Background: an optimization exercise with open tools, aiming at small area and a short achievable clock period. Do not read the settings as production practice. Where RTL was checked, it was by simulation tests only, not by an equivalence proof against the original. Some runs may be left out. An edit can pass the tests and still lose a function that they never use. No functional check of the RTL was part of run 5.

File: design/flow/run.sh
#!/bin/bash
# synth_recipe.tcl (not shown) runs the flow's synth.tcl, then flattens the netlist and writes it again
# the make line also repeats each setting of config.mk as NAME=value (left out here)
make -C /OpenROAD-flow-scripts/flow DESIGN_CONFIG=/design/flow/config.mk WORK_HOME=/design/flow/orfs CLKGATE_MAP_FILE= SYNTH_SCRIPT=/design/flow/synth_recipe.tcl finish
File: design/flow/config.mk
export PLATFORM = sky130hd
export DESIGN_NAME = fft
export DESIGN_NICKNAME = fft
export VERILOG_FILES = /design/flow/design.v
export SDC_FILE = /design/flow/constraint.sdc
export NUM_CORES = 4
export LEC_CHECK = 0
export CAP_MARGIN = 20
export CORE_MARGIN = 2
export CORE_UTILIZATION = 40
export SLEW_MARGIN = 20
File: design/flow/constraint.sdc
create_clock -name core_clock -period 10.0 [get_ports {clk}]
set_input_delay 2.0000 -clock core_clock [delete_from_list [all_inputs] [get_ports {clk}]]
set_output_delay 2.0000 -clock core_clock [all_outputs]
set_load 0.01 [all_outputs]
File: design/flow/design.v
`timescale 1ns / 1ps
module ROM16 (
    input [3:0]     rom_16_counter,
    output reg signed [8:0] w_r,  
    output reg signed [8:0] w_i   
);
        localparam signed [8:0] cos_q1_0 = 9'sd128; localparam signed [8:0] sin_q1_0 = 9'sd0;
        localparam signed [8:0] cos_q1_1 = 9'sd125; localparam signed [8:0] sin_q1_1 = 9'sd24;
        localparam signed [8:0] cos_q1_2 = 9'sd118; localparam signed [8:0] sin_q1_2 = 9'sd48;
        localparam signed [8:0] cos_q1_3 = 9'sd106; localparam signed [8:0] sin_q1_3 = 9'sd71;
        localparam signed [8:0] cos_q1_4 = 9'sd90;  localparam signed [8:0] sin_q1_4 = 9'sd90;
        localparam signed [8:0] cos_q1_5 = 9'sd71;  localparam signed [8:0] sin_q1_5 = 9'sd106;
        localparam signed [8:0] cos_q1_6 = 9'sd48;  localparam signed [8:0] sin_q1_6 = 9'sd118;
        localparam signed [8:0] cos_q1_7 = 9'sd24;  localparam signed [8:0] sin_q1_7 = 9'sd125;
    always @(rom_16_counter) begin
        case (rom_16_counter)
            4'd0: begin
                w_r = cos_q1_0;
                w_i = -sin_q1_0;
            end
            4'd1: begin
                w_r = cos_q1_1;
                w_i = -sin_q1_1;
            end
            4'd2: begin
                w_r = cos_q1_2;
                w_i = -sin_q1_2;
            end
            4'd3: begin
                w_r = cos_q1_3;
                w_i = -sin_q1_3;
            end
            4'd4: begin
                w_r = cos_q1_4;
                w_i = -sin_q1_4;
            end
            4'd5: begin
                w_r = cos_q1_5;
                w_i = -sin_q1_5;
            end
            4'd6: begin
                w_r = cos_q1_6;
                w_i = -sin_q1_6;
            end
            4'd7: begin
                w_r = cos_q1_7;
                w_i = -sin_q1_7;
            end
            4'd8: begin
                w_r = -sin_q1_0;
                w_i = -cos_q1_0;
            end
            4'd9: begin
                w_r = -sin_q1_1;
                w_i = -cos_q1_1;
            end
            4'd10: begin
                w_r = -sin_q1_2;
                w_i = -cos_q1_2;
            end
            4'd11: begin
                w_r = -sin_q1_3;
                w_i = -cos_q1_3;
            end
            4'd12: begin
                w_r = -sin_q1_4;
                w_i = -cos_q1_4;
            end
            4'd13: begin
                w_r = -sin_q1_5;
                w_i = -cos_q1_5;
            end
            4'd14: begin
                w_r = -sin_q1_6;
                w_i = -cos_q1_6;
            end
            4'd15: begin
                w_r = -sin_q1_7;
                w_i = -cos_q1_7;
            end
            default: begin
                w_r = 0;
                w_i = 0;
            end
        endcase
    end
endmodule
`timescale 1ns / 1ps
module ROM8 (
    input [2:0] rom_8_counter,
    output reg signed [8:0] w_r, 
    output reg signed [8:0] w_i
);
        localparam signed [8:0] cos_q1_0 = 9'sd128; localparam signed [8:0] sin_q1_0 = 9'sd0;
        localparam signed [8:0] cos_q1_1 = 9'sd118; localparam signed [8:0] sin_q1_1 = 9'sd48;
        localparam signed [8:0] cos_q1_2 = 9'sd90;  localparam signed [8:0] sin_q1_2 = 9'sd90;
        localparam signed [8:0] cos_q1_3 = 9'sd48;  localparam signed [8:0] sin_q1_3 = 9'sd118;
    always @(rom_8_counter) begin
        case (rom_8_counter)
            4'd0: begin
                w_r = cos_q1_0;
                w_i = -sin_q1_0;
            end
            4'd1: begin
                w_r = cos_q1_1;
                w_i = -sin_q1_1;
            end
            4'd2: begin
                w_r = cos_q1_2;
                w_i = -sin_q1_2;
            end
            4'd3: begin
                w_r = cos_q1_3;
                w_i = -sin_q1_3;
            end
            4'd4: begin
                w_r = -sin_q1_0;
                w_i = -cos_q1_0;
            end
            4'd5: begin
                w_r = -sin_q1_1;
                w_i = -cos_q1_1;
            end
            4'd6: begin
                w_r = -sin_q1_2;
                w_i = -cos_q1_2;
            end
            4'd7: begin
                w_r = -sin_q1_3;
                w_i = -cos_q1_3;
            end
            default: begin
                w_r = 0;
                w_i = 0;
            end
        endcase
    end
endmodule
`timescale 1ns / 1ps
module ROM4 (
    input [1:0] rom_4_counter,
    output reg signed [8:0] w_r, 
    output reg signed [8:0] w_i
);
        localparam signed [8:0] cos_q1_0 = 9'sd128; localparam signed [8:0] sin_q1_0 = 9'sd0;
        localparam signed [8:0] cos_q1_1 = 9'sd90;  localparam signed [8:0] sin_q1_1 = 9'sd90;
    always @(rom_4_counter) begin
        case (rom_4_counter)
            4'd0: begin
                w_r = cos_q1_0;
                w_i = -sin_q1_0;
            end
            4'd1: begin
                w_r = cos_q1_1;
                w_i = -sin_q1_1;
            end
            4'd2: begin
                w_r = -sin_q1_0;
                w_i = -cos_q1_0;
            end
            4'd3: begin
                w_r = -sin_q1_1;
                w_i = -cos_q1_1;
            end
            default: begin
                w_r = 0;
                w_i = 0;
            end
        endcase
    end
endmodule
`timescale 1ns / 1ps
module ROM2 (
    input rom_2_counter,
    output reg signed [8:0] w_r, 
    output reg signed [8:0] w_i
);
        localparam signed [8:0] cos_q1 = 9'sd128; localparam signed [8:0] sin_q1 = 9'sd0;
    always @(rom_2_counter) begin
        case (rom_2_counter)
            4'd0: begin
                w_r = cos_q1;
                w_i = -sin_q1;
            end
            4'd1: begin
                w_r = -sin_q1;
                w_i = -cos_q1;
            end
            default: begin
                w_r = 0;
                w_i = 0;
            end
        endcase
    end
endmodule
`timescale 1ns / 1ps
module shift #(
    parameter   DEPTH = 16,
    parameter   WIDTH = 9
)(
    input               clk,       
    input               rst_n,     
    input   [WIDTH-1:0] di_re,     
    input   [WIDTH-1:0] di_im,     
    output  [WIDTH-1:0] do_re,     
    output  [WIDTH-1:0] do_im      
);
reg [WIDTH-1:0] buf_re[0:DEPTH-1];
reg [WIDTH-1:0] buf_im[0:DEPTH-1];
integer n;
always @(posedge clk or negedge rst_n) begin
    if (!rst_n) begin
        for (n = 0; n < DEPTH; n = n + 1) begin
            buf_re[n] <= 0;
            buf_im[n] <= 0;
        end
    end else begin
        for (n = DEPTH-1; n > 0; n = n - 1) begin
            buf_re[n] <= buf_re[n-1];
            buf_im[n] <= buf_im[n-1];
        end
        buf_re[0] <= di_re;
        buf_im[0] <= di_im;
    end
end
assign do_re = buf_re[DEPTH-1];
assign do_im = buf_im[DEPTH-1];
endmodule
`timescale 1ns / 1ps
module butterfly #(
    parameter WIDTH = 10
)(
    input  wire                  butter_mode,      
    input  wire signed [WIDTH-2:0] x0_re,
    input  wire signed [WIDTH-2:0] x0_im,
    input  wire signed [WIDTH-2:0] x1_re,
    input  wire signed [WIDTH-2:0] x1_im,
    output reg  signed [WIDTH-1:0] y0_re,
    output reg  signed [WIDTH-1:0] y0_im,
    output reg  signed [WIDTH-1:0] y1_re,
    output reg  signed [WIDTH-1:0] y1_im
);
always @(x0_re or x0_im or x1_re or x1_im) begin
    if (!butter_mode) begin   
        y0_re = x0_re + x1_re;
        y0_im = x0_im + x1_im;
        y1_re = x0_re - x1_re;
        y1_im = x0_im - x1_im;
    end else begin   
        y0_re = x0_re;
        y0_im = x0_im;
        y1_re = x1_re;
        y1_im = x1_im;
    end
end
endmodule
`timescale 1ns / 1ps
module multiply #(
    parameter   WIDTH = 10
)(
    input   wire                mul_mode,       
    input   signed  [WIDTH-1:0] x0_re,
    input   signed  [WIDTH-1:0] x0_im,
    input   signed  [WIDTH-2:0] rom_re,
    input   signed  [WIDTH-2:0] rom_im,
    output  reg  signed [2*WIDTH-2:0] m_re,
    output  reg  signed [2*WIDTH-2:0] m_im
);
    wire signed [2*WIDTH-4:0] arbr, arbi, aibr, aibi;
    assign arbr  = x0_re * rom_re;
    assign arbi  = x0_re * rom_im;
    assign aibr  = x0_im * rom_re;
    assign aibi  = x0_im * rom_im;
    always @(arbr or arbi or aibr or aibi) begin
        if (!mul_mode) begin
            m_re = arbr - aibi;
            m_im = arbi + aibr;
        end else begin
            m_re = x0_re;
            m_im = x0_im;
        end
    end
endmodule
`timescale 1ns / 1ps
module commutator_state1 #(
    parameter WIDTH = 9
)(
    input  wire [4:0]            state_com_mode,      
    input  wire [6:0]            com_mask,  
    input  wire signed [WIDTH-1:0] inLI_re,
    input  wire signed [WIDTH-1:0] inLI_im,
    output wire  signed [WIDTH-1:0] Up_out_re,
    output wire  signed [WIDTH-1:0] Up_out_im,
    output wire  signed [WIDTH-1:0] Low_out_re,
    output wire  signed [WIDTH-1:0] Low_out_im
);
    assign Up_out_re  = (state_com_mode[0] && !com_mask[0]) ? inLI_re : 0;
    assign Up_out_im  = (state_com_mode[0] && !com_mask[0]) ? inLI_im : 0;
    assign Low_out_re = (state_com_mode[0] &&  com_mask[0]) ? inLI_re : 0;
    assign Low_out_im = (state_com_mode[0] &&  com_mask[0]) ? inLI_im : 0;
endmodule
`timescale 1ns / 1ps
module commutator_state2 #(
    parameter WIDTH = 9
)(
    input  wire [4:0]              state_com_mode,   
    input  wire [6:0]              com_mask,         
    input  wire signed [WIDTH-1:0] inUI_re,
    input  wire signed [WIDTH-1:0] inUI_im,
    input  wire signed [WIDTH-1:0] inLI_re,
    input  wire signed [WIDTH-1:0] inLI_im,
    output wire signed [WIDTH-1:0] Up_out_re,
    output wire signed [WIDTH-1:0] Up_out_im,
    output wire signed [WIDTH-1:0] Low_out_re,
    output wire signed [WIDTH-1:0] Low_out_im
);
    wire is_switch_mode = ~state_com_mode[1];
    assign Up_out_re  = is_switch_mode ?
                        (com_mask[1] ? inUI_re :
                         com_mask[2] ? inLI_re :
                         0) : 0;
    assign Up_out_im  = is_switch_mode ?
                        (com_mask[1] ? inUI_im :
                         com_mask[2] ? inLI_im :
                         0) : 0;
    assign Low_out_re = is_switch_mode ?
                        (com_mask[2] ? inUI_re :
                         com_mask[3] ? inLI_re :
                         0) : 0;
    assign Low_out_im = is_switch_mode ?
                        (com_mask[2] ? inUI_im :
                         com_mask[3] ? inLI_im :
                         0) : 0;
endmodule
`timescale 1ns / 1ps
module commutator_state3 #(
    parameter WIDTH = 9
)(
    input  wire [4:0]              state_com_mode,   
    input  wire [6:0]              com_mask,         
    input  wire signed [WIDTH-1:0] inUI_re,
    input  wire signed [WIDTH-1:0] inUI_im,
    input  wire signed [WIDTH-1:0] inLI_re,
    input  wire signed [WIDTH-1:0] inLI_im,
    output wire signed [WIDTH-1:0] Up_out_re,
    output wire signed [WIDTH-1:0] Up_out_im,
    output wire signed [WIDTH-1:0] Low_out_re,
    output wire signed [WIDTH-1:0] Low_out_im
);
    wire is_switch_mode = ~state_com_mode[2];
    assign Up_out_re = is_switch_mode ?
                        (com_mask[4] ? inUI_re :
                         com_mask[5] ? inLI_re :
                         0) : 0;
    assign Up_out_im = is_switch_mode ?
                        (com_mask[4] ? inUI_im :
                         com_mask[5] ? inLI_im :
                         0) : 0;
    assign Low_out_re = is_switch_mode ?
                        (com_mask[4] ? inLI_re :
                         com_mask[5] ? inUI_re :
                         com_mask[6] ? inLI_re :
                         0) : 0;
    assign Low_out_im = is_switch_mode ?
                        (com_mask[4] ? inLI_im :
                         com_mask[5] ? inUI_im :
                         com_mask[6] ? inLI_im :
                         0) : 0;
endmodule
`timescale 1ns / 1ps
module commutator_state4 #(
    parameter WIDTH = 9
)(
    input  wire [4:0]              state_com_mode,    
    input  wire                    state4_com_flag,
    input  wire signed [WIDTH-1:0] inUI_re,
    input  wire signed [WIDTH-1:0] inUI_im,
    input  wire signed [WIDTH-1:0] inLI_re,
    input  wire signed [WIDTH-1:0] inLI_im,
    output wire signed [WIDTH-1:0] Up_out_re,
    output wire signed [WIDTH-1:0] Up_out_im,
    output wire signed [WIDTH-1:0] Low_out_re,
    output wire signed [WIDTH-1:0] Low_out_im
);
    wire is_switch_mode = ~state_com_mode[3];
    assign Up_out_re   = is_switch_mode ? (state4_com_flag ? inUI_re : inLI_re) : 0;
    assign Up_out_im   = is_switch_mode ? (state4_com_flag ? inUI_im : inLI_im) : 0;
    assign Low_out_re  = is_switch_mode ? (state4_com_flag ? inLI_re : inUI_re) : 0;
    assign Low_out_im  = is_switch_mode ? (state4_com_flag ? inLI_im : inUI_im) : 0;
endmodule
`timescale 1ns / 1ps
module commutator_state5 #(
    parameter WIDTH = 9
)(
    input  wire [4:0]              state_com_mode,   
    input  wire                    state5_com_flag,
    input  wire signed [WIDTH-1:0] inUI_re,
    input  wire signed [WIDTH-1:0] inUI_im,
    input  wire signed [WIDTH-1:0] inLI_re,
    input  wire signed [WIDTH-1:0] inLI_im,
    output wire signed [WIDTH-1:0] Up_out_re,
    output wire signed [WIDTH-1:0] Up_out_im,
    output wire signed [WIDTH-1:0] Low_out_re,
    output wire signed [WIDTH-1:0] Low_out_im
);
    wire is_switch_mode = ~state_com_mode[4];
    assign Up_out_re   = is_switch_mode ? (state5_com_flag ? inUI_re : inLI_re) : 0;
    assign Up_out_im   = is_switch_mode ? (state5_com_flag ? inUI_im : inLI_im) : 0;
    assign Low_out_re  = is_switch_mode ? (state5_com_flag ? inLI_re : inUI_re) : 0;
    assign Low_out_im  = is_switch_mode ? (state5_com_flag ? inLI_im : inUI_im) : 0;
endmodule
`timescale 1ns / 1ps
module fft_state1 #(
    parameter WIDTH = 9
) (
    input clk,
    input rst_n,
    input [4:0] state_com_mode,
    input       butter_mode,
    input       mul_mode,
    input [6:0] state_code,
    input [3:0] rom_16_counter,
    input signed [WIDTH-1:0] state1_inLI_re,
    input signed [WIDTH-1:0] state1_inLI_im,
    output signed [WIDTH-1:0] state1_outUp_re,
    output signed [WIDTH-1:0] state1_outUp_im,
    output signed [WIDTH-1:0] state1_outL_re,
    output signed [WIDTH-1:0] state1_outL_im
);
    wire signed [8:0] state1_comUp_re;
    wire signed [8:0] state1_comUp_im;
    wire signed [8:0] state1_comL_re;
    wire signed [8:0] state1_comL_im;
    wire signed [8:0] state1_shift_re;
    wire signed [8:0] state1_shift_im;
    wire signed [9:0] state1_butter_up_re;
    wire signed [9:0] state1_butter_up_im;
    wire signed [9:0] state1_butter_l_re;
    wire signed [9:0] state1_butter_l_im;
    wire signed [8:0] rom16_re;
    wire signed [8:0] rom16_im;
    wire signed [18:0] state1_mul_l_re;
    wire signed [18:0] state1_mul_l_im;
    commutator_state1#(9) state1_com (state_com_mode, 
                            state_code,
                            state1_inLI_re, 
                            state1_inLI_im, 
                            state1_comUp_re, 
                            state1_comUp_im, 
                            state1_comL_re, 
                            state1_comL_im
    );
    shift#(16, 9) state1_shift_1(clk, 
                                rst_n, 
                                state1_comUp_re, 
                                state1_comUp_im, 
                                state1_shift_re, 
                                state1_shift_im
    );
    butterfly#(10) state1_butter(butter_mode, 
                                state1_shift_re, 
                                state1_shift_im, 
                                state1_comL_re, 
                                state1_comL_im, 
                                state1_butter_up_re, 
                                state1_butter_up_im, 
                                state1_butter_l_re, 
                                state1_butter_l_im
    );
    ROM16 rom_16(rom_16_counter, 
                rom16_re, 
                rom16_im
    );
    multiply#(10) state1_mul(mul_mode, 
                            state1_butter_l_re, 
                            state1_butter_l_im, 
                            rom16_re, rom16_im, 
                            state1_mul_l_re, 
                            state1_mul_l_im
    );
    assign state1_outUp_re = state1_butter_up_re[8:0];
    assign state1_outUp_im = state1_butter_up_im[8:0];
    assign state1_outL_re = state1_mul_l_re[15:7];
    assign state1_outL_im = state1_mul_l_im[15:7];
endmodule
`timescale 1ns / 1ps
module fft_state2 #(
    parameter WIDTH = 9
) (
    input clk,
    input rst_n,
    input [4:0] state_com_mode,
    input       butter_mode,
    input       mul_mode,
    input [6:0] state_code,
    input [2:0] rom_8_counter,
    input signed [WIDTH-1:0] state1_outUp_re,
    input signed [WIDTH-1:0] state1_outUp_im,
    input signed [WIDTH-1:0] state1_outL_re,
    input signed [WIDTH-1:0] state1_outL_im,
    output signed [WIDTH-1:0] state2_outUp_re,
    output signed [WIDTH-1:0] state2_outUp_im,
    output signed [WIDTH-1:0] state2_outL_re,
    output signed [WIDTH-1:0] state2_outL_im
);
    wire signed [8:0] state2_shift1_re;
    wire signed [8:0] state2_shift1_im;
    wire signed [8:0] state2_comUp_re;
    wire signed [8:0] state2_comUp_im;
    wire signed [8:0] state2_comL_re;
    wire signed [8:0] state2_comL_im;
    wire signed [8:0] state2_shift2_re;
    wire signed [8:0] state2_shift2_im;
    wire signed [9:0] state2_butter_up_re;
    wire signed [9:0] state2_butter_up_im;
    wire signed [9:0] state2_butter_l_re;
    wire signed [9:0] state2_butter_l_im;
    wire signed [8:0] rom8_re;
    wire signed [8:0] rom8_im;
    wire signed [18:0] state2_mul_l_re;
    wire signed [18:0] state2_mul_l_im;
    shift#(8, 9) state2_shift_1(clk, 
                                rst_n, 
                                state1_outL_re,
                                state1_outL_im, 
                                state2_shift1_re, 
                                state2_shift1_im
    );
    commutator_state2#(9) state2_com(state_com_mode, 
                            state_code,
                            state1_outUp_re, 
                            state1_outUp_im, 
                            state2_shift1_re, 
                            state2_shift1_im, 
                            state2_comUp_re, 
                            state2_comUp_im, 
                            state2_comL_re, 
                            state2_comL_im
    );
    shift#(8, 9) state2_shift_2(clk, 
                                rst_n, 
                                state2_comUp_re, 
                                state2_comUp_im, 
                                state2_shift2_re, 
                                state2_shift2_im
    );
    butterfly#(10) state2_butter(butter_mode, 
                                state2_shift2_re, 
                                state2_shift2_im, 
                                state2_comL_re, 
                                state2_comL_im, 
                                state2_butter_up_re, 
                                state2_butter_up_im, 
                                state2_butter_l_re, 
                                state2_butter_l_im
    );
    ROM8 rom_8(rom_8_counter, 
            rom8_re, 
            rom8_im);
    multiply#(10) state2_mul(mul_mode, 
                            state2_butter_l_re, 
                            state2_butter_l_im, 
                            rom8_re, rom8_im, 
                            state2_mul_l_re, 
                            state2_mul_l_im
    );
    assign state2_outUp_re = state2_butter_up_re[8:0];
    assign state2_outUp_im = state2_butter_up_im[8:0];
    assign state2_outL_re = state2_mul_l_re[15:7];
    assign state2_outL_im = state2_mul_l_im[15:7];
endmodule
`timescale 1ns / 1ps
module fft_state3 #(
    parameter WIDTH = 9
) (
    input clk,
    input rst_n,
    input [4:0] state_com_mode,
    input       butter_mode,
    input       mul_mode,
    input [6:0] state_code,
    input [1:0] rom_4_counter,
    input signed [WIDTH-1:0] state2_outUp_re,
    input signed [WIDTH-1:0] state2_outUp_im,
    input signed [WIDTH-1:0] state2_outL_re,
    input signed [WIDTH-1:0] state2_outL_im,
    output signed [WIDTH-1:0] state3_outUp_re,
    output signed [WIDTH-1:0] state3_outUp_im,
    output signed [WIDTH-1:0] state3_outL_re,
    output signed [WIDTH-1:0] state3_outL_im
);
    wire signed [8:0] state3_shift1_re;
    wire signed [8:0] state3_shift1_im;
    wire signed [8:0] state3_comUp_re;
    wire signed [8:0] state3_comUp_im;
    wire signed [8:0] state3_comL_re;
    wire signed [8:0] state3_comL_im;
    wire signed [8:0] state3_shift2_re;
    wire signed [8:0] state3_shift2_im;
    wire signed [9:0] state3_butter_up_re;
    wire signed [9:0] state3_butter_up_im;
    wire signed [9:0] state3_butter_l_re;
    wire signed [9:0] state3_butter_l_im;
    wire signed [8:0] rom4_re;
    wire signed [8:0] rom4_im;
    wire signed [18:0] state3_mul_l_re;
    wire signed [18:0] state3_mul_l_im;
    shift#(4, 9) state3_shift_1(clk, 
                                rst_n, 
                                state2_outL_re, 
                                state2_outL_im, 
                                state3_shift1_re, 
                                state3_shift1_im
    );
    commutator_state3#(9) state3_com(state_com_mode,
                            state_code,
                            state2_outUp_re,
                            state2_outUp_im,
                            state3_shift1_re,
                            state3_shift1_im,
                            state3_comUp_re,
                            state3_comUp_im,
                            state3_comL_re,
                            state3_comL_im
    );
    shift#(4, 9) state3_shift_2(clk, 
                                rst_n, 
                                state3_comUp_re, 
                                state3_comUp_im, 
                                state3_shift2_re, 
                                state3_shift2_im
    );
    butterfly#(10) state3_butter(butter_mode, 
                                state3_shift2_re, 
                                state3_shift2_im, 
                                state3_comL_re, 
                                state3_comL_im, 
                                state3_butter_up_re, 
                                state3_butter_up_im, 
                                state3_butter_l_re, 
                                state3_butter_l_im
    );
    ROM4 rom_4(rom_4_counter, 
            rom4_re, 
            rom4_im);
    multiply#(10) state3_mul(mul_mode, 
                            state3_butter_l_re, 
                            state3_butter_l_im, 
                            rom4_re, rom4_im, 
                            state3_mul_l_re, 
                            state3_mul_l_im
    );
    assign state3_outUp_re = state3_butter_up_re[8:0];
    assign state3_outUp_im = state3_butter_up_im[8:0];
    assign state3_outL_re = state3_mul_l_re[15:7];
    assign state3_outL_im = state3_mul_l_im[15:7];
endmodule
`timescale 1ns / 1ps
module fft_state4 #(
    parameter WIDTH = 9
) (
    input clk,
    input rst_n,
    input [4:0] state_com_mode,
    input butter_mode,
    input mul_mode,
    input state4_com_flag,
    input rom_2_counter,
    input signed [WIDTH-1:0] state3_outUp_re,
    input signed [WIDTH-1:0] state3_outUp_im,
    input signed [WIDTH-1:0] state3_outL_re,
    input signed [WIDTH-1:0] state3_outL_im,
    output signed [WIDTH-1:0] state4_outUp_re,
    output signed [WIDTH-1:0] state4_outUp_im,
    output signed [WIDTH-1:0] state4_outL_re,
    output signed [WIDTH-1:0] state4_outL_im
);
    wire signed [8:0] state4_shift1_re;
    wire signed [8:0] state4_shift1_im;
    wire signed [8:0] state4_comUp_re;
    wire signed [8:0] state4_comUp_im;
    wire signed [8:0] state4_comL_re;
    wire signed [8:0] state4_comL_im;
    wire signed [8:0] state4_shift2_re;
    wire signed [8:0] state4_shift2_im;
    wire signed [9:0] state4_butter_up_re;
    wire signed [9:0] state4_butter_up_im;
    wire signed [9:0] state4_butter_l_re;
    wire signed [9:0] state4_butter_l_im;
    wire signed [8:0] rom2_re;
    wire signed [8:0] rom2_im;
    wire signed [18:0] state4_mul_l_re;
    wire signed [18:0] state4_mul_l_im;
    shift#(2, 9) state4_shift_1(clk, 
                                rst_n, 
                                state3_outL_re, 
                                state3_outL_im, 
                                state4_shift1_re, 
                                state4_shift1_im
    );
    commutator_state4#(9) state4_com(state_com_mode,
                            state4_com_flag,
                            state3_outUp_re,
                            state3_outUp_im,
                            state4_shift1_re,
                            state4_shift1_im,
                            state4_comUp_re,
                            state4_comUp_im,
                            state4_comL_re,
                            state4_comL_im
    );
    shift#(2, 9) state4_shift_2(clk, 
                                rst_n, 
                                state4_comUp_re, 
                                state4_comUp_im, 
                                state4_shift2_re, 
                                state4_shift2_im
    );
    butterfly#(10) state4_butter(butter_mode, 
                                state4_shift2_re, 
                                state4_shift2_im, 
                                state4_comL_re, 
                                state4_comL_im, 
                                state4_butter_up_re, 
                                state4_butter_up_im, 
                                state4_butter_l_re, 
                                state4_butter_l_im
    );
    ROM2 rom_2(rom_2_counter, 
            rom2_re, 
            rom2_im);
    multiply#(10) state4_mul(mul_mode, 
                            state4_butter_l_re, 
                            state4_butter_l_im, 
                            rom2_re, rom2_im, 
                            state4_mul_l_re, 
                            state4_mul_l_im
    );
    assign state4_outUp_re = state4_butter_up_re[8:0];
    assign state4_outUp_im = state4_butter_up_im[8:0];
    assign state4_outL_re = state4_mul_l_re[15:7];
    assign state4_outL_im = state4_mul_l_im[15:7];
endmodule
`timescale 1ns / 1ps
module fft_state5 #(
    parameter WIDTH = 9
) (
    input clk,
    input rst_n,
    input [4:0] state_com_mode,
    input butter_mode,
    input state5_com_flag,
    input signed [WIDTH-1:0] state4_outUp_re,
    input signed [WIDTH-1:0] state4_outUp_im,
    input signed [WIDTH-1:0] state4_outL_re,
    input signed [WIDTH-1:0] state4_outL_im,
    output signed [WIDTH-1:0] state5_outUp_re,
    output signed [WIDTH-1:0] state5_outUp_im,
    output signed [WIDTH-1:0] state5_outL_re,
    output signed [WIDTH-1:0] state5_outL_im
);
    wire signed [8:0] state5_shift1_re;
    wire signed [8:0] state5_shift1_im;
    wire signed [8:0] state5_comUp_re;
    wire signed [8:0] state5_comUp_im;
    wire signed [8:0] state5_comL_re;
    wire signed [8:0] state5_comL_im;
    wire signed [8:0] state5_shift2_re;
    wire signed [8:0] state5_shift2_im;
    wire signed [9:0] state5_butter_up_re;
    wire signed [9:0] state5_butter_up_im;
    wire signed [9:0] state5_butter_l_re;
    wire signed [9:0] state5_butter_l_im;
    shift#(1, 9) state5_shift_1(clk, 
                                rst_n, 
                                state4_outL_re, 
                                state4_outL_im, 
                                state5_shift1_re, 
                                state5_shift1_im
    );
    commutator_state5#(9) state5_com(state_com_mode,
                            state5_com_flag,
                            state4_outUp_re,
                            state4_outUp_im,
                            state5_shift1_re,
                            state5_shift1_im,
                            state5_comUp_re,
                            state5_comUp_im,
                            state5_comL_re,
                            state5_comL_im
    );
    shift#(1, 9) state5_shift_2(clk, 
                                rst_n, 
                                state5_comUp_re, 
                                state5_comUp_im, 
                                state5_shift2_re, 
                                state5_shift2_im
    );
    butterfly#(10) state4_butter(butter_mode, 
                                state5_shift2_re, 
                                state5_shift2_im, 
                                state5_comL_re, 
                                state5_comL_im, 
                                state5_butter_up_re, 
                                state5_butter_up_im, 
                                state5_butter_l_re, 
                                state5_butter_l_im
    );
    assign state5_outUp_re = state5_butter_up_re[8:0];
    assign state5_outUp_im = state5_butter_up_im[8:0];
    assign state5_outL_re = state5_butter_l_re[8:0];
    assign state5_outL_im = state5_butter_l_im[8:0];
endmodule
`timescale 1ns / 1ps
module controller (
    input clk,
    input rst_n,
    input valid_in,
    output reg [4:0] state_com_mode,
    output           butter_mode,
    output           mul_mode,
    output reg [3:0] rom_16_counter,
    output reg [2:0] rom_8_counter,
    output reg [1:0] rom_4_counter,
    output reg       rom_2_counter,
    output reg  [6:0]  com_mask,
    output reg state4_com_flag,
    output reg state5_com_flag,
    output     valid_ping_pong_in
);
    reg [4:0] counter;
    always @(posedge clk or negedge rst_n) begin
        if (!rst_n) begin
            counter <= 0;
        end else if (valid_in) begin
            counter <= counter + 1;
        end else begin
            counter <= counter;
        end 
    end
    reg [4:0] res_counter;
    reg res_count_enable;
    always @(posedge clk or negedge rst_n) begin
        if (!rst_n) begin
            res_count_enable <= 0;
        end else if (counter == 30) begin
            res_count_enable <= 1;
        end else if (res_counter == 16) begin
            res_count_enable <= 0;
        end
    end
    always @(posedge clk or negedge rst_n) begin
        if (!rst_n) begin
            res_counter <= 0;
        end else if (res_count_enable) begin
            if (res_counter == 16) begin
                res_counter <= 0;
            end else begin
                res_counter <= res_counter + 1;
            end
        end else begin
            res_counter <= 0;
        end
    end
    always @(posedge clk or negedge rst_n) begin
        if (!rst_n) begin
            state_com_mode <= 0;
        end else begin
            state_com_mode[0] <= (counter >= 0);                                             
            state_com_mode[1] <= !((counter > 15 && counter < 32) || (res_counter < 9));     
            state_com_mode[2] <= !((counter > 23 && counter < 32) || (res_counter < 13));     
            state_com_mode[3] <= !((counter > 28 && counter < 32) || (res_counter < 15));     
            state_com_mode[4] <= !((counter < 30 && counter < 32) || (res_counter < 16));     
        end
    end
    assign butter_mode = ((counter >= 0) || (res_counter < 16)) ? 0 : 1;
    assign mul_mode = ((counter >= 0) || (res_counter < 15)) ? 0 : 1;
    always @(posedge clk or negedge rst_n) begin
        if (!rst_n) begin
            com_mask <= 6'b0;
        end else begin
            com_mask[0] <= (counter > 15 && counter < 32);   
            com_mask[1] <= (counter > 15 && counter < 24);   
            com_mask[2] <= (counter > 23 && counter < 32);   
            com_mask[3] <= (res_counter > 0 && res_counter < 9);   
            com_mask[4] <= (counter > 23 && counter < 28) || (res_counter > 0 && res_counter < 5);  
            com_mask[5] <= (counter > 27 && counter < 32) || (res_counter > 4 && res_counter < 9);  
            com_mask[6] <= (res_counter > 8 && res_counter < 13);   
        end
    end
    reg [1:0] pulse_cnt;
    always @(posedge clk or negedge rst_n) begin
        if (!rst_n) begin
            state4_com_flag <= 0;
            pulse_cnt  <= 0;
        end else begin
            if ((counter > 26 && counter < 32) || (res_counter < 15 && res_count_enable)) begin
                if (pulse_cnt == 1) begin
                    state4_com_flag <= ~state4_com_flag;
                    pulse_cnt  <= 0;
                end else begin
                    pulse_cnt <= pulse_cnt + 1;
                end
            end else begin
                state4_com_flag <= 0;
                pulse_cnt  <= 0;
            end
        end
    end
    always @(posedge clk or negedge rst_n) begin
        if (!rst_n) begin
            state5_com_flag  <= 0;
        end else begin
            if ((counter > 27 && counter < 32) || (res_count_enable && res_counter < 16)) begin   
                state5_com_flag <= ~state5_com_flag;  
            end else begin
                state5_com_flag <= 0;
            end
        end
    end
    reg flag_in_rom_16;
    wire valid_in_rom16;
    reg flag_in_tmp_rom16;
    always @(posedge clk or negedge rst_n) begin
        if (!rst_n) begin
            flag_in_tmp_rom16 <= 0;
        end else if (counter == 15) begin
            flag_in_tmp_rom16 <= 1;
        end
    end
    assign valid_in_rom16 = flag_in_tmp_rom16;
    always @(posedge clk or negedge rst_n) begin
        if (!rst_n) begin
            rom_16_counter <= 0;
        end else if (flag_in_rom_16) begin
            rom_16_counter <= rom_16_counter + 1;
        end else begin
            rom_16_counter <= 0;
        end
    end
    always @(posedge clk or negedge rst_n) begin
        if (!rst_n) begin
            flag_in_rom_16 <= 0;
        end else if (valid_in_rom16) begin
            flag_in_rom_16 <= 1;
        end else if (flag_in_rom_16 && rom_16_counter == 15) begin
            flag_in_rom_16 <= 0;
        end else begin
            flag_in_rom_16 <= flag_in_rom_16;
        end
    end
    reg flag_in_rom_8;
    wire valid_in_rom8;
    reg flag_in_tmp_rom8;
    always @(posedge clk or negedge rst_n) begin
        if (!rst_n) begin
            flag_in_tmp_rom8 <= 0;
        end else if (counter == 23) begin
            flag_in_tmp_rom8 <= 1;
        end
    end
    assign valid_in_rom8 = flag_in_tmp_rom8;
    always @(posedge clk or negedge rst_n) begin
        if (!rst_n) begin
            rom_8_counter <= 0;
        end else if (flag_in_rom_8) begin
            rom_8_counter <= rom_8_counter + 1;
        end else begin
            rom_8_counter <= 0;
        end
    end
    always @(posedge clk or negedge rst_n) begin
        if (!rst_n) begin
            flag_in_rom_8 <= 0;
        end else if (valid_in_rom8) begin
            flag_in_rom_8 <= 1;
        end else if (flag_in_rom_8 && rom_8_counter == 7) begin
            flag_in_rom_8 <= 0;
        end else begin
            flag_in_rom_8 <= flag_in_rom_8;
        end
    end
    reg flag_in_rom_4;
    wire valid_in_rom4;
    reg flag_in_tmp_rom4;
    always @(posedge clk or negedge rst_n) begin
        if (!rst_n) begin
            flag_in_tmp_rom4 <= 0;
        end else if (counter == 27) begin
            flag_in_tmp_rom4 <= 1;
        end
    end
    assign valid_in_rom4 = flag_in_tmp_rom4;
    always @(posedge clk or negedge rst_n) begin
        if (!rst_n) begin
            rom_4_counter <= 0;
        end else if (flag_in_rom_4) begin
            rom_4_counter <= rom_4_counter + 1;
        end else begin
            rom_4_counter <= 0;
        end
    end
    always @(posedge clk or negedge rst_n) begin
        if (!rst_n) begin
            flag_in_rom_4 <= 0;
        end else if (valid_in_rom4) begin
            flag_in_rom_4 <= 1;
        end else if (flag_in_rom_4 && rom_4_counter == 3) begin
            flag_in_rom_4 <= 0;
        end else begin
            flag_in_rom_4 <= flag_in_rom_4;
        end
    end
    reg flag_in_rom_2;
    wire valid_in_rom2;
    reg flag_in_tmp_rom2;
    always @(posedge clk or negedge rst_n) begin
        if (!rst_n) begin
            flag_in_tmp_rom2 <= 0;
        end else if (counter == 29) begin
            flag_in_tmp_rom2 <= 1;
        end
    end
    assign valid_in_rom2 = flag_in_tmp_rom2;
    always @(posedge clk or negedge rst_n) begin
        if (!rst_n) begin
            rom_2_counter <= 0;
        end else if (flag_in_rom_2) begin
            rom_2_counter <= rom_2_counter + 1;
        end else begin
            rom_2_counter <= 0;
        end
    end
    always @(posedge clk or negedge rst_n) begin
        if (!rst_n) begin
            flag_in_rom_2 <= 0;
        end else if (valid_in_rom2) begin
            flag_in_rom_2 <= 1;
        end else if (flag_in_rom_2 && rom_2_counter == 1) begin
            flag_in_rom_2 <= 0;
        end else begin
            flag_in_rom_2 <= flag_in_rom_2;
        end
    end
    assign valid_ping_pong_in = (counter == 31);
endmodule
`timescale 1ns / 1ps
module ping_pong (
    input  wire        clk,
    input  wire        rst_n,
    input  wire        valid_ping_pong_in,
    input  wire [8:0] state5_outUp_re,
    input  wire [8:0] state5_outUp_im,
    input  wire [8:0] state5_outL_re,
    input  wire [8:0] state5_outL_im,
    output reg  [8:0] memOut_re,
    output reg  [8:0] memOut_im
);
    reg [8:0] bankA_re [0:31];
    reg [8:0] bankA_im [0:31];
    reg [8:0] bankB_re [0:31];
    reg [8:0] bankB_im [0:31];
    reg [5:0] wr_count;
    reg [4:0] rd_count;
    reg       write_en;
    reg       write_sel;   
    reg       read_en;
    reg       read_sel;    
    wire [4:0] rd_addr = {rd_count[0], rd_count[1], rd_count[2], rd_count[3], rd_count[4]};
    always @(posedge clk or negedge rst_n) begin
        if (!rst_n) begin
            wr_count   <= 0;
            rd_count   <= 0;
            write_en   <= 0;
            write_sel  <= 0;
            read_en    <= 0;
            read_sel   <= 0;
        end else begin
            if (valid_ping_pong_in)
                write_en <= 1;
            if (write_en) begin
                if (wr_count == 6'd30) begin
                    wr_count   <= 0;
                    write_en   <= 0;
                    write_sel  <= ~write_sel;
                    read_en    <= 1;
                    rd_count   <= 0;
                end else begin
                    wr_count <= wr_count + 2;
                end
                if (!write_sel) begin
                    bankA_re[wr_count]     <= state5_outUp_re;
                    bankA_im[wr_count]     <= state5_outUp_im;
                    bankA_re[wr_count + 1] <= state5_outL_re;
                    bankA_im[wr_count + 1] <= state5_outL_im;
                end else begin
                    bankB_re[wr_count]     <= state5_outUp_re;
                    bankB_im[wr_count]     <= state5_outUp_im;
                    bankB_re[wr_count + 1] <= state5_outL_re;
                    bankB_im[wr_count + 1] <= state5_outL_im;
                end
            end
            if (read_en) begin
                if (rd_count == 5'd31) begin
                    read_sel <= ~read_sel;
                end else begin
                    rd_count <= rd_count + 1;
                end
            end
        end
    end
    always @(*) begin
        if (read_en) begin
            if (!read_sel) begin
                memOut_re = bankA_re[rd_addr];
                memOut_im = bankA_im[rd_addr];
            end else begin
                memOut_re = bankB_re[rd_addr];
                memOut_im = bankB_im[rd_addr];
            end
        end else begin
            memOut_re = 9'd0;
            memOut_im = 9'd0;
        end
    end
endmodule
`timescale 1ns / 1ps
module fft (
    input clk,
    input rst_n,
    input                   valid_in,
    input wire signed [8:0] FFTInRe,
    input wire signed [8:0] FFTInIm,
    output wire signed [8:0] MDCOutUpRe,
    output wire signed [8:0] MDCOutUpIm,
    output wire signed [8:0] MDCOutDownRe,
    output wire signed [8:0] MDCOutDownIm,
    output wire signed [8:0] FFTOutRe,
    output wire signed [8:0] FFTOutIm
);
wire [4:0] state_com_mode;
wire butter_mode;
wire mul_mode;
reg signed [8:0] state1_inLI_re;
reg signed [8:0] state1_inLI_im;
wire signed [8:0] state1_outUp_re;
wire signed [8:0] state1_outUp_im;
wire signed [8:0] state1_outL_re;
wire signed [8:0] state1_outL_im;
wire signed [3:0] rom_16_counter;
wire signed [8:0] state2_outUp_re;
wire signed [8:0] state2_outUp_im;
wire signed [8:0] state2_outL_re;
wire signed [8:0] state2_outL_im;
wire signed [2:0] rom_8_counter;
wire signed [8:0] state3_outUp_re;
wire signed [8:0] state3_outUp_im;
wire signed [8:0] state3_outL_re;
wire signed [8:0] state3_outL_im;
wire [1:0] rom_4_counter;
wire signed [8:0] state4_outUp_re;
wire signed [8:0] state4_outUp_im;
wire signed [8:0] state4_outL_re;
wire signed [8:0] state4_outL_im;
wire state4_com_flag;
wire rom_2_counter;
wire signed [8:0] state5_outUp_re;
wire signed [8:0] state5_outUp_im;
wire signed [8:0] state5_outL_re;
wire signed [8:0] state5_outL_im;
wire state5_com_flag;
wire valid_ping_pong_in;
wire [6:0] state_code;
controller controler_1(
    clk, 
    rst_n, 
    valid_in,
    state_com_mode,
    butter_mode,
    mul_mode,
    rom_16_counter, 
    rom_8_counter, 
    rom_4_counter,
    rom_2_counter,
    state_code,
    state4_com_flag,
    state5_com_flag,
    valid_ping_pong_in
);
always @(posedge clk or negedge rst_n) begin
    if (!rst_n) begin
        state1_inLI_re <= 0;
        state1_inLI_im <= 0;
    end else begin
        state1_inLI_re <= FFTInRe;
        state1_inLI_im <= FFTInIm;
    end
end
fft_state1 state1(
    clk,
    rst_n,
    state_com_mode,
    butter_mode,
    mul_mode,
    state_code,
    rom_16_counter,
    state1_inLI_re,
    state1_inLI_im,
    state1_outUp_re,
    state1_outUp_im,
    state1_outL_re,
    state1_outL_im
);
fft_state2#(9) state2(
    clk,
    rst_n,
    state_com_mode,
    butter_mode,
    mul_mode,
    state_code,
    rom_8_counter,
    state1_outUp_re,
    state1_outUp_im,
    state1_outL_re,
    state1_outL_im,
    state2_outUp_re,
    state2_outUp_im,
    state2_outL_re,
    state2_outL_im
);
    reg [8:0] state2_pp_outUp_re, state2_pp_outUp_im;
    reg [8:0] state2_pp_outL_re,  state2_pp_outL_im;
    always @(posedge clk or negedge rst_n) begin
        if (!rst_n) begin
            state2_pp_outUp_re <= 0; state2_pp_outUp_im <= 0;
            state2_pp_outL_re  <= 0; state2_pp_outL_im  <= 0;
        end else begin
            state2_pp_outUp_re <= state2_outUp_re;
            state2_pp_outUp_im <= state2_outUp_im;
            state2_pp_outL_re  <= state2_outL_re;
            state2_pp_outL_im  <= state2_outL_im;
        end
    end
    reg [4:0] state_com_mode_d1;
    reg       butter_mode_d1;
    reg       mul_mode_d1;
    reg [6:0] state_code_d1;
    reg [1:0] rom_4_counter_d1;
    reg       rom_2_counter_d1;
    reg       state4_com_flag_d1;
    reg       state5_com_flag_d1;
    always @(posedge clk or negedge rst_n) begin
        if (!rst_n) begin
            state_com_mode_d1 <= 0;
            butter_mode_d1    <= 0;
            mul_mode_d1       <= 0;
            state_code_d1     <= 0;
            rom_4_counter_d1  <= 0;
            rom_2_counter_d1  <= 0;
            state4_com_flag_d1 <= 0;
            state5_com_flag_d1 <= 0;
        end else begin
            state_com_mode_d1 <= state_com_mode;
            butter_mode_d1    <= butter_mode;
            mul_mode_d1       <= mul_mode;
            state_code_d1     <= state_code;
            rom_4_counter_d1  <= rom_8_counter;
            rom_2_counter_d1  <= rom_4_counter;
            state4_com_flag_d1 <= state4_com_flag;
            state5_com_flag_d1 <= state5_com_flag;
        end
    end
fft_state3#(9) state3(
    clk,
    rst_n,
    state_com_mode_d1,
    butter_mode_d1,
    mul_mode_d1,
    state_code_d1,
    rom_4_counter_d1,
    state2_pp_outUp_re,
    state2_pp_outUp_im,
    state2_pp_outL_re,
    state2_pp_outL_im,
    state3_outUp_re,
    state3_outUp_im,
    state3_outL_re,
    state3_outL_im
);
    reg [8:0] state3_pp_outUp_re, state3_pp_outUp_im;
    reg [8:0] state3_pp_outL_re,  state3_pp_outL_im;
    always @(posedge clk or negedge rst_n) begin
        if (!rst_n) begin
            state3_pp_outUp_re <= 0; state3_pp_outUp_im <= 0;
            state3_pp_outL_re  <= 0; state3_pp_outL_im  <= 0;
        end else begin
            state3_pp_outUp_re <= state3_outUp_re;
            state3_pp_outUp_im <= state3_outUp_im;
            state3_pp_outL_re  <= state3_outL_re;
            state3_pp_outL_im  <= state3_outL_im;
        end
    end
    reg [4:0] state_com_mode_d2;
    reg       butter_mode_d2;
    reg       mul_mode_d2;
    reg [6:0] state_code_d2;
    reg       rom_2_counter_d2;
    reg       state4_com_flag_d2;
    reg       state5_com_flag_d2;
    always @(posedge clk or negedge rst_n) begin
        if (!rst_n) begin
            state_com_mode_d2 <= 0;
            butter_mode_d2    <= 0;
            mul_mode_d2       <= 0;
            state_code_d2     <= 0;
            rom_2_counter_d2  <= 0;
            state4_com_flag_d2 <= 0;
            state5_com_flag_d2 <= 0;
        end else begin
            state_com_mode_d2 <= state_com_mode_d1;
            butter_mode_d2    <= butter_mode_d1;
            mul_mode_d2       <= mul_mode_d1;
            state_code_d2     <= state_code_d1;
            rom_2_counter_d2  <= rom_2_counter_d1;
            state4_com_flag_d2 <= state4_com_flag_d1;
            state5_com_flag_d2 <= state5_com_flag_d1;
        end
    end
fft_state4#(9) state4(
    clk,
    rst_n,
    state_com_mode_d2,
    butter_mode_d2,
    mul_mode_d2,
    state4_com_flag_d2,
    rom_2_counter_d2,
    state3_pp_outUp_re,
    state3_pp_outUp_im,
    state3_pp_outL_re,
    state3_pp_outL_im,
    state4_outUp_re,
    state4_outUp_im,
    state4_outL_re,
    state4_outL_im
);
fft_state5#(9) state5(
    clk,
    rst_n,
    state_com_mode_d2,
    butter_mode_d2,
    state5_com_flag_d2,
    state4_outUp_re,
    state4_outUp_im,
    state4_outL_re,
    state4_outL_im,
    state5_outUp_re,
    state5_outUp_im,
    state5_outL_re,
    state5_outL_im
);
assign MDCOutUpRe = state5_outUp_re;
assign MDCOutUpIm = state5_outUp_im;
assign MDCOutDownRe = state5_outL_re;
assign MDCOutDownIm = state5_outL_im;
    reg valid_ping_pong_in_d;
    reg valid_ping_pong_in_d2;
    always @(posedge clk or negedge rst_n) begin
        if (!rst_n) begin
            valid_ping_pong_in_d <= 0;
            valid_ping_pong_in_d2 <= 0;
        end
        else begin
            valid_ping_pong_in_d <= valid_ping_pong_in;
            valid_ping_pong_in_d2 <= valid_ping_pong_in_d;
        end
    end
ping_pong pp(
    clk,
    rst_n,
    valid_ping_pong_in_d2,
    state5_outUp_re,
    state5_outUp_im,
    state5_outL_re,
    state5_outL_im,
    FFTOutRe,
    FFTOutIm
);
endmodule
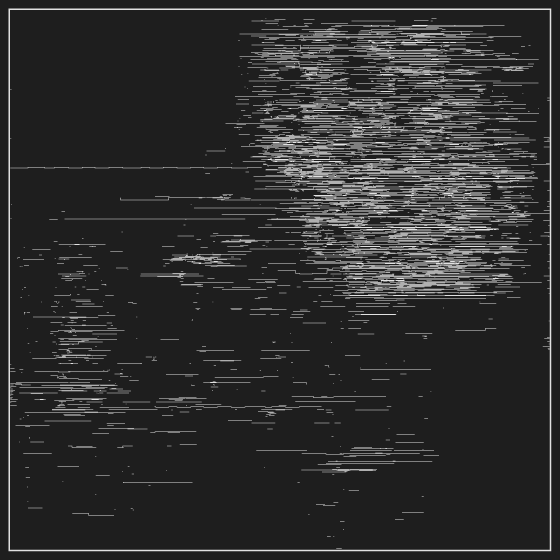
**Above:** run 1 (met3 routing).
Drawn at 1 px/um.
main direction: horizontal
longest straight run: 231 um
nets with wire on the layer: 965
wire length on this layer: 44.8 mm

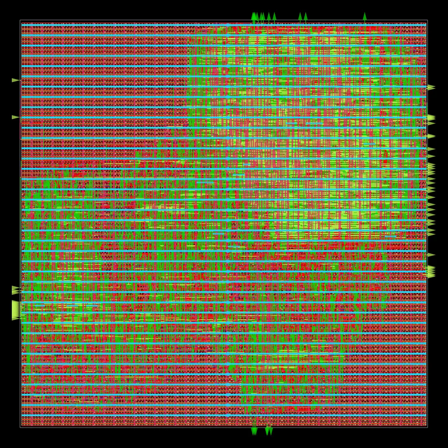
**Above:** run 1 (full-chip view from the flow's report step).
Die H: 540 um
Die W: 540 um
Final Util: 45.4%

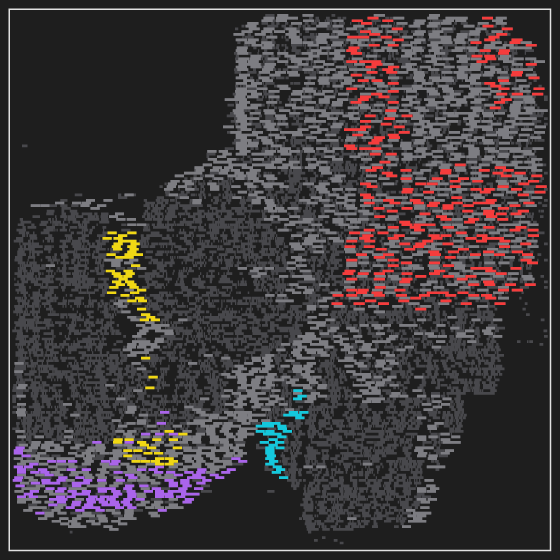
**Above:** run 1 (register map, names as in the netlist).
Drawn at 1 px/um. Other sequential cells in the stronger gray, the rest of the logic in the fainter gray.
[yellow] state2.state2_shift_1.buf_re | sequential cells: 72 | where: middle left
[purple] state1.state1_shift_1.buf_im | sequential cells: 144 | where: lower left
[red] pp.bankB_re | sequential cells: 288
[cyan] state3.state3_shift_2.buf_re | sequential cells: 36 | where: bottom center
not colored: 1604
Seq area share: 45.9%
Reg area: 0.0594 sq mm

==> results by group, run 1 <==
Worst setup path
  • Worst Path Arrival: 10.25 ns
  • CP max-delay cell: fa_1
  • CP max FO: 8
  • CP dominant cell by count: fa_1
  • CP startpoint kind: register
  • CP peak stage delay: 0.58 ns
  • Critical path class: register to register
  • Setup crit end kind: register
  • Worst path required time: 10.71 ns
  • Crit-path leading delay family: adder cells
  • Crit path buf inv count: 3

STA
  • Worst Tran Pin Value: 1.27 ns
  • Final Slew Violations: 0
  • Post-route setup TNS: 0 ns
  • Final Hold Viols: 0
  • RSZ-0062 raised after global routing: false
  • Final setup vio count: 0
  • F_max: 105 MHz
  • Post-route clock period utilization: 95.3%
  • Slew margin rel.: 15.4%
  • Final hold slack: 0.254 ns
  • Crit path time final: 9.53 ns
  • Clk_skew: 0.204 ns

Layout
  • Area delta synth->final: 12.7%
  • Post-layout nets: 11000
  • Filler cell count: 25700
  • Area of the multi-input gates: 0.0500 sq mm
  • Share of layout cells above drive strength 1: 9.31%

GRT
  • Initial antenna violation count: 23
  • GRT met1 Usage: 32.6%
  • Vias in the first global route: 77600
  • Largest net degree at the start of global routing: 161
  • GR peak layer: met2
  • M3 GR Usage: 7.13%
  • First-pass GRT wire length: 546000 um
  • Combined global-route utilization of all metal layers: 25.9%
  • Grt ovf: 0
  • Met2 Usage GRT: 40.6%

Placement
  • Port-buffer cells: 74
  • Hpwl dp: 257000 um
  • Gpl congestion: 0.943

Clock tree
  • Number of hold buffers added after cts: 0
  • Post_cts resized: 0
  • CTS Root Cell: clkbuf_16
  • CTS H-tree depth: 4
  • Num CTS Buffers: 220
  • CTS tree: built
  • Clock Sink Count: 2144
  • Clock latency on the worst-skew pair: 1.02 ns
  • Clk slew on worst S/H paths: 0.06 ns
  • Post CTS Setup Buffer Count: 0
  • Clk buf depth: 4

Logic synthesis
  • Sequential fraction of the synthesis area: 51.7%
  • Synthesized area: 0.115 sq mm
  • Commonest cells post-synth: inv_1, edfxtp_1, dfrtp_1
  • Ys Warns: 28
  • Ys flop type: edfxtp_1
  • Post-synthesis register bit count: 2144
  • Cells after synthesis: 9250
  • Synth async-reset ratio: 46.3%
  • Avg Cell Area, Syn: 12.4 sq um
  • Yosys top cell by area: edfxtp_1
  • Most common cell in the netlist: inv_1
  • EDFF count, synth: 1152
  • Yosys cell types: 81
  • Synth area leaders: edfxtp_1, dfrtp_1, fa_1
  • Synth top area share: 30.1%

Floorplan
  • Initial Utilization: 40.2%
  • Placeable Area: 0.285 sq mm
  • Top Ports: 75
  • Die area: 0.291 sq mm
  • Row Count: 196

Drt
  • DRT Wirelength: 379000 um
  • Pre-antenna DRT Iters: 9
  • DRT iter0 DRCs: 9845
  • Met2 Wirelength: 171000 um
  • Vias: 75400
  • DRC Markers: 0
  • Detail Route Antenna Nets: 0
  • Routed vias/inst: 5.64
  • DR WL/cell: 28.4 um
  • Met3 Routed Length: 44800 um
  • Met1 Wirelength: 139000 um
  • Highest Signal Layer: met5

Min path
  • Hold Path Class: register to register

Outcome
  • Status: no timing/DRC/antenna violations

Run
  • # Max-Cap Violations: 0
==> run 1: registers in the layout, indices dropped and copies added (netlist names), 72 cells and up <==
signal / flops
state1.state1_shift_1.buf_re: 144
pp.bankB_re: 288
state2.state2_shift_2.buf_re: 72
pp.bankA_re: 288
pp.bankA_im: 288
state2.state2_shift_1.buf_re: 72
pp.bankB_im: 288
state2.state2_shift_2.buf_im: 72
state2.state2_shift_1.buf_im: 72
state1.state1_shift_1.buf_im: 144
==> run 1: stage by stage <==
stage / cell area (sq um) / util, % / std cells / worst slack, ns
3_3_place_gp: 122000 / 42.6 / 13000 / 0.489
2_1_floorplan: 115000 / - / 9252 / 0.787
6_report: 129000 / 45.4 / 13400 / 0.467
3_5_place_dp: 122000 / 42.7 / 13000 / 0.533
5_1_grt: 129000 / 45.3 / 13400 / 0.00410
4_1_cts: 129000 / 45.3 / 13400 / 0.431
==> run 1: worst paths after layout <==
check	start	to	slack, ns	cells past startpoint
max in group asynchronous	rst_n	state2.state2_shift_1.buf_im[7][1]	6.20	4
setup reg to reg	controler_1.state_com_mode[0]	state2_pp_outL_re[8]	0.47	33
hold reg to reg	state3_pp_outL_im[7]	state4.state4_shift_1.buf_im[0][7]	0.25	0
setup / recovery	controler_1.state_com_mode[0]	state2_pp_outL_re[8]	0.47	33
hold / removal	state3_pp_outL_im[7]	state4.state4_shift_1.buf_im[0][7]	0.25	0
min in group asynchronous	rst_n	state2.state2_shift_1.buf_im[4][6]	0.96	1
==> run 1: layout make-up <==
type	count	share of cell area (%)
clock buffer	281	4.65
clock inverter	121	1.18
timing repair buffer	365	2.34
tap	3762	3.64
antenna	9	0.0174
inverter	1254	3.64
sequential	2144	45.9
multi-input combinational	5440	38.6
==> run 1: cell usage in the layout, fill, tap and decap left out, drive strengths merged, types with 292 or more instances in the layout <==
cell / n
a21oi: 305
buf: 292
dfrtp: 992
edfxtp: 1152
fa: 780
ha: 750
inv: 1265
nand2: 592
nor2: 823
xnor2: 424
==> run 1: logic make-up (layout without fill, tap and decap cells) <==
family / count (synthesis) / in the layout / synth area share [%]
other: 2 / 13 / 0.00654
muxes: 118 / 118 / 1.05
xor gates and xnor gates: 557 / 557 / 4.34
buffers and inverters: 1668 / 2021 / 5.51
adders and majority gates: 1530 / 1530 / 21.8
AOI/OAI and AO/OA: 1299 / 1299 / 8.17
DFF: 2144 / 2144 / 51.7
and+or+nand+nor: 1932 / 1932 / 7.42
--- run 2 (changed files replaced; the others as in run 1) ---
==> design/flow/design.v <==
module fft (
    input clk,
    input rst_n,
    input                   valid_in,
    input wire signed [8:0] FFTInRe,
    input wire signed [8:0] FFTInIm,
    output wire signed [8:0] MDCOutUpRe,
    output wire signed [8:0] MDCOutUpIm,
    output wire signed [8:0] MDCOutDownRe,
    output wire signed [8:0] MDCOutDownIm,
    output wire signed [8:0] FFTOutRe,
    output wire signed [8:0] FFTOutIm
);
    reg  [4:0] ph;
    wire [4:0] ph_n = valid_in ? ph + 5'd1 : ph;    
    always @(posedge clk or negedge rst_n)
        if (!rst_n) ph <= 5'd31;
        else        ph <= ph_n;
    reg ins1, ins2, sel2a, sel3u, sel4u, sel5u, selr_up;
    reg [3:0] rdsel;
    localparam E1 = 2;       
    localparam J2 = 2;       
    wire [4:0] q_ins1 = ph_n + 5'd1 - E1;
    wire [4:0] q_ins2 = ph_n - 5'd24 - J2;
    wire [4:0] q_s4   = ph_n + 5'd1;
    wire [4:0] q_rd   = ph_n;
    always @(posedge clk or negedge rst_n)
        if (!rst_n) begin
            ins1 <= 1'b0; ins2 <= 1'b0; sel2a <= 1'b0; sel3u <= 1'b0;
            sel4u <= 1'b0; sel5u <= 1'b0; selr_up <= 1'b0; rdsel <= 4'd0;
        end else begin
            ins1    <= q_ins1[4];                    
            ins2    <= ~q_ins2[4];                   
            sel2a   <= ph_n[4];                      
            sel3u   <= ph_n[2];
            sel4u   <= ~q_s4[1];
            sel5u   <= ~ph_n[0];
            selr_up <= (ph_n >= 5'd1) && (ph_n <= 5'd16);
            rdsel   <= ph_n[3:0];
        end
    function [17:0] tw32;    
        input [3:0] n;
        reg [7:0] c, s;
        begin
            case (n[2:0])
                3'd0: begin c = 8'd128; s = 8'd0;   end
                3'd1: begin c = 8'd125; s = 8'd24;  end
                3'd2: begin c = 8'd118; s = 8'd48;  end
                3'd3: begin c = 8'd106; s = 8'd71;  end
                3'd4: begin c = 8'd90;  s = 8'd90;  end
                3'd5: begin c = 8'd71;  s = 8'd106; end
                3'd6: begin c = 8'd48;  s = 8'd118; end
                default: begin c = 8'd24; s = 8'd125; end
            endcase
            if (!n[3]) tw32 = {1'b0, c, -{1'b0, s}};
            else       tw32 = {-{1'b0, s}, -{1'b0, c}};
        end
    endfunction
    reg  [17:0] s1 [0:16];
    reg  [8:0]  a_re, a_im;           
    reg  [9:0]  d_re, d_im;           
    wire [8:0]  x0_re = s1[15][17:9], x0_im = s1[15][8:0];
    wire [17:0] b_new;
    integer i;
    always @(posedge clk) begin
        s1[0] <= {FFTInRe, FFTInIm};
        for (i = 1; i < 17; i = i + 1)
            s1[i] <= (ins1 && i == E1) ? b_new : s1[i-1];
        a_re <= x0_re + FFTInRe;
        a_im <= x0_im + FFTInIm;
        d_re <= {x0_re[8], x0_re} - {FFTInRe[8], FFTInRe};
        d_im <= {x0_im[8], x0_im} - {FFTInIm[8], FFTInIm};
    end
    reg signed [17:0] m1_rr, m1_ii, m1_ri, m1_ir;
    wire [17:0] w1 = tw32(ph[3:0]);
    wire signed [9:0] d_re_s = d_re, d_im_s = d_im;
    wire signed [8:0] w1_re = w1[17:9], w1_im = w1[8:0];
    always @(posedge clk) begin
        m1_rr <= d_re_s * w1_re;
        m1_ii <= d_im_s * w1_im;
        m1_ri <= d_re_s * w1_im;
        m1_ir <= d_im_s * w1_re;
    end
    wire [17:0] m1_re = m1_rr - m1_ii;
    wire [17:0] m1_im = m1_ri + m1_ir;
    assign b_new = {m1_re[15:7], m1_im[15:7]};
    reg  [17:0] s2 [0:7];
    wire [17:0] d_new;
    wire [17:0] bf2_x0 = sel2a ? s2[7] : s1[16];
    wire [17:0] bf2_x1 = sel2a ? {a_re, a_im} : s1[8];
    wire [8:0]  u2_re = bf2_x0[17:9] + bf2_x1[17:9];
    wire [8:0]  u2_im = bf2_x0[8:0]  + bf2_x1[8:0];
    reg  [9:0]  d2_re, d2_im;
    reg  [2:0]  d2_k;
    always @(posedge clk) begin
        s2[0] <= {a_re, a_im};
        for (i = 1; i < 8; i = i + 1)
            s2[i] <= (ins2 && i == J2) ? d_new : s2[i-1];
        d2_re <= {bf2_x0[17], bf2_x0[17:9]} - {bf2_x1[17], bf2_x1[17:9]};
        d2_im <= {bf2_x0[8],  bf2_x0[8:0]}  - {bf2_x1[8],  bf2_x1[8:0]};
        d2_k  <= ph[2:0];
    end
    reg signed [17:0] m2_rr, m2_ii, m2_ri, m2_ir;
    wire [17:0] w2 = tw32({d2_k, 1'b0});
    wire signed [9:0] d2_re_s = d2_re, d2_im_s = d2_im;
    wire signed [8:0] w2_re = w2[17:9], w2_im = w2[8:0];
    always @(posedge clk) begin
        m2_rr <= d2_re_s * w2_re;
        m2_ii <= d2_im_s * w2_im;
        m2_ri <= d2_re_s * w2_im;
        m2_ir <= d2_im_s * w2_re;
    end
    wire [17:0] m2_re = m2_rr - m2_ii;
    wire [17:0] m2_im = m2_ri + m2_ir;
    assign d_new = {m2_re[15:7], m2_im[15:7]};
    reg  [17:0] s3 [0:3];
    wire [17:0] bf3_x0 = sel3u ? s3[3] : s2[7];
    wire [17:0] bf3_x1 = sel3u ? {u2_re, u2_im} : s2[3];
    reg  [17:0] u3;
    reg  [9:0]  d3_re, d3_im;
    reg  [1:0]  d3_k;
    always @(posedge clk) begin
        s3[0] <= {u2_re, u2_im};
        for (i = 1; i < 4; i = i + 1) s3[i] <= s3[i-1];
        u3[17:9] <= bf3_x0[17:9] + bf3_x1[17:9];
        u3[8:0]  <= bf3_x0[8:0]  + bf3_x1[8:0];
        d3_re <= {bf3_x0[17], bf3_x0[17:9]} - {bf3_x1[17], bf3_x1[17:9]};
        d3_im <= {bf3_x0[8],  bf3_x0[8:0]}  - {bf3_x1[8],  bf3_x1[8:0]};
        d3_k  <= ph[1:0];
    end
    reg  [10:0] t3_re, t3_im;
    reg         t3_mul;
    wire [10:0] e3_re = {d3_re[9], d3_re}, e3_im = {d3_im[9], d3_im};
    always @(posedge clk) begin
        t3_mul <= d3_k[0];
        case (d3_k)
            2'd0: begin t3_re <= e3_re;          t3_im <= e3_im;          end
            2'd1: begin t3_re <= e3_re + e3_im;  t3_im <= e3_im - e3_re;  end
            2'd2: begin t3_re <= e3_im;          t3_im <= -e3_re;         end
            default: begin t3_re <= e3_im - e3_re; t3_im <= -e3_re - e3_im; end
        endcase
    end
    wire signed [10:0] t3_re_s = t3_re, t3_im_s = t3_im;
    wire signed [17:0] p3_re = t3_re_s * 18'sd90;
    wire signed [17:0] p3_im = t3_im_s * 18'sd90;
    reg  [17:0] v3;
    reg  [17:0] l4 [0:1];
    always @(posedge clk) begin
        v3 <= t3_mul ? {p3_re[15:7], p3_im[15:7]} : {t3_re[8:0], t3_im[8:0]};
        l4[0] <= v3;
        l4[1] <= l4[0];
    end
    reg  [17:0] s4 [0:1];
    reg         k4;
    wire [17:0] bf4_x0 = sel4u ? s4[1] : l4[1];
    wire [17:0] bf4_x1 = sel4u ? u3 : v3;
    wire [8:0]  u4_re = bf4_x0[17:9] + bf4_x1[17:9];
    wire [8:0]  u4_im = bf4_x0[8:0]  + bf4_x1[8:0];
    wire [8:0]  v4_re = k4 ? bf4_x0[8:0] - bf4_x1[8:0]   : bf4_x0[17:9] - bf4_x1[17:9];
    wire [8:0]  v4_im = k4 ? bf4_x1[17:9] - bf4_x0[17:9] : bf4_x0[8:0]  - bf4_x1[8:0];
    always @(posedge clk or negedge rst_n)
        if (!rst_n) k4 <= 1'b0;
        else        k4 <= ~ph_n[0];
    reg  [17:0] s5;
    reg  [17:0] l5 [0:1];
    always @(posedge clk) begin
        s4[0] <= u3;
        s4[1] <= s4[0];
        s5    <= {u4_re, u4_im};
        l5[0] <= {v4_re, v4_im};
        l5[1] <= l5[0];
    end
    wire [17:0] bf5_x0 = sel5u ? s5 : l5[1];
    wire [17:0] bf5_x1 = sel5u ? {u4_re, u4_im} : l5[0];
    reg  [17:0] mu, md;
    always @(posedge clk) begin
        mu[17:9] <= bf5_x0[17:9] + bf5_x1[17:9];
        mu[8:0]  <= bf5_x0[8:0]  + bf5_x1[8:0];
        md[17:9] <= bf5_x0[17:9] - bf5_x1[17:9];
        md[8:0]  <= bf5_x0[8:0]  - bf5_x1[8:0];
    end
    assign MDCOutUpRe   = mu[17:9];
    assign MDCOutUpIm   = mu[8:0];
    assign MDCOutDownRe = md[17:9];
    assign MDCOutDownIm = md[8:0];
    reg  [17:0] dl [0:15];
    reg  [17:0] r  [0:23];
    reg  [17:0] fo;
    always @(posedge clk) begin
        dl[0] <= md;
        for (i = 1; i < 16; i = i + 1) dl[i] <= dl[i-1];
        r[0] <= selr_up ? mu : dl[15];
        for (i = 1; i < 24; i = i + 1) r[i] <= r[i-1];
        case (rdsel)    
            4'd0:  fo <= r[14];
            4'd1:  fo <= r[7];
            4'd2:  fo <= r[12];
            4'd3:  fo <= r[5];
            4'd4:  fo <= r[16];
            4'd5:  fo <= r[9];
            4'd6:  fo <= r[14];
            4'd7:  fo <= r[7];
            4'd8:  fo <= r[21];
            4'd9:  fo <= r[14];
            4'd10: fo <= r[19];
            4'd11: fo <= r[12];
            4'd12: fo <= r[23];
            4'd13: fo <= r[16];
            4'd14: fo <= r[21];
            default: fo <= r[14];
        endcase
    end
    assign FFTOutRe = fo[17:9];
    assign FFTOutIm = fo[8:0];
endmodule
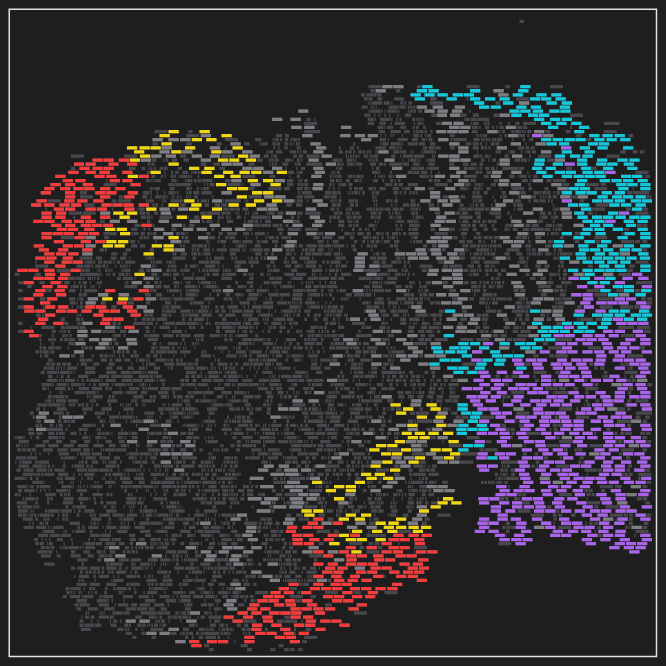
**Above:** run 2 (register map, names as in the netlist).
Drawn at 1.5 px/um. Other sequential cells in the stronger gray, the rest of the logic in the fainter gray.
[red] s1 | sequential cells: 306
[cyan] dl | sequential cells: 288
[purple] r | sequential cells: 432
[yellow] s2 | sequential cells: 144
not colored: 523
Reg area: 0.0340 sq mm
Seq area share: 41.4%
Final Util: 45.4%

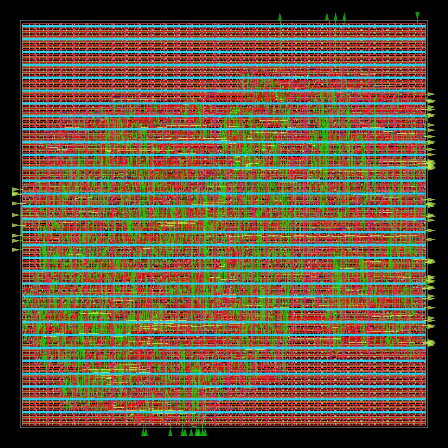
**Above:** run 2 (full-chip view from the flow's report step).
Top Ports: 75
Die H: 431 um

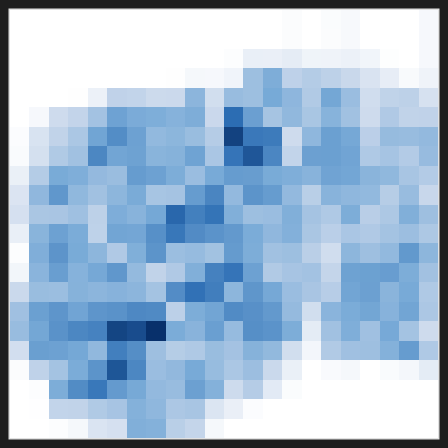
**Above:** run 2 (routed metal per tile).
22 x 22 tiles, from white (low) to dark blue (high), scaled to the fullest tile. Values are wire area over tile area, all layers added.
tiles over half the peak: 22%
densest ninth of the die: center
mean over tiles: 0.12

==> run 2 against run 1 <==
Critical endpoint is now m1_rr[15]. Wire length down 63%. Clock skew shrank 0.14 ns. Cell count is 33% lower. Critical path type unchanged. Still clean on timing, DRC and antenna. Highest routed layer is now met4.
==> results by group, run 2 <==
Logic synthesis
  • Synth area leaders: dfxtp_1, fa_1, ha_1 (was edfxtp_1, dfrtp_1, fa_1)
  • Cells after synthesis: 6373 (was 9250)
  • Most common cell in the netlist: dfxtp_1 (was inv_1)
  • EDFF count, synth: 0 (was 1152)
  • Synth async-reset ratio: 0.886% (was 46.3%)
  • Ys flop type: dfxtp_1 (was edfxtp_1)
  • Commonest cells post-synth: dfxtp_1, inv_1, ha_1 (was inv_1, edfxtp_1, dfrtp_1)
  • Ys Warns: 9 (was 28)
  • Avg Cell Area, Syn: 11.4 sq um (was 12.4 sq um)
  • Synthesized area: 0.0728 sq mm (was 0.115 sq mm)
  • Synth top area share: 46.2% (was 30.1%)
  • Sequential fraction of the synthesis area: 46.7% (was 51.7%)
  • Yosys top cell by area: dfxtp_1 (was edfxtp_1)
  • Yosys cell types: 83 (was 81)
  • Post-synthesis register bit count: 1693 (was 2144)

Min path
  • Hold path startpoint: s1[6][13] (was state3_pp_outL_im[7])
  • Worst hold path stage count: 0 (unchanged)
  • Worst hold endpoint: s1[7][13] (was state4.state4_shift_1.buf_im[0][7])
  • Hold Path Class: register to register (unchanged)

Clock tree
  • Post CTS Setup Buffer Count: 0 (unchanged)
  • Num CTS Buffers: 162 (was 220)
  • Clock latency on the worst-skew pair: 0.80 ns (was 1.02 ns)
  • Post_cts resized: 0 (unchanged)
  • Clk slew on worst S/H paths: 0.06 ns (about the same)
  • Clock Sink Count: 1693 (was 2144)
  • CTS tree: built (unchanged)
  • Clk buf depth: 3 (was 4)
  • CTS Root Cell: clkbuf_16 (unchanged)
  • CTS H-tree depth: 4 (unchanged)
  • Number of hold buffers added after cts: 0 (unchanged)

Worst setup path
  • CP max FO: 20 (was 8)
  • CP peak stage delay: 0.72 ns (was 0.58 ns)
  • Setup crit end kind: register (unchanged)
  • Crit-path leading delay family: adder cells (unchanged)
  • Critical path class: register to register (unchanged)
  • RR Endpoint: m1_rr[15] (was state2_pp_outL_re[8])
  • R2R cell count: 28 (was 33)
  • CP max-delay cell: or3_1 (was fa_1)
  • Crit path buf inv count: 7 (was 3)
  • Worst path required time: 10.67 ns (was 10.71 ns)
  • CP startpoint kind: register (unchanged)
  • R2R setup slack: 1.94 ns (was 0.47 ns)
  • RR Startpoint: ph[1] (was controler_1.state_com_mode[0])
  • Worst Path Arrival: 8.73 ns (was 10.25 ns)
  • CP dominant cell by count: inv_1 (was fa_1)

Layout
  • Max reg flops: 432
  • Biggest register: r
  • Share of layout cells above drive strength 1: 7.96% (was 9.31%)
  • Commonest non-fill, non-tap cells in the layout: dfxtp_1, inv_1, ha_1 (was inv_1, edfxtp_1, dfrtp_1)
  • Commonest non-fill, non-tap cell in the layout: dfxtp_1 (was inv_1)
  • Fin area: 0.0821 sq mm (was 0.129 sq mm)
  • Registers with the most flip-flops: r: 432 flops, s1: 306 flops, dl: 288 flops
  • Area delta synth->final: 12.8% (was 12.7%)
  • Post-layout nets: 7676 (was 11000)

Drt
  • Met2 Wirelength: 67500 um (was 171000 um)
  • Detail Route Antenna Nets: 0 (unchanged)
  • Pre-antenna DRT Iters: 8 (was 9)
  • Vias: 41500 (was 75400)
  • DRT Wirelength: 141000 um (was 379000 um)
  • DRC Markers: 0 (unchanged)
  • Met3 Routed Length: 4650 um (was 44800 um)
  • Routed vias/inst: 4.61 (was 5.64)
  • DRT iter0 DRCs: 1988 (was 9845)
  • DR WL/cell: 15.7 um (was 28.4 um)
  • Highest Signal Layer: met4 (was met5)
  • Met1 Wirelength: 66600 um (was 139000 um)

GRT
  • Initial antenna violation count: 3 (was 23)
  • Met2 Usage GRT: 26.6% (was 40.6%)
  • M3 GR Usage: 2.41% (was 7.13%)
  • First-pass GRT wire length: 232000 um (was 546000 um)
  • GR peak layer: met2 (unchanged)
  • Largest net degree at the start of global routing: 66 (was 161)
  • Combined global-route utilization of all metal layers: 15.7% (was 25.9%)
  • GRT met1 Usage: 20.8% (was 32.6%)
  • Grt ovf: 0 (unchanged)
  • Vias in the first global route: 43500 (was 77600)

STA
  • Worst Tran Pin Value: 1.11 ns (was 1.27 ns)
  • Clk_skew: 0.0625 ns (was 0.204 ns)
  • Crit path time final: 8.06 ns (was 9.53 ns)
  • Final Slew Violations: 0 (unchanged)
  • F_max: 124 MHz (was 105 MHz)
  • RSZ-0062 raised after global routing: false (unchanged)
  • Final Hold Viols: 0 (unchanged)
  • Slew margin rel.: 26.3% (was 15.4%)
  • Final setup vio count: 0 (unchanged)
  • Post-route clock period utilization: 80.6% (was 95.3%)
  • Post-route setup TNS: 0 ns (unchanged)

Outcome
  • Status: no timing/DRC/antenna violations (unchanged)

Floorplan
  • Placeable Area: 0.181 sq mm (was 0.285 sq mm)
  • Initial Utilization: 40.3% (was 40.2%)
  • Die W: 431 um (was 540 um)
  • Die area: 0.185 sq mm (was 0.291 sq mm)
  • Row Count: 156 (was 196)

Placement
  • Gpl congestion: 0.823 (was 0.943)
  • Port-buffer cells: 74 (unchanged)
  • Placement Cell Area: 0.0762 sq mm (was 0.122 sq mm)
  • Hpwl dp: 105000 um (was 257000 um)

Run
  • # Max-Cap Violations: 0 (unchanged)
run 2: worst max-delay path by stage:
stage / end / startpoint / cells after the start / slack, ns
2_1_floorplan: m1_rr[15] / ph[0] / 31 / 2.67
3_3_place_gp: m1_rr[15] / ph[1] / 28 / 1.90
3_5_place_dp: m1_rr[15] / ph[1] / 28 / 1.95
4_1_cts: m1_rr[15] / ph[1] / 28 / 1.94
5_1_grt: m1_rr[15] / ph[1] / 28 / 1.38
6_report: m1_rr[15] / ph[1] / 28 / 1.94
run 2: cell type report:
class	instances	area (sq um)
Clock inverter	74	1260
Inverter	926	3480
Fill cell	16800	98600
Sequential cell	1693	34000
Timing Repair Buffer	131	1170
Tap cell	2370	2970
Antenna cell	3	7.51
Multi-Input combinational cell	3572	34600
Clock buffer	225	4610
run 2: worst register-to-register path, delay by kind of cell (launching register included):
family / cells / cell delay, ns
adder cells (fa/ha/maj): 8 / 3.29
AND/OR/NAND/NOR: 6 / 1.84
AO/OA/AOI/OAI: 6 / 1.47
flip-flops: 1 / 0.67
buffers and inverters: 7 / 0.56
XOR/XNOR: 1 / 0.15
run 2: logic make-up (layout without fill, tap and decap cells):
| group | Yosys count | after routing | share of synthesized area (%) |
|---|---|---|---|
| flops | 1693 | 1693 | 46.7 |
| mux | 199 | 199 | 2.98 |
| simple gates | 1067 | 1067 | 7.52 |
| buf+inv | 1108 | 1356 | 5.75 |
| fa+ha+maj | 1169 | 1169 | 25.6 |
| xor+xnor | 380 | 380 | 4.61 |
| compound gates | 757 | 757 | 6.81 |
| other cells | 0 | 3 | 0 |
run 2: metrics by stage:
stage | std cells | worst slack, ns | hold WS, ns | util [%]
after floorplan | 6373 | 2.67 | 0.310 | -
after global placement | 8692 | 1.90 | 0.310 | 42.2
after detailed placement | 8692 | 1.95 | 0.312 | 42.2
after CTS | 8991 | 1.94 | 0.285 | 45.4
after global routing | 8992 | 1.38 | 0.290 | 45.4
final | 8994 | 1.94 | 0.295 | 45.4
==> run 3: a larger rewrite; changed files in full <==
==> design/flow/design.v <==
module bmul (
    input         clk,
    input  [3:0]  idx,         
    input  [9:0]  dr,
    input  [9:0]  di,
    output [17:0] out          
);
    reg [50-1:0] ctl;
    always @(*) begin
        case (idx)
            4'd0: ctl = 50'h1;
            4'd1: ctl = 50'h10a45c02c10a4;
            4'd2: ctl = 50'h155a900d01558;
            4'd3: ctl = 50'h15ba8c48555b8;
            4'd4: ctl = 50'habae58ab8ab8;
            4'd5: ctl = 50'h8571595b8854;
            4'd6: ctl = 50'hd031b9558d00;
            4'd7: ctl = 50'h2c30350a42c0;
            4'd8: ctl = 50'h3000000002;
            4'd9: ctl = 50'h5c30350a45c0;
            4'd10: ctl = 50'h29031b955a900;
            4'd11: ctl = 50'h28c71595ba8c4;
            4'd12: ctl = 50'h2e5ae58abae58;
            4'd13: ctl = 50'h315a8c4857158;
            4'd14: ctl = 50'h31ba900d031b8;
            4'd15: ctl = 50'h30345c02c3034;
            default: ctl = 50'd0;
        endcase
    end
    wire [10:0] xr = {dr[9], dr};
    wire [10:0] xi = {di[9], di};
    function [11:0] brow;
        input [2:0]  c;      
        input [10:0] x;
        reg [10:0] m;
        begin
            m = c[0] ? x : c[1] ? {x[9:0], 1'b0} : 11'd0;
            m = m ^ {11{c[2]}};
            brow = {c[2], ~m[10], m[9:0]};
        end
    endfunction
    wire [11:0] a0 = brow(ctl[4:2],   xr), a1 = brow(ctl[7:5],   xr),
                a2 = brow(ctl[10:8],  xr), a3 = brow(ctl[13:11], xr);
    wire [11:0] b0 = brow(ctl[16:14], xi), b1 = brow(ctl[19:17], xi),
                b2 = brow(ctl[22:20], xi), b3 = brow(ctl[25:23], xi);
    wire [11:0] c0 = brow(ctl[28:26], xr), c1 = brow(ctl[31:29], xr),
                c2 = brow(ctl[34:32], xr), c3 = brow(ctl[37:35], xr);
    wire [11:0] d0 = brow(ctl[40:38], xi), d1 = brow(ctl[43:41], xi),
                d2 = brow(ctl[46:44], xi), d3 = brow(ctl[49:47], xi);
    wire wr128 = ctl[0], nwi128 = ctl[1];
    wire [15:0] ra0 = {5'b01011, a0[10:0]};
    wire [15:0] ra1 = {3'b000, a1[10:0], 2'b00};
    wire [15:0] ra2 = {1'b0, a2[10:0], 4'b0000};
    wire [15:0] ra3 = {a3[9:0], 1'b0, b2[11], 1'b0, b1[11], 1'b0, b0[11]};
    wire [15:0] rb0 = {5'b00000, b0[10:0]};
    wire [15:0] rb1 = {3'b000, b1[10:0], 2'b00};
    wire [15:0] rb2 = {1'b0, b2[10:0], 4'b0000};
    wire [15:0] rb3 = {b3[9:0], 1'b0, a2[11], 1'b0, a1[11], 1'b0, a0[11]};
    wire [15:0] er  = {(wr128 ? dr[8:0] : nwi128 ? di[8:0] : 9'd0), a3[11], 6'd0};
    wire [15:0] rc0 = {5'b01011, c0[10:0]};
    wire [15:0] rc1 = {3'b000, c1[10:0], 2'b00};
    wire [15:0] rc2 = {1'b0, c2[10:0], 4'b0000};
    wire [15:0] rc3 = {c3[9:0], 1'b0, d2[11], 1'b0, d1[11], 1'b0, d0[11]};
    wire [15:0] rd0 = {5'b00000, d0[10:0]};
    wire [15:0] rd1 = {3'b000, d1[10:0], 2'b00};
    wire [15:0] rd2 = {1'b0, d2[10:0], 4'b0000};
    wire [15:0] rd3 = {d3[9:0], 1'b0, c2[11], 1'b0, c1[11], 1'b0, c0[11]};
    wire [15:0] ei  = wr128 ? {di[8:0], 7'd0}
                            : {8'd0, c3[11] & d3[11], c3[11] ^ d3[11], 6'd0};
    function [31:0] csa;     
        input [15:0] x, y, z;
        begin
            csa = {((x & y) | (x & z) | (y & z)) << 1, x ^ y ^ z};
        end
    endfunction
    wire [31:0] r1a = csa(ra0, ra1, ra2);
    wire [31:0] r1b = csa(ra3, rb0, rb1);
    wire [31:0] r1c = csa(rb2, rb3, er);
    wire [31:0] r2a = csa(r1a[15:0], r1a[31:16], r1b[15:0]);
    wire [31:0] r2b = csa(r1b[31:16], r1c[15:0], r1c[31:16]);
    wire [31:0] r3a = csa(r2a[15:0], r2a[31:16], r2b[15:0]);
    wire [31:0] r4a = csa(r3a[15:0], r3a[31:16], r2b[31:16]);
    wire [31:0] i1a = csa(rc0, rc1, rc2);
    wire [31:0] i1b = csa(rc3, rd0, rd1);
    wire [31:0] i1c = csa(rd2, rd3, ei);
    wire [31:0] i2a = csa(i1a[15:0], i1a[31:16], i1b[15:0]);
    wire [31:0] i2b = csa(i1b[31:16], i1c[15:0], i1c[31:16]);
    wire [31:0] i3a = csa(i2a[15:0], i2a[31:16], i2b[15:0]);
    wire [31:0] i4a = csa(i3a[15:0], i3a[31:16], i2b[31:16]);
    reg [15:0] rs, rc, is_, ic;
    always @(posedge clk) begin
        rs <= r4a[15:0]; rc <= r4a[31:16];
        is_ <= i4a[15:0]; ic <= i4a[31:16];
    end
    wire [15:0] re = rs + rc;
    wire [15:0] im = is_ + ic;
    assign out = {re[15:7], im[15:7]};
endmodule
module fft (
    input clk,
    input rst_n,
    input                   valid_in,
    input wire signed [8:0] FFTInRe,
    input wire signed [8:0] FFTInIm,
    output wire signed [8:0] MDCOutUpRe,
    output wire signed [8:0] MDCOutUpIm,
    output wire signed [8:0] MDCOutDownRe,
    output wire signed [8:0] MDCOutDownIm,
    output wire signed [8:0] FFTOutRe,
    output wire signed [8:0] FFTOutIm
);
    reg  [4:0] ph;
    wire [4:0] ph_n = valid_in ? ph + 5'd1 : ph;    
    always @(posedge clk or negedge rst_n)
        if (!rst_n) ph <= 5'd31;
        else        ph <= ph_n;
    reg ins1, ins2, sel2a, sel3u, sel4u, sel5u, selr_up;
    reg [3:0] rdsel;
    localparam E1 = 2;       
    localparam J2 = 2;       
    wire [4:0] q_ins1 = ph_n + 5'd1 - E1;
    wire [4:0] q_ins2 = ph_n - 5'd24 - J2;
    wire [4:0] q_s4   = ph_n + 5'd1;
    wire [4:0] q_rd   = ph_n;
    always @(posedge clk or negedge rst_n)
        if (!rst_n) begin
            ins1 <= 1'b0; ins2 <= 1'b0; sel2a <= 1'b0; sel3u <= 1'b0;
            sel4u <= 1'b0; sel5u <= 1'b0; selr_up <= 1'b0; rdsel <= 4'd0;
        end else begin
            ins1    <= q_ins1[4];                    
            ins2    <= ~q_ins2[4];                   
            sel2a   <= ph_n[4];                      
            sel3u   <= ph_n[2];
            sel4u   <= ~q_s4[1];
            sel5u   <= ~ph_n[0];
            selr_up <= (ph_n >= 5'd1) && (ph_n <= 5'd16);
            rdsel   <= ph_n[3:0];
        end
    reg  [17:0] s1 [0:16];
    reg  [8:0]  a_re, a_im;           
    reg  [9:0]  d_re, d_im;           
    wire [8:0]  x0_re = s1[15][17:9], x0_im = s1[15][8:0];
    wire [17:0] b_new;
    integer i;
    always @(posedge clk) begin
        s1[0] <= {FFTInRe, FFTInIm};
        for (i = 1; i < 17; i = i + 1)
            s1[i] <= (ins1 && i == E1) ? b_new : s1[i-1];
        a_re <= x0_re + FFTInRe;
        a_im <= x0_im + FFTInIm;
        d_re <= {x0_re[8], x0_re} - {FFTInRe[8], FFTInRe};
        d_im <= {x0_im[8], x0_im} - {FFTInIm[8], FFTInIm};
    end
    reg [3:0] ix1;
    always @(posedge clk) ix1 <= ph_n[3:0];
    bmul mul1 (.clk(clk), .idx(ix1), .dr(d_re), .di(d_im), .out(b_new));
    reg  [17:0] s2 [0:7];
    wire [17:0] d_new;
    wire [17:0] bf2_x0 = sel2a ? s2[7] : s1[16];
    wire [17:0] bf2_x1 = sel2a ? {a_re, a_im} : s1[8];
    wire [8:0]  u2_re = bf2_x0[17:9] + bf2_x1[17:9];
    wire [8:0]  u2_im = bf2_x0[8:0]  + bf2_x1[8:0];
    reg  [9:0]  d2_re, d2_im;
    reg  [2:0]  d2_k;
    always @(posedge clk) begin
        s2[0] <= {a_re, a_im};
        for (i = 1; i < 8; i = i + 1)
            s2[i] <= (ins2 && i == J2) ? d_new : s2[i-1];
        d2_re <= {bf2_x0[17], bf2_x0[17:9]} - {bf2_x1[17], bf2_x1[17:9]};
        d2_im <= {bf2_x0[8],  bf2_x0[8:0]}  - {bf2_x1[8],  bf2_x1[8:0]};
        d2_k  <= ph[2:0];
    end
    bmul mul2 (.clk(clk), .idx({d2_k, 1'b0}), .dr(d2_re), .di(d2_im), .out(d_new));
    reg  [17:0] s3 [0:3];
    wire [17:0] bf3_x0 = sel3u ? s3[3] : s2[7];
    wire [17:0] bf3_q  = sel3u ? bf2_x0 : s2[3];
    wire [17:0] bf3_r  = sel3u ? bf2_x1 : 18'd0;
    reg  [17:0] u3;
    reg  [17:0] x3;                  
    reg         x3u;
    reg  [1:0]  d3_k;
    always @(posedge clk) begin
        s3[0] <= {u2_re, u2_im};
        for (i = 1; i < 4; i = i + 1) s3[i] <= s3[i-1];
        u3[17:9] <= bf3_x0[17:9] + bf3_q[17:9] + bf3_r[17:9];
        u3[8:0]  <= bf3_x0[8:0]  + bf3_q[8:0]  + bf3_r[8:0];
        x3  <= bf3_x0;
        x3u <= sel3u;
        d3_k <= ph[1:0];
    end
    wire [17:0] x3b = x3u ? s3[0] : s2[4];
    wire [9:0]  d3_re = {x3[17], x3[17:9]} - {x3b[17], x3b[17:9]};
    wire [9:0]  d3_im = {x3[8],  x3[8:0]}  - {x3b[8],  x3b[8:0]};
    reg  [10:0] t3_re, t3_im;
    reg         t3_mul;
    wire [10:0] e3_re = {d3_re[9], d3_re}, e3_im = {d3_im[9], d3_im};
    always @(posedge clk) begin
        t3_mul <= d3_k[0];
        case (d3_k)
            2'd0: begin t3_re <= e3_re;          t3_im <= e3_im;          end
            2'd1: begin t3_re <= e3_re + e3_im;  t3_im <= e3_im - e3_re;  end
            2'd2: begin t3_re <= e3_im;          t3_im <= -e3_re;         end
            default: begin t3_re <= e3_im - e3_re; t3_im <= -e3_re - e3_im; end
        endcase
    end
    wire signed [10:0] t3_re_s = t3_re, t3_im_s = t3_im;
    wire signed [17:0] p3_re = t3_re_s * 18'sd90;
    wire signed [17:0] p3_im = t3_im_s * 18'sd90;
    reg  [17:0] v3;
    reg  [17:0] l4 [0:1];
    always @(posedge clk) begin
        v3 <= t3_mul ? {p3_re[15:7], p3_im[15:7]} : {t3_re[8:0], t3_im[8:0]};
        l4[0] <= v3;
        l4[1] <= l4[0];
    end
    reg  [17:0] s4 [0:1];
    reg         k4;
    wire [17:0] bf4_x0 = sel4u ? s4[1] : l4[1];
    wire [17:0] bf4_x1 = sel4u ? u3 : v3;
    wire [8:0]  u4_re = bf4_x0[17:9] + bf4_x1[17:9];
    wire [8:0]  u4_im = bf4_x0[8:0]  + bf4_x1[8:0];
    wire [8:0]  v4_re = k4 ? bf4_x0[8:0] - bf4_x1[8:0]   : bf4_x0[17:9] - bf4_x1[17:9];
    wire [8:0]  v4_im = k4 ? bf4_x1[17:9] - bf4_x0[17:9] : bf4_x0[8:0]  - bf4_x1[8:0];
    always @(posedge clk or negedge rst_n)
        if (!rst_n) k4 <= 1'b0;
        else        k4 <= ~ph_n[0];
    reg  [17:0] s5;
    reg  [17:0] l5 [0:1];
    always @(posedge clk) begin
        s4[0] <= u3;
        s4[1] <= s4[0];
        s5    <= {u4_re, u4_im};
        l5[0] <= {v4_re, v4_im};
        l5[1] <= l5[0];
    end
    wire [17:0] bf5_p = sel5u ? s5 : l5[1];
    wire [17:0] bf5_q = sel5u ? bf4_x0 : l5[0];
    wire [17:0] bf5_r = sel5u ? bf4_x1 : 18'd0;
    reg  [17:0] mu, md;
    always @(posedge clk) begin
        mu[17:9] <= bf5_p[17:9] + bf5_q[17:9] + bf5_r[17:9];
        mu[8:0]  <= bf5_p[8:0]  + bf5_q[8:0]  + bf5_r[8:0];
        md[17:9] <= bf5_p[17:9] - bf5_q[17:9] - bf5_r[17:9];
        md[8:0]  <= bf5_p[8:0]  - bf5_q[8:0]  - bf5_r[8:0];
    end
    assign MDCOutUpRe   = mu[17:9];
    assign MDCOutUpIm   = mu[8:0];
    assign MDCOutDownRe = md[17:9];
    assign MDCOutDownIm = md[8:0];
    reg  [17:0] dl [0:15];
    reg  [17:0] r  [0:23];
    reg  [17:0] fo;
    always @(posedge clk) begin
        dl[0] <= md;
        for (i = 1; i < 16; i = i + 1) dl[i] <= dl[i-1];
        r[0] <= selr_up ? mu : dl[15];
        for (i = 1; i < 24; i = i + 1) r[i] <= r[i-1];
        case (rdsel)    
            4'd0:  fo <= r[14];
            4'd1:  fo <= r[7];
            4'd2:  fo <= r[12];
            4'd3:  fo <= r[5];
            4'd4:  fo <= r[16];
            4'd5:  fo <= r[9];
            4'd6:  fo <= r[14];
            4'd7:  fo <= r[7];
            4'd8:  fo <= r[21];
            4'd9:  fo <= r[14];
            4'd10: fo <= r[19];
            4'd11: fo <= r[12];
            4'd12: fo <= r[23];
            4'd13: fo <= r[16];
            4'd14: fo <= r[21];
            default: fo <= r[14];
        endcase
    end
    assign FFTOutRe = fo[17:9];
    assign FFTOutIm = fo[8:0];
endmodule
==> design/flow/config.mk <==
export PLATFORM = sky130hd
export DESIGN_NAME = fft
export DESIGN_NICKNAME = fft
export VERILOG_FILES = /design/flow/design.v
export SDC_FILE = /design/flow/constraint.sdc
export NUM_CORES = 4
export LEC_CHECK = 0
export CAP_MARGIN = 20
export CORE_MARGIN = 2
export CORE_UTILIZATION = 40
export SETUP_SLACK_MARGIN = 5
export SLEW_MARGIN = 20
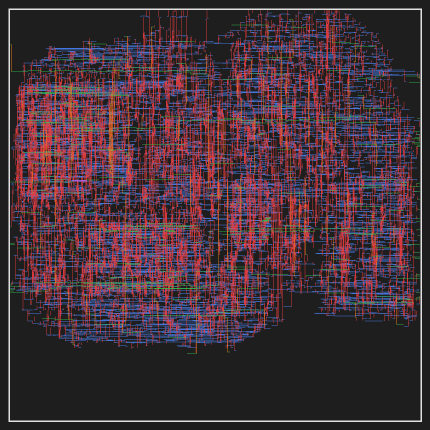
**Above:** run 3 (wiring by layer).
Drawn at 1 px/um.
[red] M2 | wire length: 66.2 mm
[purple] M5 | wire length: 12.9 um
[orange] M4 | wire length: 3440 um
[blue] M1 | wire length: 62.3 mm
[green] M3 | wire length: 5380 um

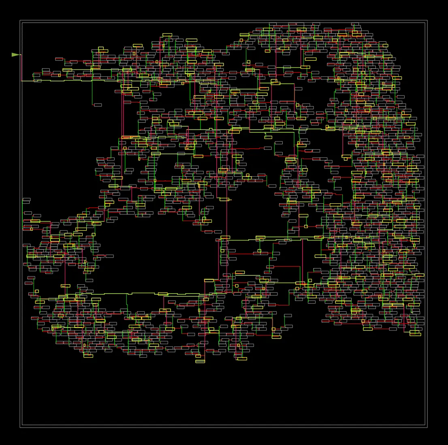
**Above:** run 3 (clock routing).
clock latency on the worst-skew pair: 0.83 ns
clk_skew: 0.0634 ns

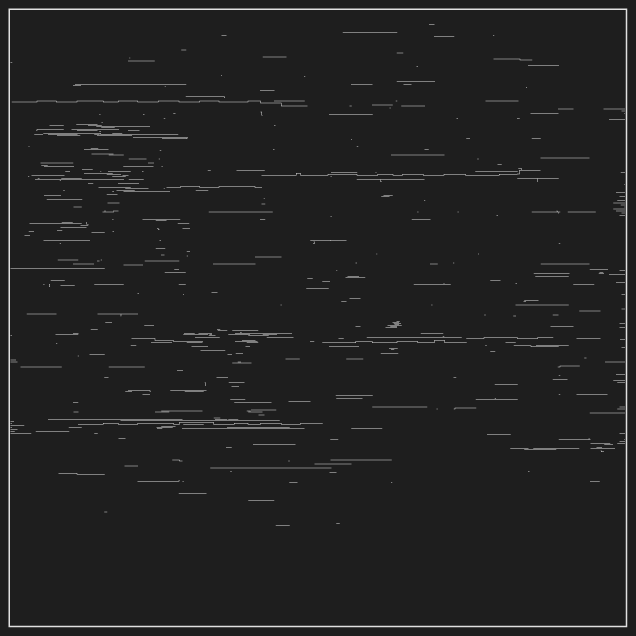
**Above:** run 3 (met3 routing).
Drawn at 1.5 px/um.
share of all routed wire: 3.9%
wire length on this layer: 5380 um
longest straight run: 106 um
main direction: horizontal
nets with wire on the layer: 223
M3 GR Usage: 2.67%
Vias: 38000
DRT Wirelength: 137000 um

==> run 3 against run 2 <==
Maximum frequency increased by 70%. Count of clock-buffer cells in the layout decreased by 9. First-iteration DRC count increased by 1.5%.
==> results by group, run 3 <==
Outcome
  • Status: no timing/DRC/antenna violations (unchanged)

Logic synthesis
  • Commonest cells post-synth: dfxtp_1, inv_1, nand2_1 (was dfxtp_1, inv_1, ha_1)
  • Post-synthesis mux area share: 3.99% (was 2.98%)
  • Yosys cell types: 75 (was 83)
  • Synth top area share: 51.7% (was 46.2%)
  • Main combinational cell family by area after synthesis: adder cells (unchanged)
  • Ys flop type: dfxtp_1 (unchanged)
  • Most common cell in the netlist: dfxtp_1 (unchanged)
  • Cells after synthesis: 5739 (was 6373)
  • Synth Area in Compound Gates: 7.98% (was 6.81%)
  • EDFF count, synth: 0 (unchanged)
  • Synth async-reset ratio: 0.871% (was 0.886%)
  • Synth area leaders: dfxtp_1, fa_1, ha_1 (unchanged)
  • Sequential fraction of the synthesis area: 52.3% (was 46.7%)
  • Post-Synth XOR/XNOR Area: 6.45% (was 4.61%)
  • Ys Warns: 10 (was 9)
  • Avg Cell Area, Syn: 11.5 sq um (was 11.4 sq um)
  • Synth Area in Adders: 18.7% (was 25.6%)
  • Synthesized area: 0.0661 sq mm (was 0.0728 sq mm)
  • Synth Area in Simple Gates: 5.68% (was 7.52%)

STA
  • Crit path time final: 4.74 ns (was 8.06 ns)
  • Final setup vio count: 0 (unchanged)
  • Final Hold Viols: 0 (unchanged)
  • RSZ-0062 raised after global routing: false (unchanged)
  • Slew margin rel.: 22.5% (was 26.3%)
  • Worst Tran Pin Value: 1.16 ns (was 1.11 ns)
  • Post-route clock period utilization: 47.4% (was 80.6%)
  • F_max: 211 MHz (was 124 MHz)
  • Post-route setup TNS: 0 ns (unchanged)
  • Final Slew Violations: 0 (unchanged)

Clock tree
  • Num CTS Buffers: 161 (was 162)
  • Clk slew on worst S/H paths: 0.07 ns (was 0.06 ns)
  • Clk buf depth: 3 (unchanged)
  • CTS tree: built (unchanged)
  • CTS Root Cell: clkbuf_16 (unchanged)
  • Number of hold buffers added after cts: 0 (unchanged)
  • CTS H-tree depth: 4 (unchanged)

Worst setup path
  • CP startpoint kind: register (unchanged)
  • Worst path required time: 10.65 ns (was 10.67 ns)
  • CP dominant cell by count: fa_1 (was inv_1)
  • Critical path class: register to register (unchanged)
  • RR Endpoint: mul2.is_[13] (was m1_rr[15])
  • R2R cell count: 11 (was 28)
  • CP peak stage delay: 1.05 ns (was 0.72 ns)
  • CP max FO: 24 (was 20)
  • Crit-path leading delay family: adder cells (unchanged)
  • Crit path buf inv count: 4 (was 7)
  • CP max-delay cell: nor2_2 (was or3_1)
  • RR Startpoint: mul2.ctl[45] (was ph[1])
  • Worst Path Arrival: 5.40 ns (was 8.73 ns)

GRT
  • Grt ovf: 0 (unchanged)
  • Combined global-route utilization of all metal layers: 16.5% (was 15.7%)
  • Vias in the first global route: 39000 (was 43500)
  • Initial antenna violation count: 5 (was 3)
  • First-pass GRT wire length: 218000 um (was 232000 um)
  • Largest net degree at the start of global routing: 85 (was 66)

Floorplan
  • Placeable Area: 0.164 sq mm (was 0.181 sq mm)
  • Die W: 410 um (was 431 um)
  • Die H: 410 um (was 431 um)
  • Top Ports: 75 (unchanged)
  • Initial Utilization: 40.2% (was 40.3%)

Min path
  • Hold Path Class: register to register (unchanged)
  • Worst hold path stage count: 0 (unchanged)
  • Hold path startpoint: s3[2][12] (was s1[6][13])
  • Worst hold endpoint: s3[3][12] (was s1[7][13])

Layout
  • Commonest non-fill, non-tap cells in the layout: dfxtp_1, inv_1, nand2_1 (was dfxtp_1, inv_1, ha_1)
  • Non-Filler Instances: 8119 (was 8994)
  • Post-layout nets: 6584 (was 7676)
  • Commonest non-fill, non-tap cell in the layout: dfxtp_1 (unchanged)
  • Filler cell count: 15100 (was 16800)
  • Biggest register: r (unchanged)
  • Max reg flops: 432 (unchanged)
  • Area delta synth->final: 13.3% (was 12.8%)
  • Share of layout cells above drive strength 1: 8.37% (was 7.96%)
  • Final Util: 45.5% (was 45.4%)
  • Fin area: 0.0748 sq mm (was 0.0821 sq mm)

Drt
  • Detail Route Antenna Nets: 0 (unchanged)
  • Pre-antenna DRT Iters: 5 (was 8)
  • Routed vias/inst: 4.67 (was 4.61)
  • DRT iter0 DRCs: 2018 (was 1988)
  • DR WL/cell: 16.9 um (was 15.7 um)
  • DRC Markers: 0 (unchanged)

Placement
  • Placement Cell Area: 0.0690 sq mm (was 0.0762 sq mm)
  • Placed instance count: 7821 (was 8692)
  • Gpl congestion: 0.860 (was 0.823)

Run
  • # Max-Cap Violations: 0 (unchanged)
==> run 3: cell families (layout without fill, tap and decap cells) <==
group / count (synthesis) / count (layout)
adders and majority gates: 768 / 768
buffers and inverters: 862 / 1052
AOI/OAI and AO/OA: 824 / 824
DFF: 1723 / 1723
other: 0 / 1
muxes: 238 / 238
xor gates and xnor gates: 485 / 485
and+or+nand+nor: 839 / 839
==> run 3: how the worst max path moves through the flow <==
stage	slack [ns]	start	endpoint	cells past startpoint
finish	5.26	mul2.ctl[45]	mul2.is_[13]	11
global route	5.01	x3u	t3_im[10]	19
CTS	5.29	x3u	t3_im[10]	19
detailed placement	5.33	d2_re[0]	t3_im[10]	18
global placement	5.33	d2_re[0]	t3_im[10]	18
floorplan	5.53	x3u	t3_im[10]	18
==> run 3: timing repair <==
item / CTS / global route
endpoints found under the setup margin: 0 / 1
hold endpoints to repair: 0 / 0
buffers inserted: 0 / 0
gates resized for setup: 0 / 2
==> run 3: area by class of cell <==
cell class	instances	area, sq um	share of cell area, %
timing repair buffer	117	1070	1.43
clock buffer	216	4580	6.12
tap	2189	2740	3.66
antenna	1	2.50	0.00334
clock inverter	81	1220	1.63
sequential	1723	34600	46.2
inverter	638	2390	3.20
multi-input combinational	3154	28200	37.7
==> run 3: metal layers <==
metal  track usage (%)  up-vias  routed length (um)
li1                  -    18600                   -
met1              21.5    18500               62300
met2              28.0      717               66200
met3              2.67      210                5380
met4              5.15        2                3440
met5                 0        -                  12
==> run 3: through the flow <==
| step | worst slack (ns) | hold WS (ns) |
|---|---|---|
| after global routing | 5.01 | 0.310 |
| after floorplan | 5.53 | 0.310 |
| after detailed placement | 5.33 | 0.312 |
| final | 5.26 | 0.303 |
| after global placement | 5.33 | 0.310 |
| after CTS | 5.29 | 0.295 |
==> inputs of run 4 (changes only) <==
--- a/design/flow/config.mk
+++ b/design/flow/config.mk
@@ -7,6 +7,6 @@
 export LEC_CHECK = 0
 export CAP_MARGIN = 20
 export CORE_MARGIN = 2
-export CORE_UTILIZATION = 40
+export CORE_UTILIZATION = 60
 export SETUP_SLACK_MARGIN = 5
 export SLEW_MARGIN = 20
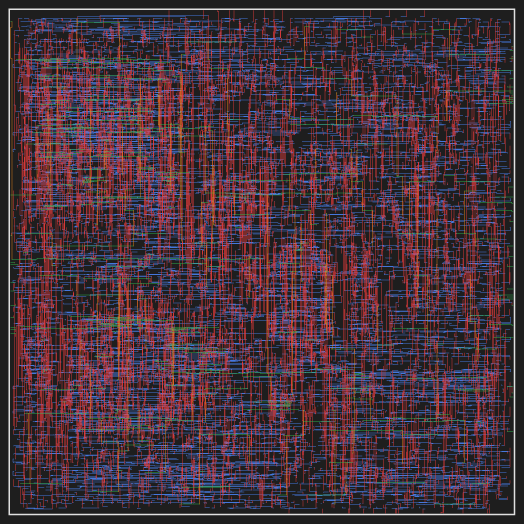
**Above:** run 4 (wiring by layer).
Drawn at 1.5 px/um.
[blue] M1 | wire length: 60.1 mm
[green] M3 | wire length: 5070 um
[red] M2 | wire length: 67.9 mm
[orange] M4 | wire length: 3660 um

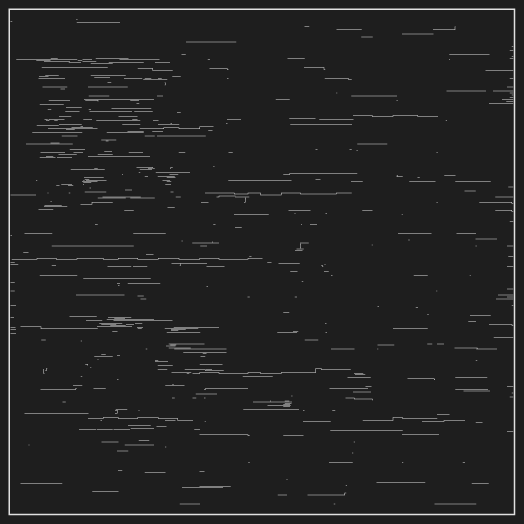
**Above:** run 4 (met3 routing).
Drawn at 1.5 px/um.
nets with wire on the layer: 218
share of all routed wire: 3.7%
longest straight run: 54.3 um
main direction: horizontal

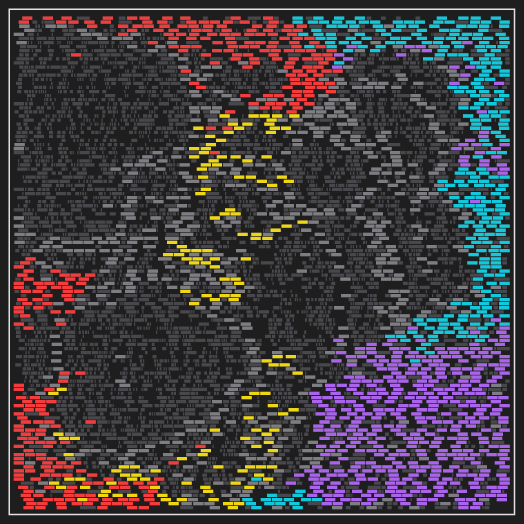
**Above:** run 4 (register map, names as in the netlist).
Drawn at 1.5 px/um. Other sequential cells in the stronger gray, the rest of the logic in the fainter gray.
[yellow] s2 | sequential cells: 144
[cyan] dl | sequential cells: 288
[purple] r | sequential cells: 432 | where: lower right
[red] s1 | sequential cells: 306
not colored: 553
Final Util: 67.7%
Seq area share: 46.9%
Reg area: 0.0346 sq mm

==> run 4 against run 3 <==
Still clean on timing, DRC and antenna. Via count hardly changed. Cell area is 1.4% lower. Non-clock buffer count shrank 2. Core utilization rose by 22 points. First-iteration DRC count decreased by 4.4%. Sequential share of layout area up 0.67 points. Critical endpoint is now mul2.is_[7].
==> results by group, run 4 <==
Floorplan
  • Initial Utilization: 60.6% (was 40.2%)
  • Die W: 336 um (was 410 um)
  • Row Count: 121 (was 149)
  • Top Ports: 75 (unchanged)
  • Die H: 336 um (was 410 um)
  • Die area: 0.113 sq mm (was 0.168 sq mm)
  • Placeable Area: 0.109 sq mm (was 0.164 sq mm)

Clock tree
  • Number of hold buffers added after cts: 0 (unchanged)
  • Clock latency on the worst-skew pair: 0.79 ns (was 0.83 ns)
  • Post_cts resized: 0 (unchanged)
  • Clk slew on worst S/H paths: 0.06 ns (was 0.07 ns)
  • CTS tree: built (unchanged)
  • Clock Sink Count: 1723 (unchanged)
  • Num CTS Buffers: 162 (was 161)
  • Post CTS Setup Buffer Count: 0 (unchanged)
  • CTS H-tree depth: 4 (unchanged)
  • Clk buf depth: 3 (unchanged)
  • CTS Root Cell: clkbuf_16 (unchanged)

Logic synthesis
  • Synth async-reset ratio: 0.871% (unchanged)
  • Ys Warns: 10 (unchanged)
  • Post-synthesis register bit count: 1723 (unchanged)
  • Yosys cell types: 75 (unchanged)
  • Synth top area share: 51.7% (unchanged)
  • Synth area leaders: dfxtp_1, fa_1, ha_1 (unchanged)
  • Commonest cells post-synth: dfxtp_1, inv_1, nand2_1 (unchanged)
  • Avg Cell Area, Syn: 11.5 sq um (unchanged)
  • Cells after synthesis: 5739 (unchanged)
  • Ys flop type: dfxtp_1 (unchanged)
  • Sequential fraction of the synthesis area: 52.3% (unchanged)
  • Yosys top cell by area: dfxtp_1 (unchanged)
  • EDFF count, synth: 0 (unchanged)
  • Synthesized area: 0.0661 sq mm (unchanged)
  • Most common cell in the netlist: dfxtp_1 (unchanged)

GRT
  • Grt ovf: 0 (unchanged)
  • Initial antenna violation count: 1 (was 5)
  • First-pass GRT wire length: 217000 um (was 218000 um)
  • Vias in the first global route: 38900 (was 39000)
  • Largest net degree at the start of global routing: 77 (was 85)
  • Combined global-route utilization of all metal layers: 24.9% (was 16.5%)

Worst setup path
  • Setup crit end kind: register (unchanged)
  • Critical path class: register to register (unchanged)
  • Worst Path Arrival: 5.32 ns (was 5.40 ns)
  • Worst path required time: 10.60 ns (was 10.65 ns)
  • CP startpoint kind: register (unchanged)
  • CP max FO: 24 (unchanged)

Drt
  • DRT Wirelength: 137000 um (about the same)
  • DRT iter0 DRCs: 1929 (was 2018)
  • Routed vias/inst: 5.17 (was 4.67)
  • Vias: 38000 (about the same)
  • DR WL/cell: 18.6 um (was 16.9 um)
  • DRC Markers: 0 (unchanged)
  • Detail Route Antenna Nets: 0 (unchanged)
  • Pre-antenna DRT Iters: 6 (was 5)

STA
  • Clk_skew: 0.0648 ns (was 0.0634 ns)
  • RSZ-0062 raised after global routing: false (unchanged)
  • Slew margin rel.: 24.6% (was 22.5%)
  • Final setup vio count: 0 (unchanged)
  • Post-route setup TNS: 0 ns (unchanged)
  • F_max: 212 MHz (was 211 MHz)
  • Crit path time final: 4.72 ns (was 4.74 ns)
  • Final Slew Violations: 0 (unchanged)
  • Post-route clock period utilization: 47.2% (was 47.4%)
  • Worst Tran Pin Value: 1.13 ns (was 1.16 ns)
  • Final Hold Viols: 0 (unchanged)

Layout
  • Registers with the most flip-flops: r: 432 flops, s1: 306 flops, dl: 288 flops (unchanged)
  • Area of the multi-input gates: 0.0282 sq mm (unchanged)
  • Area delta synth->final: 11.6% (was 13.3%)
  • Max reg flops: 432 (unchanged)
  • Share of layout cells above drive strength 1: 8.21% (was 8.37%)
  • Commonest non-fill, non-tap cells in the layout: dfxtp_1, inv_1, nand2_1 (unchanged)
  • Biggest register: r (unchanged)
  • Commonest non-fill, non-tap cell in the layout: dfxtp_1 (unchanged)
  • Filler cell count: 8240 (was 15100)
  • Post-layout nets: 6583 (was 6584)

Placement
  • Gpl congestion: 0.858 (was 0.860)
  • Port-buffer cells: 74 (unchanged)
  • Hpwl dp: 98200 um (was 98700 um)

Run
  • # Max-Cap Violations: 0 (unchanged)

Min path
  • Hold Path Class: register to register (unchanged)

Outcome
  • Status: no timing/DRC/antenna violations (unchanged)
## run 4: cell count changes in the layout (fill, tap and decap cells not counted), sizes merged
cell      previous run  this run
clkbuf             216       230
clkinvlp            13         8
bufinv              20        16
clkinv              39        42
buf                 43        41
inv                647       645
## run 4: cell families (layout without fill, tap and decap cells)
kind of cell	Yosys count	count (layout)	share of synthesized area, %
AOI/OAI and AO/OA	824	824	7.98
other	0	1	0
muxes	238	238	3.99
buffers and inverters	862	1056	4.93
xor gates and xnor gates	485	485	6.45
and+or+nand+nor	839	839	5.68
adders and majority gates	768	768	18.7
DFF	1723	1723	52.3
## run 4: path summary, 6_finish.rpt
check / startpoint / to / slack [ns] / depth (start not counted)
worst max-delay path: mul2.ctl[45] / mul2.is_[7] / 5.28 / 11
worst min-delay path: s3[0][1] / s3[1][1] / 0.29 / 0
worst max register to register: mul2.ctl[45] / mul2.is_[7] / 5.28 / 11
worst min register to register: s3[0][1] / s3[1][1] / 0.29 / 0
max in group asynchronous: rst_n / k4 / 7.69 / 1
min in group asynchronous: rst_n / rdsel[1] / 1.71 / 1
## run 4: routing by layer
metal | up-vias | track usage (%) | wire (um)
met5 | - | 0 | 0
met4 | 0 | 7.94 | 3660
met3 | 227 | 3.57 | 5070
met2 | 724 | 43.4 | 67900
met1 | 18400 | 31.9 | 60100
li1 | 18600 | - | -
## run 4: cell type report
type | instances | area share, %
Sequential cell | 1723 | 46.9
Multi-Input combinational cell | 3154 | 38.3
Clock buffer | 230 | 6.33
Inverter | 638 | 3.25
Tap cell | 1414 | 2.40
Clock inverter | 73 | 1.42
Timing Repair Buffer | 115 | 1.42
Antenna cell | 1 | 0.00339
## run 4: stage by stage
step / hold WS, ns / cell area [sq um] / setup slack [ns] / cells
global route: 0.302 / 73800 / 5.06 / 7347
floorplan: 0.310 / 66100 / 5.53 / 5739
global placement: 0.310 / 68000 / 5.43 / 7044
CTS: 0.288 / 73800 / 5.35 / 7347
finish: 0.287 / 73800 / 5.28 / 7348
detailed placement: 0.312 / 68000 / 5.36 / 7044
## run 4: critical path, stage by stage (launching register included)
cell     delay (ns)
dfxtp_1        0.30
buf_4          0.29
inv_1          0.46
nor2_2         1.02
a22oi_1        0.20
xnor2_1        0.20
fa_1           0.50
inv_1          0.05
fa_1           0.49
inv_1          0.05
fa_1           0.55
fa_1           0.41
==> run 5: a larger rewrite; changed files in full <==
removed: design/flow/run.sh
==> design/flow/design.v <==
module bmul (
    input         clk,
    input  [3:0]  idx,         
    input  [9:0]  dr,
    input  [9:0]  di,
    output [17:0] out          
);
    reg [50-1:0] ctl;
    always @(*) begin
        case (idx)
            4'd0: ctl = 50'h1;
            4'd1: ctl = 50'h10a45c02c10a4;
            4'd2: ctl = 50'h155a900d01558;
            4'd3: ctl = 50'h15ba8c48555b8;
            4'd4: ctl = 50'habae58ab8ab8;
            4'd5: ctl = 50'h8571595b8854;
            4'd6: ctl = 50'hd031b9558d00;
            4'd7: ctl = 50'h2c30350a42c0;
            4'd8: ctl = 50'h3000000002;
            4'd9: ctl = 50'h5c30350a45c0;
            4'd10: ctl = 50'h29031b955a900;
            4'd11: ctl = 50'h28c71595ba8c4;
            4'd12: ctl = 50'h2e5ae58abae58;
            4'd13: ctl = 50'h315a8c4857158;
            4'd14: ctl = 50'h31ba900d031b8;
            4'd15: ctl = 50'h30345c02c3034;
            default: ctl = 50'd0;
        endcase
    end
    wire [10:0] xr = {dr[9], dr};
    wire [10:0] xi = {di[9], di};
    function [11:0] brow;
        input [2:0]  c;      
        input [10:0] x;
        reg [10:0] m;
        begin
            m = c[0] ? x : c[1] ? {x[9:0], 1'b0} : 11'd0;
            m = m ^ {11{c[2]}};
            brow = {c[2], ~m[10], m[9:0]};
        end
    endfunction
    wire [11:0] a0 = brow(ctl[4:2],   xr), a1 = brow(ctl[7:5],   xr),
                a2 = brow(ctl[10:8],  xr), a3 = brow(ctl[13:11], xr);
    wire [11:0] b0 = brow(ctl[16:14], xi), b1 = brow(ctl[19:17], xi),
                b2 = brow(ctl[22:20], xi), b3 = brow(ctl[25:23], xi);
    wire [11:0] c0 = brow(ctl[28:26], xr), c1 = brow(ctl[31:29], xr),
                c2 = brow(ctl[34:32], xr), c3 = brow(ctl[37:35], xr);
    wire [11:0] d0 = brow(ctl[40:38], xi), d1 = brow(ctl[43:41], xi),
                d2 = brow(ctl[46:44], xi), d3 = brow(ctl[49:47], xi);
    wire wr128 = ctl[0], nwi128 = ctl[1];
    wire [15:0] ra0 = {5'b01011, a0[10:0]};
    wire [15:0] ra1 = {3'b000, a1[10:0], 2'b00};
    wire [15:0] ra2 = {1'b0, a2[10:0], 4'b0000};
    wire [15:0] ra3 = {a3[9:0], 1'b0, b2[11], 1'b0, b1[11], 1'b0, b0[11]};
    wire [15:0] rb0 = {5'b00000, b0[10:0]};
    wire [15:0] rb1 = {3'b000, b1[10:0], 2'b00};
    wire [15:0] rb2 = {1'b0, b2[10:0], 4'b0000};
    wire [15:0] rb3 = {b3[9:0], 1'b0, a2[11], 1'b0, a1[11], 1'b0, a0[11]};
    wire [15:0] er  = {(wr128 ? dr[8:0] : nwi128 ? di[8:0] : 9'd0), a3[11], 6'd0};
    wire [15:0] rc0 = {5'b01011, c0[10:0]};
    wire [15:0] rc1 = {3'b000, c1[10:0], 2'b00};
    wire [15:0] rc2 = {1'b0, c2[10:0], 4'b0000};
    wire [15:0] rc3 = {c3[9:0], 1'b0, d2[11], 1'b0, d1[11], 1'b0, d0[11]};
    wire [15:0] rd0 = {5'b00000, d0[10:0]};
    wire [15:0] rd1 = {3'b000, d1[10:0], 2'b00};
    wire [15:0] rd2 = {1'b0, d2[10:0], 4'b0000};
    wire [15:0] rd3 = {d3[9:0], 1'b0, c2[11], 1'b0, c1[11], 1'b0, c0[11]};
    wire [15:0] ei  = wr128 ? {di[8:0], 7'd0}
                            : {8'd0, c3[11] & d3[11], c3[11] ^ d3[11], 6'd0};
    function [31:0] csa;     
        input [15:0] x, y, z;
        begin
            csa = {((x & y) | (x & z) | (y & z)) << 1, x ^ y ^ z};
        end
    endfunction
    wire [31:0] r1a = csa(ra0, ra1, ra2);
    wire [31:0] r1b = csa(ra3, rb0, rb1);
    wire [31:0] r1c = csa(rb2, rb3, er);
    wire [31:0] r2a = csa(r1a[15:0], r1a[31:16], r1b[15:0]);
    wire [31:0] r2b = csa(r1b[31:16], r1c[15:0], r1c[31:16]);
    wire [31:0] r3a = csa(r2a[15:0], r2a[31:16], r2b[15:0]);
    wire [31:0] r4a = csa(r3a[15:0], r3a[31:16], r2b[31:16]);
    wire [31:0] i1a = csa(rc0, rc1, rc2);
    wire [31:0] i1b = csa(rc3, rd0, rd1);
    wire [31:0] i1c = csa(rd2, rd3, ei);
    wire [31:0] i2a = csa(i1a[15:0], i1a[31:16], i1b[15:0]);
    wire [31:0] i2b = csa(i1b[31:16], i1c[15:0], i1c[31:16]);
    wire [31:0] i3a = csa(i2a[15:0], i2a[31:16], i2b[15:0]);
    wire [31:0] i4a = csa(i3a[15:0], i3a[31:16], i2b[31:16]);
    reg [15:0] rs, rc, is_, ic;
    always @(posedge clk) begin
        rs <= r4a[15:0]; rc <= r4a[31:16];
        is_ <= i4a[15:0]; ic <= i4a[31:16];
    end
    wire [15:0] re = rs + rc;
    wire [15:0] im = is_ + ic;
    assign out = {re[15:7], im[15:7]};
endmodule
module fft (
    input clk,
    input rst_n,
    input                   valid_in,
    input wire signed [8:0] FFTInRe,
    input wire signed [8:0] FFTInIm,
    output wire signed [8:0] MDCOutUpRe,
    output wire signed [8:0] MDCOutUpIm,
    output wire signed [8:0] MDCOutDownRe,
    output wire signed [8:0] MDCOutDownIm,
    output wire signed [8:0] FFTOutRe,
    output wire signed [8:0] FFTOutIm
);
    reg  [4:0] ph;
    wire [4:0] ph_n = valid_in ? ph + 5'd1 : ph;    
    wire [4:0] ph_1 = ph + 5'd1;                     
    always @(posedge clk or negedge rst_n)
        if (!rst_n) ph <= 5'd31;
        else        ph <= ph_n;
    localparam E1 = 2;       
    localparam J2 = 2;       
    wire [4:0] q_ins1 = ph_1 + 5'd1 - E1;
    wire [4:0] q_ins2 = ph_1 - 5'd24 - J2;
    wire [4:0] q_s4   = ph_1 + 5'd1;
    wire [4:0] q_s4n  = ph_n + 5'd1;
    wire [1:0] k3n    = ph_1[1:0] - 2'd1;           
    reg ins1, ins2, selr_up;
    reg sel2a_r, sel2a_i, sel3u_r, sel3u_i, sel4u_r, sel4u_i, sel5u_r, sel5u_i;
    reg k4_r, k4_i;
    reg [3:0] rdsel;
    reg [3:0] ix1;
    reg [1:0] rsa, rsb, isa, isb;    
    reg       t3m;
    always @(posedge clk or negedge rst_n)
        if (!rst_n) begin
            ins1 <= 1'b0; ins2 <= 1'b0; selr_up <= 1'b0;
            sel2a_r <= 1'b0; sel2a_i <= 1'b0; sel3u_r <= 1'b0; sel3u_i <= 1'b0;
            sel4u_r <= 1'b0; sel4u_i <= 1'b0; sel5u_r <= 1'b0; sel5u_i <= 1'b0;
            k4_r <= 1'b0; k4_i <= 1'b0;
            rdsel <= 4'd0;
            rsa <= 2'd0; rsb <= 2'd0; isa <= 2'd0; isb <= 2'd0; t3m <= 1'b0;
        end else begin
            ins1    <= q_ins1[4];                    
            ins2    <= ~q_ins2[4];                   
            selr_up <= (ph_1 >= 5'd1) && (ph_1 <= 5'd16);
            sel2a_r <= ph_1[4];                      
            sel2a_i <= ph_n[4];
            sel3u_r <= ph_1[2];                      
            sel3u_i <= ph_n[2];
            sel4u_r <= ~q_s4[1];
            sel4u_i <= ~q_s4n[1];
            sel5u_r <= ~ph_1[0];
            sel5u_i <= ~ph_n[0];
            k4_r    <= ~ph_1[0];
            k4_i    <= ~ph_n[0];
            rdsel   <= ph_1[3:0];
            t3m <= k3n[0];
            case (k3n)
                2'd0: begin rsa <= 2'b10; rsb <= 2'b00; isa <= 2'b00; isb <= 2'b10; end
                2'd1: begin rsa <= 2'b10; rsb <= 2'b10; isa <= 2'b01; isb <= 2'b10; end
                2'd2: begin rsa <= 2'b00; rsb <= 2'b10; isa <= 2'b01; isb <= 2'b00; end
                default: begin rsa <= 2'b01; rsb <= 2'b10; isa <= 2'b01; isb <= 2'b01; end
            endcase
        end
    integer i;
    reg  [17:0] s1 [0:16];
    reg  [8:0]  a_re, a_im;           
    reg  [9:0]  d_re, d_im;           
    wire [8:0]  x0_re = s1[15][17:9], x0_im = s1[15][8:0];
    wire [17:0] b_new;
    always @(posedge clk) begin
        s1[0] <= {FFTInRe, FFTInIm};
        for (i = 1; i < 17; i = i + 1)
            s1[i] <= (ins1 && i == E1) ? b_new : s1[i-1];
        a_re <= x0_re + FFTInRe;
        a_im <= x0_im + FFTInIm;
        d_re <= {x0_re[8], x0_re} - {FFTInRe[8], FFTInRe};
        d_im <= {x0_im[8], x0_im} - {FFTInIm[8], FFTInIm};
    end
    always @(posedge clk) ix1 <= ph_1[3:0];
    bmul mul1 (.clk(clk), .idx(ix1), .dr(d_re), .di(d_im), .out(b_new));
    reg  [17:0] s2 [0:7];
    wire [17:0] d_new;
    wire [8:0]  bf2_x0_re = sel2a_r ? s2[7][17:9] : s1[16][17:9];
    wire [8:0]  bf2_x1_re = sel2a_r ? a_re : s1[8][17:9];
    wire [8:0]  bf2_x0_im = sel2a_i ? s2[7][8:0] : s1[16][8:0];
    wire [8:0]  bf2_x1_im = sel2a_i ? a_im : s1[8][8:0];
    wire [8:0]  u2_re = bf2_x0_re + bf2_x1_re;
    wire [8:0]  u2_im = bf2_x0_im + bf2_x1_im;
    reg  [9:0]  d2_re, d2_im;
    reg  [2:0]  d2_k;
    always @(posedge clk) begin
        s2[0] <= {a_re, a_im};
        for (i = 1; i < 8; i = i + 1)
            s2[i] <= (ins2 && i == J2) ? d_new : s2[i-1];
        d2_re <= {bf2_x0_re[8], bf2_x0_re} - {bf2_x1_re[8], bf2_x1_re};
        d2_im <= {bf2_x0_im[8], bf2_x0_im} - {bf2_x1_im[8], bf2_x1_im};
        d2_k  <= ph[2:0];
    end
    bmul mul2 (.clk(clk), .idx({d2_k, 1'b0}), .dr(d2_re), .di(d2_im), .out(d_new));
    reg  [17:0] s3 [0:3];
    wire [8:0]  bf3_p_re = sel3u_r ? s3[3][17:9] : s2[7][17:9];
    wire [8:0]  bf3_q_re = sel3u_r ? bf2_x0_re : s2[3][17:9];
    wire [8:0]  bf3_r_re = sel3u_r ? bf2_x1_re : 9'd0;
    wire [8:0]  bf3_p_im = sel3u_i ? s3[3][8:0] : s2[7][8:0];
    wire [8:0]  bf3_q_im = sel3u_i ? bf2_x0_im : s2[3][8:0];
    wire [8:0]  bf3_r_im = sel3u_i ? bf2_x1_im : 9'd0;
    wire [8:0]  bf3_x1_re = sel3u_r ? u2_re : s2[3][17:9];
    wire [8:0]  bf3_x1_im = sel3u_i ? u2_im : s2[3][8:0];
    reg  [17:0] u3;
    reg  [17:0] x3, x3b;             
    always @(posedge clk) begin
        s3[0] <= {u2_re, u2_im};
        for (i = 1; i < 4; i = i + 1) s3[i] <= s3[i-1];
        u3[17:9] <= bf3_p_re + bf3_q_re + bf3_r_re;
        u3[8:0]  <= bf3_p_im + bf3_q_im + bf3_r_im;
        x3  <= {bf3_p_re, bf3_p_im};
        x3b <= {bf3_x1_re, bf3_x1_im};
    end
    wire [10:0] e_r  = {{2{x3[17]}},  x3[17:9]},  e_i  = {{2{x3[8]}},  x3[8:0]};
    wire [10:0] e_br = {{2{x3b[17]}}, x3b[17:9]}, e_bi = {{2{x3b[8]}}, x3b[8:0]};
    function [10:0] sgn;     
        input [1:0] s;
        input [10:0] v;
        begin
            sgn = s[1] ? v : s[0] ? ~v : 11'd0;
        end
    endfunction
    wire [10:0] t_re = sgn(rsa, e_r) + sgn({rsa[0], rsa[1]}, e_br)
                     + sgn(rsb, e_i) + sgn({rsb[0], rsb[1]}, e_bi)
                     + {10'd0, |rsa} + {10'd0, |rsb};
    wire [10:0] t_im = sgn(isa, e_r) + sgn({isa[0], isa[1]}, e_br)
                     + sgn(isb, e_i) + sgn({isb[0], isb[1]}, e_bi)
                     + {10'd0, |isa} + {10'd0, |isb};
    reg  [10:0] t3_re, t3_im;
    reg         t3_mul;
    always @(posedge clk) begin
        t3_mul <= t3m;
        t3_re  <= t_re;
        t3_im  <= t_im;
    end
    wire signed [10:0] t3_re_s = t3_re, t3_im_s = t3_im;
    wire signed [17:0] p3_re = t3_re_s * 18'sd90;
    wire signed [17:0] p3_im = t3_im_s * 18'sd90;
    reg  [17:0] v3;
    reg  [17:0] l4 [0:1];
    always @(posedge clk) begin
        v3 <= t3_mul ? {p3_re[15:7], p3_im[15:7]} : {t3_re[8:0], t3_im[8:0]};
        l4[0] <= v3;
        l4[1] <= l4[0];
    end
    reg  [17:0] s4 [0:1];
    wire [8:0]  bf4_x0_re = sel4u_r ? s4[1][17:9] : l4[1][17:9];
    wire [8:0]  bf4_x1_re = sel4u_r ? u3[17:9] : v3[17:9];
    wire [8:0]  bf4_x0_im = sel4u_i ? s4[1][8:0] : l4[1][8:0];
    wire [8:0]  bf4_x1_im = sel4u_i ? u3[8:0] : v3[8:0];
    wire [8:0]  u4_re = bf4_x0_re + bf4_x1_re;
    wire [8:0]  u4_im = bf4_x0_im + bf4_x1_im;
    wire [8:0]  v4_re = k4_r ? bf4_x0_im - bf4_x1_im : bf4_x0_re - bf4_x1_re;
    wire [8:0]  v4_im = k4_i ? bf4_x1_re - bf4_x0_re : bf4_x0_im - bf4_x1_im;
    reg  [17:0] s5;
    reg  [17:0] l5 [0:1];
    always @(posedge clk) begin
        s4[0] <= u3;
        s4[1] <= s4[0];
        s5    <= {u4_re, u4_im};
        l5[0] <= {v4_re, v4_im};
        l5[1] <= l5[0];
    end
    wire [8:0]  bf5_p_re = sel5u_r ? s5[17:9] : l5[1][17:9];
    wire [8:0]  bf5_q_re = sel5u_r ? bf4_x0_re : l5[0][17:9];
    wire [8:0]  bf5_r_re = sel5u_r ? bf4_x1_re : 9'd0;
    wire [8:0]  bf5_p_im = sel5u_i ? s5[8:0] : l5[1][8:0];
    wire [8:0]  bf5_q_im = sel5u_i ? bf4_x0_im : l5[0][8:0];
    wire [8:0]  bf5_r_im = sel5u_i ? bf4_x1_im : 9'd0;
    reg  [17:0] mu, md;
    always @(posedge clk) begin
        mu[17:9] <= bf5_p_re + bf5_q_re + bf5_r_re;
        mu[8:0]  <= bf5_p_im + bf5_q_im + bf5_r_im;
        md[17:9] <= bf5_p_re - bf5_q_re - bf5_r_re;
        md[8:0]  <= bf5_p_im - bf5_q_im - bf5_r_im;
    end
    assign MDCOutUpRe   = mu[17:9];
    assign MDCOutUpIm   = mu[8:0];
    assign MDCOutDownRe = md[17:9];
    assign MDCOutDownIm = md[8:0];
    reg  [17:0] dl [0:15];
    reg  [17:0] r  [0:23];
    reg  [17:0] fo;
    always @(posedge clk) begin
        dl[0] <= md;
        for (i = 1; i < 16; i = i + 1) dl[i] <= dl[i-1];
        r[0] <= selr_up ? mu : dl[15];
        for (i = 1; i < 24; i = i + 1) r[i] <= r[i-1];
        case (rdsel)    
            4'd0:  fo <= r[14];
            4'd1:  fo <= r[7];
            4'd2:  fo <= r[12];
            4'd3:  fo <= r[5];
            4'd4:  fo <= r[16];
            4'd5:  fo <= r[9];
            4'd6:  fo <= r[14];
            4'd7:  fo <= r[7];
            4'd8:  fo <= r[21];
            4'd9:  fo <= r[14];
            4'd10: fo <= r[19];
            4'd11: fo <= r[12];
            4'd12: fo <= r[23];
            4'd13: fo <= r[16];
            4'd14: fo <= r[21];
            default: fo <= r[14];
        endcase
    end
    assign FFTOutRe = fo[17:9];
    assign FFTOutIm = fo[8:0];
endmodule
==> design/flow/flow/run.sh <==
#!/bin/bash
# Standard ORFS layout (standard.sh, standard synthesis), with
# timing repair aimed past the 10 ns clock: repair_timing works until each
# path has SETUP_SLACK_MARGIN ns of slack.
set -euo pipefail
bash standard.sh SETUP_SLACK_MARGIN=6.5 finish > orfs_make.log 2>&1
==> design/flow/standard.sh <==
#!/bin/bash
# synth_recipe.tcl (not shown) runs the flow's synth.tcl, then flattens the netlist and writes it again
# the make line also repeats each setting of config.mk as NAME=value (left out here)
make -C /OpenROAD-flow-scripts/flow DESIGN_CONFIG=/design/flow/config.mk WORK_HOME=/design/flow/orfs CLKGATE_MAP_FILE= SYNTH_SCRIPT=/design/flow/synth_recipe.tcl "${@:-finish}"
==> design/flow/config.mk <==
export PLATFORM = sky130hd
export DESIGN_NAME = fft
export DESIGN_NICKNAME = fft
export VERILOG_FILES = /design/flow/design.v
export SDC_FILE = /design/flow/constraint.sdc
export NUM_CORES = 4
export LEC_CHECK = 0
export CAP_MARGIN = 20
export CORE_MARGIN = 2
export CORE_UTILIZATION = 40
export SLEW_MARGIN = 20
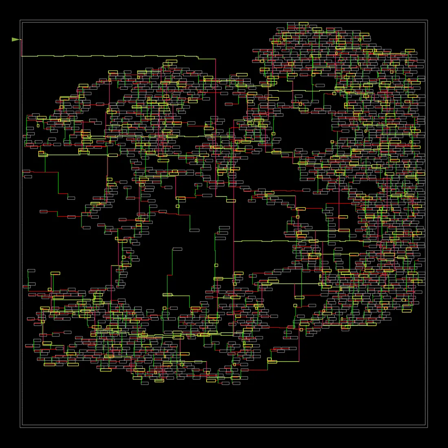
**Above:** run 5 (clock routing).
clock latency on the worst-skew pair: 0.81 ns
Num CTS Buffers: 165
Clock Sink Count: 1748
seq_cells: 1748

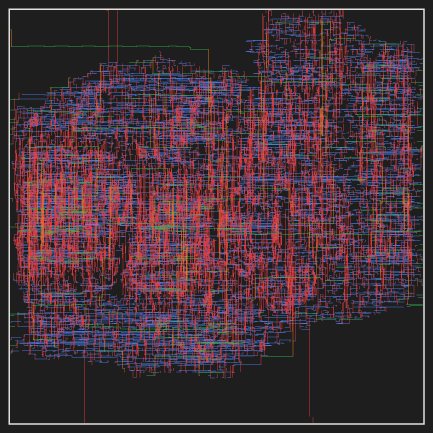
**Above:** run 5 (wiring by layer).
Drawn at 1 px/um.
[orange] M4 | wire length: 3960 um
[purple] M5 | wire length: 12.0 um
[red] M2 | wire length: 69.2 mm
[blue] M1 | wire length: 62.4 mm
[green] M3 | wire length: 5860 um
Vias: 39600
combined global-route utilization of all metal layers: 16.7%
DRT Wirelength: 141000 um
DR WL/cell: 16.9 um

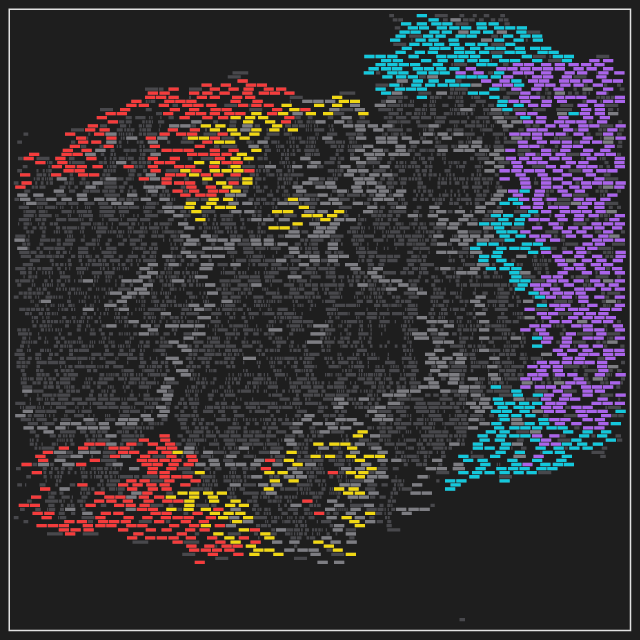
**Above:** run 5 (register map, names as in the netlist).
Drawn at 1.5 px/um. Other sequential cells in the stronger gray, the rest of the logic in the fainter gray.
[yellow] s2 | sequential cells: 144
[purple] r | sequential cells: 432
[cyan] dl | sequential cells: 288 | where: a column on the right
[red] s1 | sequential cells: 306
Reg area: 0.0353 sq mm
Seq area share: 45.8%
Final Util: 46.2%

==> run 5 against run 4 <==
Critical endpoint is now t3_re[10]. Cell count increased by 14%. Still clean. Synthesized cell count increased by 2.8%.
==> results by group, run 5 <==
Outcome
  • Status: no timing/DRC/antenna violations (unchanged)

Placement
  • Gpl congestion: 0.867 (was 0.858)
  • DP Worst Slack: 5.30 ns (was 5.36 ns)
  • Port-buffer cells: 74 (unchanged)
  • Hpwl dp: 101000 um (was 98200 um)

Worst setup path
  • R2R cell count: 14 (was 11)
  • CP max FO: 4 (was 24)
  • CP startpoint kind: register (unchanged)
  • RR Startpoint: isb[1] (was mul2.ctl[45])
  • CP startpoint: isb[1] (was mul2.ctl[45])
  • Setup crit end kind: register (unchanged)
  • Critical path class: register to register (unchanged)
  • R2R setup slack: 6.18 ns (was 5.28 ns)
  • Crit path to: t3_re[10] (was mul2.is_[7])
  • RR Endpoint: t3_re[10] (was mul2.is_[7])
  • Worst path required time: 10.69 ns (was 10.60 ns)
  • Worst Path Arrival: 4.50 ns (was 5.32 ns)

Logic synthesis
  • Yosys top cell by area: dfxtp_1 (unchanged)
  • Post-synthesis register bit count: 1748 (was 1723)
  • Synthesized area: 0.0670 sq mm (was 0.0661 sq mm)
  • Most common cell in the netlist: dfxtp_1 (unchanged)
  • Avg Cell Area, Syn: 11.3 sq um (was 11.5 sq um)
  • Synth top area share: 51.6% (was 51.7%)
  • Synth area leaders: dfxtp_1, fa_1, ha_1 (unchanged)
  • Yosys cell types: 77 (was 75)
  • Commonest cells post-synth: dfxtp_1, inv_1, nand2_1 (unchanged)
  • Synth async-reset ratio: 1.26% (was 0.871%)
  • Sequential fraction of the synthesis area: 52.4% (was 52.3%)
  • Cells after synthesis: 5902 (was 5739)
  • Ys Warns: 10 (unchanged)
  • EDFF count, synth: 0 (unchanged)
  • Ys flop type: dfxtp_1 (unchanged)

GRT
  • Largest net degree at the start of global routing: 61 (was 77)
  • First-pass GRT wire length: 222000 um (was 217000 um)
  • Initial antenna violation count: 2 (was 1)
  • Grt ovf: 0 (unchanged)
  • Vias in the first global route: 40000 (was 38900)

Floorplan
  • Die area: 0.171 sq mm (was 0.113 sq mm)
  • Initial Utilization: 40.2% (was 60.6%)
  • Placeable Area: 0.167 sq mm (was 0.109 sq mm)
  • Die H: 413 um (was 336 um)
  • Row Count: 150 (was 121)
  • Die W: 413 um (was 336 um)
  • Top Ports: 75 (unchanged)

Layout
  • Biggest register: r (unchanged)
  • Commonest non-fill, non-tap cell in the layout: dfxtp_1 (unchanged)
  • Commonest non-fill, non-tap cells in the layout: dfxtp_1, inv_1, nand2_1 (unchanged)
  • Post-layout nets: 6806 (was 6583)
  • Share of layout cells above drive strength 1: 11.7% (was 8.21%)
  • Area delta synth->final: 15.0% (was 11.6%)
  • Registers with the most flip-flops: r: 432 flops, s1: 306 flops, dl: 288 flops (unchanged)
  • Area of the multi-input gates: 0.0291 sq mm (was 0.0282 sq mm)
  • Max reg flops: 432 (unchanged)
  • Filler cell count: 15300 (was 8240)

STA
  • Crit path time final: 3.82 ns (was 4.72 ns)
  • Final Slew Violations: 0 (unchanged)
  • F_max: 262 MHz (was 212 MHz)
  • Slew margin rel.: 49.9% (was 24.6%)
  • Clk_skew: 0.0552 ns (was 0.0648 ns)
  • Post-route setup TNS: 0 ns (unchanged)
  • Worst Tran Pin Value: 0.731 ns (was 1.13 ns)
  • Final worst setup slack: 6.18 ns (was 5.28 ns)
  • Post-route clock period utilization: 38.2% (was 47.2%)
  • Final Hold Viols: 0 (unchanged)
  • Final setup vio count: 0 (unchanged)
  • RSZ-0062 raised after global routing: true (was false)

Drt
  • Detail Route Antenna Nets: 0 (unchanged)
  • DRT iter0 DRCs: 2231 (was 1929)
  • Pre-antenna DRT Iters: 5 (was 6)
  • Routed vias/inst: 4.73 (was 5.17)
  • DRC Markers: 0 (unchanged)

Clock tree
  • Post CTS Setup Buffer Count: 30 (was 0)
  • CTS H-tree depth: 4 (unchanged)
  • Clk buf depth: 3 (unchanged)
  • CTS Root Cell: clkbuf_16 (unchanged)
  • Clk slew on worst S/H paths: 0.06 ns (about the same)
  • Post_cts resized: 258 (was 0)
  • CTS tree: built (unchanged)
  • Number of hold buffers added after cts: 0 (unchanged)

Min path
  • Hold Path Class: register to register (unchanged)

Run
  • # Max-Cap Violations: 0 (unchanged)
run 5: cell types whose count changed after synthesis, sizes merged, moves of 31 or more:
cell,change
nand2,+41
ha,-31
o21ai,+41
fa,+34
nor2,+81
xor2,-43
run 5: per-layer routing:
layer,vias to the layer above,wire [um],track usage (%)
met5,-,11,0
met4,2,3960,5.52
met3,250,5860,2.76
met2,848,69200,28.7
met1,19200,62400,21.2
li1,19200,-,-
run 5: how the worst min path moves through the flow:
stage | start | end | depth (start not counted) | slack [ns]
2_1_floorplan | dl[9][0] | dl[10][0] | 0 | 0.31
3_3_place_gp | s1[12][3] | s1[13][3] | 0 | 0.31
3_5_place_dp | dl[10][16] | dl[11][16] | 0 | 0.31
4_1_cts | s2[6][5] | s2[7][5] | 0 | 0.28
5_1_grt | s2[6][5] | s2[7][5] | 0 | 0.29
6_report | s2[6][5] | s2[7][5] | 0 | 0.29
run 5: cell type report:
class | instances | area share [%]
inverters | 647 | 3.19
diodes | 2 | 0.00650
repair inverters | 2 | 0.0162
well taps | 2204 | 3.58
flip-flops and latches | 1748 | 45.8
multi-input cells | 3276 | 37.8
clock buffers | 218 | 5.97
clock inverters | 89 | 1.63
repair buffers | 174 | 2.01
run 5: logic make-up (layout without fill, tap and decap cells):
group | Yosys count | after routing | synth area share [%]
other | 0 | 2 | 0
xor gates and xnor gates | 440 | 440 | 5.78
DFF | 1748 | 1748 | 52.4
buffers and inverters | 878 | 1130 | 4.94
adders and majority gates | 771 | 771 | 18.8
and+or+nand+nor | 1029 | 1029 | 6.86
muxes | 184 | 184 | 2.95
AOI/OAI and AO/OA | 852 | 852 | 8.20
run 5: metrics by stage:
step | hold slack (ns) | cell area, sq um | std cells
after floorplan | 0.310 | 67000 | 5902
after global placement | 0.310 | 69900 | 7993
after detailed placement | 0.312 | 69900 | 7993
after CTS | 0.282 | 76500 | 8331
after global routing | 0.289 | 77000 | 8358
final | 0.286 | 77000 | 8360
run 5: critical path, cell delays in order, from the launching register on:
cell and delay, ns:
dfrtp_4 0.50, nand2b_4 0.19, nor2_4 0.09, a21oi_2 0.04, fa_1 0.49, inv_1 0.05
fa_1 0.44, ha_2 0.20, fa_2 0.35, a21o_1 0.18, a21oi_2 0.17, o21ai_2 0.09
or4_4 0.43, a2111o_1 0.37, o211a_1 0.12
==> inputs of run 6 (changes only) <==
--- a/design/flow/design.v
+++ b/design/flow/design.v
@@ -203,20 +203,21 @@
     wire [8:0]  bf3_p_im = sel3u_i ? s3[3][8:0] : s2[7][8:0];
     wire [8:0]  bf3_q_im = sel3u_i ? bf2_x0_im : s2[3][8:0];
     wire [8:0]  bf3_r_im = sel3u_i ? bf2_x1_im : 9'd0;
-    wire [8:0]  bf3_x1_re = sel3u_r ? u2_re : s2[3][17:9];
-    wire [8:0]  bf3_x1_im = sel3u_i ? u2_im : s2[3][8:0];
+    wire ov2_re = sel3u_r & (bf2_x0_re[8] ~^ bf2_x1_re[8]) & (u2_re[8] ^ bf2_x0_re[8]);
+    wire ov2_im = sel3u_i & (bf2_x0_im[8] ~^ bf2_x1_im[8]) & (u2_im[8] ^ bf2_x0_im[8]);
+    wire [9:0]  dd3_re = {bf3_p_re[8], bf3_p_re} - {bf3_q_re[8], bf3_q_re} - {bf3_r_re[8], bf3_r_re};
+    wire [9:0]  dd3_im = {bf3_p_im[8], bf3_p_im} - {bf3_q_im[8], bf3_q_im} - {bf3_r_im[8], bf3_r_im};
     reg  [17:0] u3;
-    reg  [17:0] x3, x3b;             
+    reg  [9:0]  d3_re, d3_im;
     always @(posedge clk) begin
         s3[0] <= {u2_re, u2_im};
         for (i = 1; i < 4; i = i + 1) s3[i] <= s3[i-1];
         u3[17:9] <= bf3_p_re + bf3_q_re + bf3_r_re;
         u3[8:0]  <= bf3_p_im + bf3_q_im + bf3_r_im;
-        x3  <= {bf3_p_re, bf3_p_im};
-        x3b <= {bf3_x1_re, bf3_x1_im};
+        d3_re <= dd3_re ^ {ov2_re, 9'd0};
+        d3_im <= dd3_im ^ {ov2_im, 9'd0};
     end
-    wire [10:0] e_r  = {{2{x3[17]}},  x3[17:9]},  e_i  = {{2{x3[8]}},  x3[8:0]};
-    wire [10:0] e_br = {{2{x3b[17]}}, x3b[17:9]}, e_bi = {{2{x3b[8]}}, x3b[8:0]};
+    wire [10:0] e_r = {d3_re[9], d3_re}, e_i = {d3_im[9], d3_im};
     function [10:0] sgn;     
         input [1:0] s;
         input [10:0] v;
@@ -224,12 +225,8 @@
             sgn = s[1] ? v : s[0] ? ~v : 11'd0;
         end
     endfunction
-    wire [10:0] t_re = sgn(rsa, e_r) + sgn({rsa[0], rsa[1]}, e_br)
-                     + sgn(rsb, e_i) + sgn({rsb[0], rsb[1]}, e_bi)
-                     + {10'd0, |rsa} + {10'd0, |rsb};
-    wire [10:0] t_im = sgn(isa, e_r) + sgn({isa[0], isa[1]}, e_br)
-                     + sgn(isb, e_i) + sgn({isb[0], isb[1]}, e_bi)
-                     + {10'd0, |isa} + {10'd0, |isb};
+    wire [10:0] t_re = sgn(rsa, e_r) + sgn(rsb, e_i) + {10'd0, rsa[0]} + {10'd0, rsb[0]};
+    wire [10:0] t_im = sgn(isa, e_r) + sgn(isb, e_i) + {10'd0, isa[0]} + {10'd0, isb[0]};
     reg  [10:0] t3_re, t3_im;
     reg         t3_mul;
     always @(posedge clk) begin
@@ -237,9 +234,9 @@
         t3_re  <= t_re;
         t3_im  <= t_im;
     end
-    wire signed [10:0] t3_re_s = t3_re, t3_im_s = t3_im;
-    wire signed [17:0] p3_re = t3_re_s * 18'sd90;
-    wire signed [17:0] p3_im = t3_im_s * 18'sd90;
+    wire [15:0] w3_re = {{5{t3_re[10]}}, t3_re}, w3_im = {{5{t3_im[10]}}, t3_im};
+    wire [15:0] p3_re = (w3_re << 6) + (w3_re << 4) + (w3_re << 3) + (w3_re << 1);
+    wire [15:0] p3_im = (w3_im << 6) + (w3_im << 4) + (w3_im << 3) + (w3_im << 1);
     reg  [17:0] v3;
     reg  [17:0] l4 [0:1];
     always @(posedge clk) begin
==> design/flow/flow/run.sh (replaced) <==
#!/bin/bash
# Standard ORFS layout through standard.sh (standard synthesis and
# steps), with timing repair aimed past the 10 ns clock: repair_timing keeps
# working until each path has SETUP_SLACK_MARGIN ns of slack.  make's full
# output goes to orfs_make.log here; each ORFS step also logs under orfs/logs.
set -euo pipefail
bash standard.sh SETUP_SLACK_MARGIN=6.6 finish > orfs_make.log 2>&1
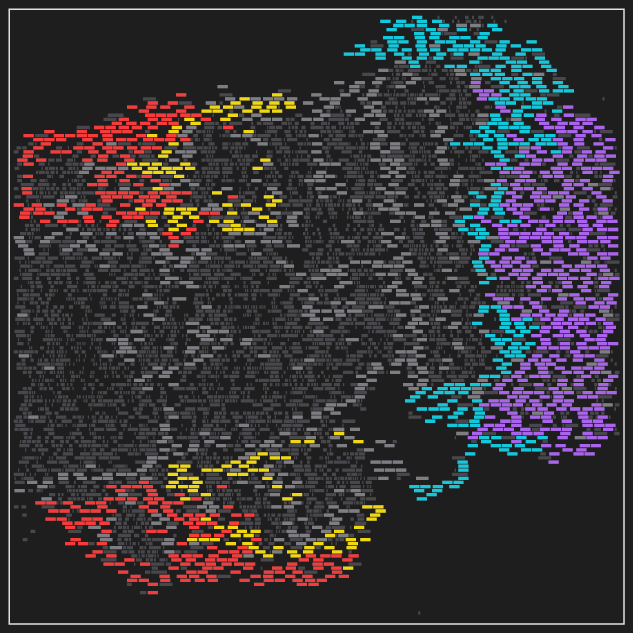
**Above:** run 6 (register map, names as in the netlist).
Drawn at 1.5 px/um. Other sequential cells in the stronger gray, the rest of the logic in the fainter gray.
[red] s1 | sequential cells: 306
[yellow] s2 | sequential cells: 144
[cyan] dl | sequential cells: 288 | where: a column on the right
[purple] r | sequential cells: 432
not colored: 560

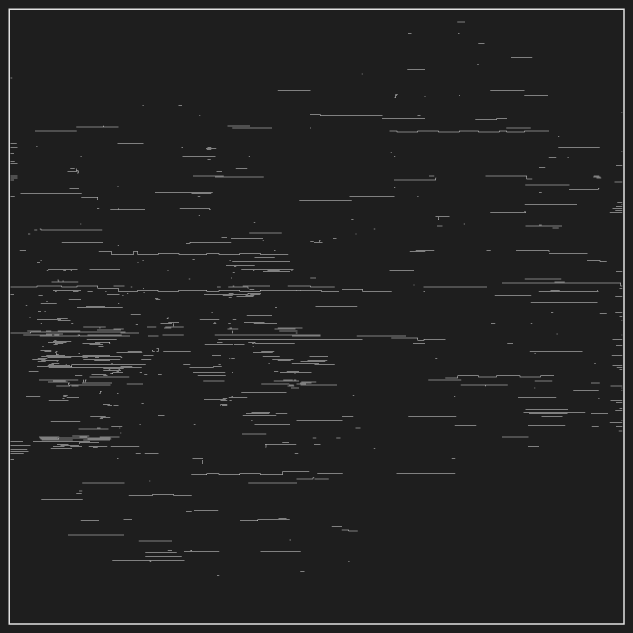
**Above:** run 6 (met3 routing).
Drawn at 1.5 px/um.
main direction: horizontal
longest straight run: 95.9 um
nets with wire on the layer: 288
wire length on this layer: 6290 um
share of all routed wire: 4.6%
Vias: 38000
M3 GR Usage: 2.94%
DRT Wirelength: 137000 um

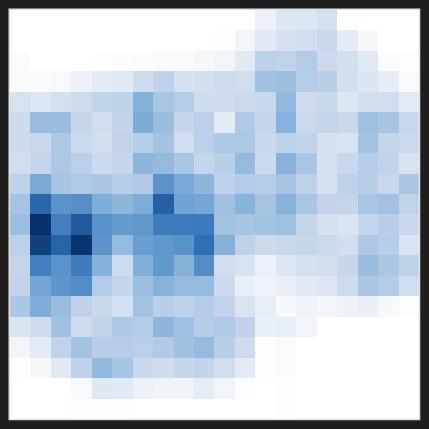
**Above:** run 6 (routed metal per tile).
Drawn at 1 px/um. 20 x 20 tiles, from white (low) to dark blue (high), scaled to the fullest tile. Values are wire area over tile area, all layers added.
nearly empty tiles: 22%
densest ninth of the die: middle left
tiles over half the peak: 8.3%
emptiest ninth of the die: lower right

==> run 6 against run 5 <==
Still clean on timing, DRC and antenna. Synthesized cell count down 2.9%. Global-route usage down 0.42 points. Maximum frequency up 14%. Worst hold slack better by 0.025 ns. Area after synthesis down 2.1%. Count of clock-buffer cells in the layout up 6.
==> results by group, run 6 <==
Logic synthesis
  • Synth top area share: 52.2% (was 51.6%)
  • Yosys top cell by area: dfxtp_1 (unchanged)
  • Ys Warns: 10 (unchanged)
  • Yosys cell types: 72 (was 77)
  • Synth async-reset ratio: 1.27% (was 1.26%)
  • Synthesized area: 0.0655 sq mm (was 0.0670 sq mm)
  • Cells after synthesis: 5730 (was 5902)
  • EDFF count, synth: 0 (unchanged)
  • Ys flop type: dfxtp_1 (unchanged)
  • Commonest cells post-synth: dfxtp_1, inv_1, nand2_1 (unchanged)
  • Post-synthesis register bit count: 1730 (was 1748)
  • Avg Cell Area, Syn: 11.4 sq um (was 11.3 sq um)
  • Sequential fraction of the synthesis area: 53.0% (was 52.4%)
  • Most common cell in the netlist: dfxtp_1 (unchanged)
  • Synth area leaders: dfxtp_1, fa_1, ha_1 (unchanged)

Drt
  • Routed vias/inst: 4.65 (was 4.73)
  • DRC Markers: 0 (unchanged)
  • DRT iter0 DRCs: 2334 (was 2231)
  • Pre-antenna DRT Iters: 6 (was 5)
  • Detail Route Antenna Nets: 0 (unchanged)
  • DR WL/cell: 16.8 um (was 16.9 um)

Layout
  • Registers with the most flip-flops: r: 432 flops, s1: 306 flops, dl: 288 flops (unchanged)
  • Area delta synth->final: 15.4% (was 15.0%)
  • Share of layout cells above drive strength 1: 12.1% (was 11.7%)
  • Biggest register: r (unchanged)
  • Filler cell count: 14700 (was 15300)
  • Area of the multi-input gates: 0.0279 sq mm (was 0.0291 sq mm)
  • Fin area: 0.0756 sq mm (was 0.0770 sq mm)
  • Commonest non-fill, non-tap cell in the layout: dfxtp_1 (unchanged)
  • Commonest non-fill, non-tap cells in the layout: dfxtp_1, inv_1, nand2_1 (unchanged)
  • Max reg flops: 432 (unchanged)
  • Reg area: 0.0350 sq mm (was 0.0353 sq mm)
  • Post-layout nets: 6624 (was 6806)

Placement
  • Placement Cell Area: 0.0685 sq mm (was 0.0699 sq mm)
  • Gpl congestion: 0.898 (was 0.867)
  • Hpwl dp: 96700 um (was 101000 um)
  • Port-buffer cells: 74 (unchanged)

GRT
  • Largest net degree at the start of global routing: 61 (unchanged)
  • Initial antenna violation count: 1 (was 2)
  • Grt ovf: 0 (unchanged)
  • Combined global-route utilization of all metal layers: 16.3% (was 16.7%)
  • Vias in the first global route: 39000 (was 40000)
  • First-pass GRT wire length: 213000 um (was 222000 um)

Floorplan
  • Placeable Area: 0.163 sq mm (was 0.167 sq mm)
  • Die H: 409 um (was 413 um)
  • Die W: 409 um (was 413 um)
  • Die area: 0.167 sq mm (was 0.171 sq mm)
  • Row Count: 148 (was 150)
  • Initial Utilization: 40.3% (was 40.2%)
  • Top Ports: 75 (unchanged)

STA
  • Post-route clock period utilization: 33.3% (was 38.2%)
  • Clk_skew: 0.0249 ns (was 0.0552 ns)
  • Final setup vio count: 0 (unchanged)
  • Worst Tran Pin Value: 0.777 ns (was 0.731 ns)
  • Final hold slack: 0.312 ns (was 0.286 ns)
  • RSZ-0062 raised after global routing: true (unchanged)
  • Post-route setup TNS: 0 ns (unchanged)
  • Final Slew Violations: 0 (unchanged)
  • Slew margin rel.: 48.1% (was 49.9%)
  • F_max: 300 MHz (was 262 MHz)
  • Crit path time final: 3.33 ns (was 3.82 ns)
  • Final Hold Viols: 0 (unchanged)

Worst setup path
  • Critical path class: register to register (unchanged)
  • CP cell instances: buf_12, buf_4, buf_4, mux2i_2, inv_1, nand2_1, inv_1, fa_1, ha_1, a21oi_1, o21ai_0, xnor2_1 (was nand2b_4, nor2_4, a21oi_2, fa_1, inv_1, fa_1, ha_2, fa_2, a21o_1, a21oi_2, o21ai_2, or4_4, a2111o_1, o211a_1)
  • Setup crit end kind: register (unchanged)
  • CP startpoint kind: register (unchanged)
  • Worst path required time: 10.68 ns (was 10.69 ns)
  • CP max FO: 7 (was 4)
  • CP max-delay cell: fa_1 (was dfrtp_4)
  • Worst Path Arrival: 4.01 ns (was 4.50 ns)
  • CP peak stage delay: 0.51 ns (was 0.50 ns)

Clock tree
  • Num CTS Buffers: 169 (was 165)
  • Clock latency on the worst-skew pair: 0.80 ns (was 0.81 ns)
  • CTS Root Cell: clkbuf_16 (unchanged)
  • Clk buf depth: 3 (unchanged)
  • Clk slew on worst S/H paths: 0.07 ns (was 0.06 ns)
  • CTS tree: built (unchanged)
  • Clock Sink Count: 1730 (was 1748)
  • CTS H-tree depth: 4 (unchanged)

Min path
  • Hold Path Class: register to register (unchanged)

Outcome
  • Status: no timing/DRC/antenna violations (unchanged)

Run
  • # Max-Cap Violations: 0 (unchanged)
[run 6: cell families after synthesis]
logic type	count (synthesis)	synth area share, %
muxes	178	2.91
DFF	1730	53.0
xor gates and xnor gates	465	6.21
AOI/OAI and AO/OA	878	8.53
buffers and inverters	910	5.27
and+or+nand+nor	827	5.58
adders and majority gates	742	18.5
[run 6: timing repair]
action	4_1_cts	5_1_grt
endpoints found under the setup margin	202	105
cloned	4	4
setup buffers	21	38
pin swaps	4	41
gates resized for setup	349	143
hold buffers	0	0
[run 6: worst paths after layout]
kind | start | end | slack, ns | cells past startpoint
max | sel2a_i | d3_im[8] | 6.67 | 12
min | dl[0][6] | dl[1][6] | 0.31 | 0
max reg2reg | sel2a_i | d3_im[8] | 6.67 | 12
min reg2reg | dl[0][6] | dl[1][6] | 0.31 | 0
max in group asynchronous | rst_n | sel4u_i | 8.02 | 2
min in group asynchronous | rst_n | rdsel[3] | 1.63 | 2
[run 6: final cells by class]
cell class	instances	share of cell area, %
multi-input cells	3091	36.8
clock inverters	81	1.45
well taps	2175	3.60
repair buffers	182	2.23
diodes	3	0.00993
clock buffers	224	6.21
flip-flops and latches	1730	46.2
inverters	687	3.44
[run 6: metal layers]
metal | wire length [um] | track usage (%) | part of all wire, % | up-vias
li1 | - | - | - | 18600
met1 | 59600 | 20.3 | 44 | 18300
met2 | 64900 | 27.3 | 47 | 868
met3 | 6290 | 2.94 | 4.6 | 309
met4 | 6090 | 7.46 | 4.4 | 2
met5 | 14 | 0 | 0.010 | -
[run 6: per-stage QoR]
step	std cells	setup slack (ns)	util [%]
3_3_place_gp	7798	5.73	42.1
4_1_cts	8128	6.55	45.9
3_5_place_dp	7798	5.65	42.1
2_1_floorplan	5730	6.50	-
6_report	8173	6.67	46.5
5_1_grt	8170	6.43	46.5
[run 6: critical path, delay by kind of cell, from the launching register on]
family,cells,cell delay (ns)
AOI/OAI and AO/OA,2,0.36
adders and majority gates,2,0.87
DFF,1,0.50
muxes,1,0.30
and+or+nand+nor,1,0.15
xor gates and xnor gates,1,0.27
buffers and inverters,5,0.74
==> inputs of run 7 (changes only) <==
--- a/design/flow/design.v
+++ b/design/flow/design.v
@@ -79,21 +79,21 @@
     wire [31:0] r2a = csa(r1a[15:0], r1a[31:16], r1b[15:0]);
     wire [31:0] r2b = csa(r1b[31:16], r1c[15:0], r1c[31:16]);
     wire [31:0] r3a = csa(r2a[15:0], r2a[31:16], r2b[15:0]);
-    wire [31:0] r4a = csa(r3a[15:0], r3a[31:16], r2b[31:16]);
     wire [31:0] i1a = csa(rc0, rc1, rc2);
     wire [31:0] i1b = csa(rc3, rd0, rd1);
     wire [31:0] i1c = csa(rd2, rd3, ei);
     wire [31:0] i2a = csa(i1a[15:0], i1a[31:16], i1b[15:0]);
     wire [31:0] i2b = csa(i1b[31:16], i1c[15:0], i1c[31:16]);
     wire [31:0] i3a = csa(i2a[15:0], i2a[31:16], i2b[15:0]);
-    wire [31:0] i4a = csa(i3a[15:0], i3a[31:16], i2b[31:16]);
-    reg [15:0] rs, rc, is_, ic;
+    reg [15:0] ra, rb, rcc, ia, ib, icc;
     always @(posedge clk) begin
-        rs <= r4a[15:0]; rc <= r4a[31:16];
-        is_ <= i4a[15:0]; ic <= i4a[31:16];
+        ra <= r3a[15:0]; rb <= r3a[31:16]; rcc <= r2b[31:16];
+        ia <= i3a[15:0]; ib <= i3a[31:16]; icc <= i2b[31:16];
     end
-    wire [15:0] re = rs + rc;
-    wire [15:0] im = is_ + ic;
+    wire [31:0] r4a = csa(ra, rb, rcc);
+    wire [31:0] i4a = csa(ia, ib, icc);
+    wire [15:0] re = r4a[15:0] + r4a[31:16];
+    wire [15:0] im = i4a[15:0] + i4a[31:16];
     assign out = {re[15:7], im[15:7]};
 endmodule
 module fft (
==> design/flow/flow/run.sh (replaced) <==
#!/bin/bash
# Standard ORFS layout through standard.sh (standard synthesis and
# steps) with these changes to how it is optimised:
#  - timing repair aims past the 10 ns clock: repair_timing keeps working
#    until each path has SETUP_SLACK_MARGIN ns of slack, and may resize cells
#    to any footprint (MATCH_CELL_FOOTPRINT=0);
#  - the port buffers are buf_4 rather than the default delay-type buffer;
#  - clock tree sinks are clustered in larger groups (fewer leaf buffers).
# make's full output goes to orfs_make.log here; each ORFS step also writes
# its own log under orfs/logs.
set -euo pipefail
bash standard.sh SETUP_SLACK_MARGIN=6.7 MATCH_CELL_FOOTPRINT=0 \
  "BUFFER_PORTS_ARGS=-buffer_cell sky130_fd_sc_hd__buf_4" \
  CTS_CLUSTER_SIZE=30 CTS_CLUSTER_DIAMETER=100 \
  finish > orfs_make.log 2>&1
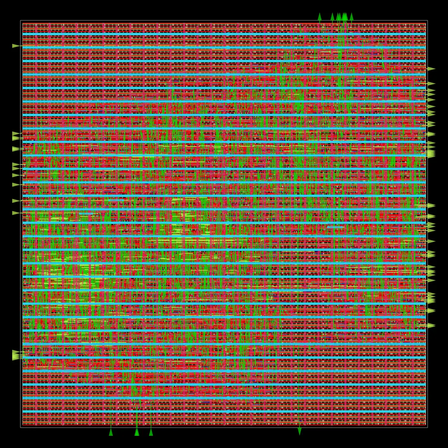
**Above:** run 7 (full-chip view from the flow's report step).
die area: 0.169 sq mm
fin area: 0.0729 sq mm

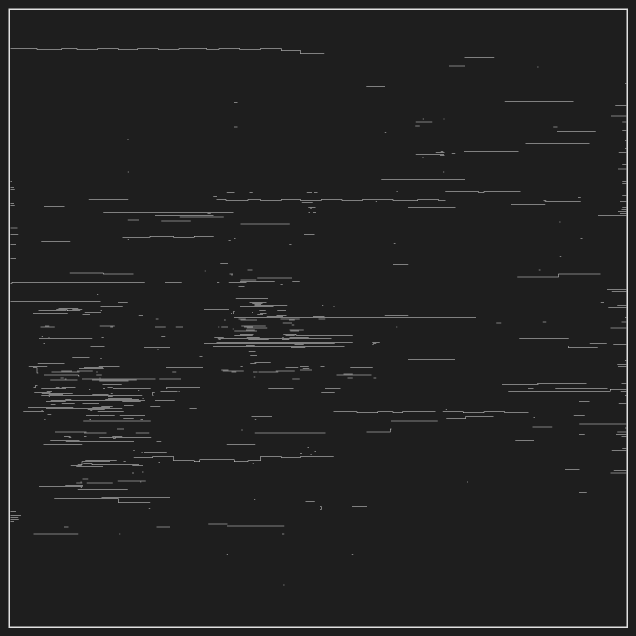
**Above:** run 7 (met3 routing).
Drawn at 1.5 px/um.
main direction: horizontal
nets with wire on the layer: 246
longest straight run: 161 um

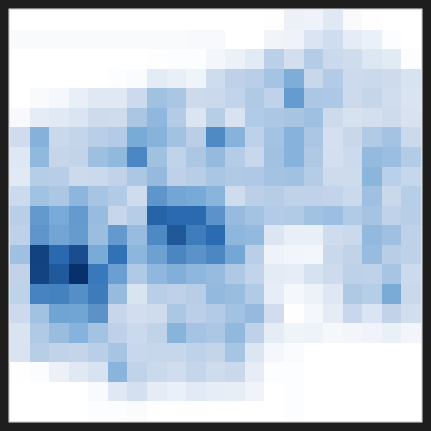
**Above:** run 7 (routed metal per tile).
Drawn at 1 px/um. 21 x 21 tiles, from white (low) to dark blue (high), scaled to the fullest tile. Values are wire area over tile area, all layers added.
fullest tile: 0.51
emptiest ninth of the die: lower right
tiles over half the peak: 9.1%

==> run 7 against run 6 <==
Via count shrank 3.1%. Worst hold slack gained 0.0066 ns. Count of clock-buffer cells in the layout shrank 142. Core utilization shrank 2.3 points. Non-clock buffer count grew 5. Synthesized cell count shrank 0.94%.
==> results by group, run 7 <==
Logic synthesis
  • Ys Warns: 10 (unchanged)
  • Synthesized area: 0.0662 sq mm (was 0.0655 sq mm)
  • Commonest cells post-synth: dfxtp_1, inv_1, fa_1, nand2_1, ha_1 (was dfxtp_1, inv_1, nand2_1)
  • Most common cell in the netlist: dfxtp_1 (unchanged)
  • Yosys top cell by area: dfxtp_1 (unchanged)
  • Post-synthesis register bit count: 1782 (was 1730)
  • Yosys cell types: 71 (was 72)
  • EDFF count, synth: 0 (unchanged)
  • Synth area leaders: dfxtp_1, fa_1, ha_1 (unchanged)
  • Cells after synthesis: 5676 (was 5730)
  • Synth top area share: 53.2% (was 52.2%)
  • Synth async-reset ratio: 1.23% (was 1.27%)
  • Ys flop type: dfxtp_1 (unchanged)
  • Sequential fraction of the synthesis area: 54.0% (was 53.0%)
  • Avg Cell Area, Syn: 11.7 sq um (was 11.4 sq um)

STA
  • Post-route clock period utilization: 32.9% (was 33.3%)
  • Worst Tran Pin Value: 0.951 ns (was 0.777 ns)
  • Slew margin rel.: 36.4% (was 48.1%)
  • RSZ-0062 raised after global routing: true (unchanged)
  • Final worst setup slack: 6.71 ns (was 6.67 ns)
  • F_max: 304 MHz (was 300 MHz)
  • Final Hold Viols: 0 (unchanged)
  • Final hold slack: 0.318 ns (was 0.312 ns)
  • Crit path time final: 3.29 ns (was 3.33 ns)
  • Post-route setup TNS: 0 ns (unchanged)
  • Final Slew Violations: 0 (unchanged)
  • Final setup vio count: 0 (unchanged)
  • Clk_skew: 0.0398 ns (was 0.0249 ns)

Placement
  • Port-buffer cells: 74 (unchanged)
  • DP Worst Slack: 6.13 ns (was 5.65 ns)
  • Placement Cell Area: 0.0691 sq mm (was 0.0685 sq mm)
  • Gpl congestion: 0.863 (was 0.898)
  • Hpwl dp: 95200 um (was 96700 um)
  • Placed instance count: 7759 (was 7798)

Floorplan
  • Top Ports: 75 (unchanged)
  • Placeable Area: 0.165 sq mm (was 0.163 sq mm)
  • Die W: 411 um (was 409 um)
  • Die H: 411 um (was 409 um)
  • Initial Utilization: 40.2% (was 40.3%)
  • Row Count: 149 (was 148)

Layout
  • Final Util: 44.2% (was 46.5%)
  • Non-Filler Instances: 7937 (was 8173)
  • Commonest non-fill, non-tap cell in the layout: dfxtp_1 (unchanged)
  • Share of layout cells above drive strength 1: 10.0% (was 12.1%)
  • Registers with the most flip-flops: r: 432 flops, s1: 306 flops, dl: 288 flops (unchanged)
  • Post-layout nets: 6483 (was 6624)
  • Filler cell count: 15300 (was 14700)
  • Area delta synth->final: 9.98% (was 15.4%)
  • Biggest register: r (unchanged)
  • Max reg flops: 432 (unchanged)
  • Commonest non-fill, non-tap cells in the layout: dfxtp_1, inv_1, nand2_1 (unchanged)

Clock tree
  • Clk buf depth: 3 (unchanged)
  • Clock latency on the worst-skew pair: 0.74 ns (was 0.80 ns)
  • Clock Sink Count: 1782 (was 1730)
  • Clk slew on worst S/H paths: 0.11 ns (was 0.07 ns)
  • CTS Root Cell: clkbuf_16 (unchanged)
  • CTS H-tree depth: 3 (was 4)
  • CTS tree: built (unchanged)
  • Number of hold buffers added after cts: 0 (unchanged)
  • Num CTS Buffers: 73 (was 169)

Worst setup path
  • CP max-delay cell: fa_1 (unchanged)
  • Setup crit end kind: register (unchanged)
  • CP peak stage delay: 0.54 ns (was 0.51 ns)
  • R2R cell count: 14 (was 12)
  • Worst Path Arrival: 3.90 ns (was 4.01 ns)
  • CP startpoint kind: register (unchanged)
  • Critical path class: register to register (unchanged)
  • Worst path required time: 10.61 ns (was 10.68 ns)
  • CP cell instances: inv_4, fa_1, inv_1, fa_1, ha_1, a41oi_2, o21bai_2, a21oi_2, nor2b_2, a311oi_2, a21oi_2, a21oi_2, xnor2_1, mux2i_1 (was buf_12, buf_4, buf_4, mux2i_2, inv_1, nand2_1, inv_1, fa_1, ha_1, a21oi_1, o21ai_0, xnor2_1)
  • CP dominant cell by count: a21oi_2

Drt
  • DRT Wirelength: 132000 um (was 137000 um)
  • DRC Markers: 0 (unchanged)
  • DRT iter0 DRCs: 2006 (was 2334)
  • DR WL/cell: 16.7 um (was 16.8 um)
  • Detail Route Antenna Nets: 0 (unchanged)
  • Pre-antenna DRT Iters: 6 (unchanged)
  • Vias: 36800 (was 38000)
  • Routed vias/inst: 4.64 (was 4.65)

GRT
  • Grt ovf: 0 (unchanged)
  • Largest net degree at the start of global routing: 61 (unchanged)
  • First-pass GRT wire length: 208000 um (was 213000 um)
  • Vias in the first global route: 37700 (was 39000)
  • Combined global-route utilization of all metal layers: 15.6% (was 16.3%)
  • Initial antenna violation count: 3 (was 1)

Run
  • # Max-Cap Violations: 0 (unchanged)

Min path
  • Worst hold path stage count: 0 (unchanged)
  • Hold Path Class: register to register (unchanged)

Outcome
  • Status: no timing/DRC/antenna violations (unchanged)
==> run 7: final timing paths <==
kind	from	to	slack, ns
hold / removal	dl[13][0]	dl[14][0]	0.32
setup / recovery	t3_im[2]	v3[8]	6.71
max in group asynchronous	rst_n	isb[1]	8.46
setup reg to reg	t3_im[2]	v3[8]	6.71
hold reg to reg	dl[13][0]	dl[14][0]	0.32
min in group asynchronous	rst_n	ins2	1.19
==> run 7: layer usage <==
| layer | wire [um] | vias to the layer above | global-route usage [%] |
|---|---|---|---|
| met3 | 5580 | 206 | 2.62 |
| li1 | - | 18000 | - |
| met1 | 60100 | 17900 | 20.7 |
| met5 | 39 | - | 0 |
| met2 | 62500 | 678 | 26.2 |
| met4 | 4190 | 6 | 4.81 |
==> run 7: worst max-delay path, delay by kind of cell (launching register included) <==
| family | cells | cell delay (ns) |
|---|---|---|
| multiplexers | 1 | 0.09 |
| buffers and inverters | 2 | 0.12 |
| XOR/XNOR | 1 | 0.13 |
| AO/OA/AOI/OAI | 6 | 1.11 |
| adder cells (fa/ha/maj) | 3 | 1.27 |
| AND/OR/NAND/NOR | 1 | 0.08 |
| flip-flops | 1 | 0.37 |
==> run 7: layout make-up <==
| class | count | area [sq um] | area share, % |
|---|---|---|---|
| well taps | 2189 | 2740 | 3.76 |
| clock buffers | 82 | 1890 | 2.60 |
| clock inverters | 19 | 347 | 0.476 |
| inverters | 649 | 2460 | 3.37 |
| flip-flops and latches | 1782 | 35900 | 49.3 |
| multi-input cells | 3027 | 27800 | 38.2 |
| diodes | 2 | 5.00 | 0.00687 |
| repair buffers | 187 | 1690 | 2.32 |
==> run 7: kinds of logic (layout without fill, tap and decap cells) <==
logic type / Yosys count / count (layout) / synth area share (%)
other cells: 0 / 2 / 0
flops: 1782 / 1782 / 54.0
simple gates: 798 / 799 / 5.34
compound gates: 834 / 834 / 8.21
xor+xnor: 466 / 466 / 6.16
fa+ha+maj: 742 / 742 / 18.3
buf+inv: 868 / 937 / 4.96
mux: 186 / 186 / 3.01
==> run 7: timing repair <==
action,CTS,global route
pin swaps,16,33
buffers inserted,21,49
gates resized for setup,127,128
gates cloned,1,4
setup endpoints to repair,154,85
==> inputs of run 8 (changes only) <==
--- a/design/flow/flow/run.sh
+++ b/design/flow/flow/run.sh
@@ -11,5 +11,5 @@
 set -euo pipefail
 bash standard.sh SETUP_SLACK_MARGIN=6.7 MATCH_CELL_FOOTPRINT=0 \
   "BUFFER_PORTS_ARGS=-buffer_cell sky130_fd_sc_hd__buf_4" \
-  CTS_CLUSTER_SIZE=30 CTS_CLUSTER_DIAMETER=100 \
+  CTS_CLUSTER_SIZE=25 CTS_CLUSTER_DIAMETER=80 \
   finish > orfs_make.log 2>&1
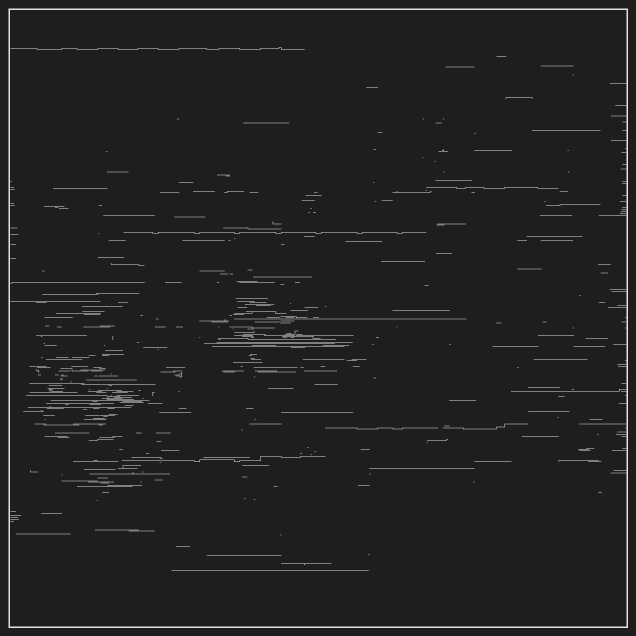
**Above:** run 8 (met3 routing).
Drawn at 1.5 px/um.
longest straight run: 155 um
wire length on this layer: 6120 um
main direction: horizontal
nets with wire on the layer: 243
share of all routed wire: 4.6%
Vias: 37000
DRT Wirelength: 133000 um
M3 GR Usage: 2.91%

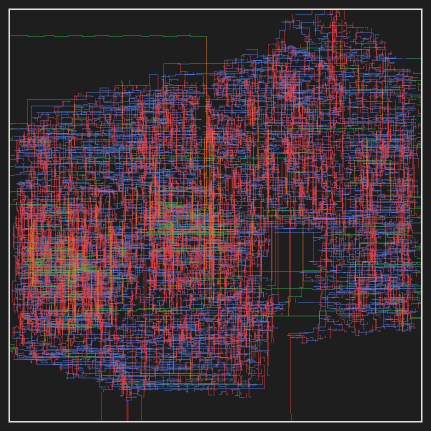
**Above:** run 8 (wiring by layer).
Drawn at 1 px/um.
[blue] M1 | wire length: 60.2 mm
[green] M3 | wire length: 6120 um
[purple] M5 | wire length: 46.0 um
[orange] M4 | wire length: 4340 um
[red] M2 | wire length: 62.3 mm
DR WL/cell: 16.7 um
combined global-route utilization of all metal layers: 15.8%

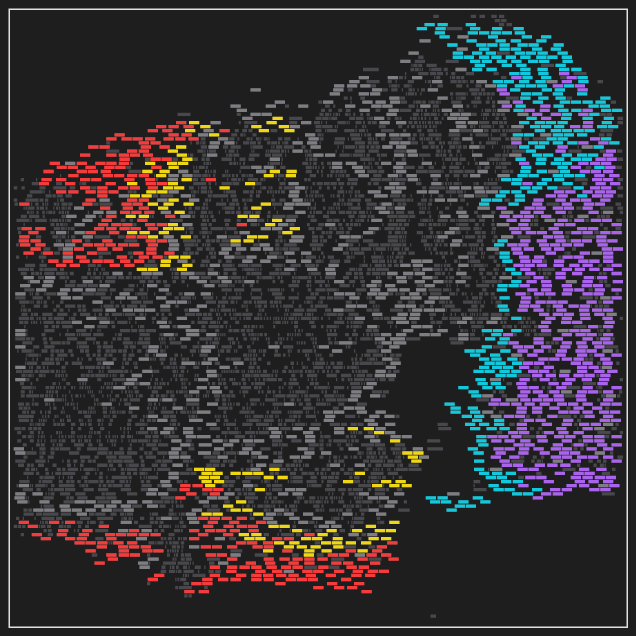
**Above:** run 8 (register map, names as in the netlist).
Drawn at 1.5 px/um. Other sequential cells in the stronger gray, the rest of the logic in the fainter gray.
[cyan] dl | sequential cells: 288 | where: a column on the right
[purple] r | sequential cells: 432 | where: middle right
[red] s1 | sequential cells: 306
[yellow] s2 | sequential cells: 144
not colored: 612

==> run 8 against run 7 <==
Die area is the same. Wire length grew 0.48%. Cell area grew 1.4%. Critical path type unchanged. Sequential share of layout area shrank 0.65 points. First-iteration DRC count shrank 0.30%. Critical endpoint is now v3[17].
==> results by group, run 8 <==
Outcome
  • Status: no timing/DRC/antenna violations (unchanged)

Worst setup path
  • Crit-path leading delay family: adder cells (unchanged)
  • CP cell instances: inv_4, fa_1, inv_1, fa_1, ha_1, a41oi_2, o21bai_2, a21oi_2, nor2b_2, a311oi_2, a21oi_2, a21oi_2, xnor2_1, mux2i_1 (unchanged)
  • Worst Path Arrival: 3.93 ns (was 3.90 ns)
  • CP startpoint kind: register (unchanged)
  • CP max-delay cell: fa_1 (unchanged)
  • Setup crit end kind: register (unchanged)
  • Crit path buf inv count: 2 (unchanged)
  • Critical path class: register to register (unchanged)
  • CP dominant cell by count: a21oi_2 (unchanged)
  • Worst path required time: 10.64 ns (was 10.61 ns)
  • CP peak stage delay: 0.52 ns (was 0.54 ns)
  • R2R setup slack: 6.71 ns (about the same)
  • CP max FO: 3 (was 4)

Clock tree
  • Clk slew on worst S/H paths: 0.10 ns (was 0.11 ns)
  • Clk buf depth: 3 (unchanged)
  • Clock latency on the worst-skew pair: 0.77 ns (was 0.74 ns)
  • CTS Root Cell: clkbuf_16 (unchanged)
  • CTS tree: built (unchanged)
  • CTS H-tree depth: 3 (unchanged)
  • Num CTS Buffers: 95 (was 73)
  • Clock Sink Count: 1782 (unchanged)

Floorplan
  • Top Ports: 75 (unchanged)
  • Placeable Area: 0.165 sq mm (unchanged)
  • Row Count: 149 (unchanged)
  • Die area: 0.169 sq mm (unchanged)
  • Die W: 411 um (unchanged)
  • Die H: 411 um (unchanged)
  • Initial Utilization: 40.2% (unchanged)

Logic synthesis
  • Synth Area in Compound Gates: 8.21% (unchanged)
  • Most common cell in the netlist: dfxtp_1 (unchanged)
  • Synth async-reset ratio: 1.23% (unchanged)
  • Synth Area in Simple Gates: 5.34% (unchanged)
  • EDFF count, synth: 0 (unchanged)
  • Main combinational cell family by area after synthesis: adder cells (unchanged)
  • Avg Cell Area, Syn: 11.7 sq um (unchanged)
  • Post-Synth XOR/XNOR Area: 6.16% (unchanged)
  • Yosys top cell by area: dfxtp_1 (unchanged)
  • Post-synthesis mux area share: 3.01% (unchanged)
  • Post-synthesis register bit count: 1782 (unchanged)
  • Synth Area in Adders: 18.3% (unchanged)
  • Ys flop type: dfxtp_1 (unchanged)
  • Commonest cells post-synth: dfxtp_1, inv_1, fa_1, nand2_1, ha_1 (unchanged)
  • Synthesized area: 0.0662 sq mm (unchanged)
  • Sequential fraction of the synthesis area: 54.0% (unchanged)
  • Cells after synthesis: 5676 (unchanged)
  • Synth area leaders: dfxtp_1, fa_1, ha_1 (unchanged)
  • Yosys cell types: 71 (unchanged)
  • Synth top area share: 53.2% (unchanged)
  • Ys Warns: 10 (unchanged)

GRT
  • First-pass GRT wire length: 210000 um (was 208000 um)
  • Grt ovf: 0 (unchanged)
  • Initial antenna violation count: 3 (unchanged)
  • Vias in the first global route: 37900 (was 37700)
  • Largest net degree at the start of global routing: 61 (unchanged)

STA
  • Final Slew Violations: 0 (unchanged)
  • Crit path time final: 3.29 ns (about the same)
  • Final Hold Viols: 0 (unchanged)
  • Slew margin rel.: 38.3% (was 36.4%)
  • Worst Tran Pin Value: 0.925 ns (was 0.951 ns)
  • Final setup vio count: 0 (unchanged)
  • Clk_skew: 0.0415 ns (was 0.0398 ns)
  • Post-route setup TNS: 0 ns (unchanged)
  • Post-route clock period utilization: 32.9% (about the same)
  • RSZ-0062 raised after global routing: true (unchanged)
  • F_max: 304 MHz (about the same)

Layout
  • Share of layout cells above drive strength 1: 10.9% (was 10.0%)
  • Max reg flops: 432 (unchanged)
  • Biggest register: r (unchanged)
  • Commonest non-fill, non-tap cells in the layout: dfxtp_1, inv_1, nand2_1 (unchanged)
  • Area delta synth->final: 11.5% (was 9.98%)
  • Commonest non-fill, non-tap cell in the layout: dfxtp_1 (unchanged)
  • Post-layout nets: 6503 (was 6483)
  • Registers with the most flip-flops: r: 432 flops, s1: 306 flops, dl: 288 flops (unchanged)

Drt
  • Routed vias/inst: 4.64 (about the same)
  • Detail Route Antenna Nets: 0 (unchanged)
  • DRT iter0 DRCs: 2000 (was 2006)
  • DRC Markers: 0 (unchanged)
  • Pre-antenna DRT Iters: 6 (unchanged)

Min path
  • Hold Path Class: register to register (unchanged)

Placement
  • Gpl congestion: 0.863 (unchanged)
  • Hpwl dp: 95200 um (unchanged)
  • Port-buffer cells: 74 (unchanged)

Run
  • # Max-Cap Violations: 0 (unchanged)
## run 8: cell counts after synthesis
Identical to the previous run, type by type.
## run 8: metal layers
layer  wire length, um  global-route usage, %  up-vias
li1                  -                      -    18100
met1             60200                   20.6    18000
met2             62300                   26.3      700
met3              6120                   2.91      241
met4              4340                   5.18        6
met5                46                      0        -
## run 8: final timing paths
kind,cells past startpoint,endpoint,from
worst min-delay path,0,dl[6][2],dl[5][2]
max in group asynchronous,1,ph[0],rst_n
min in group asynchronous,1,sel2a_r,rst_n
worst min register to register,0,dl[6][2],dl[5][2]
worst max register to register,14,v3[17],t3_re[2]
worst max-delay path,14,v3[17],t3_re[2]
## run 8: final cells by class
class | count | area [sq um]
clock buffers | 104 | 2450
multi-input cells | 3027 | 27800
fillers | 15100 | 90900
well taps | 2189 | 2740
flip-flops and latches | 1782 | 35900
clock inverters | 39 | 727
diodes | 3 | 7.51
repair buffers | 184 | 1730
inverters | 649 | 2460
repair inverters | 1 | 5.00
## run 8: logic make-up (layout without fill, tap and decap cells)
logic type,count (synthesis),in the layout
flip-flops,1782,1782
buffers and inverters,868,977
AO/OA/AOI/OAI,834,834
AND/OR/NAND/NOR,798,799
adder cells (fa/ha/maj),742,742
XOR/XNOR,466,466
multiplexers,186,186
other,0,3
## run 8: stage by stage
step | area, sq um | utilization [%] | hold WS [ns] | setup WS [ns] | std cells
5_1_grt | 73900 | 44.8 | 0.307 | 6.51 | 7975
4_1_cts | 72900 | 44.3 | 0.314 | 6.50 | 7926
3_3_place_gp | 69100 | 41.9 | 0.309 | 6.17 | 7759
3_5_place_dp | 69100 | 41.9 | 0.312 | 6.13 | 7759
2_1_floorplan | 66400 | - | 0.310 | 6.49 | 5676
6_report | 73900 | 44.8 | 0.311 | 6.71 | 7978
## run 8: repair_timing
action / 4_1_cts / 5_1_grt
setup buffers: 24 / 44
pin swaps: 17 / 36
cloned: 0 / 5
resized for setup: 170 / 124
hold buffers: 0 / 0
setup endpoints to repair: 174 / 88
==> inputs of run 9 (changes only) <==
--- a/design/flow/design.v
+++ b/design/flow/design.v
@@ -123,26 +123,28 @@
     wire [4:0] q_s4n  = ph_n + 5'd1;
     wire [1:0] k3n    = ph_1[1:0] - 2'd1;           
     reg ins1, ins2, selr_up;
-    reg sel2a_r, sel2a_i, sel3u_r, sel3u_i, sel4u_r, sel4u_i, sel5u_r, sel5u_i;
+    reg sel3u_r, sel3u_i, sel4u_r, sel4u_i, sel5u_r, sel5u_i;
     reg k4_r, k4_i;
     reg [3:0] rdsel;
     reg [3:0] ix1;
+    reg sel2a_e, sel3u_e, sel4u_e, sel5u_e;
+    wire [4:0] ph_2 = ph_1 + 5'd1;
+    wire [4:0] ph_3 = ph_1 + 5'd2;
     reg [1:0] rsa, rsb, isa, isb;    
     reg       t3m;
     always @(posedge clk or negedge rst_n)
         if (!rst_n) begin
             ins1 <= 1'b0; ins2 <= 1'b0; selr_up <= 1'b0;
-            sel2a_r <= 1'b0; sel2a_i <= 1'b0; sel3u_r <= 1'b0; sel3u_i <= 1'b0;
+            sel3u_r <= 1'b0; sel3u_i <= 1'b0;
             sel4u_r <= 1'b0; sel4u_i <= 1'b0; sel5u_r <= 1'b0; sel5u_i <= 1'b0;
             k4_r <= 1'b0; k4_i <= 1'b0;
+            sel2a_e <= 1'b0; sel3u_e <= 1'b0; sel4u_e <= 1'b0; sel5u_e <= 1'b0;
             rdsel <= 4'd0;
             rsa <= 2'd0; rsb <= 2'd0; isa <= 2'd0; isb <= 2'd0; t3m <= 1'b0;
         end else begin
             ins1    <= q_ins1[4];                    
             ins2    <= ~q_ins2[4];                   
             selr_up <= (ph_1 >= 5'd1) && (ph_1 <= 5'd16);
-            sel2a_r <= ph_1[4];                      
-            sel2a_i <= ph_n[4];
             sel3u_r <= ph_1[2];                      
             sel3u_i <= ph_n[2];
             sel4u_r <= ~q_s4[1];
@@ -152,6 +154,10 @@
             k4_r    <= ~ph_1[0];
             k4_i    <= ~ph_n[0];
             rdsel   <= ph_1[3:0];
+            sel2a_e <= ph_2[4];                      
+            sel3u_e <= ph_2[2];
+            sel4u_e <= ~ph_3[1];
+            sel5u_e <= ph_1[0];
             t3m <= k3n[0];
             case (k3n)
                 2'd0: begin rsa <= 2'b10; rsb <= 2'b00; isa <= 2'b00; isb <= 2'b10; end
@@ -161,17 +167,19 @@
             endcase
         end
     integer i;
-    reg  [17:0] s1 [0:16];
-    reg  [8:0]  a_re, a_im;           
+    reg  [17:0] s1 [0:15];
+    reg  [17:0] x2a, x2b;
     reg  [9:0]  d_re, d_im;           
     wire [8:0]  x0_re = s1[15][17:9], x0_im = s1[15][8:0];
+    wire [8:0]  a_re = x0_re + FFTInRe;
+    wire [8:0]  a_im = x0_im + FFTInIm;
     wire [17:0] b_new;
     always @(posedge clk) begin
         s1[0] <= {FFTInRe, FFTInIm};
-        for (i = 1; i < 17; i = i + 1)
+        for (i = 1; i < 16; i = i + 1)
             s1[i] <= (ins1 && i == E1) ? b_new : s1[i-1];
-        a_re <= x0_re + FFTInRe;
-        a_im <= x0_im + FFTInIm;
+        x2a <= sel2a_e ? s2[6] : s1[15];
+        x2b <= sel2a_e ? {a_re, a_im} : s1[7];
         d_re <= {x0_re[8], x0_re} - {FFTInRe[8], FFTInRe};
         d_im <= {x0_im[8], x0_im} - {FFTInIm[8], FFTInIm};
     end
@@ -179,16 +187,14 @@
     bmul mul1 (.clk(clk), .idx(ix1), .dr(d_re), .di(d_im), .out(b_new));
     reg  [17:0] s2 [0:7];
     wire [17:0] d_new;
-    wire [8:0]  bf2_x0_re = sel2a_r ? s2[7][17:9] : s1[16][17:9];
-    wire [8:0]  bf2_x1_re = sel2a_r ? a_re : s1[8][17:9];
-    wire [8:0]  bf2_x0_im = sel2a_i ? s2[7][8:0] : s1[16][8:0];
-    wire [8:0]  bf2_x1_im = sel2a_i ? a_im : s1[8][8:0];
+    wire [8:0]  bf2_x0_re = x2a[17:9], bf2_x0_im = x2a[8:0];
+    wire [8:0]  bf2_x1_re = x2b[17:9], bf2_x1_im = x2b[8:0];
     wire [8:0]  u2_re = bf2_x0_re + bf2_x1_re;
     wire [8:0]  u2_im = bf2_x0_im + bf2_x1_im;
     reg  [9:0]  d2_re, d2_im;
     reg  [2:0]  d2_k;
     always @(posedge clk) begin
-        s2[0] <= {a_re, a_im};
+        s2[0] <= x2b;
         for (i = 1; i < 8; i = i + 1)
             s2[i] <= (ins2 && i == J2) ? d_new : s2[i-1];
         d2_re <= {bf2_x0_re[8], bf2_x0_re} - {bf2_x1_re[8], bf2_x1_re};
@@ -196,11 +202,11 @@
         d2_k  <= ph[2:0];
     end
     bmul mul2 (.clk(clk), .idx({d2_k, 1'b0}), .dr(d2_re), .di(d2_im), .out(d_new));
-    reg  [17:0] s3 [0:3];
-    wire [8:0]  bf3_p_re = sel3u_r ? s3[3][17:9] : s2[7][17:9];
+    reg  [17:0] s3 [0:2];
+    reg  [17:0] p3;
+    wire [8:0]  bf3_p_re = p3[17:9], bf3_p_im = p3[8:0];
     wire [8:0]  bf3_q_re = sel3u_r ? bf2_x0_re : s2[3][17:9];
     wire [8:0]  bf3_r_re = sel3u_r ? bf2_x1_re : 9'd0;
-    wire [8:0]  bf3_p_im = sel3u_i ? s3[3][8:0] : s2[7][8:0];
     wire [8:0]  bf3_q_im = sel3u_i ? bf2_x0_im : s2[3][8:0];
     wire [8:0]  bf3_r_im = sel3u_i ? bf2_x1_im : 9'd0;
     wire ov2_re = sel3u_r & (bf2_x0_re[8] ~^ bf2_x1_re[8]) & (u2_re[8] ^ bf2_x0_re[8]);
@@ -211,7 +217,8 @@
     reg  [9:0]  d3_re, d3_im;
     always @(posedge clk) begin
         s3[0] <= {u2_re, u2_im};
-        for (i = 1; i < 4; i = i + 1) s3[i] <= s3[i-1];
+        for (i = 1; i < 3; i = i + 1) s3[i] <= s3[i-1];
+        p3 <= sel3u_e ? s3[2] : s2[6];
         u3[17:9] <= bf3_p_re + bf3_q_re + bf3_r_re;
         u3[8:0]  <= bf3_p_im + bf3_q_im + bf3_r_im;
         d3_re <= dd3_re ^ {ov2_re, 9'd0};
@@ -237,36 +244,30 @@
     wire [15:0] w3_re = {{5{t3_re[10]}}, t3_re}, w3_im = {{5{t3_im[10]}}, t3_im};
     wire [15:0] p3_re = (w3_re << 6) + (w3_re << 4) + (w3_re << 3) + (w3_re << 1);
     wire [15:0] p3_im = (w3_im << 6) + (w3_im << 4) + (w3_im << 3) + (w3_im << 1);
-    reg  [17:0] v3;
-    reg  [17:0] l4 [0:1];
+    reg  [17:0] v3, l4;
     always @(posedge clk) begin
         v3 <= t3_mul ? {p3_re[15:7], p3_im[15:7]} : {t3_re[8:0], t3_im[8:0]};
-        l4[0] <= v3;
-        l4[1] <= l4[0];
+        l4 <= v3;
     end
-    reg  [17:0] s4 [0:1];
-    wire [8:0]  bf4_x0_re = sel4u_r ? s4[1][17:9] : l4[1][17:9];
+    reg  [17:0] s4, p4;
+    wire [8:0]  bf4_x0_re = p4[17:9], bf4_x0_im = p4[8:0];
     wire [8:0]  bf4_x1_re = sel4u_r ? u3[17:9] : v3[17:9];
-    wire [8:0]  bf4_x0_im = sel4u_i ? s4[1][8:0] : l4[1][8:0];
     wire [8:0]  bf4_x1_im = sel4u_i ? u3[8:0] : v3[8:0];
     wire [8:0]  u4_re = bf4_x0_re + bf4_x1_re;
     wire [8:0]  u4_im = bf4_x0_im + bf4_x1_im;
     wire [8:0]  v4_re = k4_r ? bf4_x0_im - bf4_x1_im : bf4_x0_re - bf4_x1_re;
     wire [8:0]  v4_im = k4_i ? bf4_x1_re - bf4_x0_re : bf4_x0_im - bf4_x1_im;
-    reg  [17:0] s5;
-    reg  [17:0] l5 [0:1];
+    reg  [17:0] p5, l5;
     always @(posedge clk) begin
-        s4[0] <= u3;
-        s4[1] <= s4[0];
-        s5    <= {u4_re, u4_im};
-        l5[0] <= {v4_re, v4_im};
-        l5[1] <= l5[0];
+        s4 <= u3;
+        p4 <= sel4u_e ? s4 : l4;
+        p5 <= sel5u_e ? {u4_re, u4_im} : l5;
+        l5 <= {v4_re, v4_im};
     end
-    wire [8:0]  bf5_p_re = sel5u_r ? s5[17:9] : l5[1][17:9];
-    wire [8:0]  bf5_q_re = sel5u_r ? bf4_x0_re : l5[0][17:9];
+    wire [8:0]  bf5_p_re = p5[17:9], bf5_p_im = p5[8:0];
+    wire [8:0]  bf5_q_re = sel5u_r ? bf4_x0_re : l5[17:9];
     wire [8:0]  bf5_r_re = sel5u_r ? bf4_x1_re : 9'd0;
-    wire [8:0]  bf5_p_im = sel5u_i ? s5[8:0] : l5[1][8:0];
-    wire [8:0]  bf5_q_im = sel5u_i ? bf4_x0_im : l5[0][8:0];
+    wire [8:0]  bf5_q_im = sel5u_i ? bf4_x0_im : l5[8:0];
     wire [8:0]  bf5_r_im = sel5u_i ? bf4_x1_im : 9'd0;
     reg  [17:0] mu, md;
     always @(posedge clk) begin
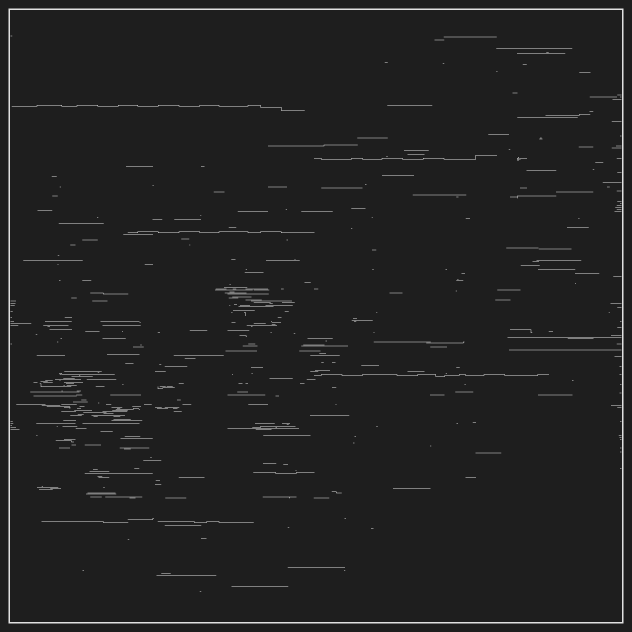
**Above:** run 9 (met3 routing).
Drawn at 1.5 px/um.
share of all routed wire: 3.5%
longest straight run: 75.6 um
main direction: horizontal
nets with wire on the layer: 221

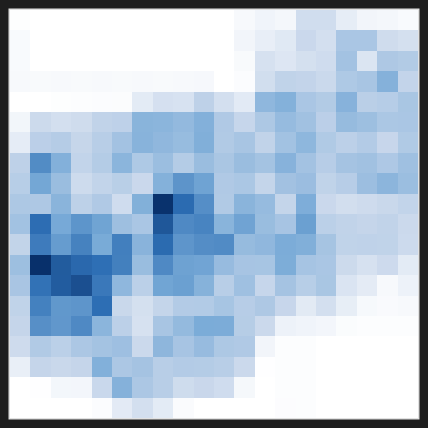
**Above:** run 9 (routed metal per tile).
Drawn at 1 px/um. 20 x 20 tiles, from white (low) to dark blue (high), scaled to the fullest tile. Values are wire area over tile area, all layers added.
emptiest ninth of the die: lower right
nearly empty tiles: 21%
fullest tile: 0.47
mean over tiles: 0.13

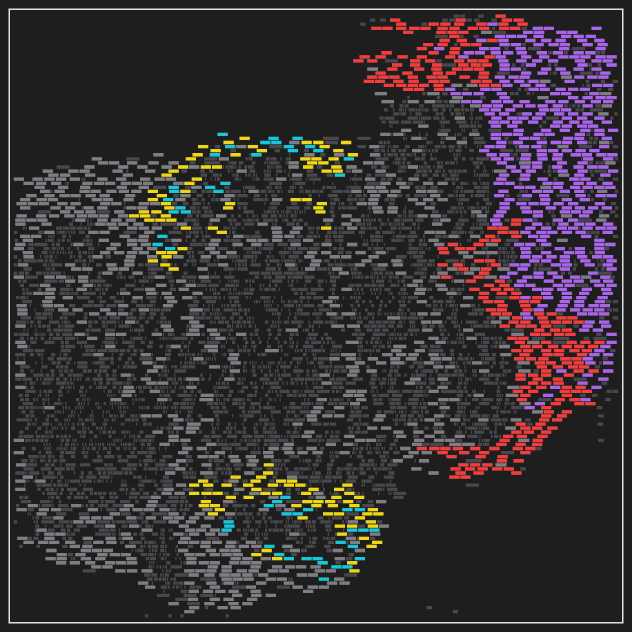
**Above:** run 9 (register map, names as in the netlist).
Drawn at 1.5 px/um. Other sequential cells in the stronger gray, the rest of the logic in the fainter gray.
[yellow] s2 | sequential cells: 126
[red] dl | sequential cells: 288 | where: a column on the right
[purple] r | sequential cells: 432
[cyan] s3 | sequential cells: 52

==> run 9 against run 8 <==
Still clean. First-iteration DRC count grew 6.6%. Global-route usage increased by 0.41 points. Cell area down 2.6%. Die area decreased by 1.5%. Flip-flop and latch count is 50 lower. Highest routed layer is now met4.
==> results by group, run 9 <==
Clock tree
  • Num CTS Buffers: 92 (was 95)
  • Clock latency on the worst-skew pair: 0.77 ns (about the same)
  • Number of hold buffers added after cts: 0 (unchanged)
  • CTS H-tree depth: 3 (unchanged)
  • CTS tree: built (unchanged)
  • CTS Root Cell: clkbuf_16 (unchanged)
  • Clk buf depth: 3 (unchanged)
  • Clk slew on worst S/H paths: 0.09 ns (was 0.10 ns)
  • Clock Sink Count: 1732 (was 1782)

Logic synthesis
  • Synth area leaders: dfxtp_1, fa_1, ha_1 (unchanged)
  • Commonest cells post-synth: dfxtp_1, inv_1, nand2_1 (was dfxtp_1, inv_1, fa_1, nand2_1, ha_1)
  • EDFF count, synth: 0 (unchanged)
  • Yosys top cell by area: dfxtp_1 (unchanged)
  • Post-synthesis register bit count: 1732 (was 1782)
  • Sequential fraction of the synthesis area: 53.3% (was 54.0%)
  • Synthesized area: 0.0653 sq mm (was 0.0662 sq mm)
  • Synth top area share: 52.4% (was 53.2%)
  • Yosys cell types: 71 (unchanged)
  • Cells after synthesis: 5647 (was 5676)
  • Avg Cell Area, Syn: 11.6 sq um (was 11.7 sq um)
  • Most common cell in the netlist: dfxtp_1 (unchanged)
  • Ys Warns: 7 (was 10)
  • Synth async-reset ratio: 1.27% (was 1.23%)
  • Ys flop type: dfxtp_1 (unchanged)

Placement
  • Placed instance count: 7713 (was 7759)
  • DP Worst Slack: 6.01 ns (was 6.13 ns)
  • Gpl congestion: 0.884 (was 0.863)
  • Placement Cell Area: 0.0681 sq mm (was 0.0691 sq mm)
  • Port-buffer cells: 74 (unchanged)
  • Hpwl dp: 97100 um (was 95200 um)

Worst setup path
  • CP max FO: 2 (was 3)
  • CP peak stage delay: 0.40 ns (was 0.52 ns)
  • Crit-path leading delay family: flip-flops (was adder cells)
  • Worst Path Arrival: 1.27 ns (was 3.93 ns)
  • Worst path required time: 8.00 ns (was 10.64 ns)
  • Setup crit end kind: primary output (was register)
  • CP cell instances: buf_6 (was inv_4, fa_1, inv_1, fa_1, ha_1, a41oi_2, o21bai_2, a21oi_2, nor2b_2, a311oi_2, a21oi_2, a21oi_2, xnor2_1, mux2i_1)
  • Crit path buf inv count: 1 (was 2)
  • CP max-delay cell: dfxtp_4 (was fa_1)
  • CP startpoint kind: register (unchanged)
  • Critical path class: register to primary output (was register to register)

Drt
  • Detail Route Antenna Nets: 0 (unchanged)
  • DRC Markers: 0 (unchanged)
  • DRT iter0 DRCs: 2132 (was 2000)
  • Routed vias/inst: 4.68 (was 4.64)
  • DRT Wirelength: 133000 um (about the same)
  • DR WL/cell: 16.9 um (was 16.7 um)
  • Vias: 36800 (was 37000)
  • Pre-antenna DRT Iters: 5 (was 6)

STA
  • Final worst setup slack: 6.73 ns (was 6.71 ns)
  • Worst Tran Pin Value: 1.05 ns (was 0.925 ns)
  • Final Slew Violations: 0 (unchanged)
  • Final setup vio count: 0 (unchanged)
  • RSZ-0062 raised after global routing: true (unchanged)
  • Post-route clock period utilization: 32.7% (was 32.9%)
  • Crit path time final: 3.27 ns (was 3.29 ns)
  • Slew margin rel.: 29.8% (was 38.3%)
  • Post-route setup TNS: 0 ns (unchanged)
  • Clk_skew: 0.0582 ns (was 0.0415 ns)
  • Final Hold Viols: 0 (unchanged)
  • F_max: 306 MHz (was 304 MHz)
  • Final hold slack: 0.302 ns (was 0.311 ns)

Layout
  • Fin area: 0.0719 sq mm (was 0.0739 sq mm)
  • Area delta synth->final: 10.2% (was 11.5%)
  • Commonest non-fill, non-tap cell in the layout: dfxtp_1 (unchanged)
  • Registers with the most flip-flops: r: 432 flops, dl: 288 flops, s1: 288 flops (was r: 432 flops, s1: 306 flops, dl: 288 flops)
  • # diodes: 0 (was 3)
  • Area of the multi-input gates: 0.0276 sq mm (was 0.0278 sq mm)
  • Max reg flops: 432 (unchanged)
  • Share of layout cells above drive strength 1: 9.62% (was 10.9%)
  • Reg area: 0.0349 sq mm (was 0.0359 sq mm)
  • Non-Filler Instances: 7874 (was 7978)
  • Filler cell count: 15100 (about the same)
  • Biggest register: r (unchanged)
  • Commonest non-fill, non-tap cells in the layout: dfxtp_1, inv_1, nand2_1 (unchanged)
  • Post-layout nets: 6431 (was 6503)
  • Final Util: 44.3% (was 44.8%)

Floorplan
  • Die W: 408 um (was 411 um)
  • Placeable Area: 0.162 sq mm (was 0.165 sq mm)
  • Die H: 408 um (was 411 um)
  • Die area: 0.166 sq mm (was 0.169 sq mm)
  • Row Count: 148 (was 149)
  • Top Ports: 75 (unchanged)
  • Initial Utilization: 40.2% (about the same)

Run
  • # Max-Cap Violations: 0 (unchanged)

Min path
  • Hold Path Class: register to register (unchanged)

GRT
  • Grt ovf: 0 (unchanged)
  • Vias in the first global route: 38500 (was 37900)
  • First-pass GRT wire length: 213000 um (was 210000 um)
  • Largest net degree at the start of global routing: 61 (unchanged)
  • Initial antenna violation count: 5 (was 3)
  • Combined global-route utilization of all metal layers: 16.2% (was 15.8%)

Outcome
  • Status: no timing/DRC/antenna violations (unchanged)
-- run 9: changes by cell type after synthesis, moves of 27 or more --
cell	delta
inv_1	-31
dfxtp_1	-50
a21o_1	-33
o21ai_1	+32
a21oi_1	+27
mux2i_1	-40
mux2_2	+36
-- run 9: worst paths after layout --
| check | cells after the start | slack [ns] | start | endpoint |
|---|---|---|---|---|
| worst max-delay path | 1 | 6.73 | mu[11] | MDCOutUpRe[2] |
| worst min-delay path | 0 | 0.30 | s3[0][13] | s3[1][13] |
| worst max register to register | 8 | 6.76 | d_re[3] | mul1.ia[4] |
| worst min register to register | 0 | 0.30 | s3[0][13] | s3[1][13] |
| max in group asynchronous | 1 | 8.46 | rst_n | ph[0] |
| min in group asynchronous | 1 | 1.16 | rst_n | ins1 |
-- run 9: cell type report --
| type | count | share of cell area, % |
|---|---|---|
| clock inverter | 35 | 0.951 |
| clock buffer | 100 | 3.30 |
| timing repair buffer | 136 | 1.72 |
| tap | 2175 | 3.78 |
| multi-input combinational | 3074 | 38.4 |
| timing repair inverter | 1 | 0.0104 |
| inverter | 621 | 3.26 |
| sequential | 1732 | 48.6 |
-- run 9: logic make-up (layout without fill, tap and decap cells) --
kind of cell / count (synthesis) / count (layout) / synth area share, %
xor+xnor: 456 / 456 / 6.12
compound gates: 866 / 866 / 8.40
flops: 1732 / 1732 / 53.3
fa+ha+maj: 752 / 752 / 18.8
simple gates: 820 / 820 / 5.57
buf+inv: 841 / 893 / 4.85
mux: 180 / 180 / 3.01
-- run 9: timing repair --
item | CTS | global route
endpoints found under the hold margin | 0 | 0
cloned | 0 | 1
setup buffers | 13 | 12
pin swaps | 3 | 14
gates resized for setup | 135 | 66
endpoints found under the setup margin | 153 | 114
-- run 9: per-layer routing --
metal	wire [um]	track usage, %	vias to the layer above
li1	-	-	18000
met1	59300	20.6	17900
met2	65500	28.3	665
met3	4690	2.14	223
met4	3960	5.13	0
met5	0	0	-
==> inputs of run 10 (changes only) <==
--- a/design/flow/flow/run.sh
+++ b/design/flow/flow/run.sh
@@ -9,7 +9,7 @@
 # make's full output goes to orfs_make.log here; each ORFS step also writes
 # its own log under orfs/logs.
 set -euo pipefail
-bash standard.sh SETUP_SLACK_MARGIN=6.7 MATCH_CELL_FOOTPRINT=0 \
+bash standard.sh SETUP_SLACK_MARGIN=6.85 MATCH_CELL_FOOTPRINT=0 \
   "BUFFER_PORTS_ARGS=-buffer_cell sky130_fd_sc_hd__buf_4" \
   CTS_CLUSTER_SIZE=25 CTS_CLUSTER_DIAMETER=80 \
   finish > orfs_make.log 2>&1
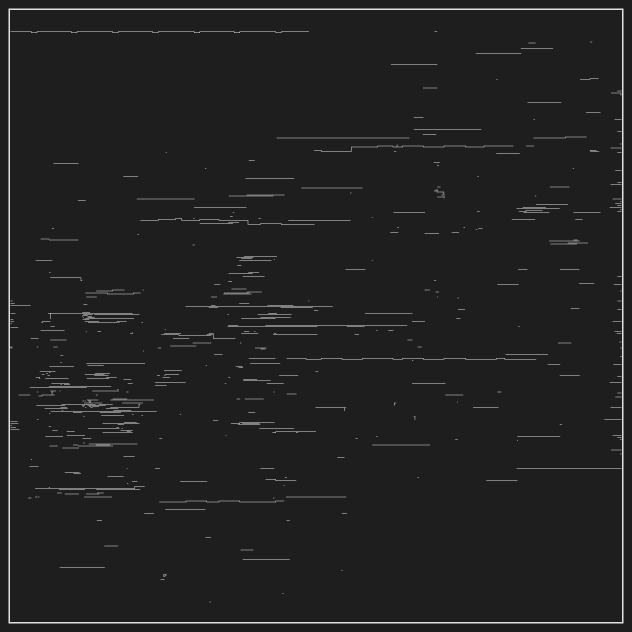
**Above:** run 10 (met3 routing).
Drawn at 1.5 px/um.
wire length on this layer: 4960 um
longest straight run: 98.0 um

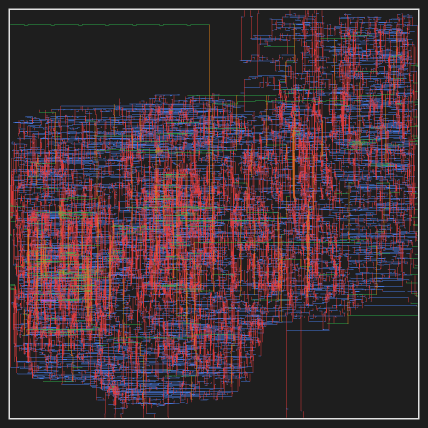
**Above:** run 10 (wiring by layer).
Drawn at 1 px/um.
[red] M2 | wire length: 65.9 mm
[blue] M1 | wire length: 59.5 mm
[orange] M4 | wire length: 4290 um
[purple] M5 | wire length: 13.8 um
[green] M3 | wire length: 4960 um

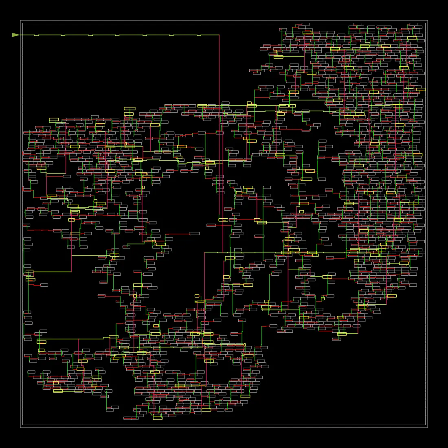
**Above:** run 10 (clock routing).
clk_skew: 0.0558 ns
seq_cells: 1732
clock latency on the worst-skew pair: 0.76 ns
CLK BUF: 96

==> run 10 against run 9 <==
Still clean on timing, DRC and antenna. Register-to-register slack gained 0.08 ns. Critical path depth is the same. Worst hold slack is essentially flat. First-iteration DRC count shrank 11%. Count of clock-buffer cells in the layout shrank 4. Global-route usage shrank 0.13 points. Cell count grew 0.46%. Synthesized cell count is the same. Cell area grew 0.87%. Critical path type unchanged. Largest cell class unchanged.
==> results by group, run 10 <==
STA
  • Crit path time final: 3.24 ns (was 3.27 ns)
  • Worst Tran Pin Value: 0.908 ns (was 1.05 ns)
  • Final worst setup slack: 6.76 ns (was 6.73 ns)
  • Final Hold Viols: 0 (unchanged)
  • F_max: 308 MHz (was 306 MHz)
  • RSZ-0062 raised after global routing: true (unchanged)
  • Post-route setup TNS: 0 ns (unchanged)
  • Final hold slack: 0.302 ns (about the same)
  • Post-route clock period utilization: 32.4% (was 32.7%)
  • Final setup vio count: 0 (unchanged)

Logic synthesis
  • Ys flop type: dfxtp_1 (unchanged)
  • EDFF count, synth: 0 (unchanged)
  • Sequential fraction of the synthesis area: 53.3% (unchanged)
  • Synth area leaders: dfxtp_1, fa_1, ha_1 (unchanged)
  • Yosys top cell by area: dfxtp_1 (unchanged)
  • Post-synthesis register bit count: 1732 (unchanged)
  • Synthesized area: 0.0653 sq mm (unchanged)
  • Synth top area share: 52.4% (unchanged)
  • Commonest cells post-synth: dfxtp_1, inv_1, nand2_1 (unchanged)
  • Synth async-reset ratio: 1.27% (unchanged)
  • Cells after synthesis: 5647 (unchanged)

Worst setup path
  • Setup crit end kind: primary output (unchanged)
  • CP startpoint kind: register (unchanged)
  • CP peak stage delay: 0.37 ns (was 0.40 ns)
  • Worst Path Arrival: 1.24 ns (was 1.27 ns)
  • RR Startpoint: t3_im[2] (was d_re[3])
  • RR Endpoint: v3[8] (was mul1.ia[4])
  • Crit-path leading delay family: flip-flops (unchanged)
  • CP cell instances: buf_6 (unchanged)
  • Worst path required time: 8.00 ns (about the same)
  • CP max FO: 1 (was 2)
  • Critical path class: register to primary output (unchanged)

Layout
  • Final Util: 44.7% (was 44.3%)
  • Share of layout cells above drive strength 1: 11.5% (was 9.62%)
  • Registers with the most flip-flops: r: 432 flops, dl: 288 flops, s1: 288 flops (unchanged)
  • Commonest non-fill, non-tap cell in the layout: dfxtp_1 (unchanged)
  • Area delta synth->final: 11.2% (was 10.2%)
  • Biggest register: r (unchanged)
  • Commonest non-fill, non-tap cells in the layout: dfxtp_1, inv_1, nand2_1 (unchanged)
  • Max reg flops: 432 (unchanged)
  • Non-Filler Instances: 7910 (was 7874)
  • Post-layout nets: 6467 (was 6431)

Placement
  • Port-buffer cells: 74 (unchanged)
  • Hpwl dp: 96600 um (was 97100 um)
  • Placed instance count: 7713 (unchanged)
  • Gpl congestion: 0.872 (was 0.884)
  • DP Worst Slack: 6.06 ns (was 6.01 ns)

Clock tree
  • CTS tree: built (unchanged)
  • Clk slew on worst S/H paths: 0.10 ns (was 0.09 ns)
  • Clock Sink Count: 1732 (unchanged)
  • CTS Root Cell: clkbuf_16 (unchanged)
  • Clk buf depth: 3 (unchanged)
  • Number of hold buffers added after cts: 0 (unchanged)
  • Num CTS Buffers: 91 (was 92)
  • CTS H-tree depth: 3 (unchanged)

Drt
  • Detail Route Antenna Nets: 0 (unchanged)
  • Pre-antenna DRT Iters: 7 (was 5)
  • Routed vias/inst: 4.68 (about the same)
  • Vias: 37000 (was 36800)
  • DRC Markers: 0 (unchanged)

Min path
  • Hold path startpoint: s1[14][11] (was s3[0][13])
  • Worst hold path stage count: 0 (unchanged)
  • Worst hold endpoint: s1[15][11] (was s3[1][13])
  • Hold Path Class: register to register (unchanged)

Floorplan
  • Row Count: 148 (unchanged)
  • Top Ports: 75 (unchanged)
  • Die H: 408 um (unchanged)
  • Die W: 408 um (unchanged)
  • Die area: 0.166 sq mm (unchanged)
  • Initial Utilization: 40.2% (unchanged)
  • Placeable Area: 0.162 sq mm (unchanged)

Run
  • # Max-Cap Violations: 0 (unchanged)

GRT
  • Largest net degree at the start of global routing: 61 (unchanged)
  • Vias in the first global route: 38200 (was 38500)
  • Initial antenna violation count: 2 (was 5)
  • First-pass GRT wire length: 210000 um (was 213000 um)

Outcome
  • Status: no timing/DRC/antenna violations (unchanged)
-- run 10: what timing repair did --
action / CTS / global route
pin swaps: 9 / 27
gates resized for setup: 195 / 119
setup endpoints to repair: 202 / 142
setup buffers: 17 / 41
hold endpoints to repair: 0 / 0
cloned: 1 / 4
-- run 10: worst max path at each step --
stage	depth (start not counted)	endpoint	slack, ns	start
2_1_floorplan	11	x2b[17]	6.51	FFTInRe[0]
3_3_place_gp	8	selr_up	6.10	ph[0]
3_5_place_dp	8	selr_up	6.06	ph[0]
4_1_cts	1	MDCOutDownRe[7]	6.66	md[16]
5_1_grt	1	MDCOutDownRe[7]	6.67	md[16]
6_report	1	FFTOutRe[8]	6.76	fo[17]
-- run 10: kinds of logic after synthesis --
| family | Yosys count | share of synthesized area, % |
|---|---|---|
| AOI/OAI and AO/OA | 866 | 8.40 |
| xor gates and xnor gates | 456 | 6.12 |
| adders and majority gates | 752 | 18.8 |
| buffers and inverters | 841 | 4.85 |
| DFF | 1732 | 53.3 |
| muxes | 180 | 3.01 |
| and+or+nand+nor | 820 | 5.57 |
-- run 10: per-layer routing --
metal  vias up  GRT usage (%)  share of wire (%)
met5         -              0             0.0097
met4         2           5.34                3.2
met3       233           2.37                3.7
met2       676           27.9                 49
met1     18000           20.3                 44
li1      18100              -                  -
-- run 10: area by class of cell --
| type | count | area (sq um) | area share (%) |
|---|---|---|---|
| Timing Repair Buffer | 173 | 1630 | 2.24 |
| Antenna cell | 1 | 2.50 | 0.00345 |
| Sequential cell | 1732 | 35000 | 48.2 |
| Multi-Input combinational cell | 3074 | 27900 | 38.5 |
| Clock inverter | 37 | 596 | 0.821 |
| Clock buffer | 96 | 2330 | 3.21 |
| Inverter | 621 | 2360 | 3.26 |
| Tap cell | 2175 | 2720 | 3.75 |
| Timing Repair inverter | 1 | 7.51 | 0.0103 |
==> inputs of run 11 (changes only) <==
--- a/design/flow/design.v
+++ b/design/flow/design.v
@@ -144,7 +144,7 @@
         end else begin
             ins1    <= q_ins1[4];                    
             ins2    <= ~q_ins2[4];                   
-            selr_up <= (ph_1 >= 5'd1) && (ph_1 <= 5'd16);
+            selr_up <= ~ph_1[4];                     
             sel3u_r <= ph_1[2];                      
             sel3u_i <= ph_n[2];
             sel4u_r <= ~q_s4[1];
@@ -269,42 +269,44 @@
     wire [8:0]  bf5_r_re = sel5u_r ? bf4_x1_re : 9'd0;
     wire [8:0]  bf5_q_im = sel5u_i ? bf4_x0_im : l5[8:0];
     wire [8:0]  bf5_r_im = sel5u_i ? bf4_x1_im : 9'd0;
+    wire [8:0]  mu_re = bf5_p_re + bf5_q_re + bf5_r_re;
+    wire [8:0]  mu_im = bf5_p_im + bf5_q_im + bf5_r_im;
+    wire [8:0]  md_re = bf5_p_re - bf5_q_re - bf5_r_re;
+    wire [8:0]  md_im = bf5_p_im - bf5_q_im - bf5_r_im;
     reg  [17:0] mu, md;
     always @(posedge clk) begin
-        mu[17:9] <= bf5_p_re + bf5_q_re + bf5_r_re;
-        mu[8:0]  <= bf5_p_im + bf5_q_im + bf5_r_im;
-        md[17:9] <= bf5_p_re - bf5_q_re - bf5_r_re;
-        md[8:0]  <= bf5_p_im - bf5_q_im - bf5_r_im;
+        mu <= {mu_re, mu_im};
+        md <= {md_re, md_im};
     end
     assign MDCOutUpRe   = mu[17:9];
     assign MDCOutUpIm   = mu[8:0];
     assign MDCOutDownRe = md[17:9];
     assign MDCOutDownIm = md[8:0];
-    reg  [17:0] dl [0:15];
-    reg  [17:0] r  [0:23];
+    reg  [17:0] dl [0:14];
+    reg  [17:0] r  [0:24];
     reg  [17:0] fo;
     always @(posedge clk) begin
         dl[0] <= md;
-        for (i = 1; i < 16; i = i + 1) dl[i] <= dl[i-1];
-        r[0] <= selr_up ? mu : dl[15];
-        for (i = 1; i < 24; i = i + 1) r[i] <= r[i-1];
+        for (i = 1; i < 15; i = i + 1) dl[i] <= dl[i-1];
+        r[0] <= selr_up ? {mu_re, mu_im} : dl[14];
+        for (i = 1; i < 25; i = i + 1) r[i] <= r[i-1];
         case (rdsel)    
-            4'd0:  fo <= r[14];
-            4'd1:  fo <= r[7];
-            4'd2:  fo <= r[12];
-            4'd3:  fo <= r[5];
-            4'd4:  fo <= r[16];
-            4'd5:  fo <= r[9];
-            4'd6:  fo <= r[14];
-            4'd7:  fo <= r[7];
-            4'd8:  fo <= r[21];
-            4'd9:  fo <= r[14];
-            4'd10: fo <= r[19];
-            4'd11: fo <= r[12];
-            4'd12: fo <= r[23];
-            4'd13: fo <= r[16];
-            4'd14: fo <= r[21];
-            default: fo <= r[14];
+            4'd0:  fo <= r[15];
+            4'd1:  fo <= r[8];
+            4'd2:  fo <= r[13];
+            4'd3:  fo <= r[6];
+            4'd4:  fo <= r[17];
+            4'd5:  fo <= r[10];
+            4'd6:  fo <= r[15];
+            4'd7:  fo <= r[8];
+            4'd8:  fo <= r[22];
+            4'd9:  fo <= r[15];
+            4'd10: fo <= r[20];
+            4'd11: fo <= r[13];
+            4'd12: fo <= r[24];
+            4'd13: fo <= r[17];
+            4'd14: fo <= r[22];
+            default: fo <= r[15];
         endcase
     end
     assign FFTOutRe = fo[17:9];
--- a/design/flow/config.mk
+++ b/design/flow/config.mk
@@ -7,5 +7,5 @@
 export LEC_CHECK = 0
 export CAP_MARGIN = 20
 export CORE_MARGIN = 2
-export CORE_UTILIZATION = 40
+export CORE_UTILIZATION = 70
 export SLEW_MARGIN = 20
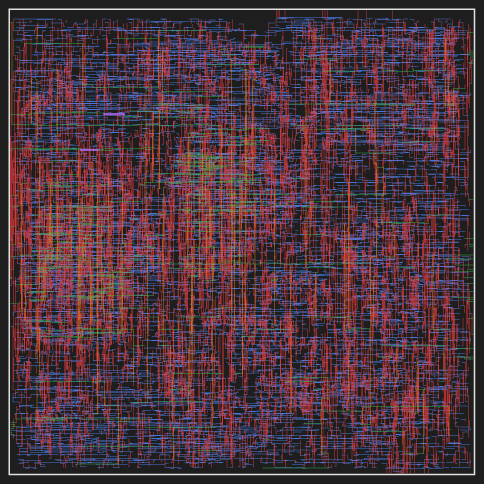
**Above:** run 11 (wiring by layer).
Drawn at 1.5 px/um.
[orange] M4 | wire length: 5340 um
[green] M3 | wire length: 5590 um
[blue] M1 | wire length: 56.1 mm
[purple] M5 | wire length: 23.9 um
[red] M2 | wire length: 66.9 mm

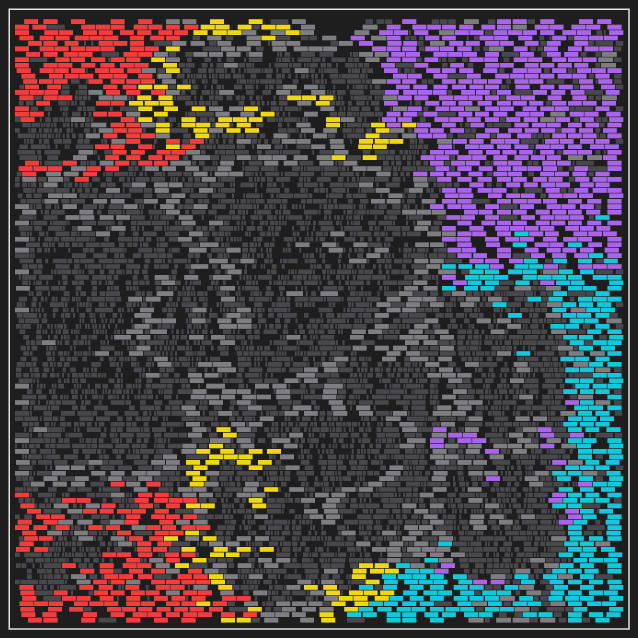
**Above:** run 11 (register map, names as in the netlist).
Drawn at 2 px/um. Other sequential cells in the stronger gray, the rest of the logic in the fainter gray.
[purple] r | sequential cells: 450 | where: upper right
[cyan] dl | sequential cells: 270
[red] s1 | sequential cells: 288 | where: a column on the left
[yellow] s2 | sequential cells: 126
not colored: 598
Reg area: 0.0349 sq mm
Final Util: 77.1%
Seq area share: 49.3%

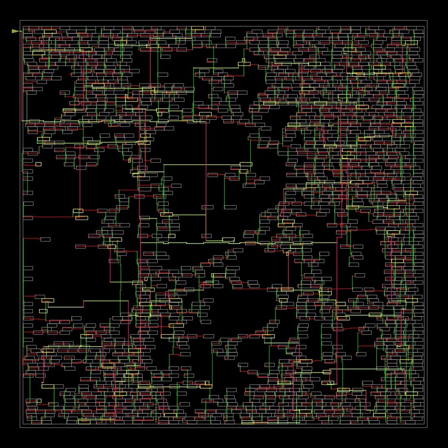
**Above:** run 11 (clock routing).
CLK BUF: 92

==> run 11 against run 10 <==
Still clean on timing, DRC and antenna. Worst setup slack improved by 0.053 ns. Wire length fell by 0.48%. Cell count fell by 12%. Critical endpoint is now MDCOutDownRe[8]. Largest cell class unchanged. Highest routed layer unchanged.
==> results by group, run 11 <==
Outcome
  • Status: no timing/DRC/antenna violations (unchanged)

Floorplan
  • Top Ports: 75 (unchanged)
  • Die W: 309 um (was 408 um)
  • Row Count: 111 (was 148)
  • Initial Utilization: 70.9% (was 40.2%)
  • Placeable Area: 0.0919 sq mm (was 0.162 sq mm)

STA
  • Crit path time final: 3.19 ns (was 3.24 ns)
  • Final worst setup slack: 6.81 ns (was 6.76 ns)
  • Final Slew Violations: 0 (unchanged)
  • Post-route clock period utilization: 31.9% (was 32.4%)
  • Clk_skew: 0.0365 ns (was 0.0558 ns)
  • F_max: 314 MHz (was 308 MHz)
  • Final Hold Viols: 0 (unchanged)
  • Worst Tran Pin Value: 1.17 ns (was 0.908 ns)
  • Slew margin rel.: 22.0% (was 39.2%)
  • Post-route setup TNS: 0 ns (unchanged)

Worst setup path
  • Crit-path leading delay family: flip-flops (unchanged)
  • Critical path class: register to primary output (unchanged)
  • Setup crit end kind: primary output (unchanged)
  • CP cell instances: buf_6 (unchanged)
  • Crit path buf inv count: 1 (unchanged)
  • Worst Path Arrival: 1.19 ns (was 1.24 ns)
  • CP startpoint kind: register (unchanged)
  • CP max FO: 2 (was 1)
  • CP max-delay cell: dfxtp_4 (unchanged)
  • Worst path required time: 8.00 ns (about the same)
  • CP peak stage delay: 0.38 ns (was 0.37 ns)

Layout
  • Biggest register: r (unchanged)
  • # diodes: 0 (was 1)
  • Commonest non-fill, non-tap cell in the layout: dfxtp_1 (unchanged)
  • Registers with the most flip-flops: r: 450 flops, s1: 288 flops, dl: 270 flops (was r: 432 flops, dl: 288 flops, s1: 288 flops)
  • Commonest non-fill, non-tap cells in the layout: dfxtp_1, inv_1, nand2_1 (unchanged)
  • Non-Filler Instances: 6959 (was 7910)
  • Area delta synth->final: 8.81% (was 11.2%)
  • Share of layout cells above drive strength 1: 11.6% (was 11.5%)
  • Post-layout nets: 6466 (was 6467)
  • Fin area: 0.0709 sq mm (was 0.0726 sq mm)

Placement
  • Placed instance count: 6771 (was 7713)
  • Placement Cell Area: 0.0668 sq mm (was 0.0681 sq mm)
  • Port-buffer cells: 74 (unchanged)
  • DP Worst Slack: 6.23 ns (was 6.06 ns)
  • Gpl congestion: 0.936 (was 0.872)
  • Hpwl dp: 94100 um (was 96600 um)

GRT
  • Combined global-route utilization of all metal layers: 28.5% (was 16.0%)
  • Largest net degree at the start of global routing: 61 (unchanged)
  • Grt ovf: 0 (unchanged)
  • Vias in the first global route: 39200 (was 38200)
  • Initial antenna violation count: 3 (was 2)
  • First-pass GRT wire length: 211000 um (was 210000 um)

Min path
  • Hold Path Class: register to register (unchanged)

Drt
  • DR WL/cell: 19.3 um (was 17.0 um)
  • DRT iter0 DRCs: 2433 (was 1907)
  • DRT Wirelength: 134000 um (was 135000 um)
  • Vias: 37600 (was 37000)
  • DRC Markers: 0 (unchanged)
  • Detail Route Antenna Nets: 0 (unchanged)
  • Pre-antenna DRT Iters: 6 (was 7)
  • Routed vias/inst: 5.40 (was 4.68)

Logic synthesis
  • Synth top area share: 52.5% (was 52.4%)
  • EDFF count, synth: 0 (unchanged)
  • Synth async-reset ratio: 1.27% (unchanged)
  • Most common cell in the netlist: dfxtp_1 (unchanged)
  • Yosys cell types: 65 (was 71)
  • Ys Warns: 7 (unchanged)
  • Commonest cells post-synth: dfxtp_1, inv_1, nand2_1 (unchanged)
  • Yosys top cell by area: dfxtp_1 (unchanged)
  • Avg Cell Area, Syn: 11.6 sq um (about the same)
  • Sequential fraction of the synthesis area: 53.4% (was 53.3%)
  • Synth area leaders: dfxtp_1, fa_1, ha_1 (unchanged)
  • Post-synthesis register bit count: 1732 (unchanged)
  • Synthesized area: 0.0652 sq mm (was 0.0653 sq mm)

Clock tree
  • CTS Root Cell: clkbuf_16 (unchanged)
  • Num CTS Buffers: 83 (was 91)
  • CTS H-tree depth: 3 (unchanged)
  • Clock latency on the worst-skew pair: 0.72 ns (was 0.76 ns)
  • Clk slew on worst S/H paths: 0.09 ns (was 0.10 ns)
  • Clock Sink Count: 1732 (unchanged)
  • CTS tree: built (unchanged)

Run
  • # Max-Cap Violations: 0 (unchanged)
==> run 11: changes by cell type in the layout (fill, tap and decap cells not counted), moves of 10 or more <==
cell | previous run | this run
nor2b_1 | 74 | 61
a21oi_1 | 172 | 158
dfxtp_2 | 54 | 80
o21ai_0 | 227 | 253
nor2_1 | 173 | 184
buf_4 | 105 | 115
xnor2_1 | 350 | 340
o21ai_1 | 47 | 29
dfxtp_4 | 34 | 9
==> run 11: logic make-up after synthesis <==
group / share of synthesized area, %
AOI/OAI and AO/OA: 8.10
xor gates and xnor gates: 6.12
adders and majority gates: 18.8
buffers and inverters: 4.88
DFF: 53.4
muxes: 3.09
and+or+nand+nor: 5.59
==> run 11: timing repair <==
action | in CTS | in global routing
setup buffers | 38 | 36
pin swaps | 14 | 59
cloned | 3 | 0
gates resized for setup | 194 | 146
endpoints found under the setup margin | 211 | 155
hold buffers | 0 | 0
==> run 11: final timing paths <==
path / start / end / slack, ns / cells after the start
min in group asynchronous: rst_n / rdsel[2] / 1.21 / 1
max in group asynchronous: rst_n / sel4u_i / 8.40 / 1
worst min register to register: s3[0][5] / s3[1][5] / 0.32 / 0
worst max-delay path: md[17] / MDCOutDownRe[8] / 6.81 / 1
worst max register to register: t3_im[0] / v3[6] / 6.82 / 13
worst min-delay path: s3[0][5] / s3[1][5] / 0.32 / 0
==> run 11: per-stage QoR <==
step                utilization [%]  hold slack (ns)
floorplan                         -            0.310
global placement               72.7            0.309
detailed placement             72.7            0.312
CTS                            76.3            0.326
global route                   77.1            0.329
finish                         77.1            0.317
==> run 11: final cells by class <==
type,count,area (sq um)
fillers,6020,21000
flip-flops and latches,1732,34900
clock buffers,92,2140
repair inverters,1,7.51
clock inverters,19,303
multi-input cells,3067,27900
inverters,624,2380
repair buffers,181,1680
well taps,1243,1560
==> run 11: per-layer routing <==
metal / part of all wire [%] / vias to the layer above / track usage (%)
met3: 4.2 / 276 / 3.10
met2: 50 / 938 / 50.2
li1: - / 18000 / -
met5: 0.017 / - / 0
met4: 4.0 / 4 / 12.2
met1: 42 / 18300 / 35.8
==> inputs of run 12 (changes only) <==
--- a/design/flow/config.mk
+++ b/design/flow/config.mk
@@ -7,5 +7,5 @@
 export LEC_CHECK = 0
 export CAP_MARGIN = 20
 export CORE_MARGIN = 2
-export CORE_UTILIZATION = 70
+export CORE_UTILIZATION = 60
 export SLEW_MARGIN = 20
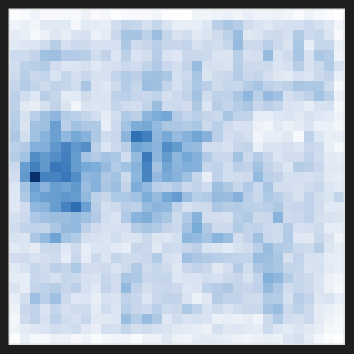
**Above:** run 12 (routed metal per tile).
Drawn at 1 px/um. 33 x 33 tiles, from white (low) to dark blue (high), scaled to the fullest tile. Values are wire area over tile area, all layers added.
densest ninth of the die: middle left
nearly empty tiles: 0.70%
mean over tiles: 0.19
fullest tile: 0.74
DR WL/cell: 18.6 um
Vias: 37000
DRT Wirelength: 133000 um
combined global-route utilization of all metal layers: 24.1%

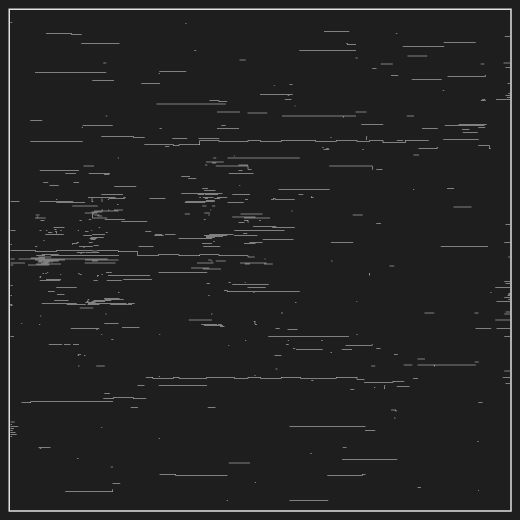
**Above:** run 12 (met3 routing).
Drawn at 1.5 px/um.
share of all routed wire: 3.1%
wire length on this layer: 4090 um
main direction: horizontal
nets with wire on the layer: 222
longest straight run: 59.3 um

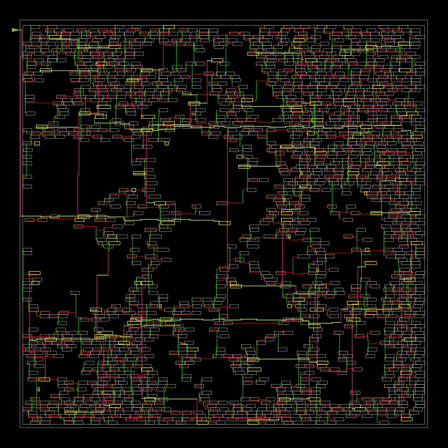
**Above:** run 12 (clock routing).
Num CTS Buffers: 83
clock latency on the worst-skew pair: 0.72 ns
clk_skew: 0.0411 ns

==> run 12 against run 11 <==
Maximum frequency is 0.68% lower. Wire length down 1.1%. Non-clock buffer count up 14. Global-route usage is 4.4 points lower.
==> results by group, run 12 <==
Placement
  • Hpwl dp: 96100 um (was 94100 um)
  • Gpl congestion: 0.889 (was 0.936)
  • Placed instance count: 6939 (was 6771)
  • Port-buffer cells: 74 (unchanged)
  • DP Worst Slack: 6.24 ns (was 6.23 ns)

Logic synthesis
  • Yosys top cell by area: dfxtp_1 (unchanged)
  • Ys Warns: 7 (unchanged)
  • Synth area leaders: dfxtp_1, fa_1, ha_1 (unchanged)
  • Post-synthesis register bit count: 1732 (unchanged)
  • Commonest cells post-synth: dfxtp_1, inv_1, nand2_1 (unchanged)
  • EDFF count, synth: 0 (unchanged)
  • Ys flop type: dfxtp_1 (unchanged)
  • Cells after synthesis: 5640 (unchanged)
  • Avg Cell Area, Syn: 11.6 sq um (unchanged)
  • Synthesized area: 0.0652 sq mm (unchanged)
  • Post-synthesis mux area share: 3.09% (unchanged)
  • Synth async-reset ratio: 1.27% (unchanged)
  • Synth Area in Simple Gates: 5.59% (unchanged)
  • Post-Synth XOR/XNOR Area: 6.12% (unchanged)
  • Synth top area share: 52.5% (unchanged)
  • Main combinational cell family by area after synthesis: adder cells (unchanged)
  • Most common cell in the netlist: dfxtp_1 (unchanged)
  • Sequential fraction of the synthesis area: 53.4% (unchanged)
  • Synth Area in Compound Gates: 8.10% (unchanged)
  • Synth Area in Adders: 18.8% (unchanged)
  • Yosys cell types: 65 (unchanged)

Clock tree
  • CTS H-tree depth: 3 (unchanged)
  • Clk buf depth: 3 (unchanged)
  • Number of hold buffers added after cts: 0 (unchanged)
  • Clock Sink Count: 1732 (unchanged)
  • CTS tree: built (unchanged)
  • CTS Root Cell: clkbuf_16 (unchanged)
  • Clk slew on worst S/H paths: 0.09 ns (about the same)

Worst setup path
  • Worst Path Arrival: 1.21 ns (was 1.19 ns)
  • CP cell instances: buf_6 (unchanged)
  • CP peak stage delay: 0.37 ns (was 0.38 ns)
  • Crit-path leading delay family: flip-flops (unchanged)
  • CP max-delay cell: dfxtp_4 (unchanged)
  • Crit path buf inv count: 1 (unchanged)
  • Critical path class: register to primary output (unchanged)
  • CP max FO: 1 (was 2)
  • Levels on crit path: 1 (unchanged)
  • Setup crit end kind: primary output (unchanged)
  • R2R cell count: 14 (was 13)
  • CP startpoint kind: register (unchanged)
  • Worst path required time: 8.00 ns (about the same)

Layout
  • Max reg flops: 450 (unchanged)
  • Commonest non-fill, non-tap cell in the layout: dfxtp_1 (unchanged)
  • Non-Filler Instances: 7132 (was 6959)
  • Area delta synth->final: 9.44% (was 8.81%)
  • Reg area: 0.0349 sq mm (about the same)
  • Post-layout nets: 6480 (was 6466)
  • Share of layout cells above drive strength 1: 11.8% (was 11.6%)
  • Registers with the most flip-flops: r: 450 flops, s1: 288 flops, dl: 270 flops (unchanged)
  • Biggest register: r (unchanged)
  • # diodes: 0 (unchanged)
  • Commonest non-fill, non-tap cells in the layout: dfxtp_1, inv_1, nand2_1 (unchanged)
  • Filler cell count: 8270 (was 6020)
  • Area of the multi-input gates: 0.0279 sq mm (unchanged)

Floorplan
  • Initial Utilization: 60.7% (was 70.9%)
  • Die W: 334 um (was 309 um)
  • Die H: 334 um (was 309 um)
  • Die area: 0.111 sq mm (was 0.0956 sq mm)
  • Placeable Area: 0.107 sq mm (was 0.0919 sq mm)
  • Row Count: 120 (was 111)
  • Top Ports: 75 (unchanged)

Drt
  • Detail Route Antenna Nets: 0 (unchanged)
  • DRT iter0 DRCs: 2036 (was 2433)
  • Pre-antenna DRT Iters: 6 (unchanged)
  • DRC Markers: 0 (unchanged)
  • Routed vias/inst: 5.19 (was 5.40)

GRT
  • Initial antenna violation count: 3 (unchanged)
  • Vias in the first global route: 37800 (was 39200)
  • First-pass GRT wire length: 208000 um (was 211000 um)
  • Largest net degree at the start of global routing: 61 (unchanged)
  • Grt ovf: 0 (unchanged)

STA
  • Final setup vio count: 0 (unchanged)
  • Final Hold Viols: 0 (unchanged)
  • F_max: 311 MHz (was 314 MHz)
  • Worst Tran Pin Value: 0.978 ns (was 1.17 ns)
  • Crit path time final: 3.21 ns (was 3.19 ns)
  • Final Slew Violations: 0 (unchanged)
  • Final worst setup slack: 6.79 ns (was 6.81 ns)
  • Post-route clock period utilization: 32.1% (was 31.9%)
  • Slew margin rel.: 34.7% (was 22.0%)
  • Post-route setup TNS: 0 ns (unchanged)
  • RSZ-0062 raised after global routing: true (unchanged)

Min path
  • Worst hold path stage count: 0 (unchanged)
  • Hold Path Class: register to register (unchanged)

Outcome
  • Status: no timing/DRC/antenna violations (unchanged)

Run
  • # Max-Cap Violations: 0 (unchanged)
-- run 12: cell counts after synthesis --
Identical to the previous run, type by type.
-- run 12: logic make-up after synthesis --
| group | count (synthesis) |
|---|---|
| multiplexers | 185 |
| flip-flops | 1732 |
| adder cells (fa/ha/maj) | 755 |
| buffers and inverters | 841 |
| AO/OA/AOI/OAI | 847 |
| AND/OR/NAND/NOR | 826 |
| XOR/XNOR | 454 |
-- run 12: final timing paths --
check                           from       endpoint  slack, ns
setup / recovery              mu[17]  MDCOutUpRe[8]       6.79
hold / removal             s1[12][7]      s1[13][7]       0.31
setup reg to reg            t3_re[2]         v3[16]       6.84
hold reg to reg            s1[12][7]      s1[13][7]       0.31
max in group asynchronous      rst_n          ph[2]       8.38
min in group asynchronous      rst_n         rsb[1]       1.24
-- run 12: layout make-up --
| type | count | area share [%] |
|---|---|---|
| Inverter | 624 | 3.34 |
| Timing Repair Buffer | 195 | 2.57 |
| Tap cell | 1403 | 2.46 |
| Clock inverter | 20 | 0.532 |
| Clock buffer | 90 | 2.98 |
| Sequential cell | 1732 | 49.0 |
| Multi-Input combinational cell | 3067 | 39.1 |
| Timing Repair inverter | 1 | 0.0105 |
-- run 12: repair_timing --
item                                   CTS  global route
pin swaps                               25            56
endpoints found under the hold margin    0             0
setup endpoints to repair              207           163
buffers inserted                        44            35
cloned                                   1             3
resized for setup                      211           139
-- run 12: per-layer routing --
metal  share of wire [%]  up-vias  track usage (%)
li1                    -    18100                -
met1                  44    18000             30.6
met2                  50      674             42.6
met3                 3.1      244             2.65
met4                 3.7        2             8.46
met5              0.0091        -                0
-- run 12: through the flow --
| step | instance area [sq um] | utilization, % | hold WS, ns |
|---|---|---|---|
| after floorplan | 65300 | - | 0.310 |
| after global placement | 67100 | 62.5 | 0.310 |
| after detailed placement | 67100 | 62.5 | 0.312 |
| after CTS | 70600 | 65.7 | 0.307 |
| after global routing | 71300 | 66.4 | 0.321 |
| final | 71300 | 66.4 | 0.309 |
==> inputs of run 13 (changes only) <==
--- a/design/flow/design.v
+++ b/design/flow/design.v
@@ -127,9 +127,9 @@
     reg k4_r, k4_i;
     reg [3:0] rdsel;
     reg [3:0] ix1;
-    reg sel2a_e, sel3u_e, sel4u_e, sel5u_e;
+    reg sel2a_e, sel3u_e, sel4q_e, sel5u_e;
     wire [4:0] ph_2 = ph_1 + 5'd1;
-    wire [4:0] ph_3 = ph_1 + 5'd2;
+    wire [4:0] ph_4 = ph_1 + 5'd3;
     reg [1:0] rsa, rsb, isa, isb;    
     reg       t3m;
     always @(posedge clk or negedge rst_n)
@@ -138,7 +138,7 @@
             sel3u_r <= 1'b0; sel3u_i <= 1'b0;
             sel4u_r <= 1'b0; sel4u_i <= 1'b0; sel5u_r <= 1'b0; sel5u_i <= 1'b0;
             k4_r <= 1'b0; k4_i <= 1'b0;
-            sel2a_e <= 1'b0; sel3u_e <= 1'b0; sel4u_e <= 1'b0; sel5u_e <= 1'b0;
+            sel2a_e <= 1'b0; sel3u_e <= 1'b0; sel4q_e <= 1'b0; sel5u_e <= 1'b0;
             rdsel <= 4'd0;
             rsa <= 2'd0; rsb <= 2'd0; isa <= 2'd0; isb <= 2'd0; t3m <= 1'b0;
         end else begin
@@ -156,7 +156,7 @@
             rdsel   <= ph_1[3:0];
             sel2a_e <= ph_2[4];                      
             sel3u_e <= ph_2[2];
-            sel4u_e <= ~ph_3[1];
+            sel4q_e <= ~ph_4[1];                     
             sel5u_e <= ph_1[0];
             t3m <= k3n[0];
             case (k3n)
@@ -244,12 +244,10 @@
     wire [15:0] w3_re = {{5{t3_re[10]}}, t3_re}, w3_im = {{5{t3_im[10]}}, t3_im};
     wire [15:0] p3_re = (w3_re << 6) + (w3_re << 4) + (w3_re << 3) + (w3_re << 1);
     wire [15:0] p3_im = (w3_im << 6) + (w3_im << 4) + (w3_im << 3) + (w3_im << 1);
-    reg  [17:0] v3, l4;
-    always @(posedge clk) begin
+    reg  [17:0] v3;
+    always @(posedge clk)
         v3 <= t3_mul ? {p3_re[15:7], p3_im[15:7]} : {t3_re[8:0], t3_im[8:0]};
-        l4 <= v3;
-    end
-    reg  [17:0] s4, p4;
+    reg  [17:0] q4, p4;
     wire [8:0]  bf4_x0_re = p4[17:9], bf4_x0_im = p4[8:0];
     wire [8:0]  bf4_x1_re = sel4u_r ? u3[17:9] : v3[17:9];
     wire [8:0]  bf4_x1_im = sel4u_i ? u3[8:0] : v3[8:0];
@@ -259,8 +257,8 @@
     wire [8:0]  v4_im = k4_i ? bf4_x1_re - bf4_x0_re : bf4_x0_im - bf4_x1_im;
     reg  [17:0] p5, l5;
     always @(posedge clk) begin
-        s4 <= u3;
-        p4 <= sel4u_e ? s4 : l4;
+        q4 <= sel4q_e ? u3 : v3;
+        p4 <= q4;
         p5 <= sel5u_e ? {u4_re, u4_im} : l5;
         l5 <= {v4_re, v4_im};
     end
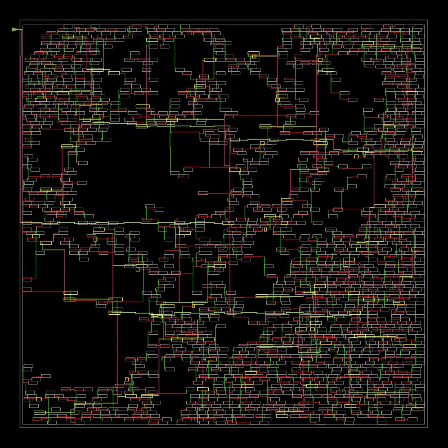
**Above:** run 13 (clock routing).
clk_skew: 0.0476 ns
CLK BUF: 88

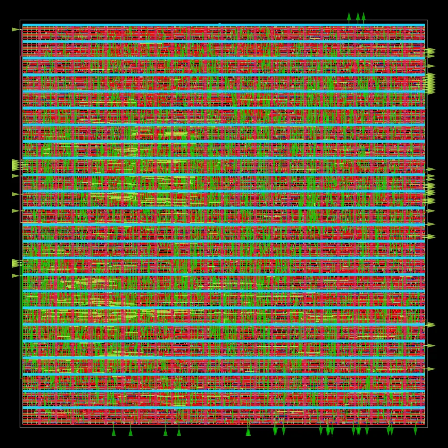
**Above:** run 13 (full-chip view from the flow's report step).
Final Util: 66.2%
fin area: 0.0709 sq mm
Die W: 333 um

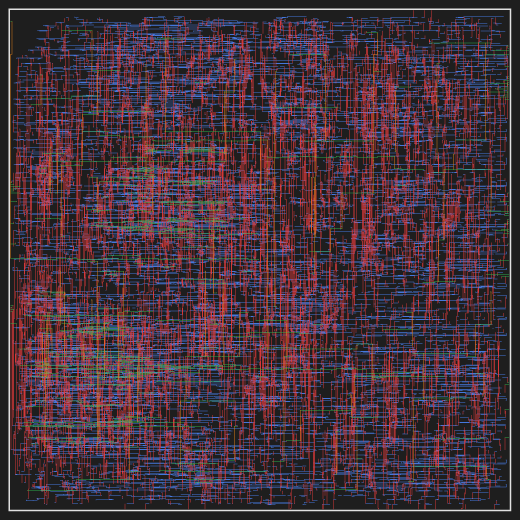
**Above:** run 13 (wiring by layer).
Drawn at 1.5 px/um.
[blue] M1 | wire length: 59.5 mm
[green] M3 | wire length: 5630 um
[red] M2 | wire length: 65.2 mm
[orange] M4 | wire length: 3220 um

==> run 13 against run 12 <==
Still clean on timing, DRC and antenna. Cell area is 0.53% lower. Worst setup slack improved by 0.019 ns. Count of clock-buffer cells in the layout down 2. Sequential share of layout area fell by 0.21 points. Flip-flop and latch count shrank 17. Wire length increased by 0.77%. Maximum frequency grew 0.59%. Die area down 0.26%. Highest routed layer is now met4.
==> results by group, run 13 <==
Outcome
  • Status: no timing/DRC/antenna violations (unchanged)

GRT
  • First-pass GRT wire length: 210000 um (was 208000 um)
  • Combined global-route utilization of all metal layers: 24.3% (was 24.1%)
  • Largest net degree at the start of global routing: 61 (unchanged)
  • Grt ovf: 0 (unchanged)
  • Initial antenna violation count: 2 (was 3)

STA
  • F_max: 313 MHz (was 311 MHz)
  • Final hold slack: 0.323 ns (was 0.309 ns)
  • Worst Tran Pin Value: 0.885 ns (was 0.978 ns)
  • Slew margin rel.: 40.9% (was 34.7%)
  • Final Hold Viols: 0 (unchanged)
  • Final worst setup slack: 6.81 ns (was 6.79 ns)
  • Final Slew Violations: 0 (unchanged)
  • Crit path time final: 3.19 ns (was 3.21 ns)
  • Final setup vio count: 0 (unchanged)
  • Post-route clock period utilization: 31.9% (was 32.1%)
  • Post-route setup TNS: 0 ns (unchanged)
  • RSZ-0062 raised after global routing: true (unchanged)

Layout
  • Post-layout nets: 6473 (was 6480)
  • Share of layout cells above drive strength 1: 11.7% (was 11.8%)
  • Commonest non-fill, non-tap cells in the layout: dfxtp_1, inv_1, nand2_1 (unchanged)
  • Area delta synth->final: 9.15% (was 9.44%)
  • Biggest register: r (unchanged)
  • Non-Filler Instances: 7122 (was 7132)
  • Commonest non-fill, non-tap cell in the layout: dfxtp_1 (unchanged)
  • Registers with the most flip-flops: r: 450 flops, s1: 288 flops, dl: 270 flops (unchanged)
  • Max reg flops: 450 (unchanged)

Placement
  • DP Worst Slack: 6.22 ns (was 6.24 ns)
  • Placed instance count: 6944 (was 6939)
  • Placement Cell Area: 0.0669 sq mm (was 0.0671 sq mm)
  • Port-buffer cells: 74 (unchanged)
  • Gpl congestion: 0.876 (was 0.889)
  • Hpwl dp: 96000 um (was 96100 um)

Logic synthesis
  • Sequential fraction of the synthesis area: 53.0% (was 53.4%)
  • Ys flop type: dfxtp_1 (unchanged)
  • Most common cell in the netlist: dfxtp_1 (unchanged)
  • EDFF count, synth: 0 (unchanged)
  • Post-synthesis register bit count: 1715 (was 1732)
  • Post-synthesis mux area share: 3.03% (was 3.09%)
  • Yosys top cell by area: dfxtp_1 (unchanged)
  • Post-Synth XOR/XNOR Area: 6.10% (was 6.12%)
  • Avg Cell Area, Syn: 11.5 sq um (was 11.6 sq um)
  • Yosys cell types: 78 (was 65)
  • Commonest cells post-synth: dfxtp_1, inv_1, nand2_1 (unchanged)
  • Synth area leaders: dfxtp_1, fa_1, ha_1 (unchanged)
  • Synthesized area: 0.0650 sq mm (was 0.0652 sq mm)
  • Main combinational cell family by area after synthesis: adder cells (unchanged)
  • Ys Warns: 7 (unchanged)
  • Synth Area in Simple Gates: 5.76% (was 5.59%)
  • Synth Area in Adders: 18.9% (was 18.8%)
  • Cells after synthesis: 5646 (was 5640)
  • Synth top area share: 52.1% (was 52.5%)
  • Synth Area in Compound Gates: 8.28% (was 8.10%)
  • Synth async-reset ratio: 1.34% (was 1.27%)

Clock tree
  • Number of hold buffers added after cts: 0 (unchanged)
  • CTS tree: built (unchanged)
  • CTS Root Cell: clkbuf_16 (unchanged)
  • Clock latency on the worst-skew pair: 0.70 ns (was 0.72 ns)
  • Clock Sink Count: 1715 (was 1732)
  • Clk slew on worst S/H paths: 0.09 ns (about the same)
  • Clk buf depth: 3 (unchanged)
  • Num CTS Buffers: 82 (was 83)
  • CTS H-tree depth: 3 (unchanged)

Worst setup path
  • CP cell instances: buf_6 (unchanged)
  • Crit path buf inv count: 1 (unchanged)
  • Setup crit end kind: primary output (unchanged)
  • RR Startpoint: isb[1] (was t3_re[2])
  • CP startpoint kind: register (unchanged)
  • Critical path class: register to primary output (unchanged)
  • CP peak stage delay: 0.38 ns (was 0.37 ns)
  • Crit-path leading delay family: flip-flops (unchanged)
  • Worst path required time: 8.00 ns (about the same)
  • Worst Path Arrival: 1.19 ns (was 1.21 ns)
  • CP startpoint: md[8] (was mu[17])
  • CP max FO: 2 (was 1)
  • CP max-delay cell: dfxtp_4 (unchanged)

Floorplan
  • Die area: 0.111 sq mm (about the same)
  • Initial Utilization: 60.6% (was 60.7%)
  • Row Count: 120 (unchanged)
  • Top Ports: 75 (unchanged)

Drt
  • DRT iter0 DRCs: 2351 (was 2036)
  • Pre-antenna DRT Iters: 6 (unchanged)
  • Detail Route Antenna Nets: 0 (unchanged)
  • DRC Markers: 0 (unchanged)
  • DRT Wirelength: 134000 um (was 133000 um)
  • DR WL/cell: 18.8 um (was 18.6 um)
  • Routed vias/inst: 5.18 (was 5.19)
  • Vias: 36900 (was 37000)

Min path
  • Hold Path Class: register to register (unchanged)
  • Hold path startpoint: dl[7][16] (was s1[12][7])

Run
  • # Max-Cap Violations: 0 (unchanged)
## run 13: what timing repair did
item	4_1_cts	5_1_grt
setup buffers	30	36
gates cloned	2	2
pin swaps	12	46
setup endpoints to repair	210	157
gates resized for setup	192	155
## run 13: logic make-up (layout without fill, tap and decap cells)
| group | Yosys count | in the layout |
|---|---|---|
| flip-flops | 1715 | 1715 |
| adder cells (fa/ha/maj) | 757 | 757 |
| buffers and inverters | 841 | 913 |
| multiplexers | 179 | 179 |
| AO/OA/AOI/OAI | 856 | 856 |
| other | 0 | 1 |
| AND/OR/NAND/NOR | 848 | 848 |
| XOR/XNOR | 450 | 450 |
## run 13: final timing paths
| path | to | slack (ns) | cells after the start |
|---|---|---|---|
| setup / recovery | MDCOutDownIm[8] | 6.81 | 1 |
| setup reg to reg | t3_im[10] | 6.86 | 13 |
| min in group asynchronous | sel2a_e | 1.24 | 1 |
| max in group asynchronous | rsb[1] | 8.37 | 1 |
| hold reg to reg | dl[8][16] | 0.32 | 0 |
| hold / removal | dl[8][16] | 0.32 | 0 |
## run 13: cell type report
| type | count | area, sq um |
|---|---|---|
| Antenna cell | 1 | 2.50 |
| Multi-Input combinational cell | 3090 | 28100 |
| Inverter | 626 | 2380 |
| Clock buffer | 88 | 2080 |
| Sequential cell | 1715 | 34600 |
| Fill cell | 8320 | 36300 |
| Timing Repair inverter | 1 | 7.51 |
| Timing Repair Buffer | 179 | 1720 |
| Clock inverter | 19 | 292 |
| Tap cell | 1403 | 1760 |
## run 13: routing by layer
metal / vias up / wire [um] / global-route usage, % / part of all wire [%]
met1: 17900 / 59500 / 32.5 / 45
li1: 18000 / - / - / -
met4: 0 / 3220 / 6.25 / 2.4
met2: 780 / 65200 / 41.6 / 49
met3: 185 / 5630 / 3.27 / 4.2
met5: - / 0 / 0 / 0
## run 13: worst register-to-register path: stages (launching register included)
cell and delay [ns]:
dfrtp_2 0.48, buf_4 0.16, nand2b_4 0.21, o21ai_0 0.20, ha_1 0.26, ha_1 0.34
nor2b_1 0.16, o21ai_2 0.15, a21boi_2 0.09, o21ai_1 0.17, a21oi_1 0.11, o21ai_1 0.15
or4b_1 0.44, o311a_1 0.13

## Gallery

Wiring by layer.
(a)
Drawn at 1 px/um.
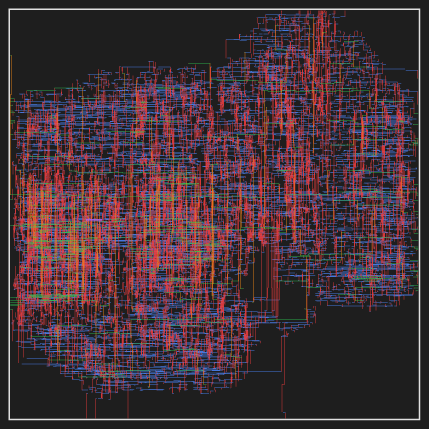
(b)
Drawn at 1 px/um.
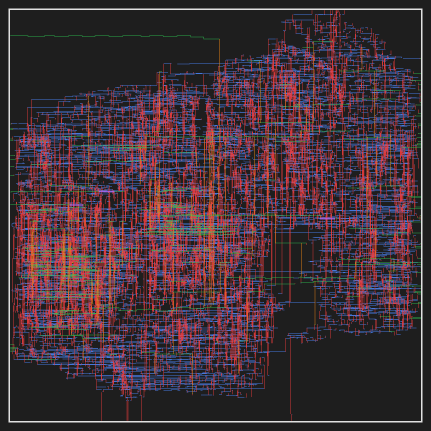
(c)
Drawn at 1.5 px/um.
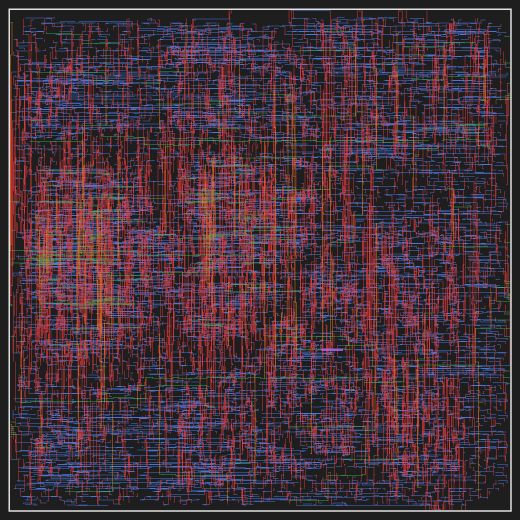
(d)
Drawn at 1 px/um.
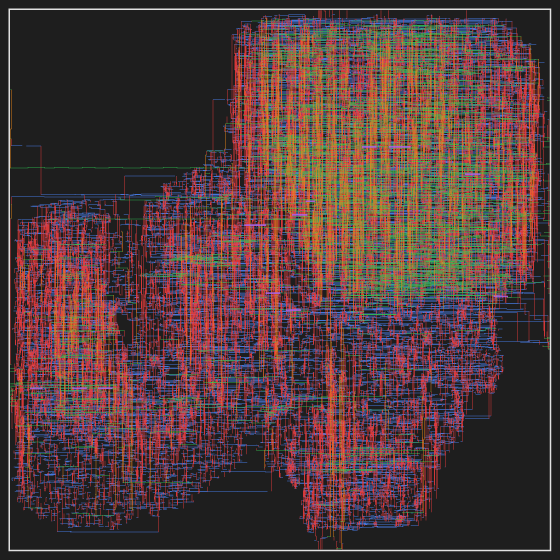
(e)
Drawn at 1 px/um.
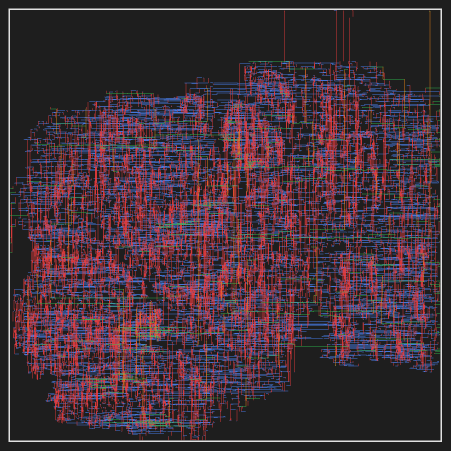
(f)
Drawn at 1 px/um.
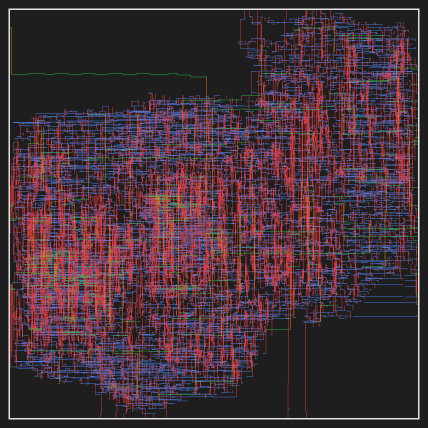
The one with the largest die is (d).
The one with the smallest die is (c).
run 1: (d)
run 7: (b)
run 12: (c)
run 6: (a)
run 9: (f)
run 2: (e)

Key to (a):
[blue] M1 | wire length: 59.6 mm
[red] M2 | wire length: 64.9 mm
[purple] M5 | wire length: 14.7 um
[orange] M4 | wire length: 6090 um
[green] M3 | wire length: 6290 um


==> screenshots <==
Routed metal per tile.
panel A
Drawn at 1 px/um. 34 x 34 tiles, from white (low) to dark blue (high), scaled to the fullest tile. Values are wire area over tile area, all layers added.
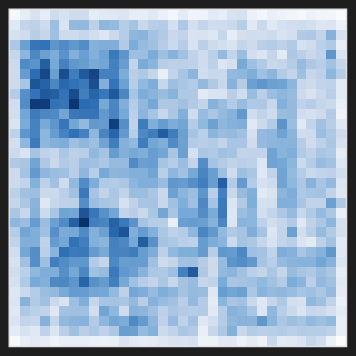
panel B
Drawn at 1 px/um. 31 x 31 tiles, from white (low) to dark blue (high), scaled to the fullest tile. Values are wire area over tile area, all layers added.
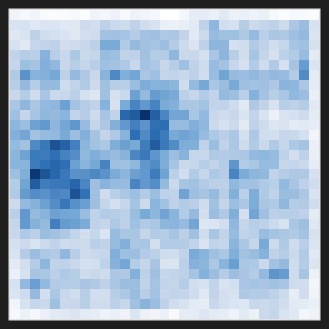
panel C
Drawn at 1 px/um. 33 x 33 tiles, from white (low) to dark blue (high), scaled to the fullest tile. Values are wire area over tile area, all layers added.
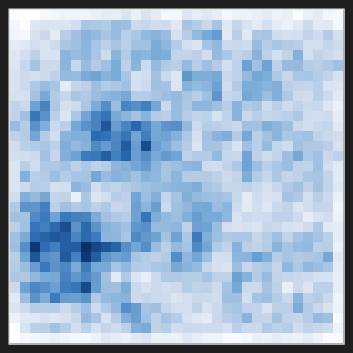
panel D
Drawn at 1 px/um. 21 x 21 tiles, from white (low) to dark blue (high), scaled to the fullest tile. Values are wire area over tile area, all layers added.
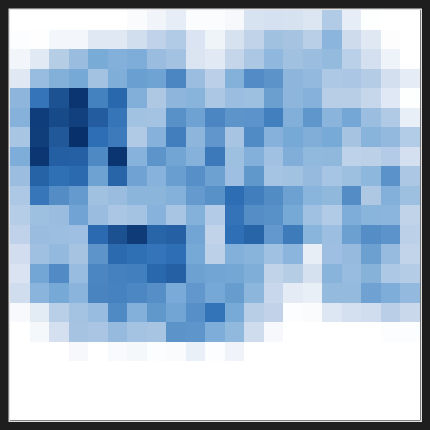
panel E
Drawn at 1 px/um. 20 x 20 tiles, from white (low) to dark blue (high), scaled to the fullest tile. Values are wire area over tile area, all layers added.
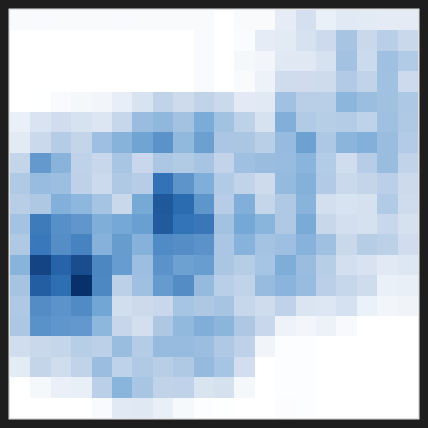
panel F
Drawn at 1 px/um. 21 x 21 tiles, from white (low) to dark blue (high), scaled to the fullest tile. Values are wire area over tile area, all layers added.
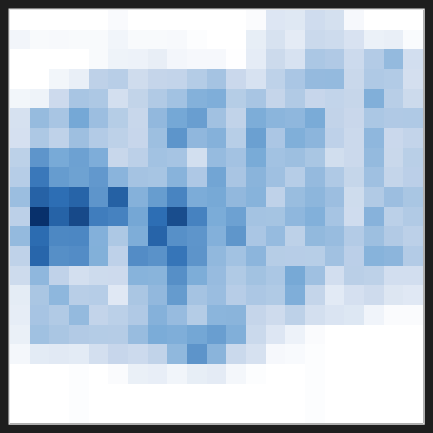
For run 13, see panel C.
For run 4, see panel A.
For run 3, see panel D.
For run 5, see panel F.
For run 11, see panel B.
For run 10, see panel E.

Key to panel B:
mean over tiles: 0.22
densest ninth of the die: middle left
fullest tile: 0.67
nearly empty tiles: 0.20%

==> what the ideal ports hide <==
The results above use ideal ports. As a check the final layouts listed here were re-extracted and re-timed, cells and wires unchanged. Step 1: set_driving_cell puts a clkbuf_16 on clk and a buf_2 on each other input, an assumption about the parent block. Step 2 adds t to the input delays and takes it off the output delays; t is the mean of the earliest and latest rising clock arrival at the registers after step 1. Input paths then give back, and output paths get back, about the clock's delay inside the block. a / b / c = ideal / step 1 / step 2; a / b = the first two.
run | t (ns) | setup slack, ns | hold WS [ns] | worst setup path after step 2 | latest minus earliest clock arrival (ns)
run 1 | 1.002 | 0.467 / 0.467 / 0.467 | 0.254 / 0.254 / 0.254 | register to register | 0.205 / 0.205
run 2 | 0.859 | 1.940 / 1.940 / 1.940 | 0.295 / 0.295 / 0.295 | register to register | 0.065 / 0.065
run 3 | 0.873 | 5.257 / 5.257 / 5.255 | 0.303 / 0.303 / 0.303 | input to register | 0.063 / 0.063
run 4 | 0.828 | 5.280 / 5.280 / 5.280 | 0.287 / 0.287 / 0.287 | register to register | 0.067 / 0.067
run 5 | 0.851 | 6.183 / 6.183 / 5.778 | 0.286 / 0.286 / 0.286 | input to register | 0.068 / 0.067
run 6 | 0.866 | 6.666 / 6.596 / 5.867 | 0.312 / 0.312 / 0.312 | input to register | 0.028 / 0.028
run 7 | 0.794 | 6.707 / 6.686 / 6.134 | 0.318 / 0.318 / 0.318 | input to register | 0.043 / 0.042
run 8 | 0.828 | 6.715 / 6.659 / 6.119 | 0.311 / 0.311 / 0.311 | input to register | 0.042 / 0.041
run 9 | 0.812 | 6.733 / 6.660 / 6.113 | 0.302 / 0.302 / 0.302 | input to register | 0.059 / 0.059
run 10 | 0.809 | 6.757 / 6.683 / 6.179 | 0.302 / 0.302 / 0.302 | input to register | 0.057 / 0.056
run 11 | 0.772 | 6.810 / 6.733 / 6.172 | 0.317 / 0.317 / 0.317 | input to register | 0.042 / 0.042
run 12 | 0.778 | 6.788 / 6.709 / 6.134 | 0.309 / 0.309 / 0.309 | input to register | 0.049 / 0.048
run 13 | 0.748 | 6.807 / 6.739 / 6.266 | 0.323 / 0.323 / 0.323 | input to register | 0.048 / 0.048
After both steps setup and hold are still met in every run listed. The setup slack of run 6, which loses most, moves by -0.070 ns with the drivers and by -0.799 ns with both steps.
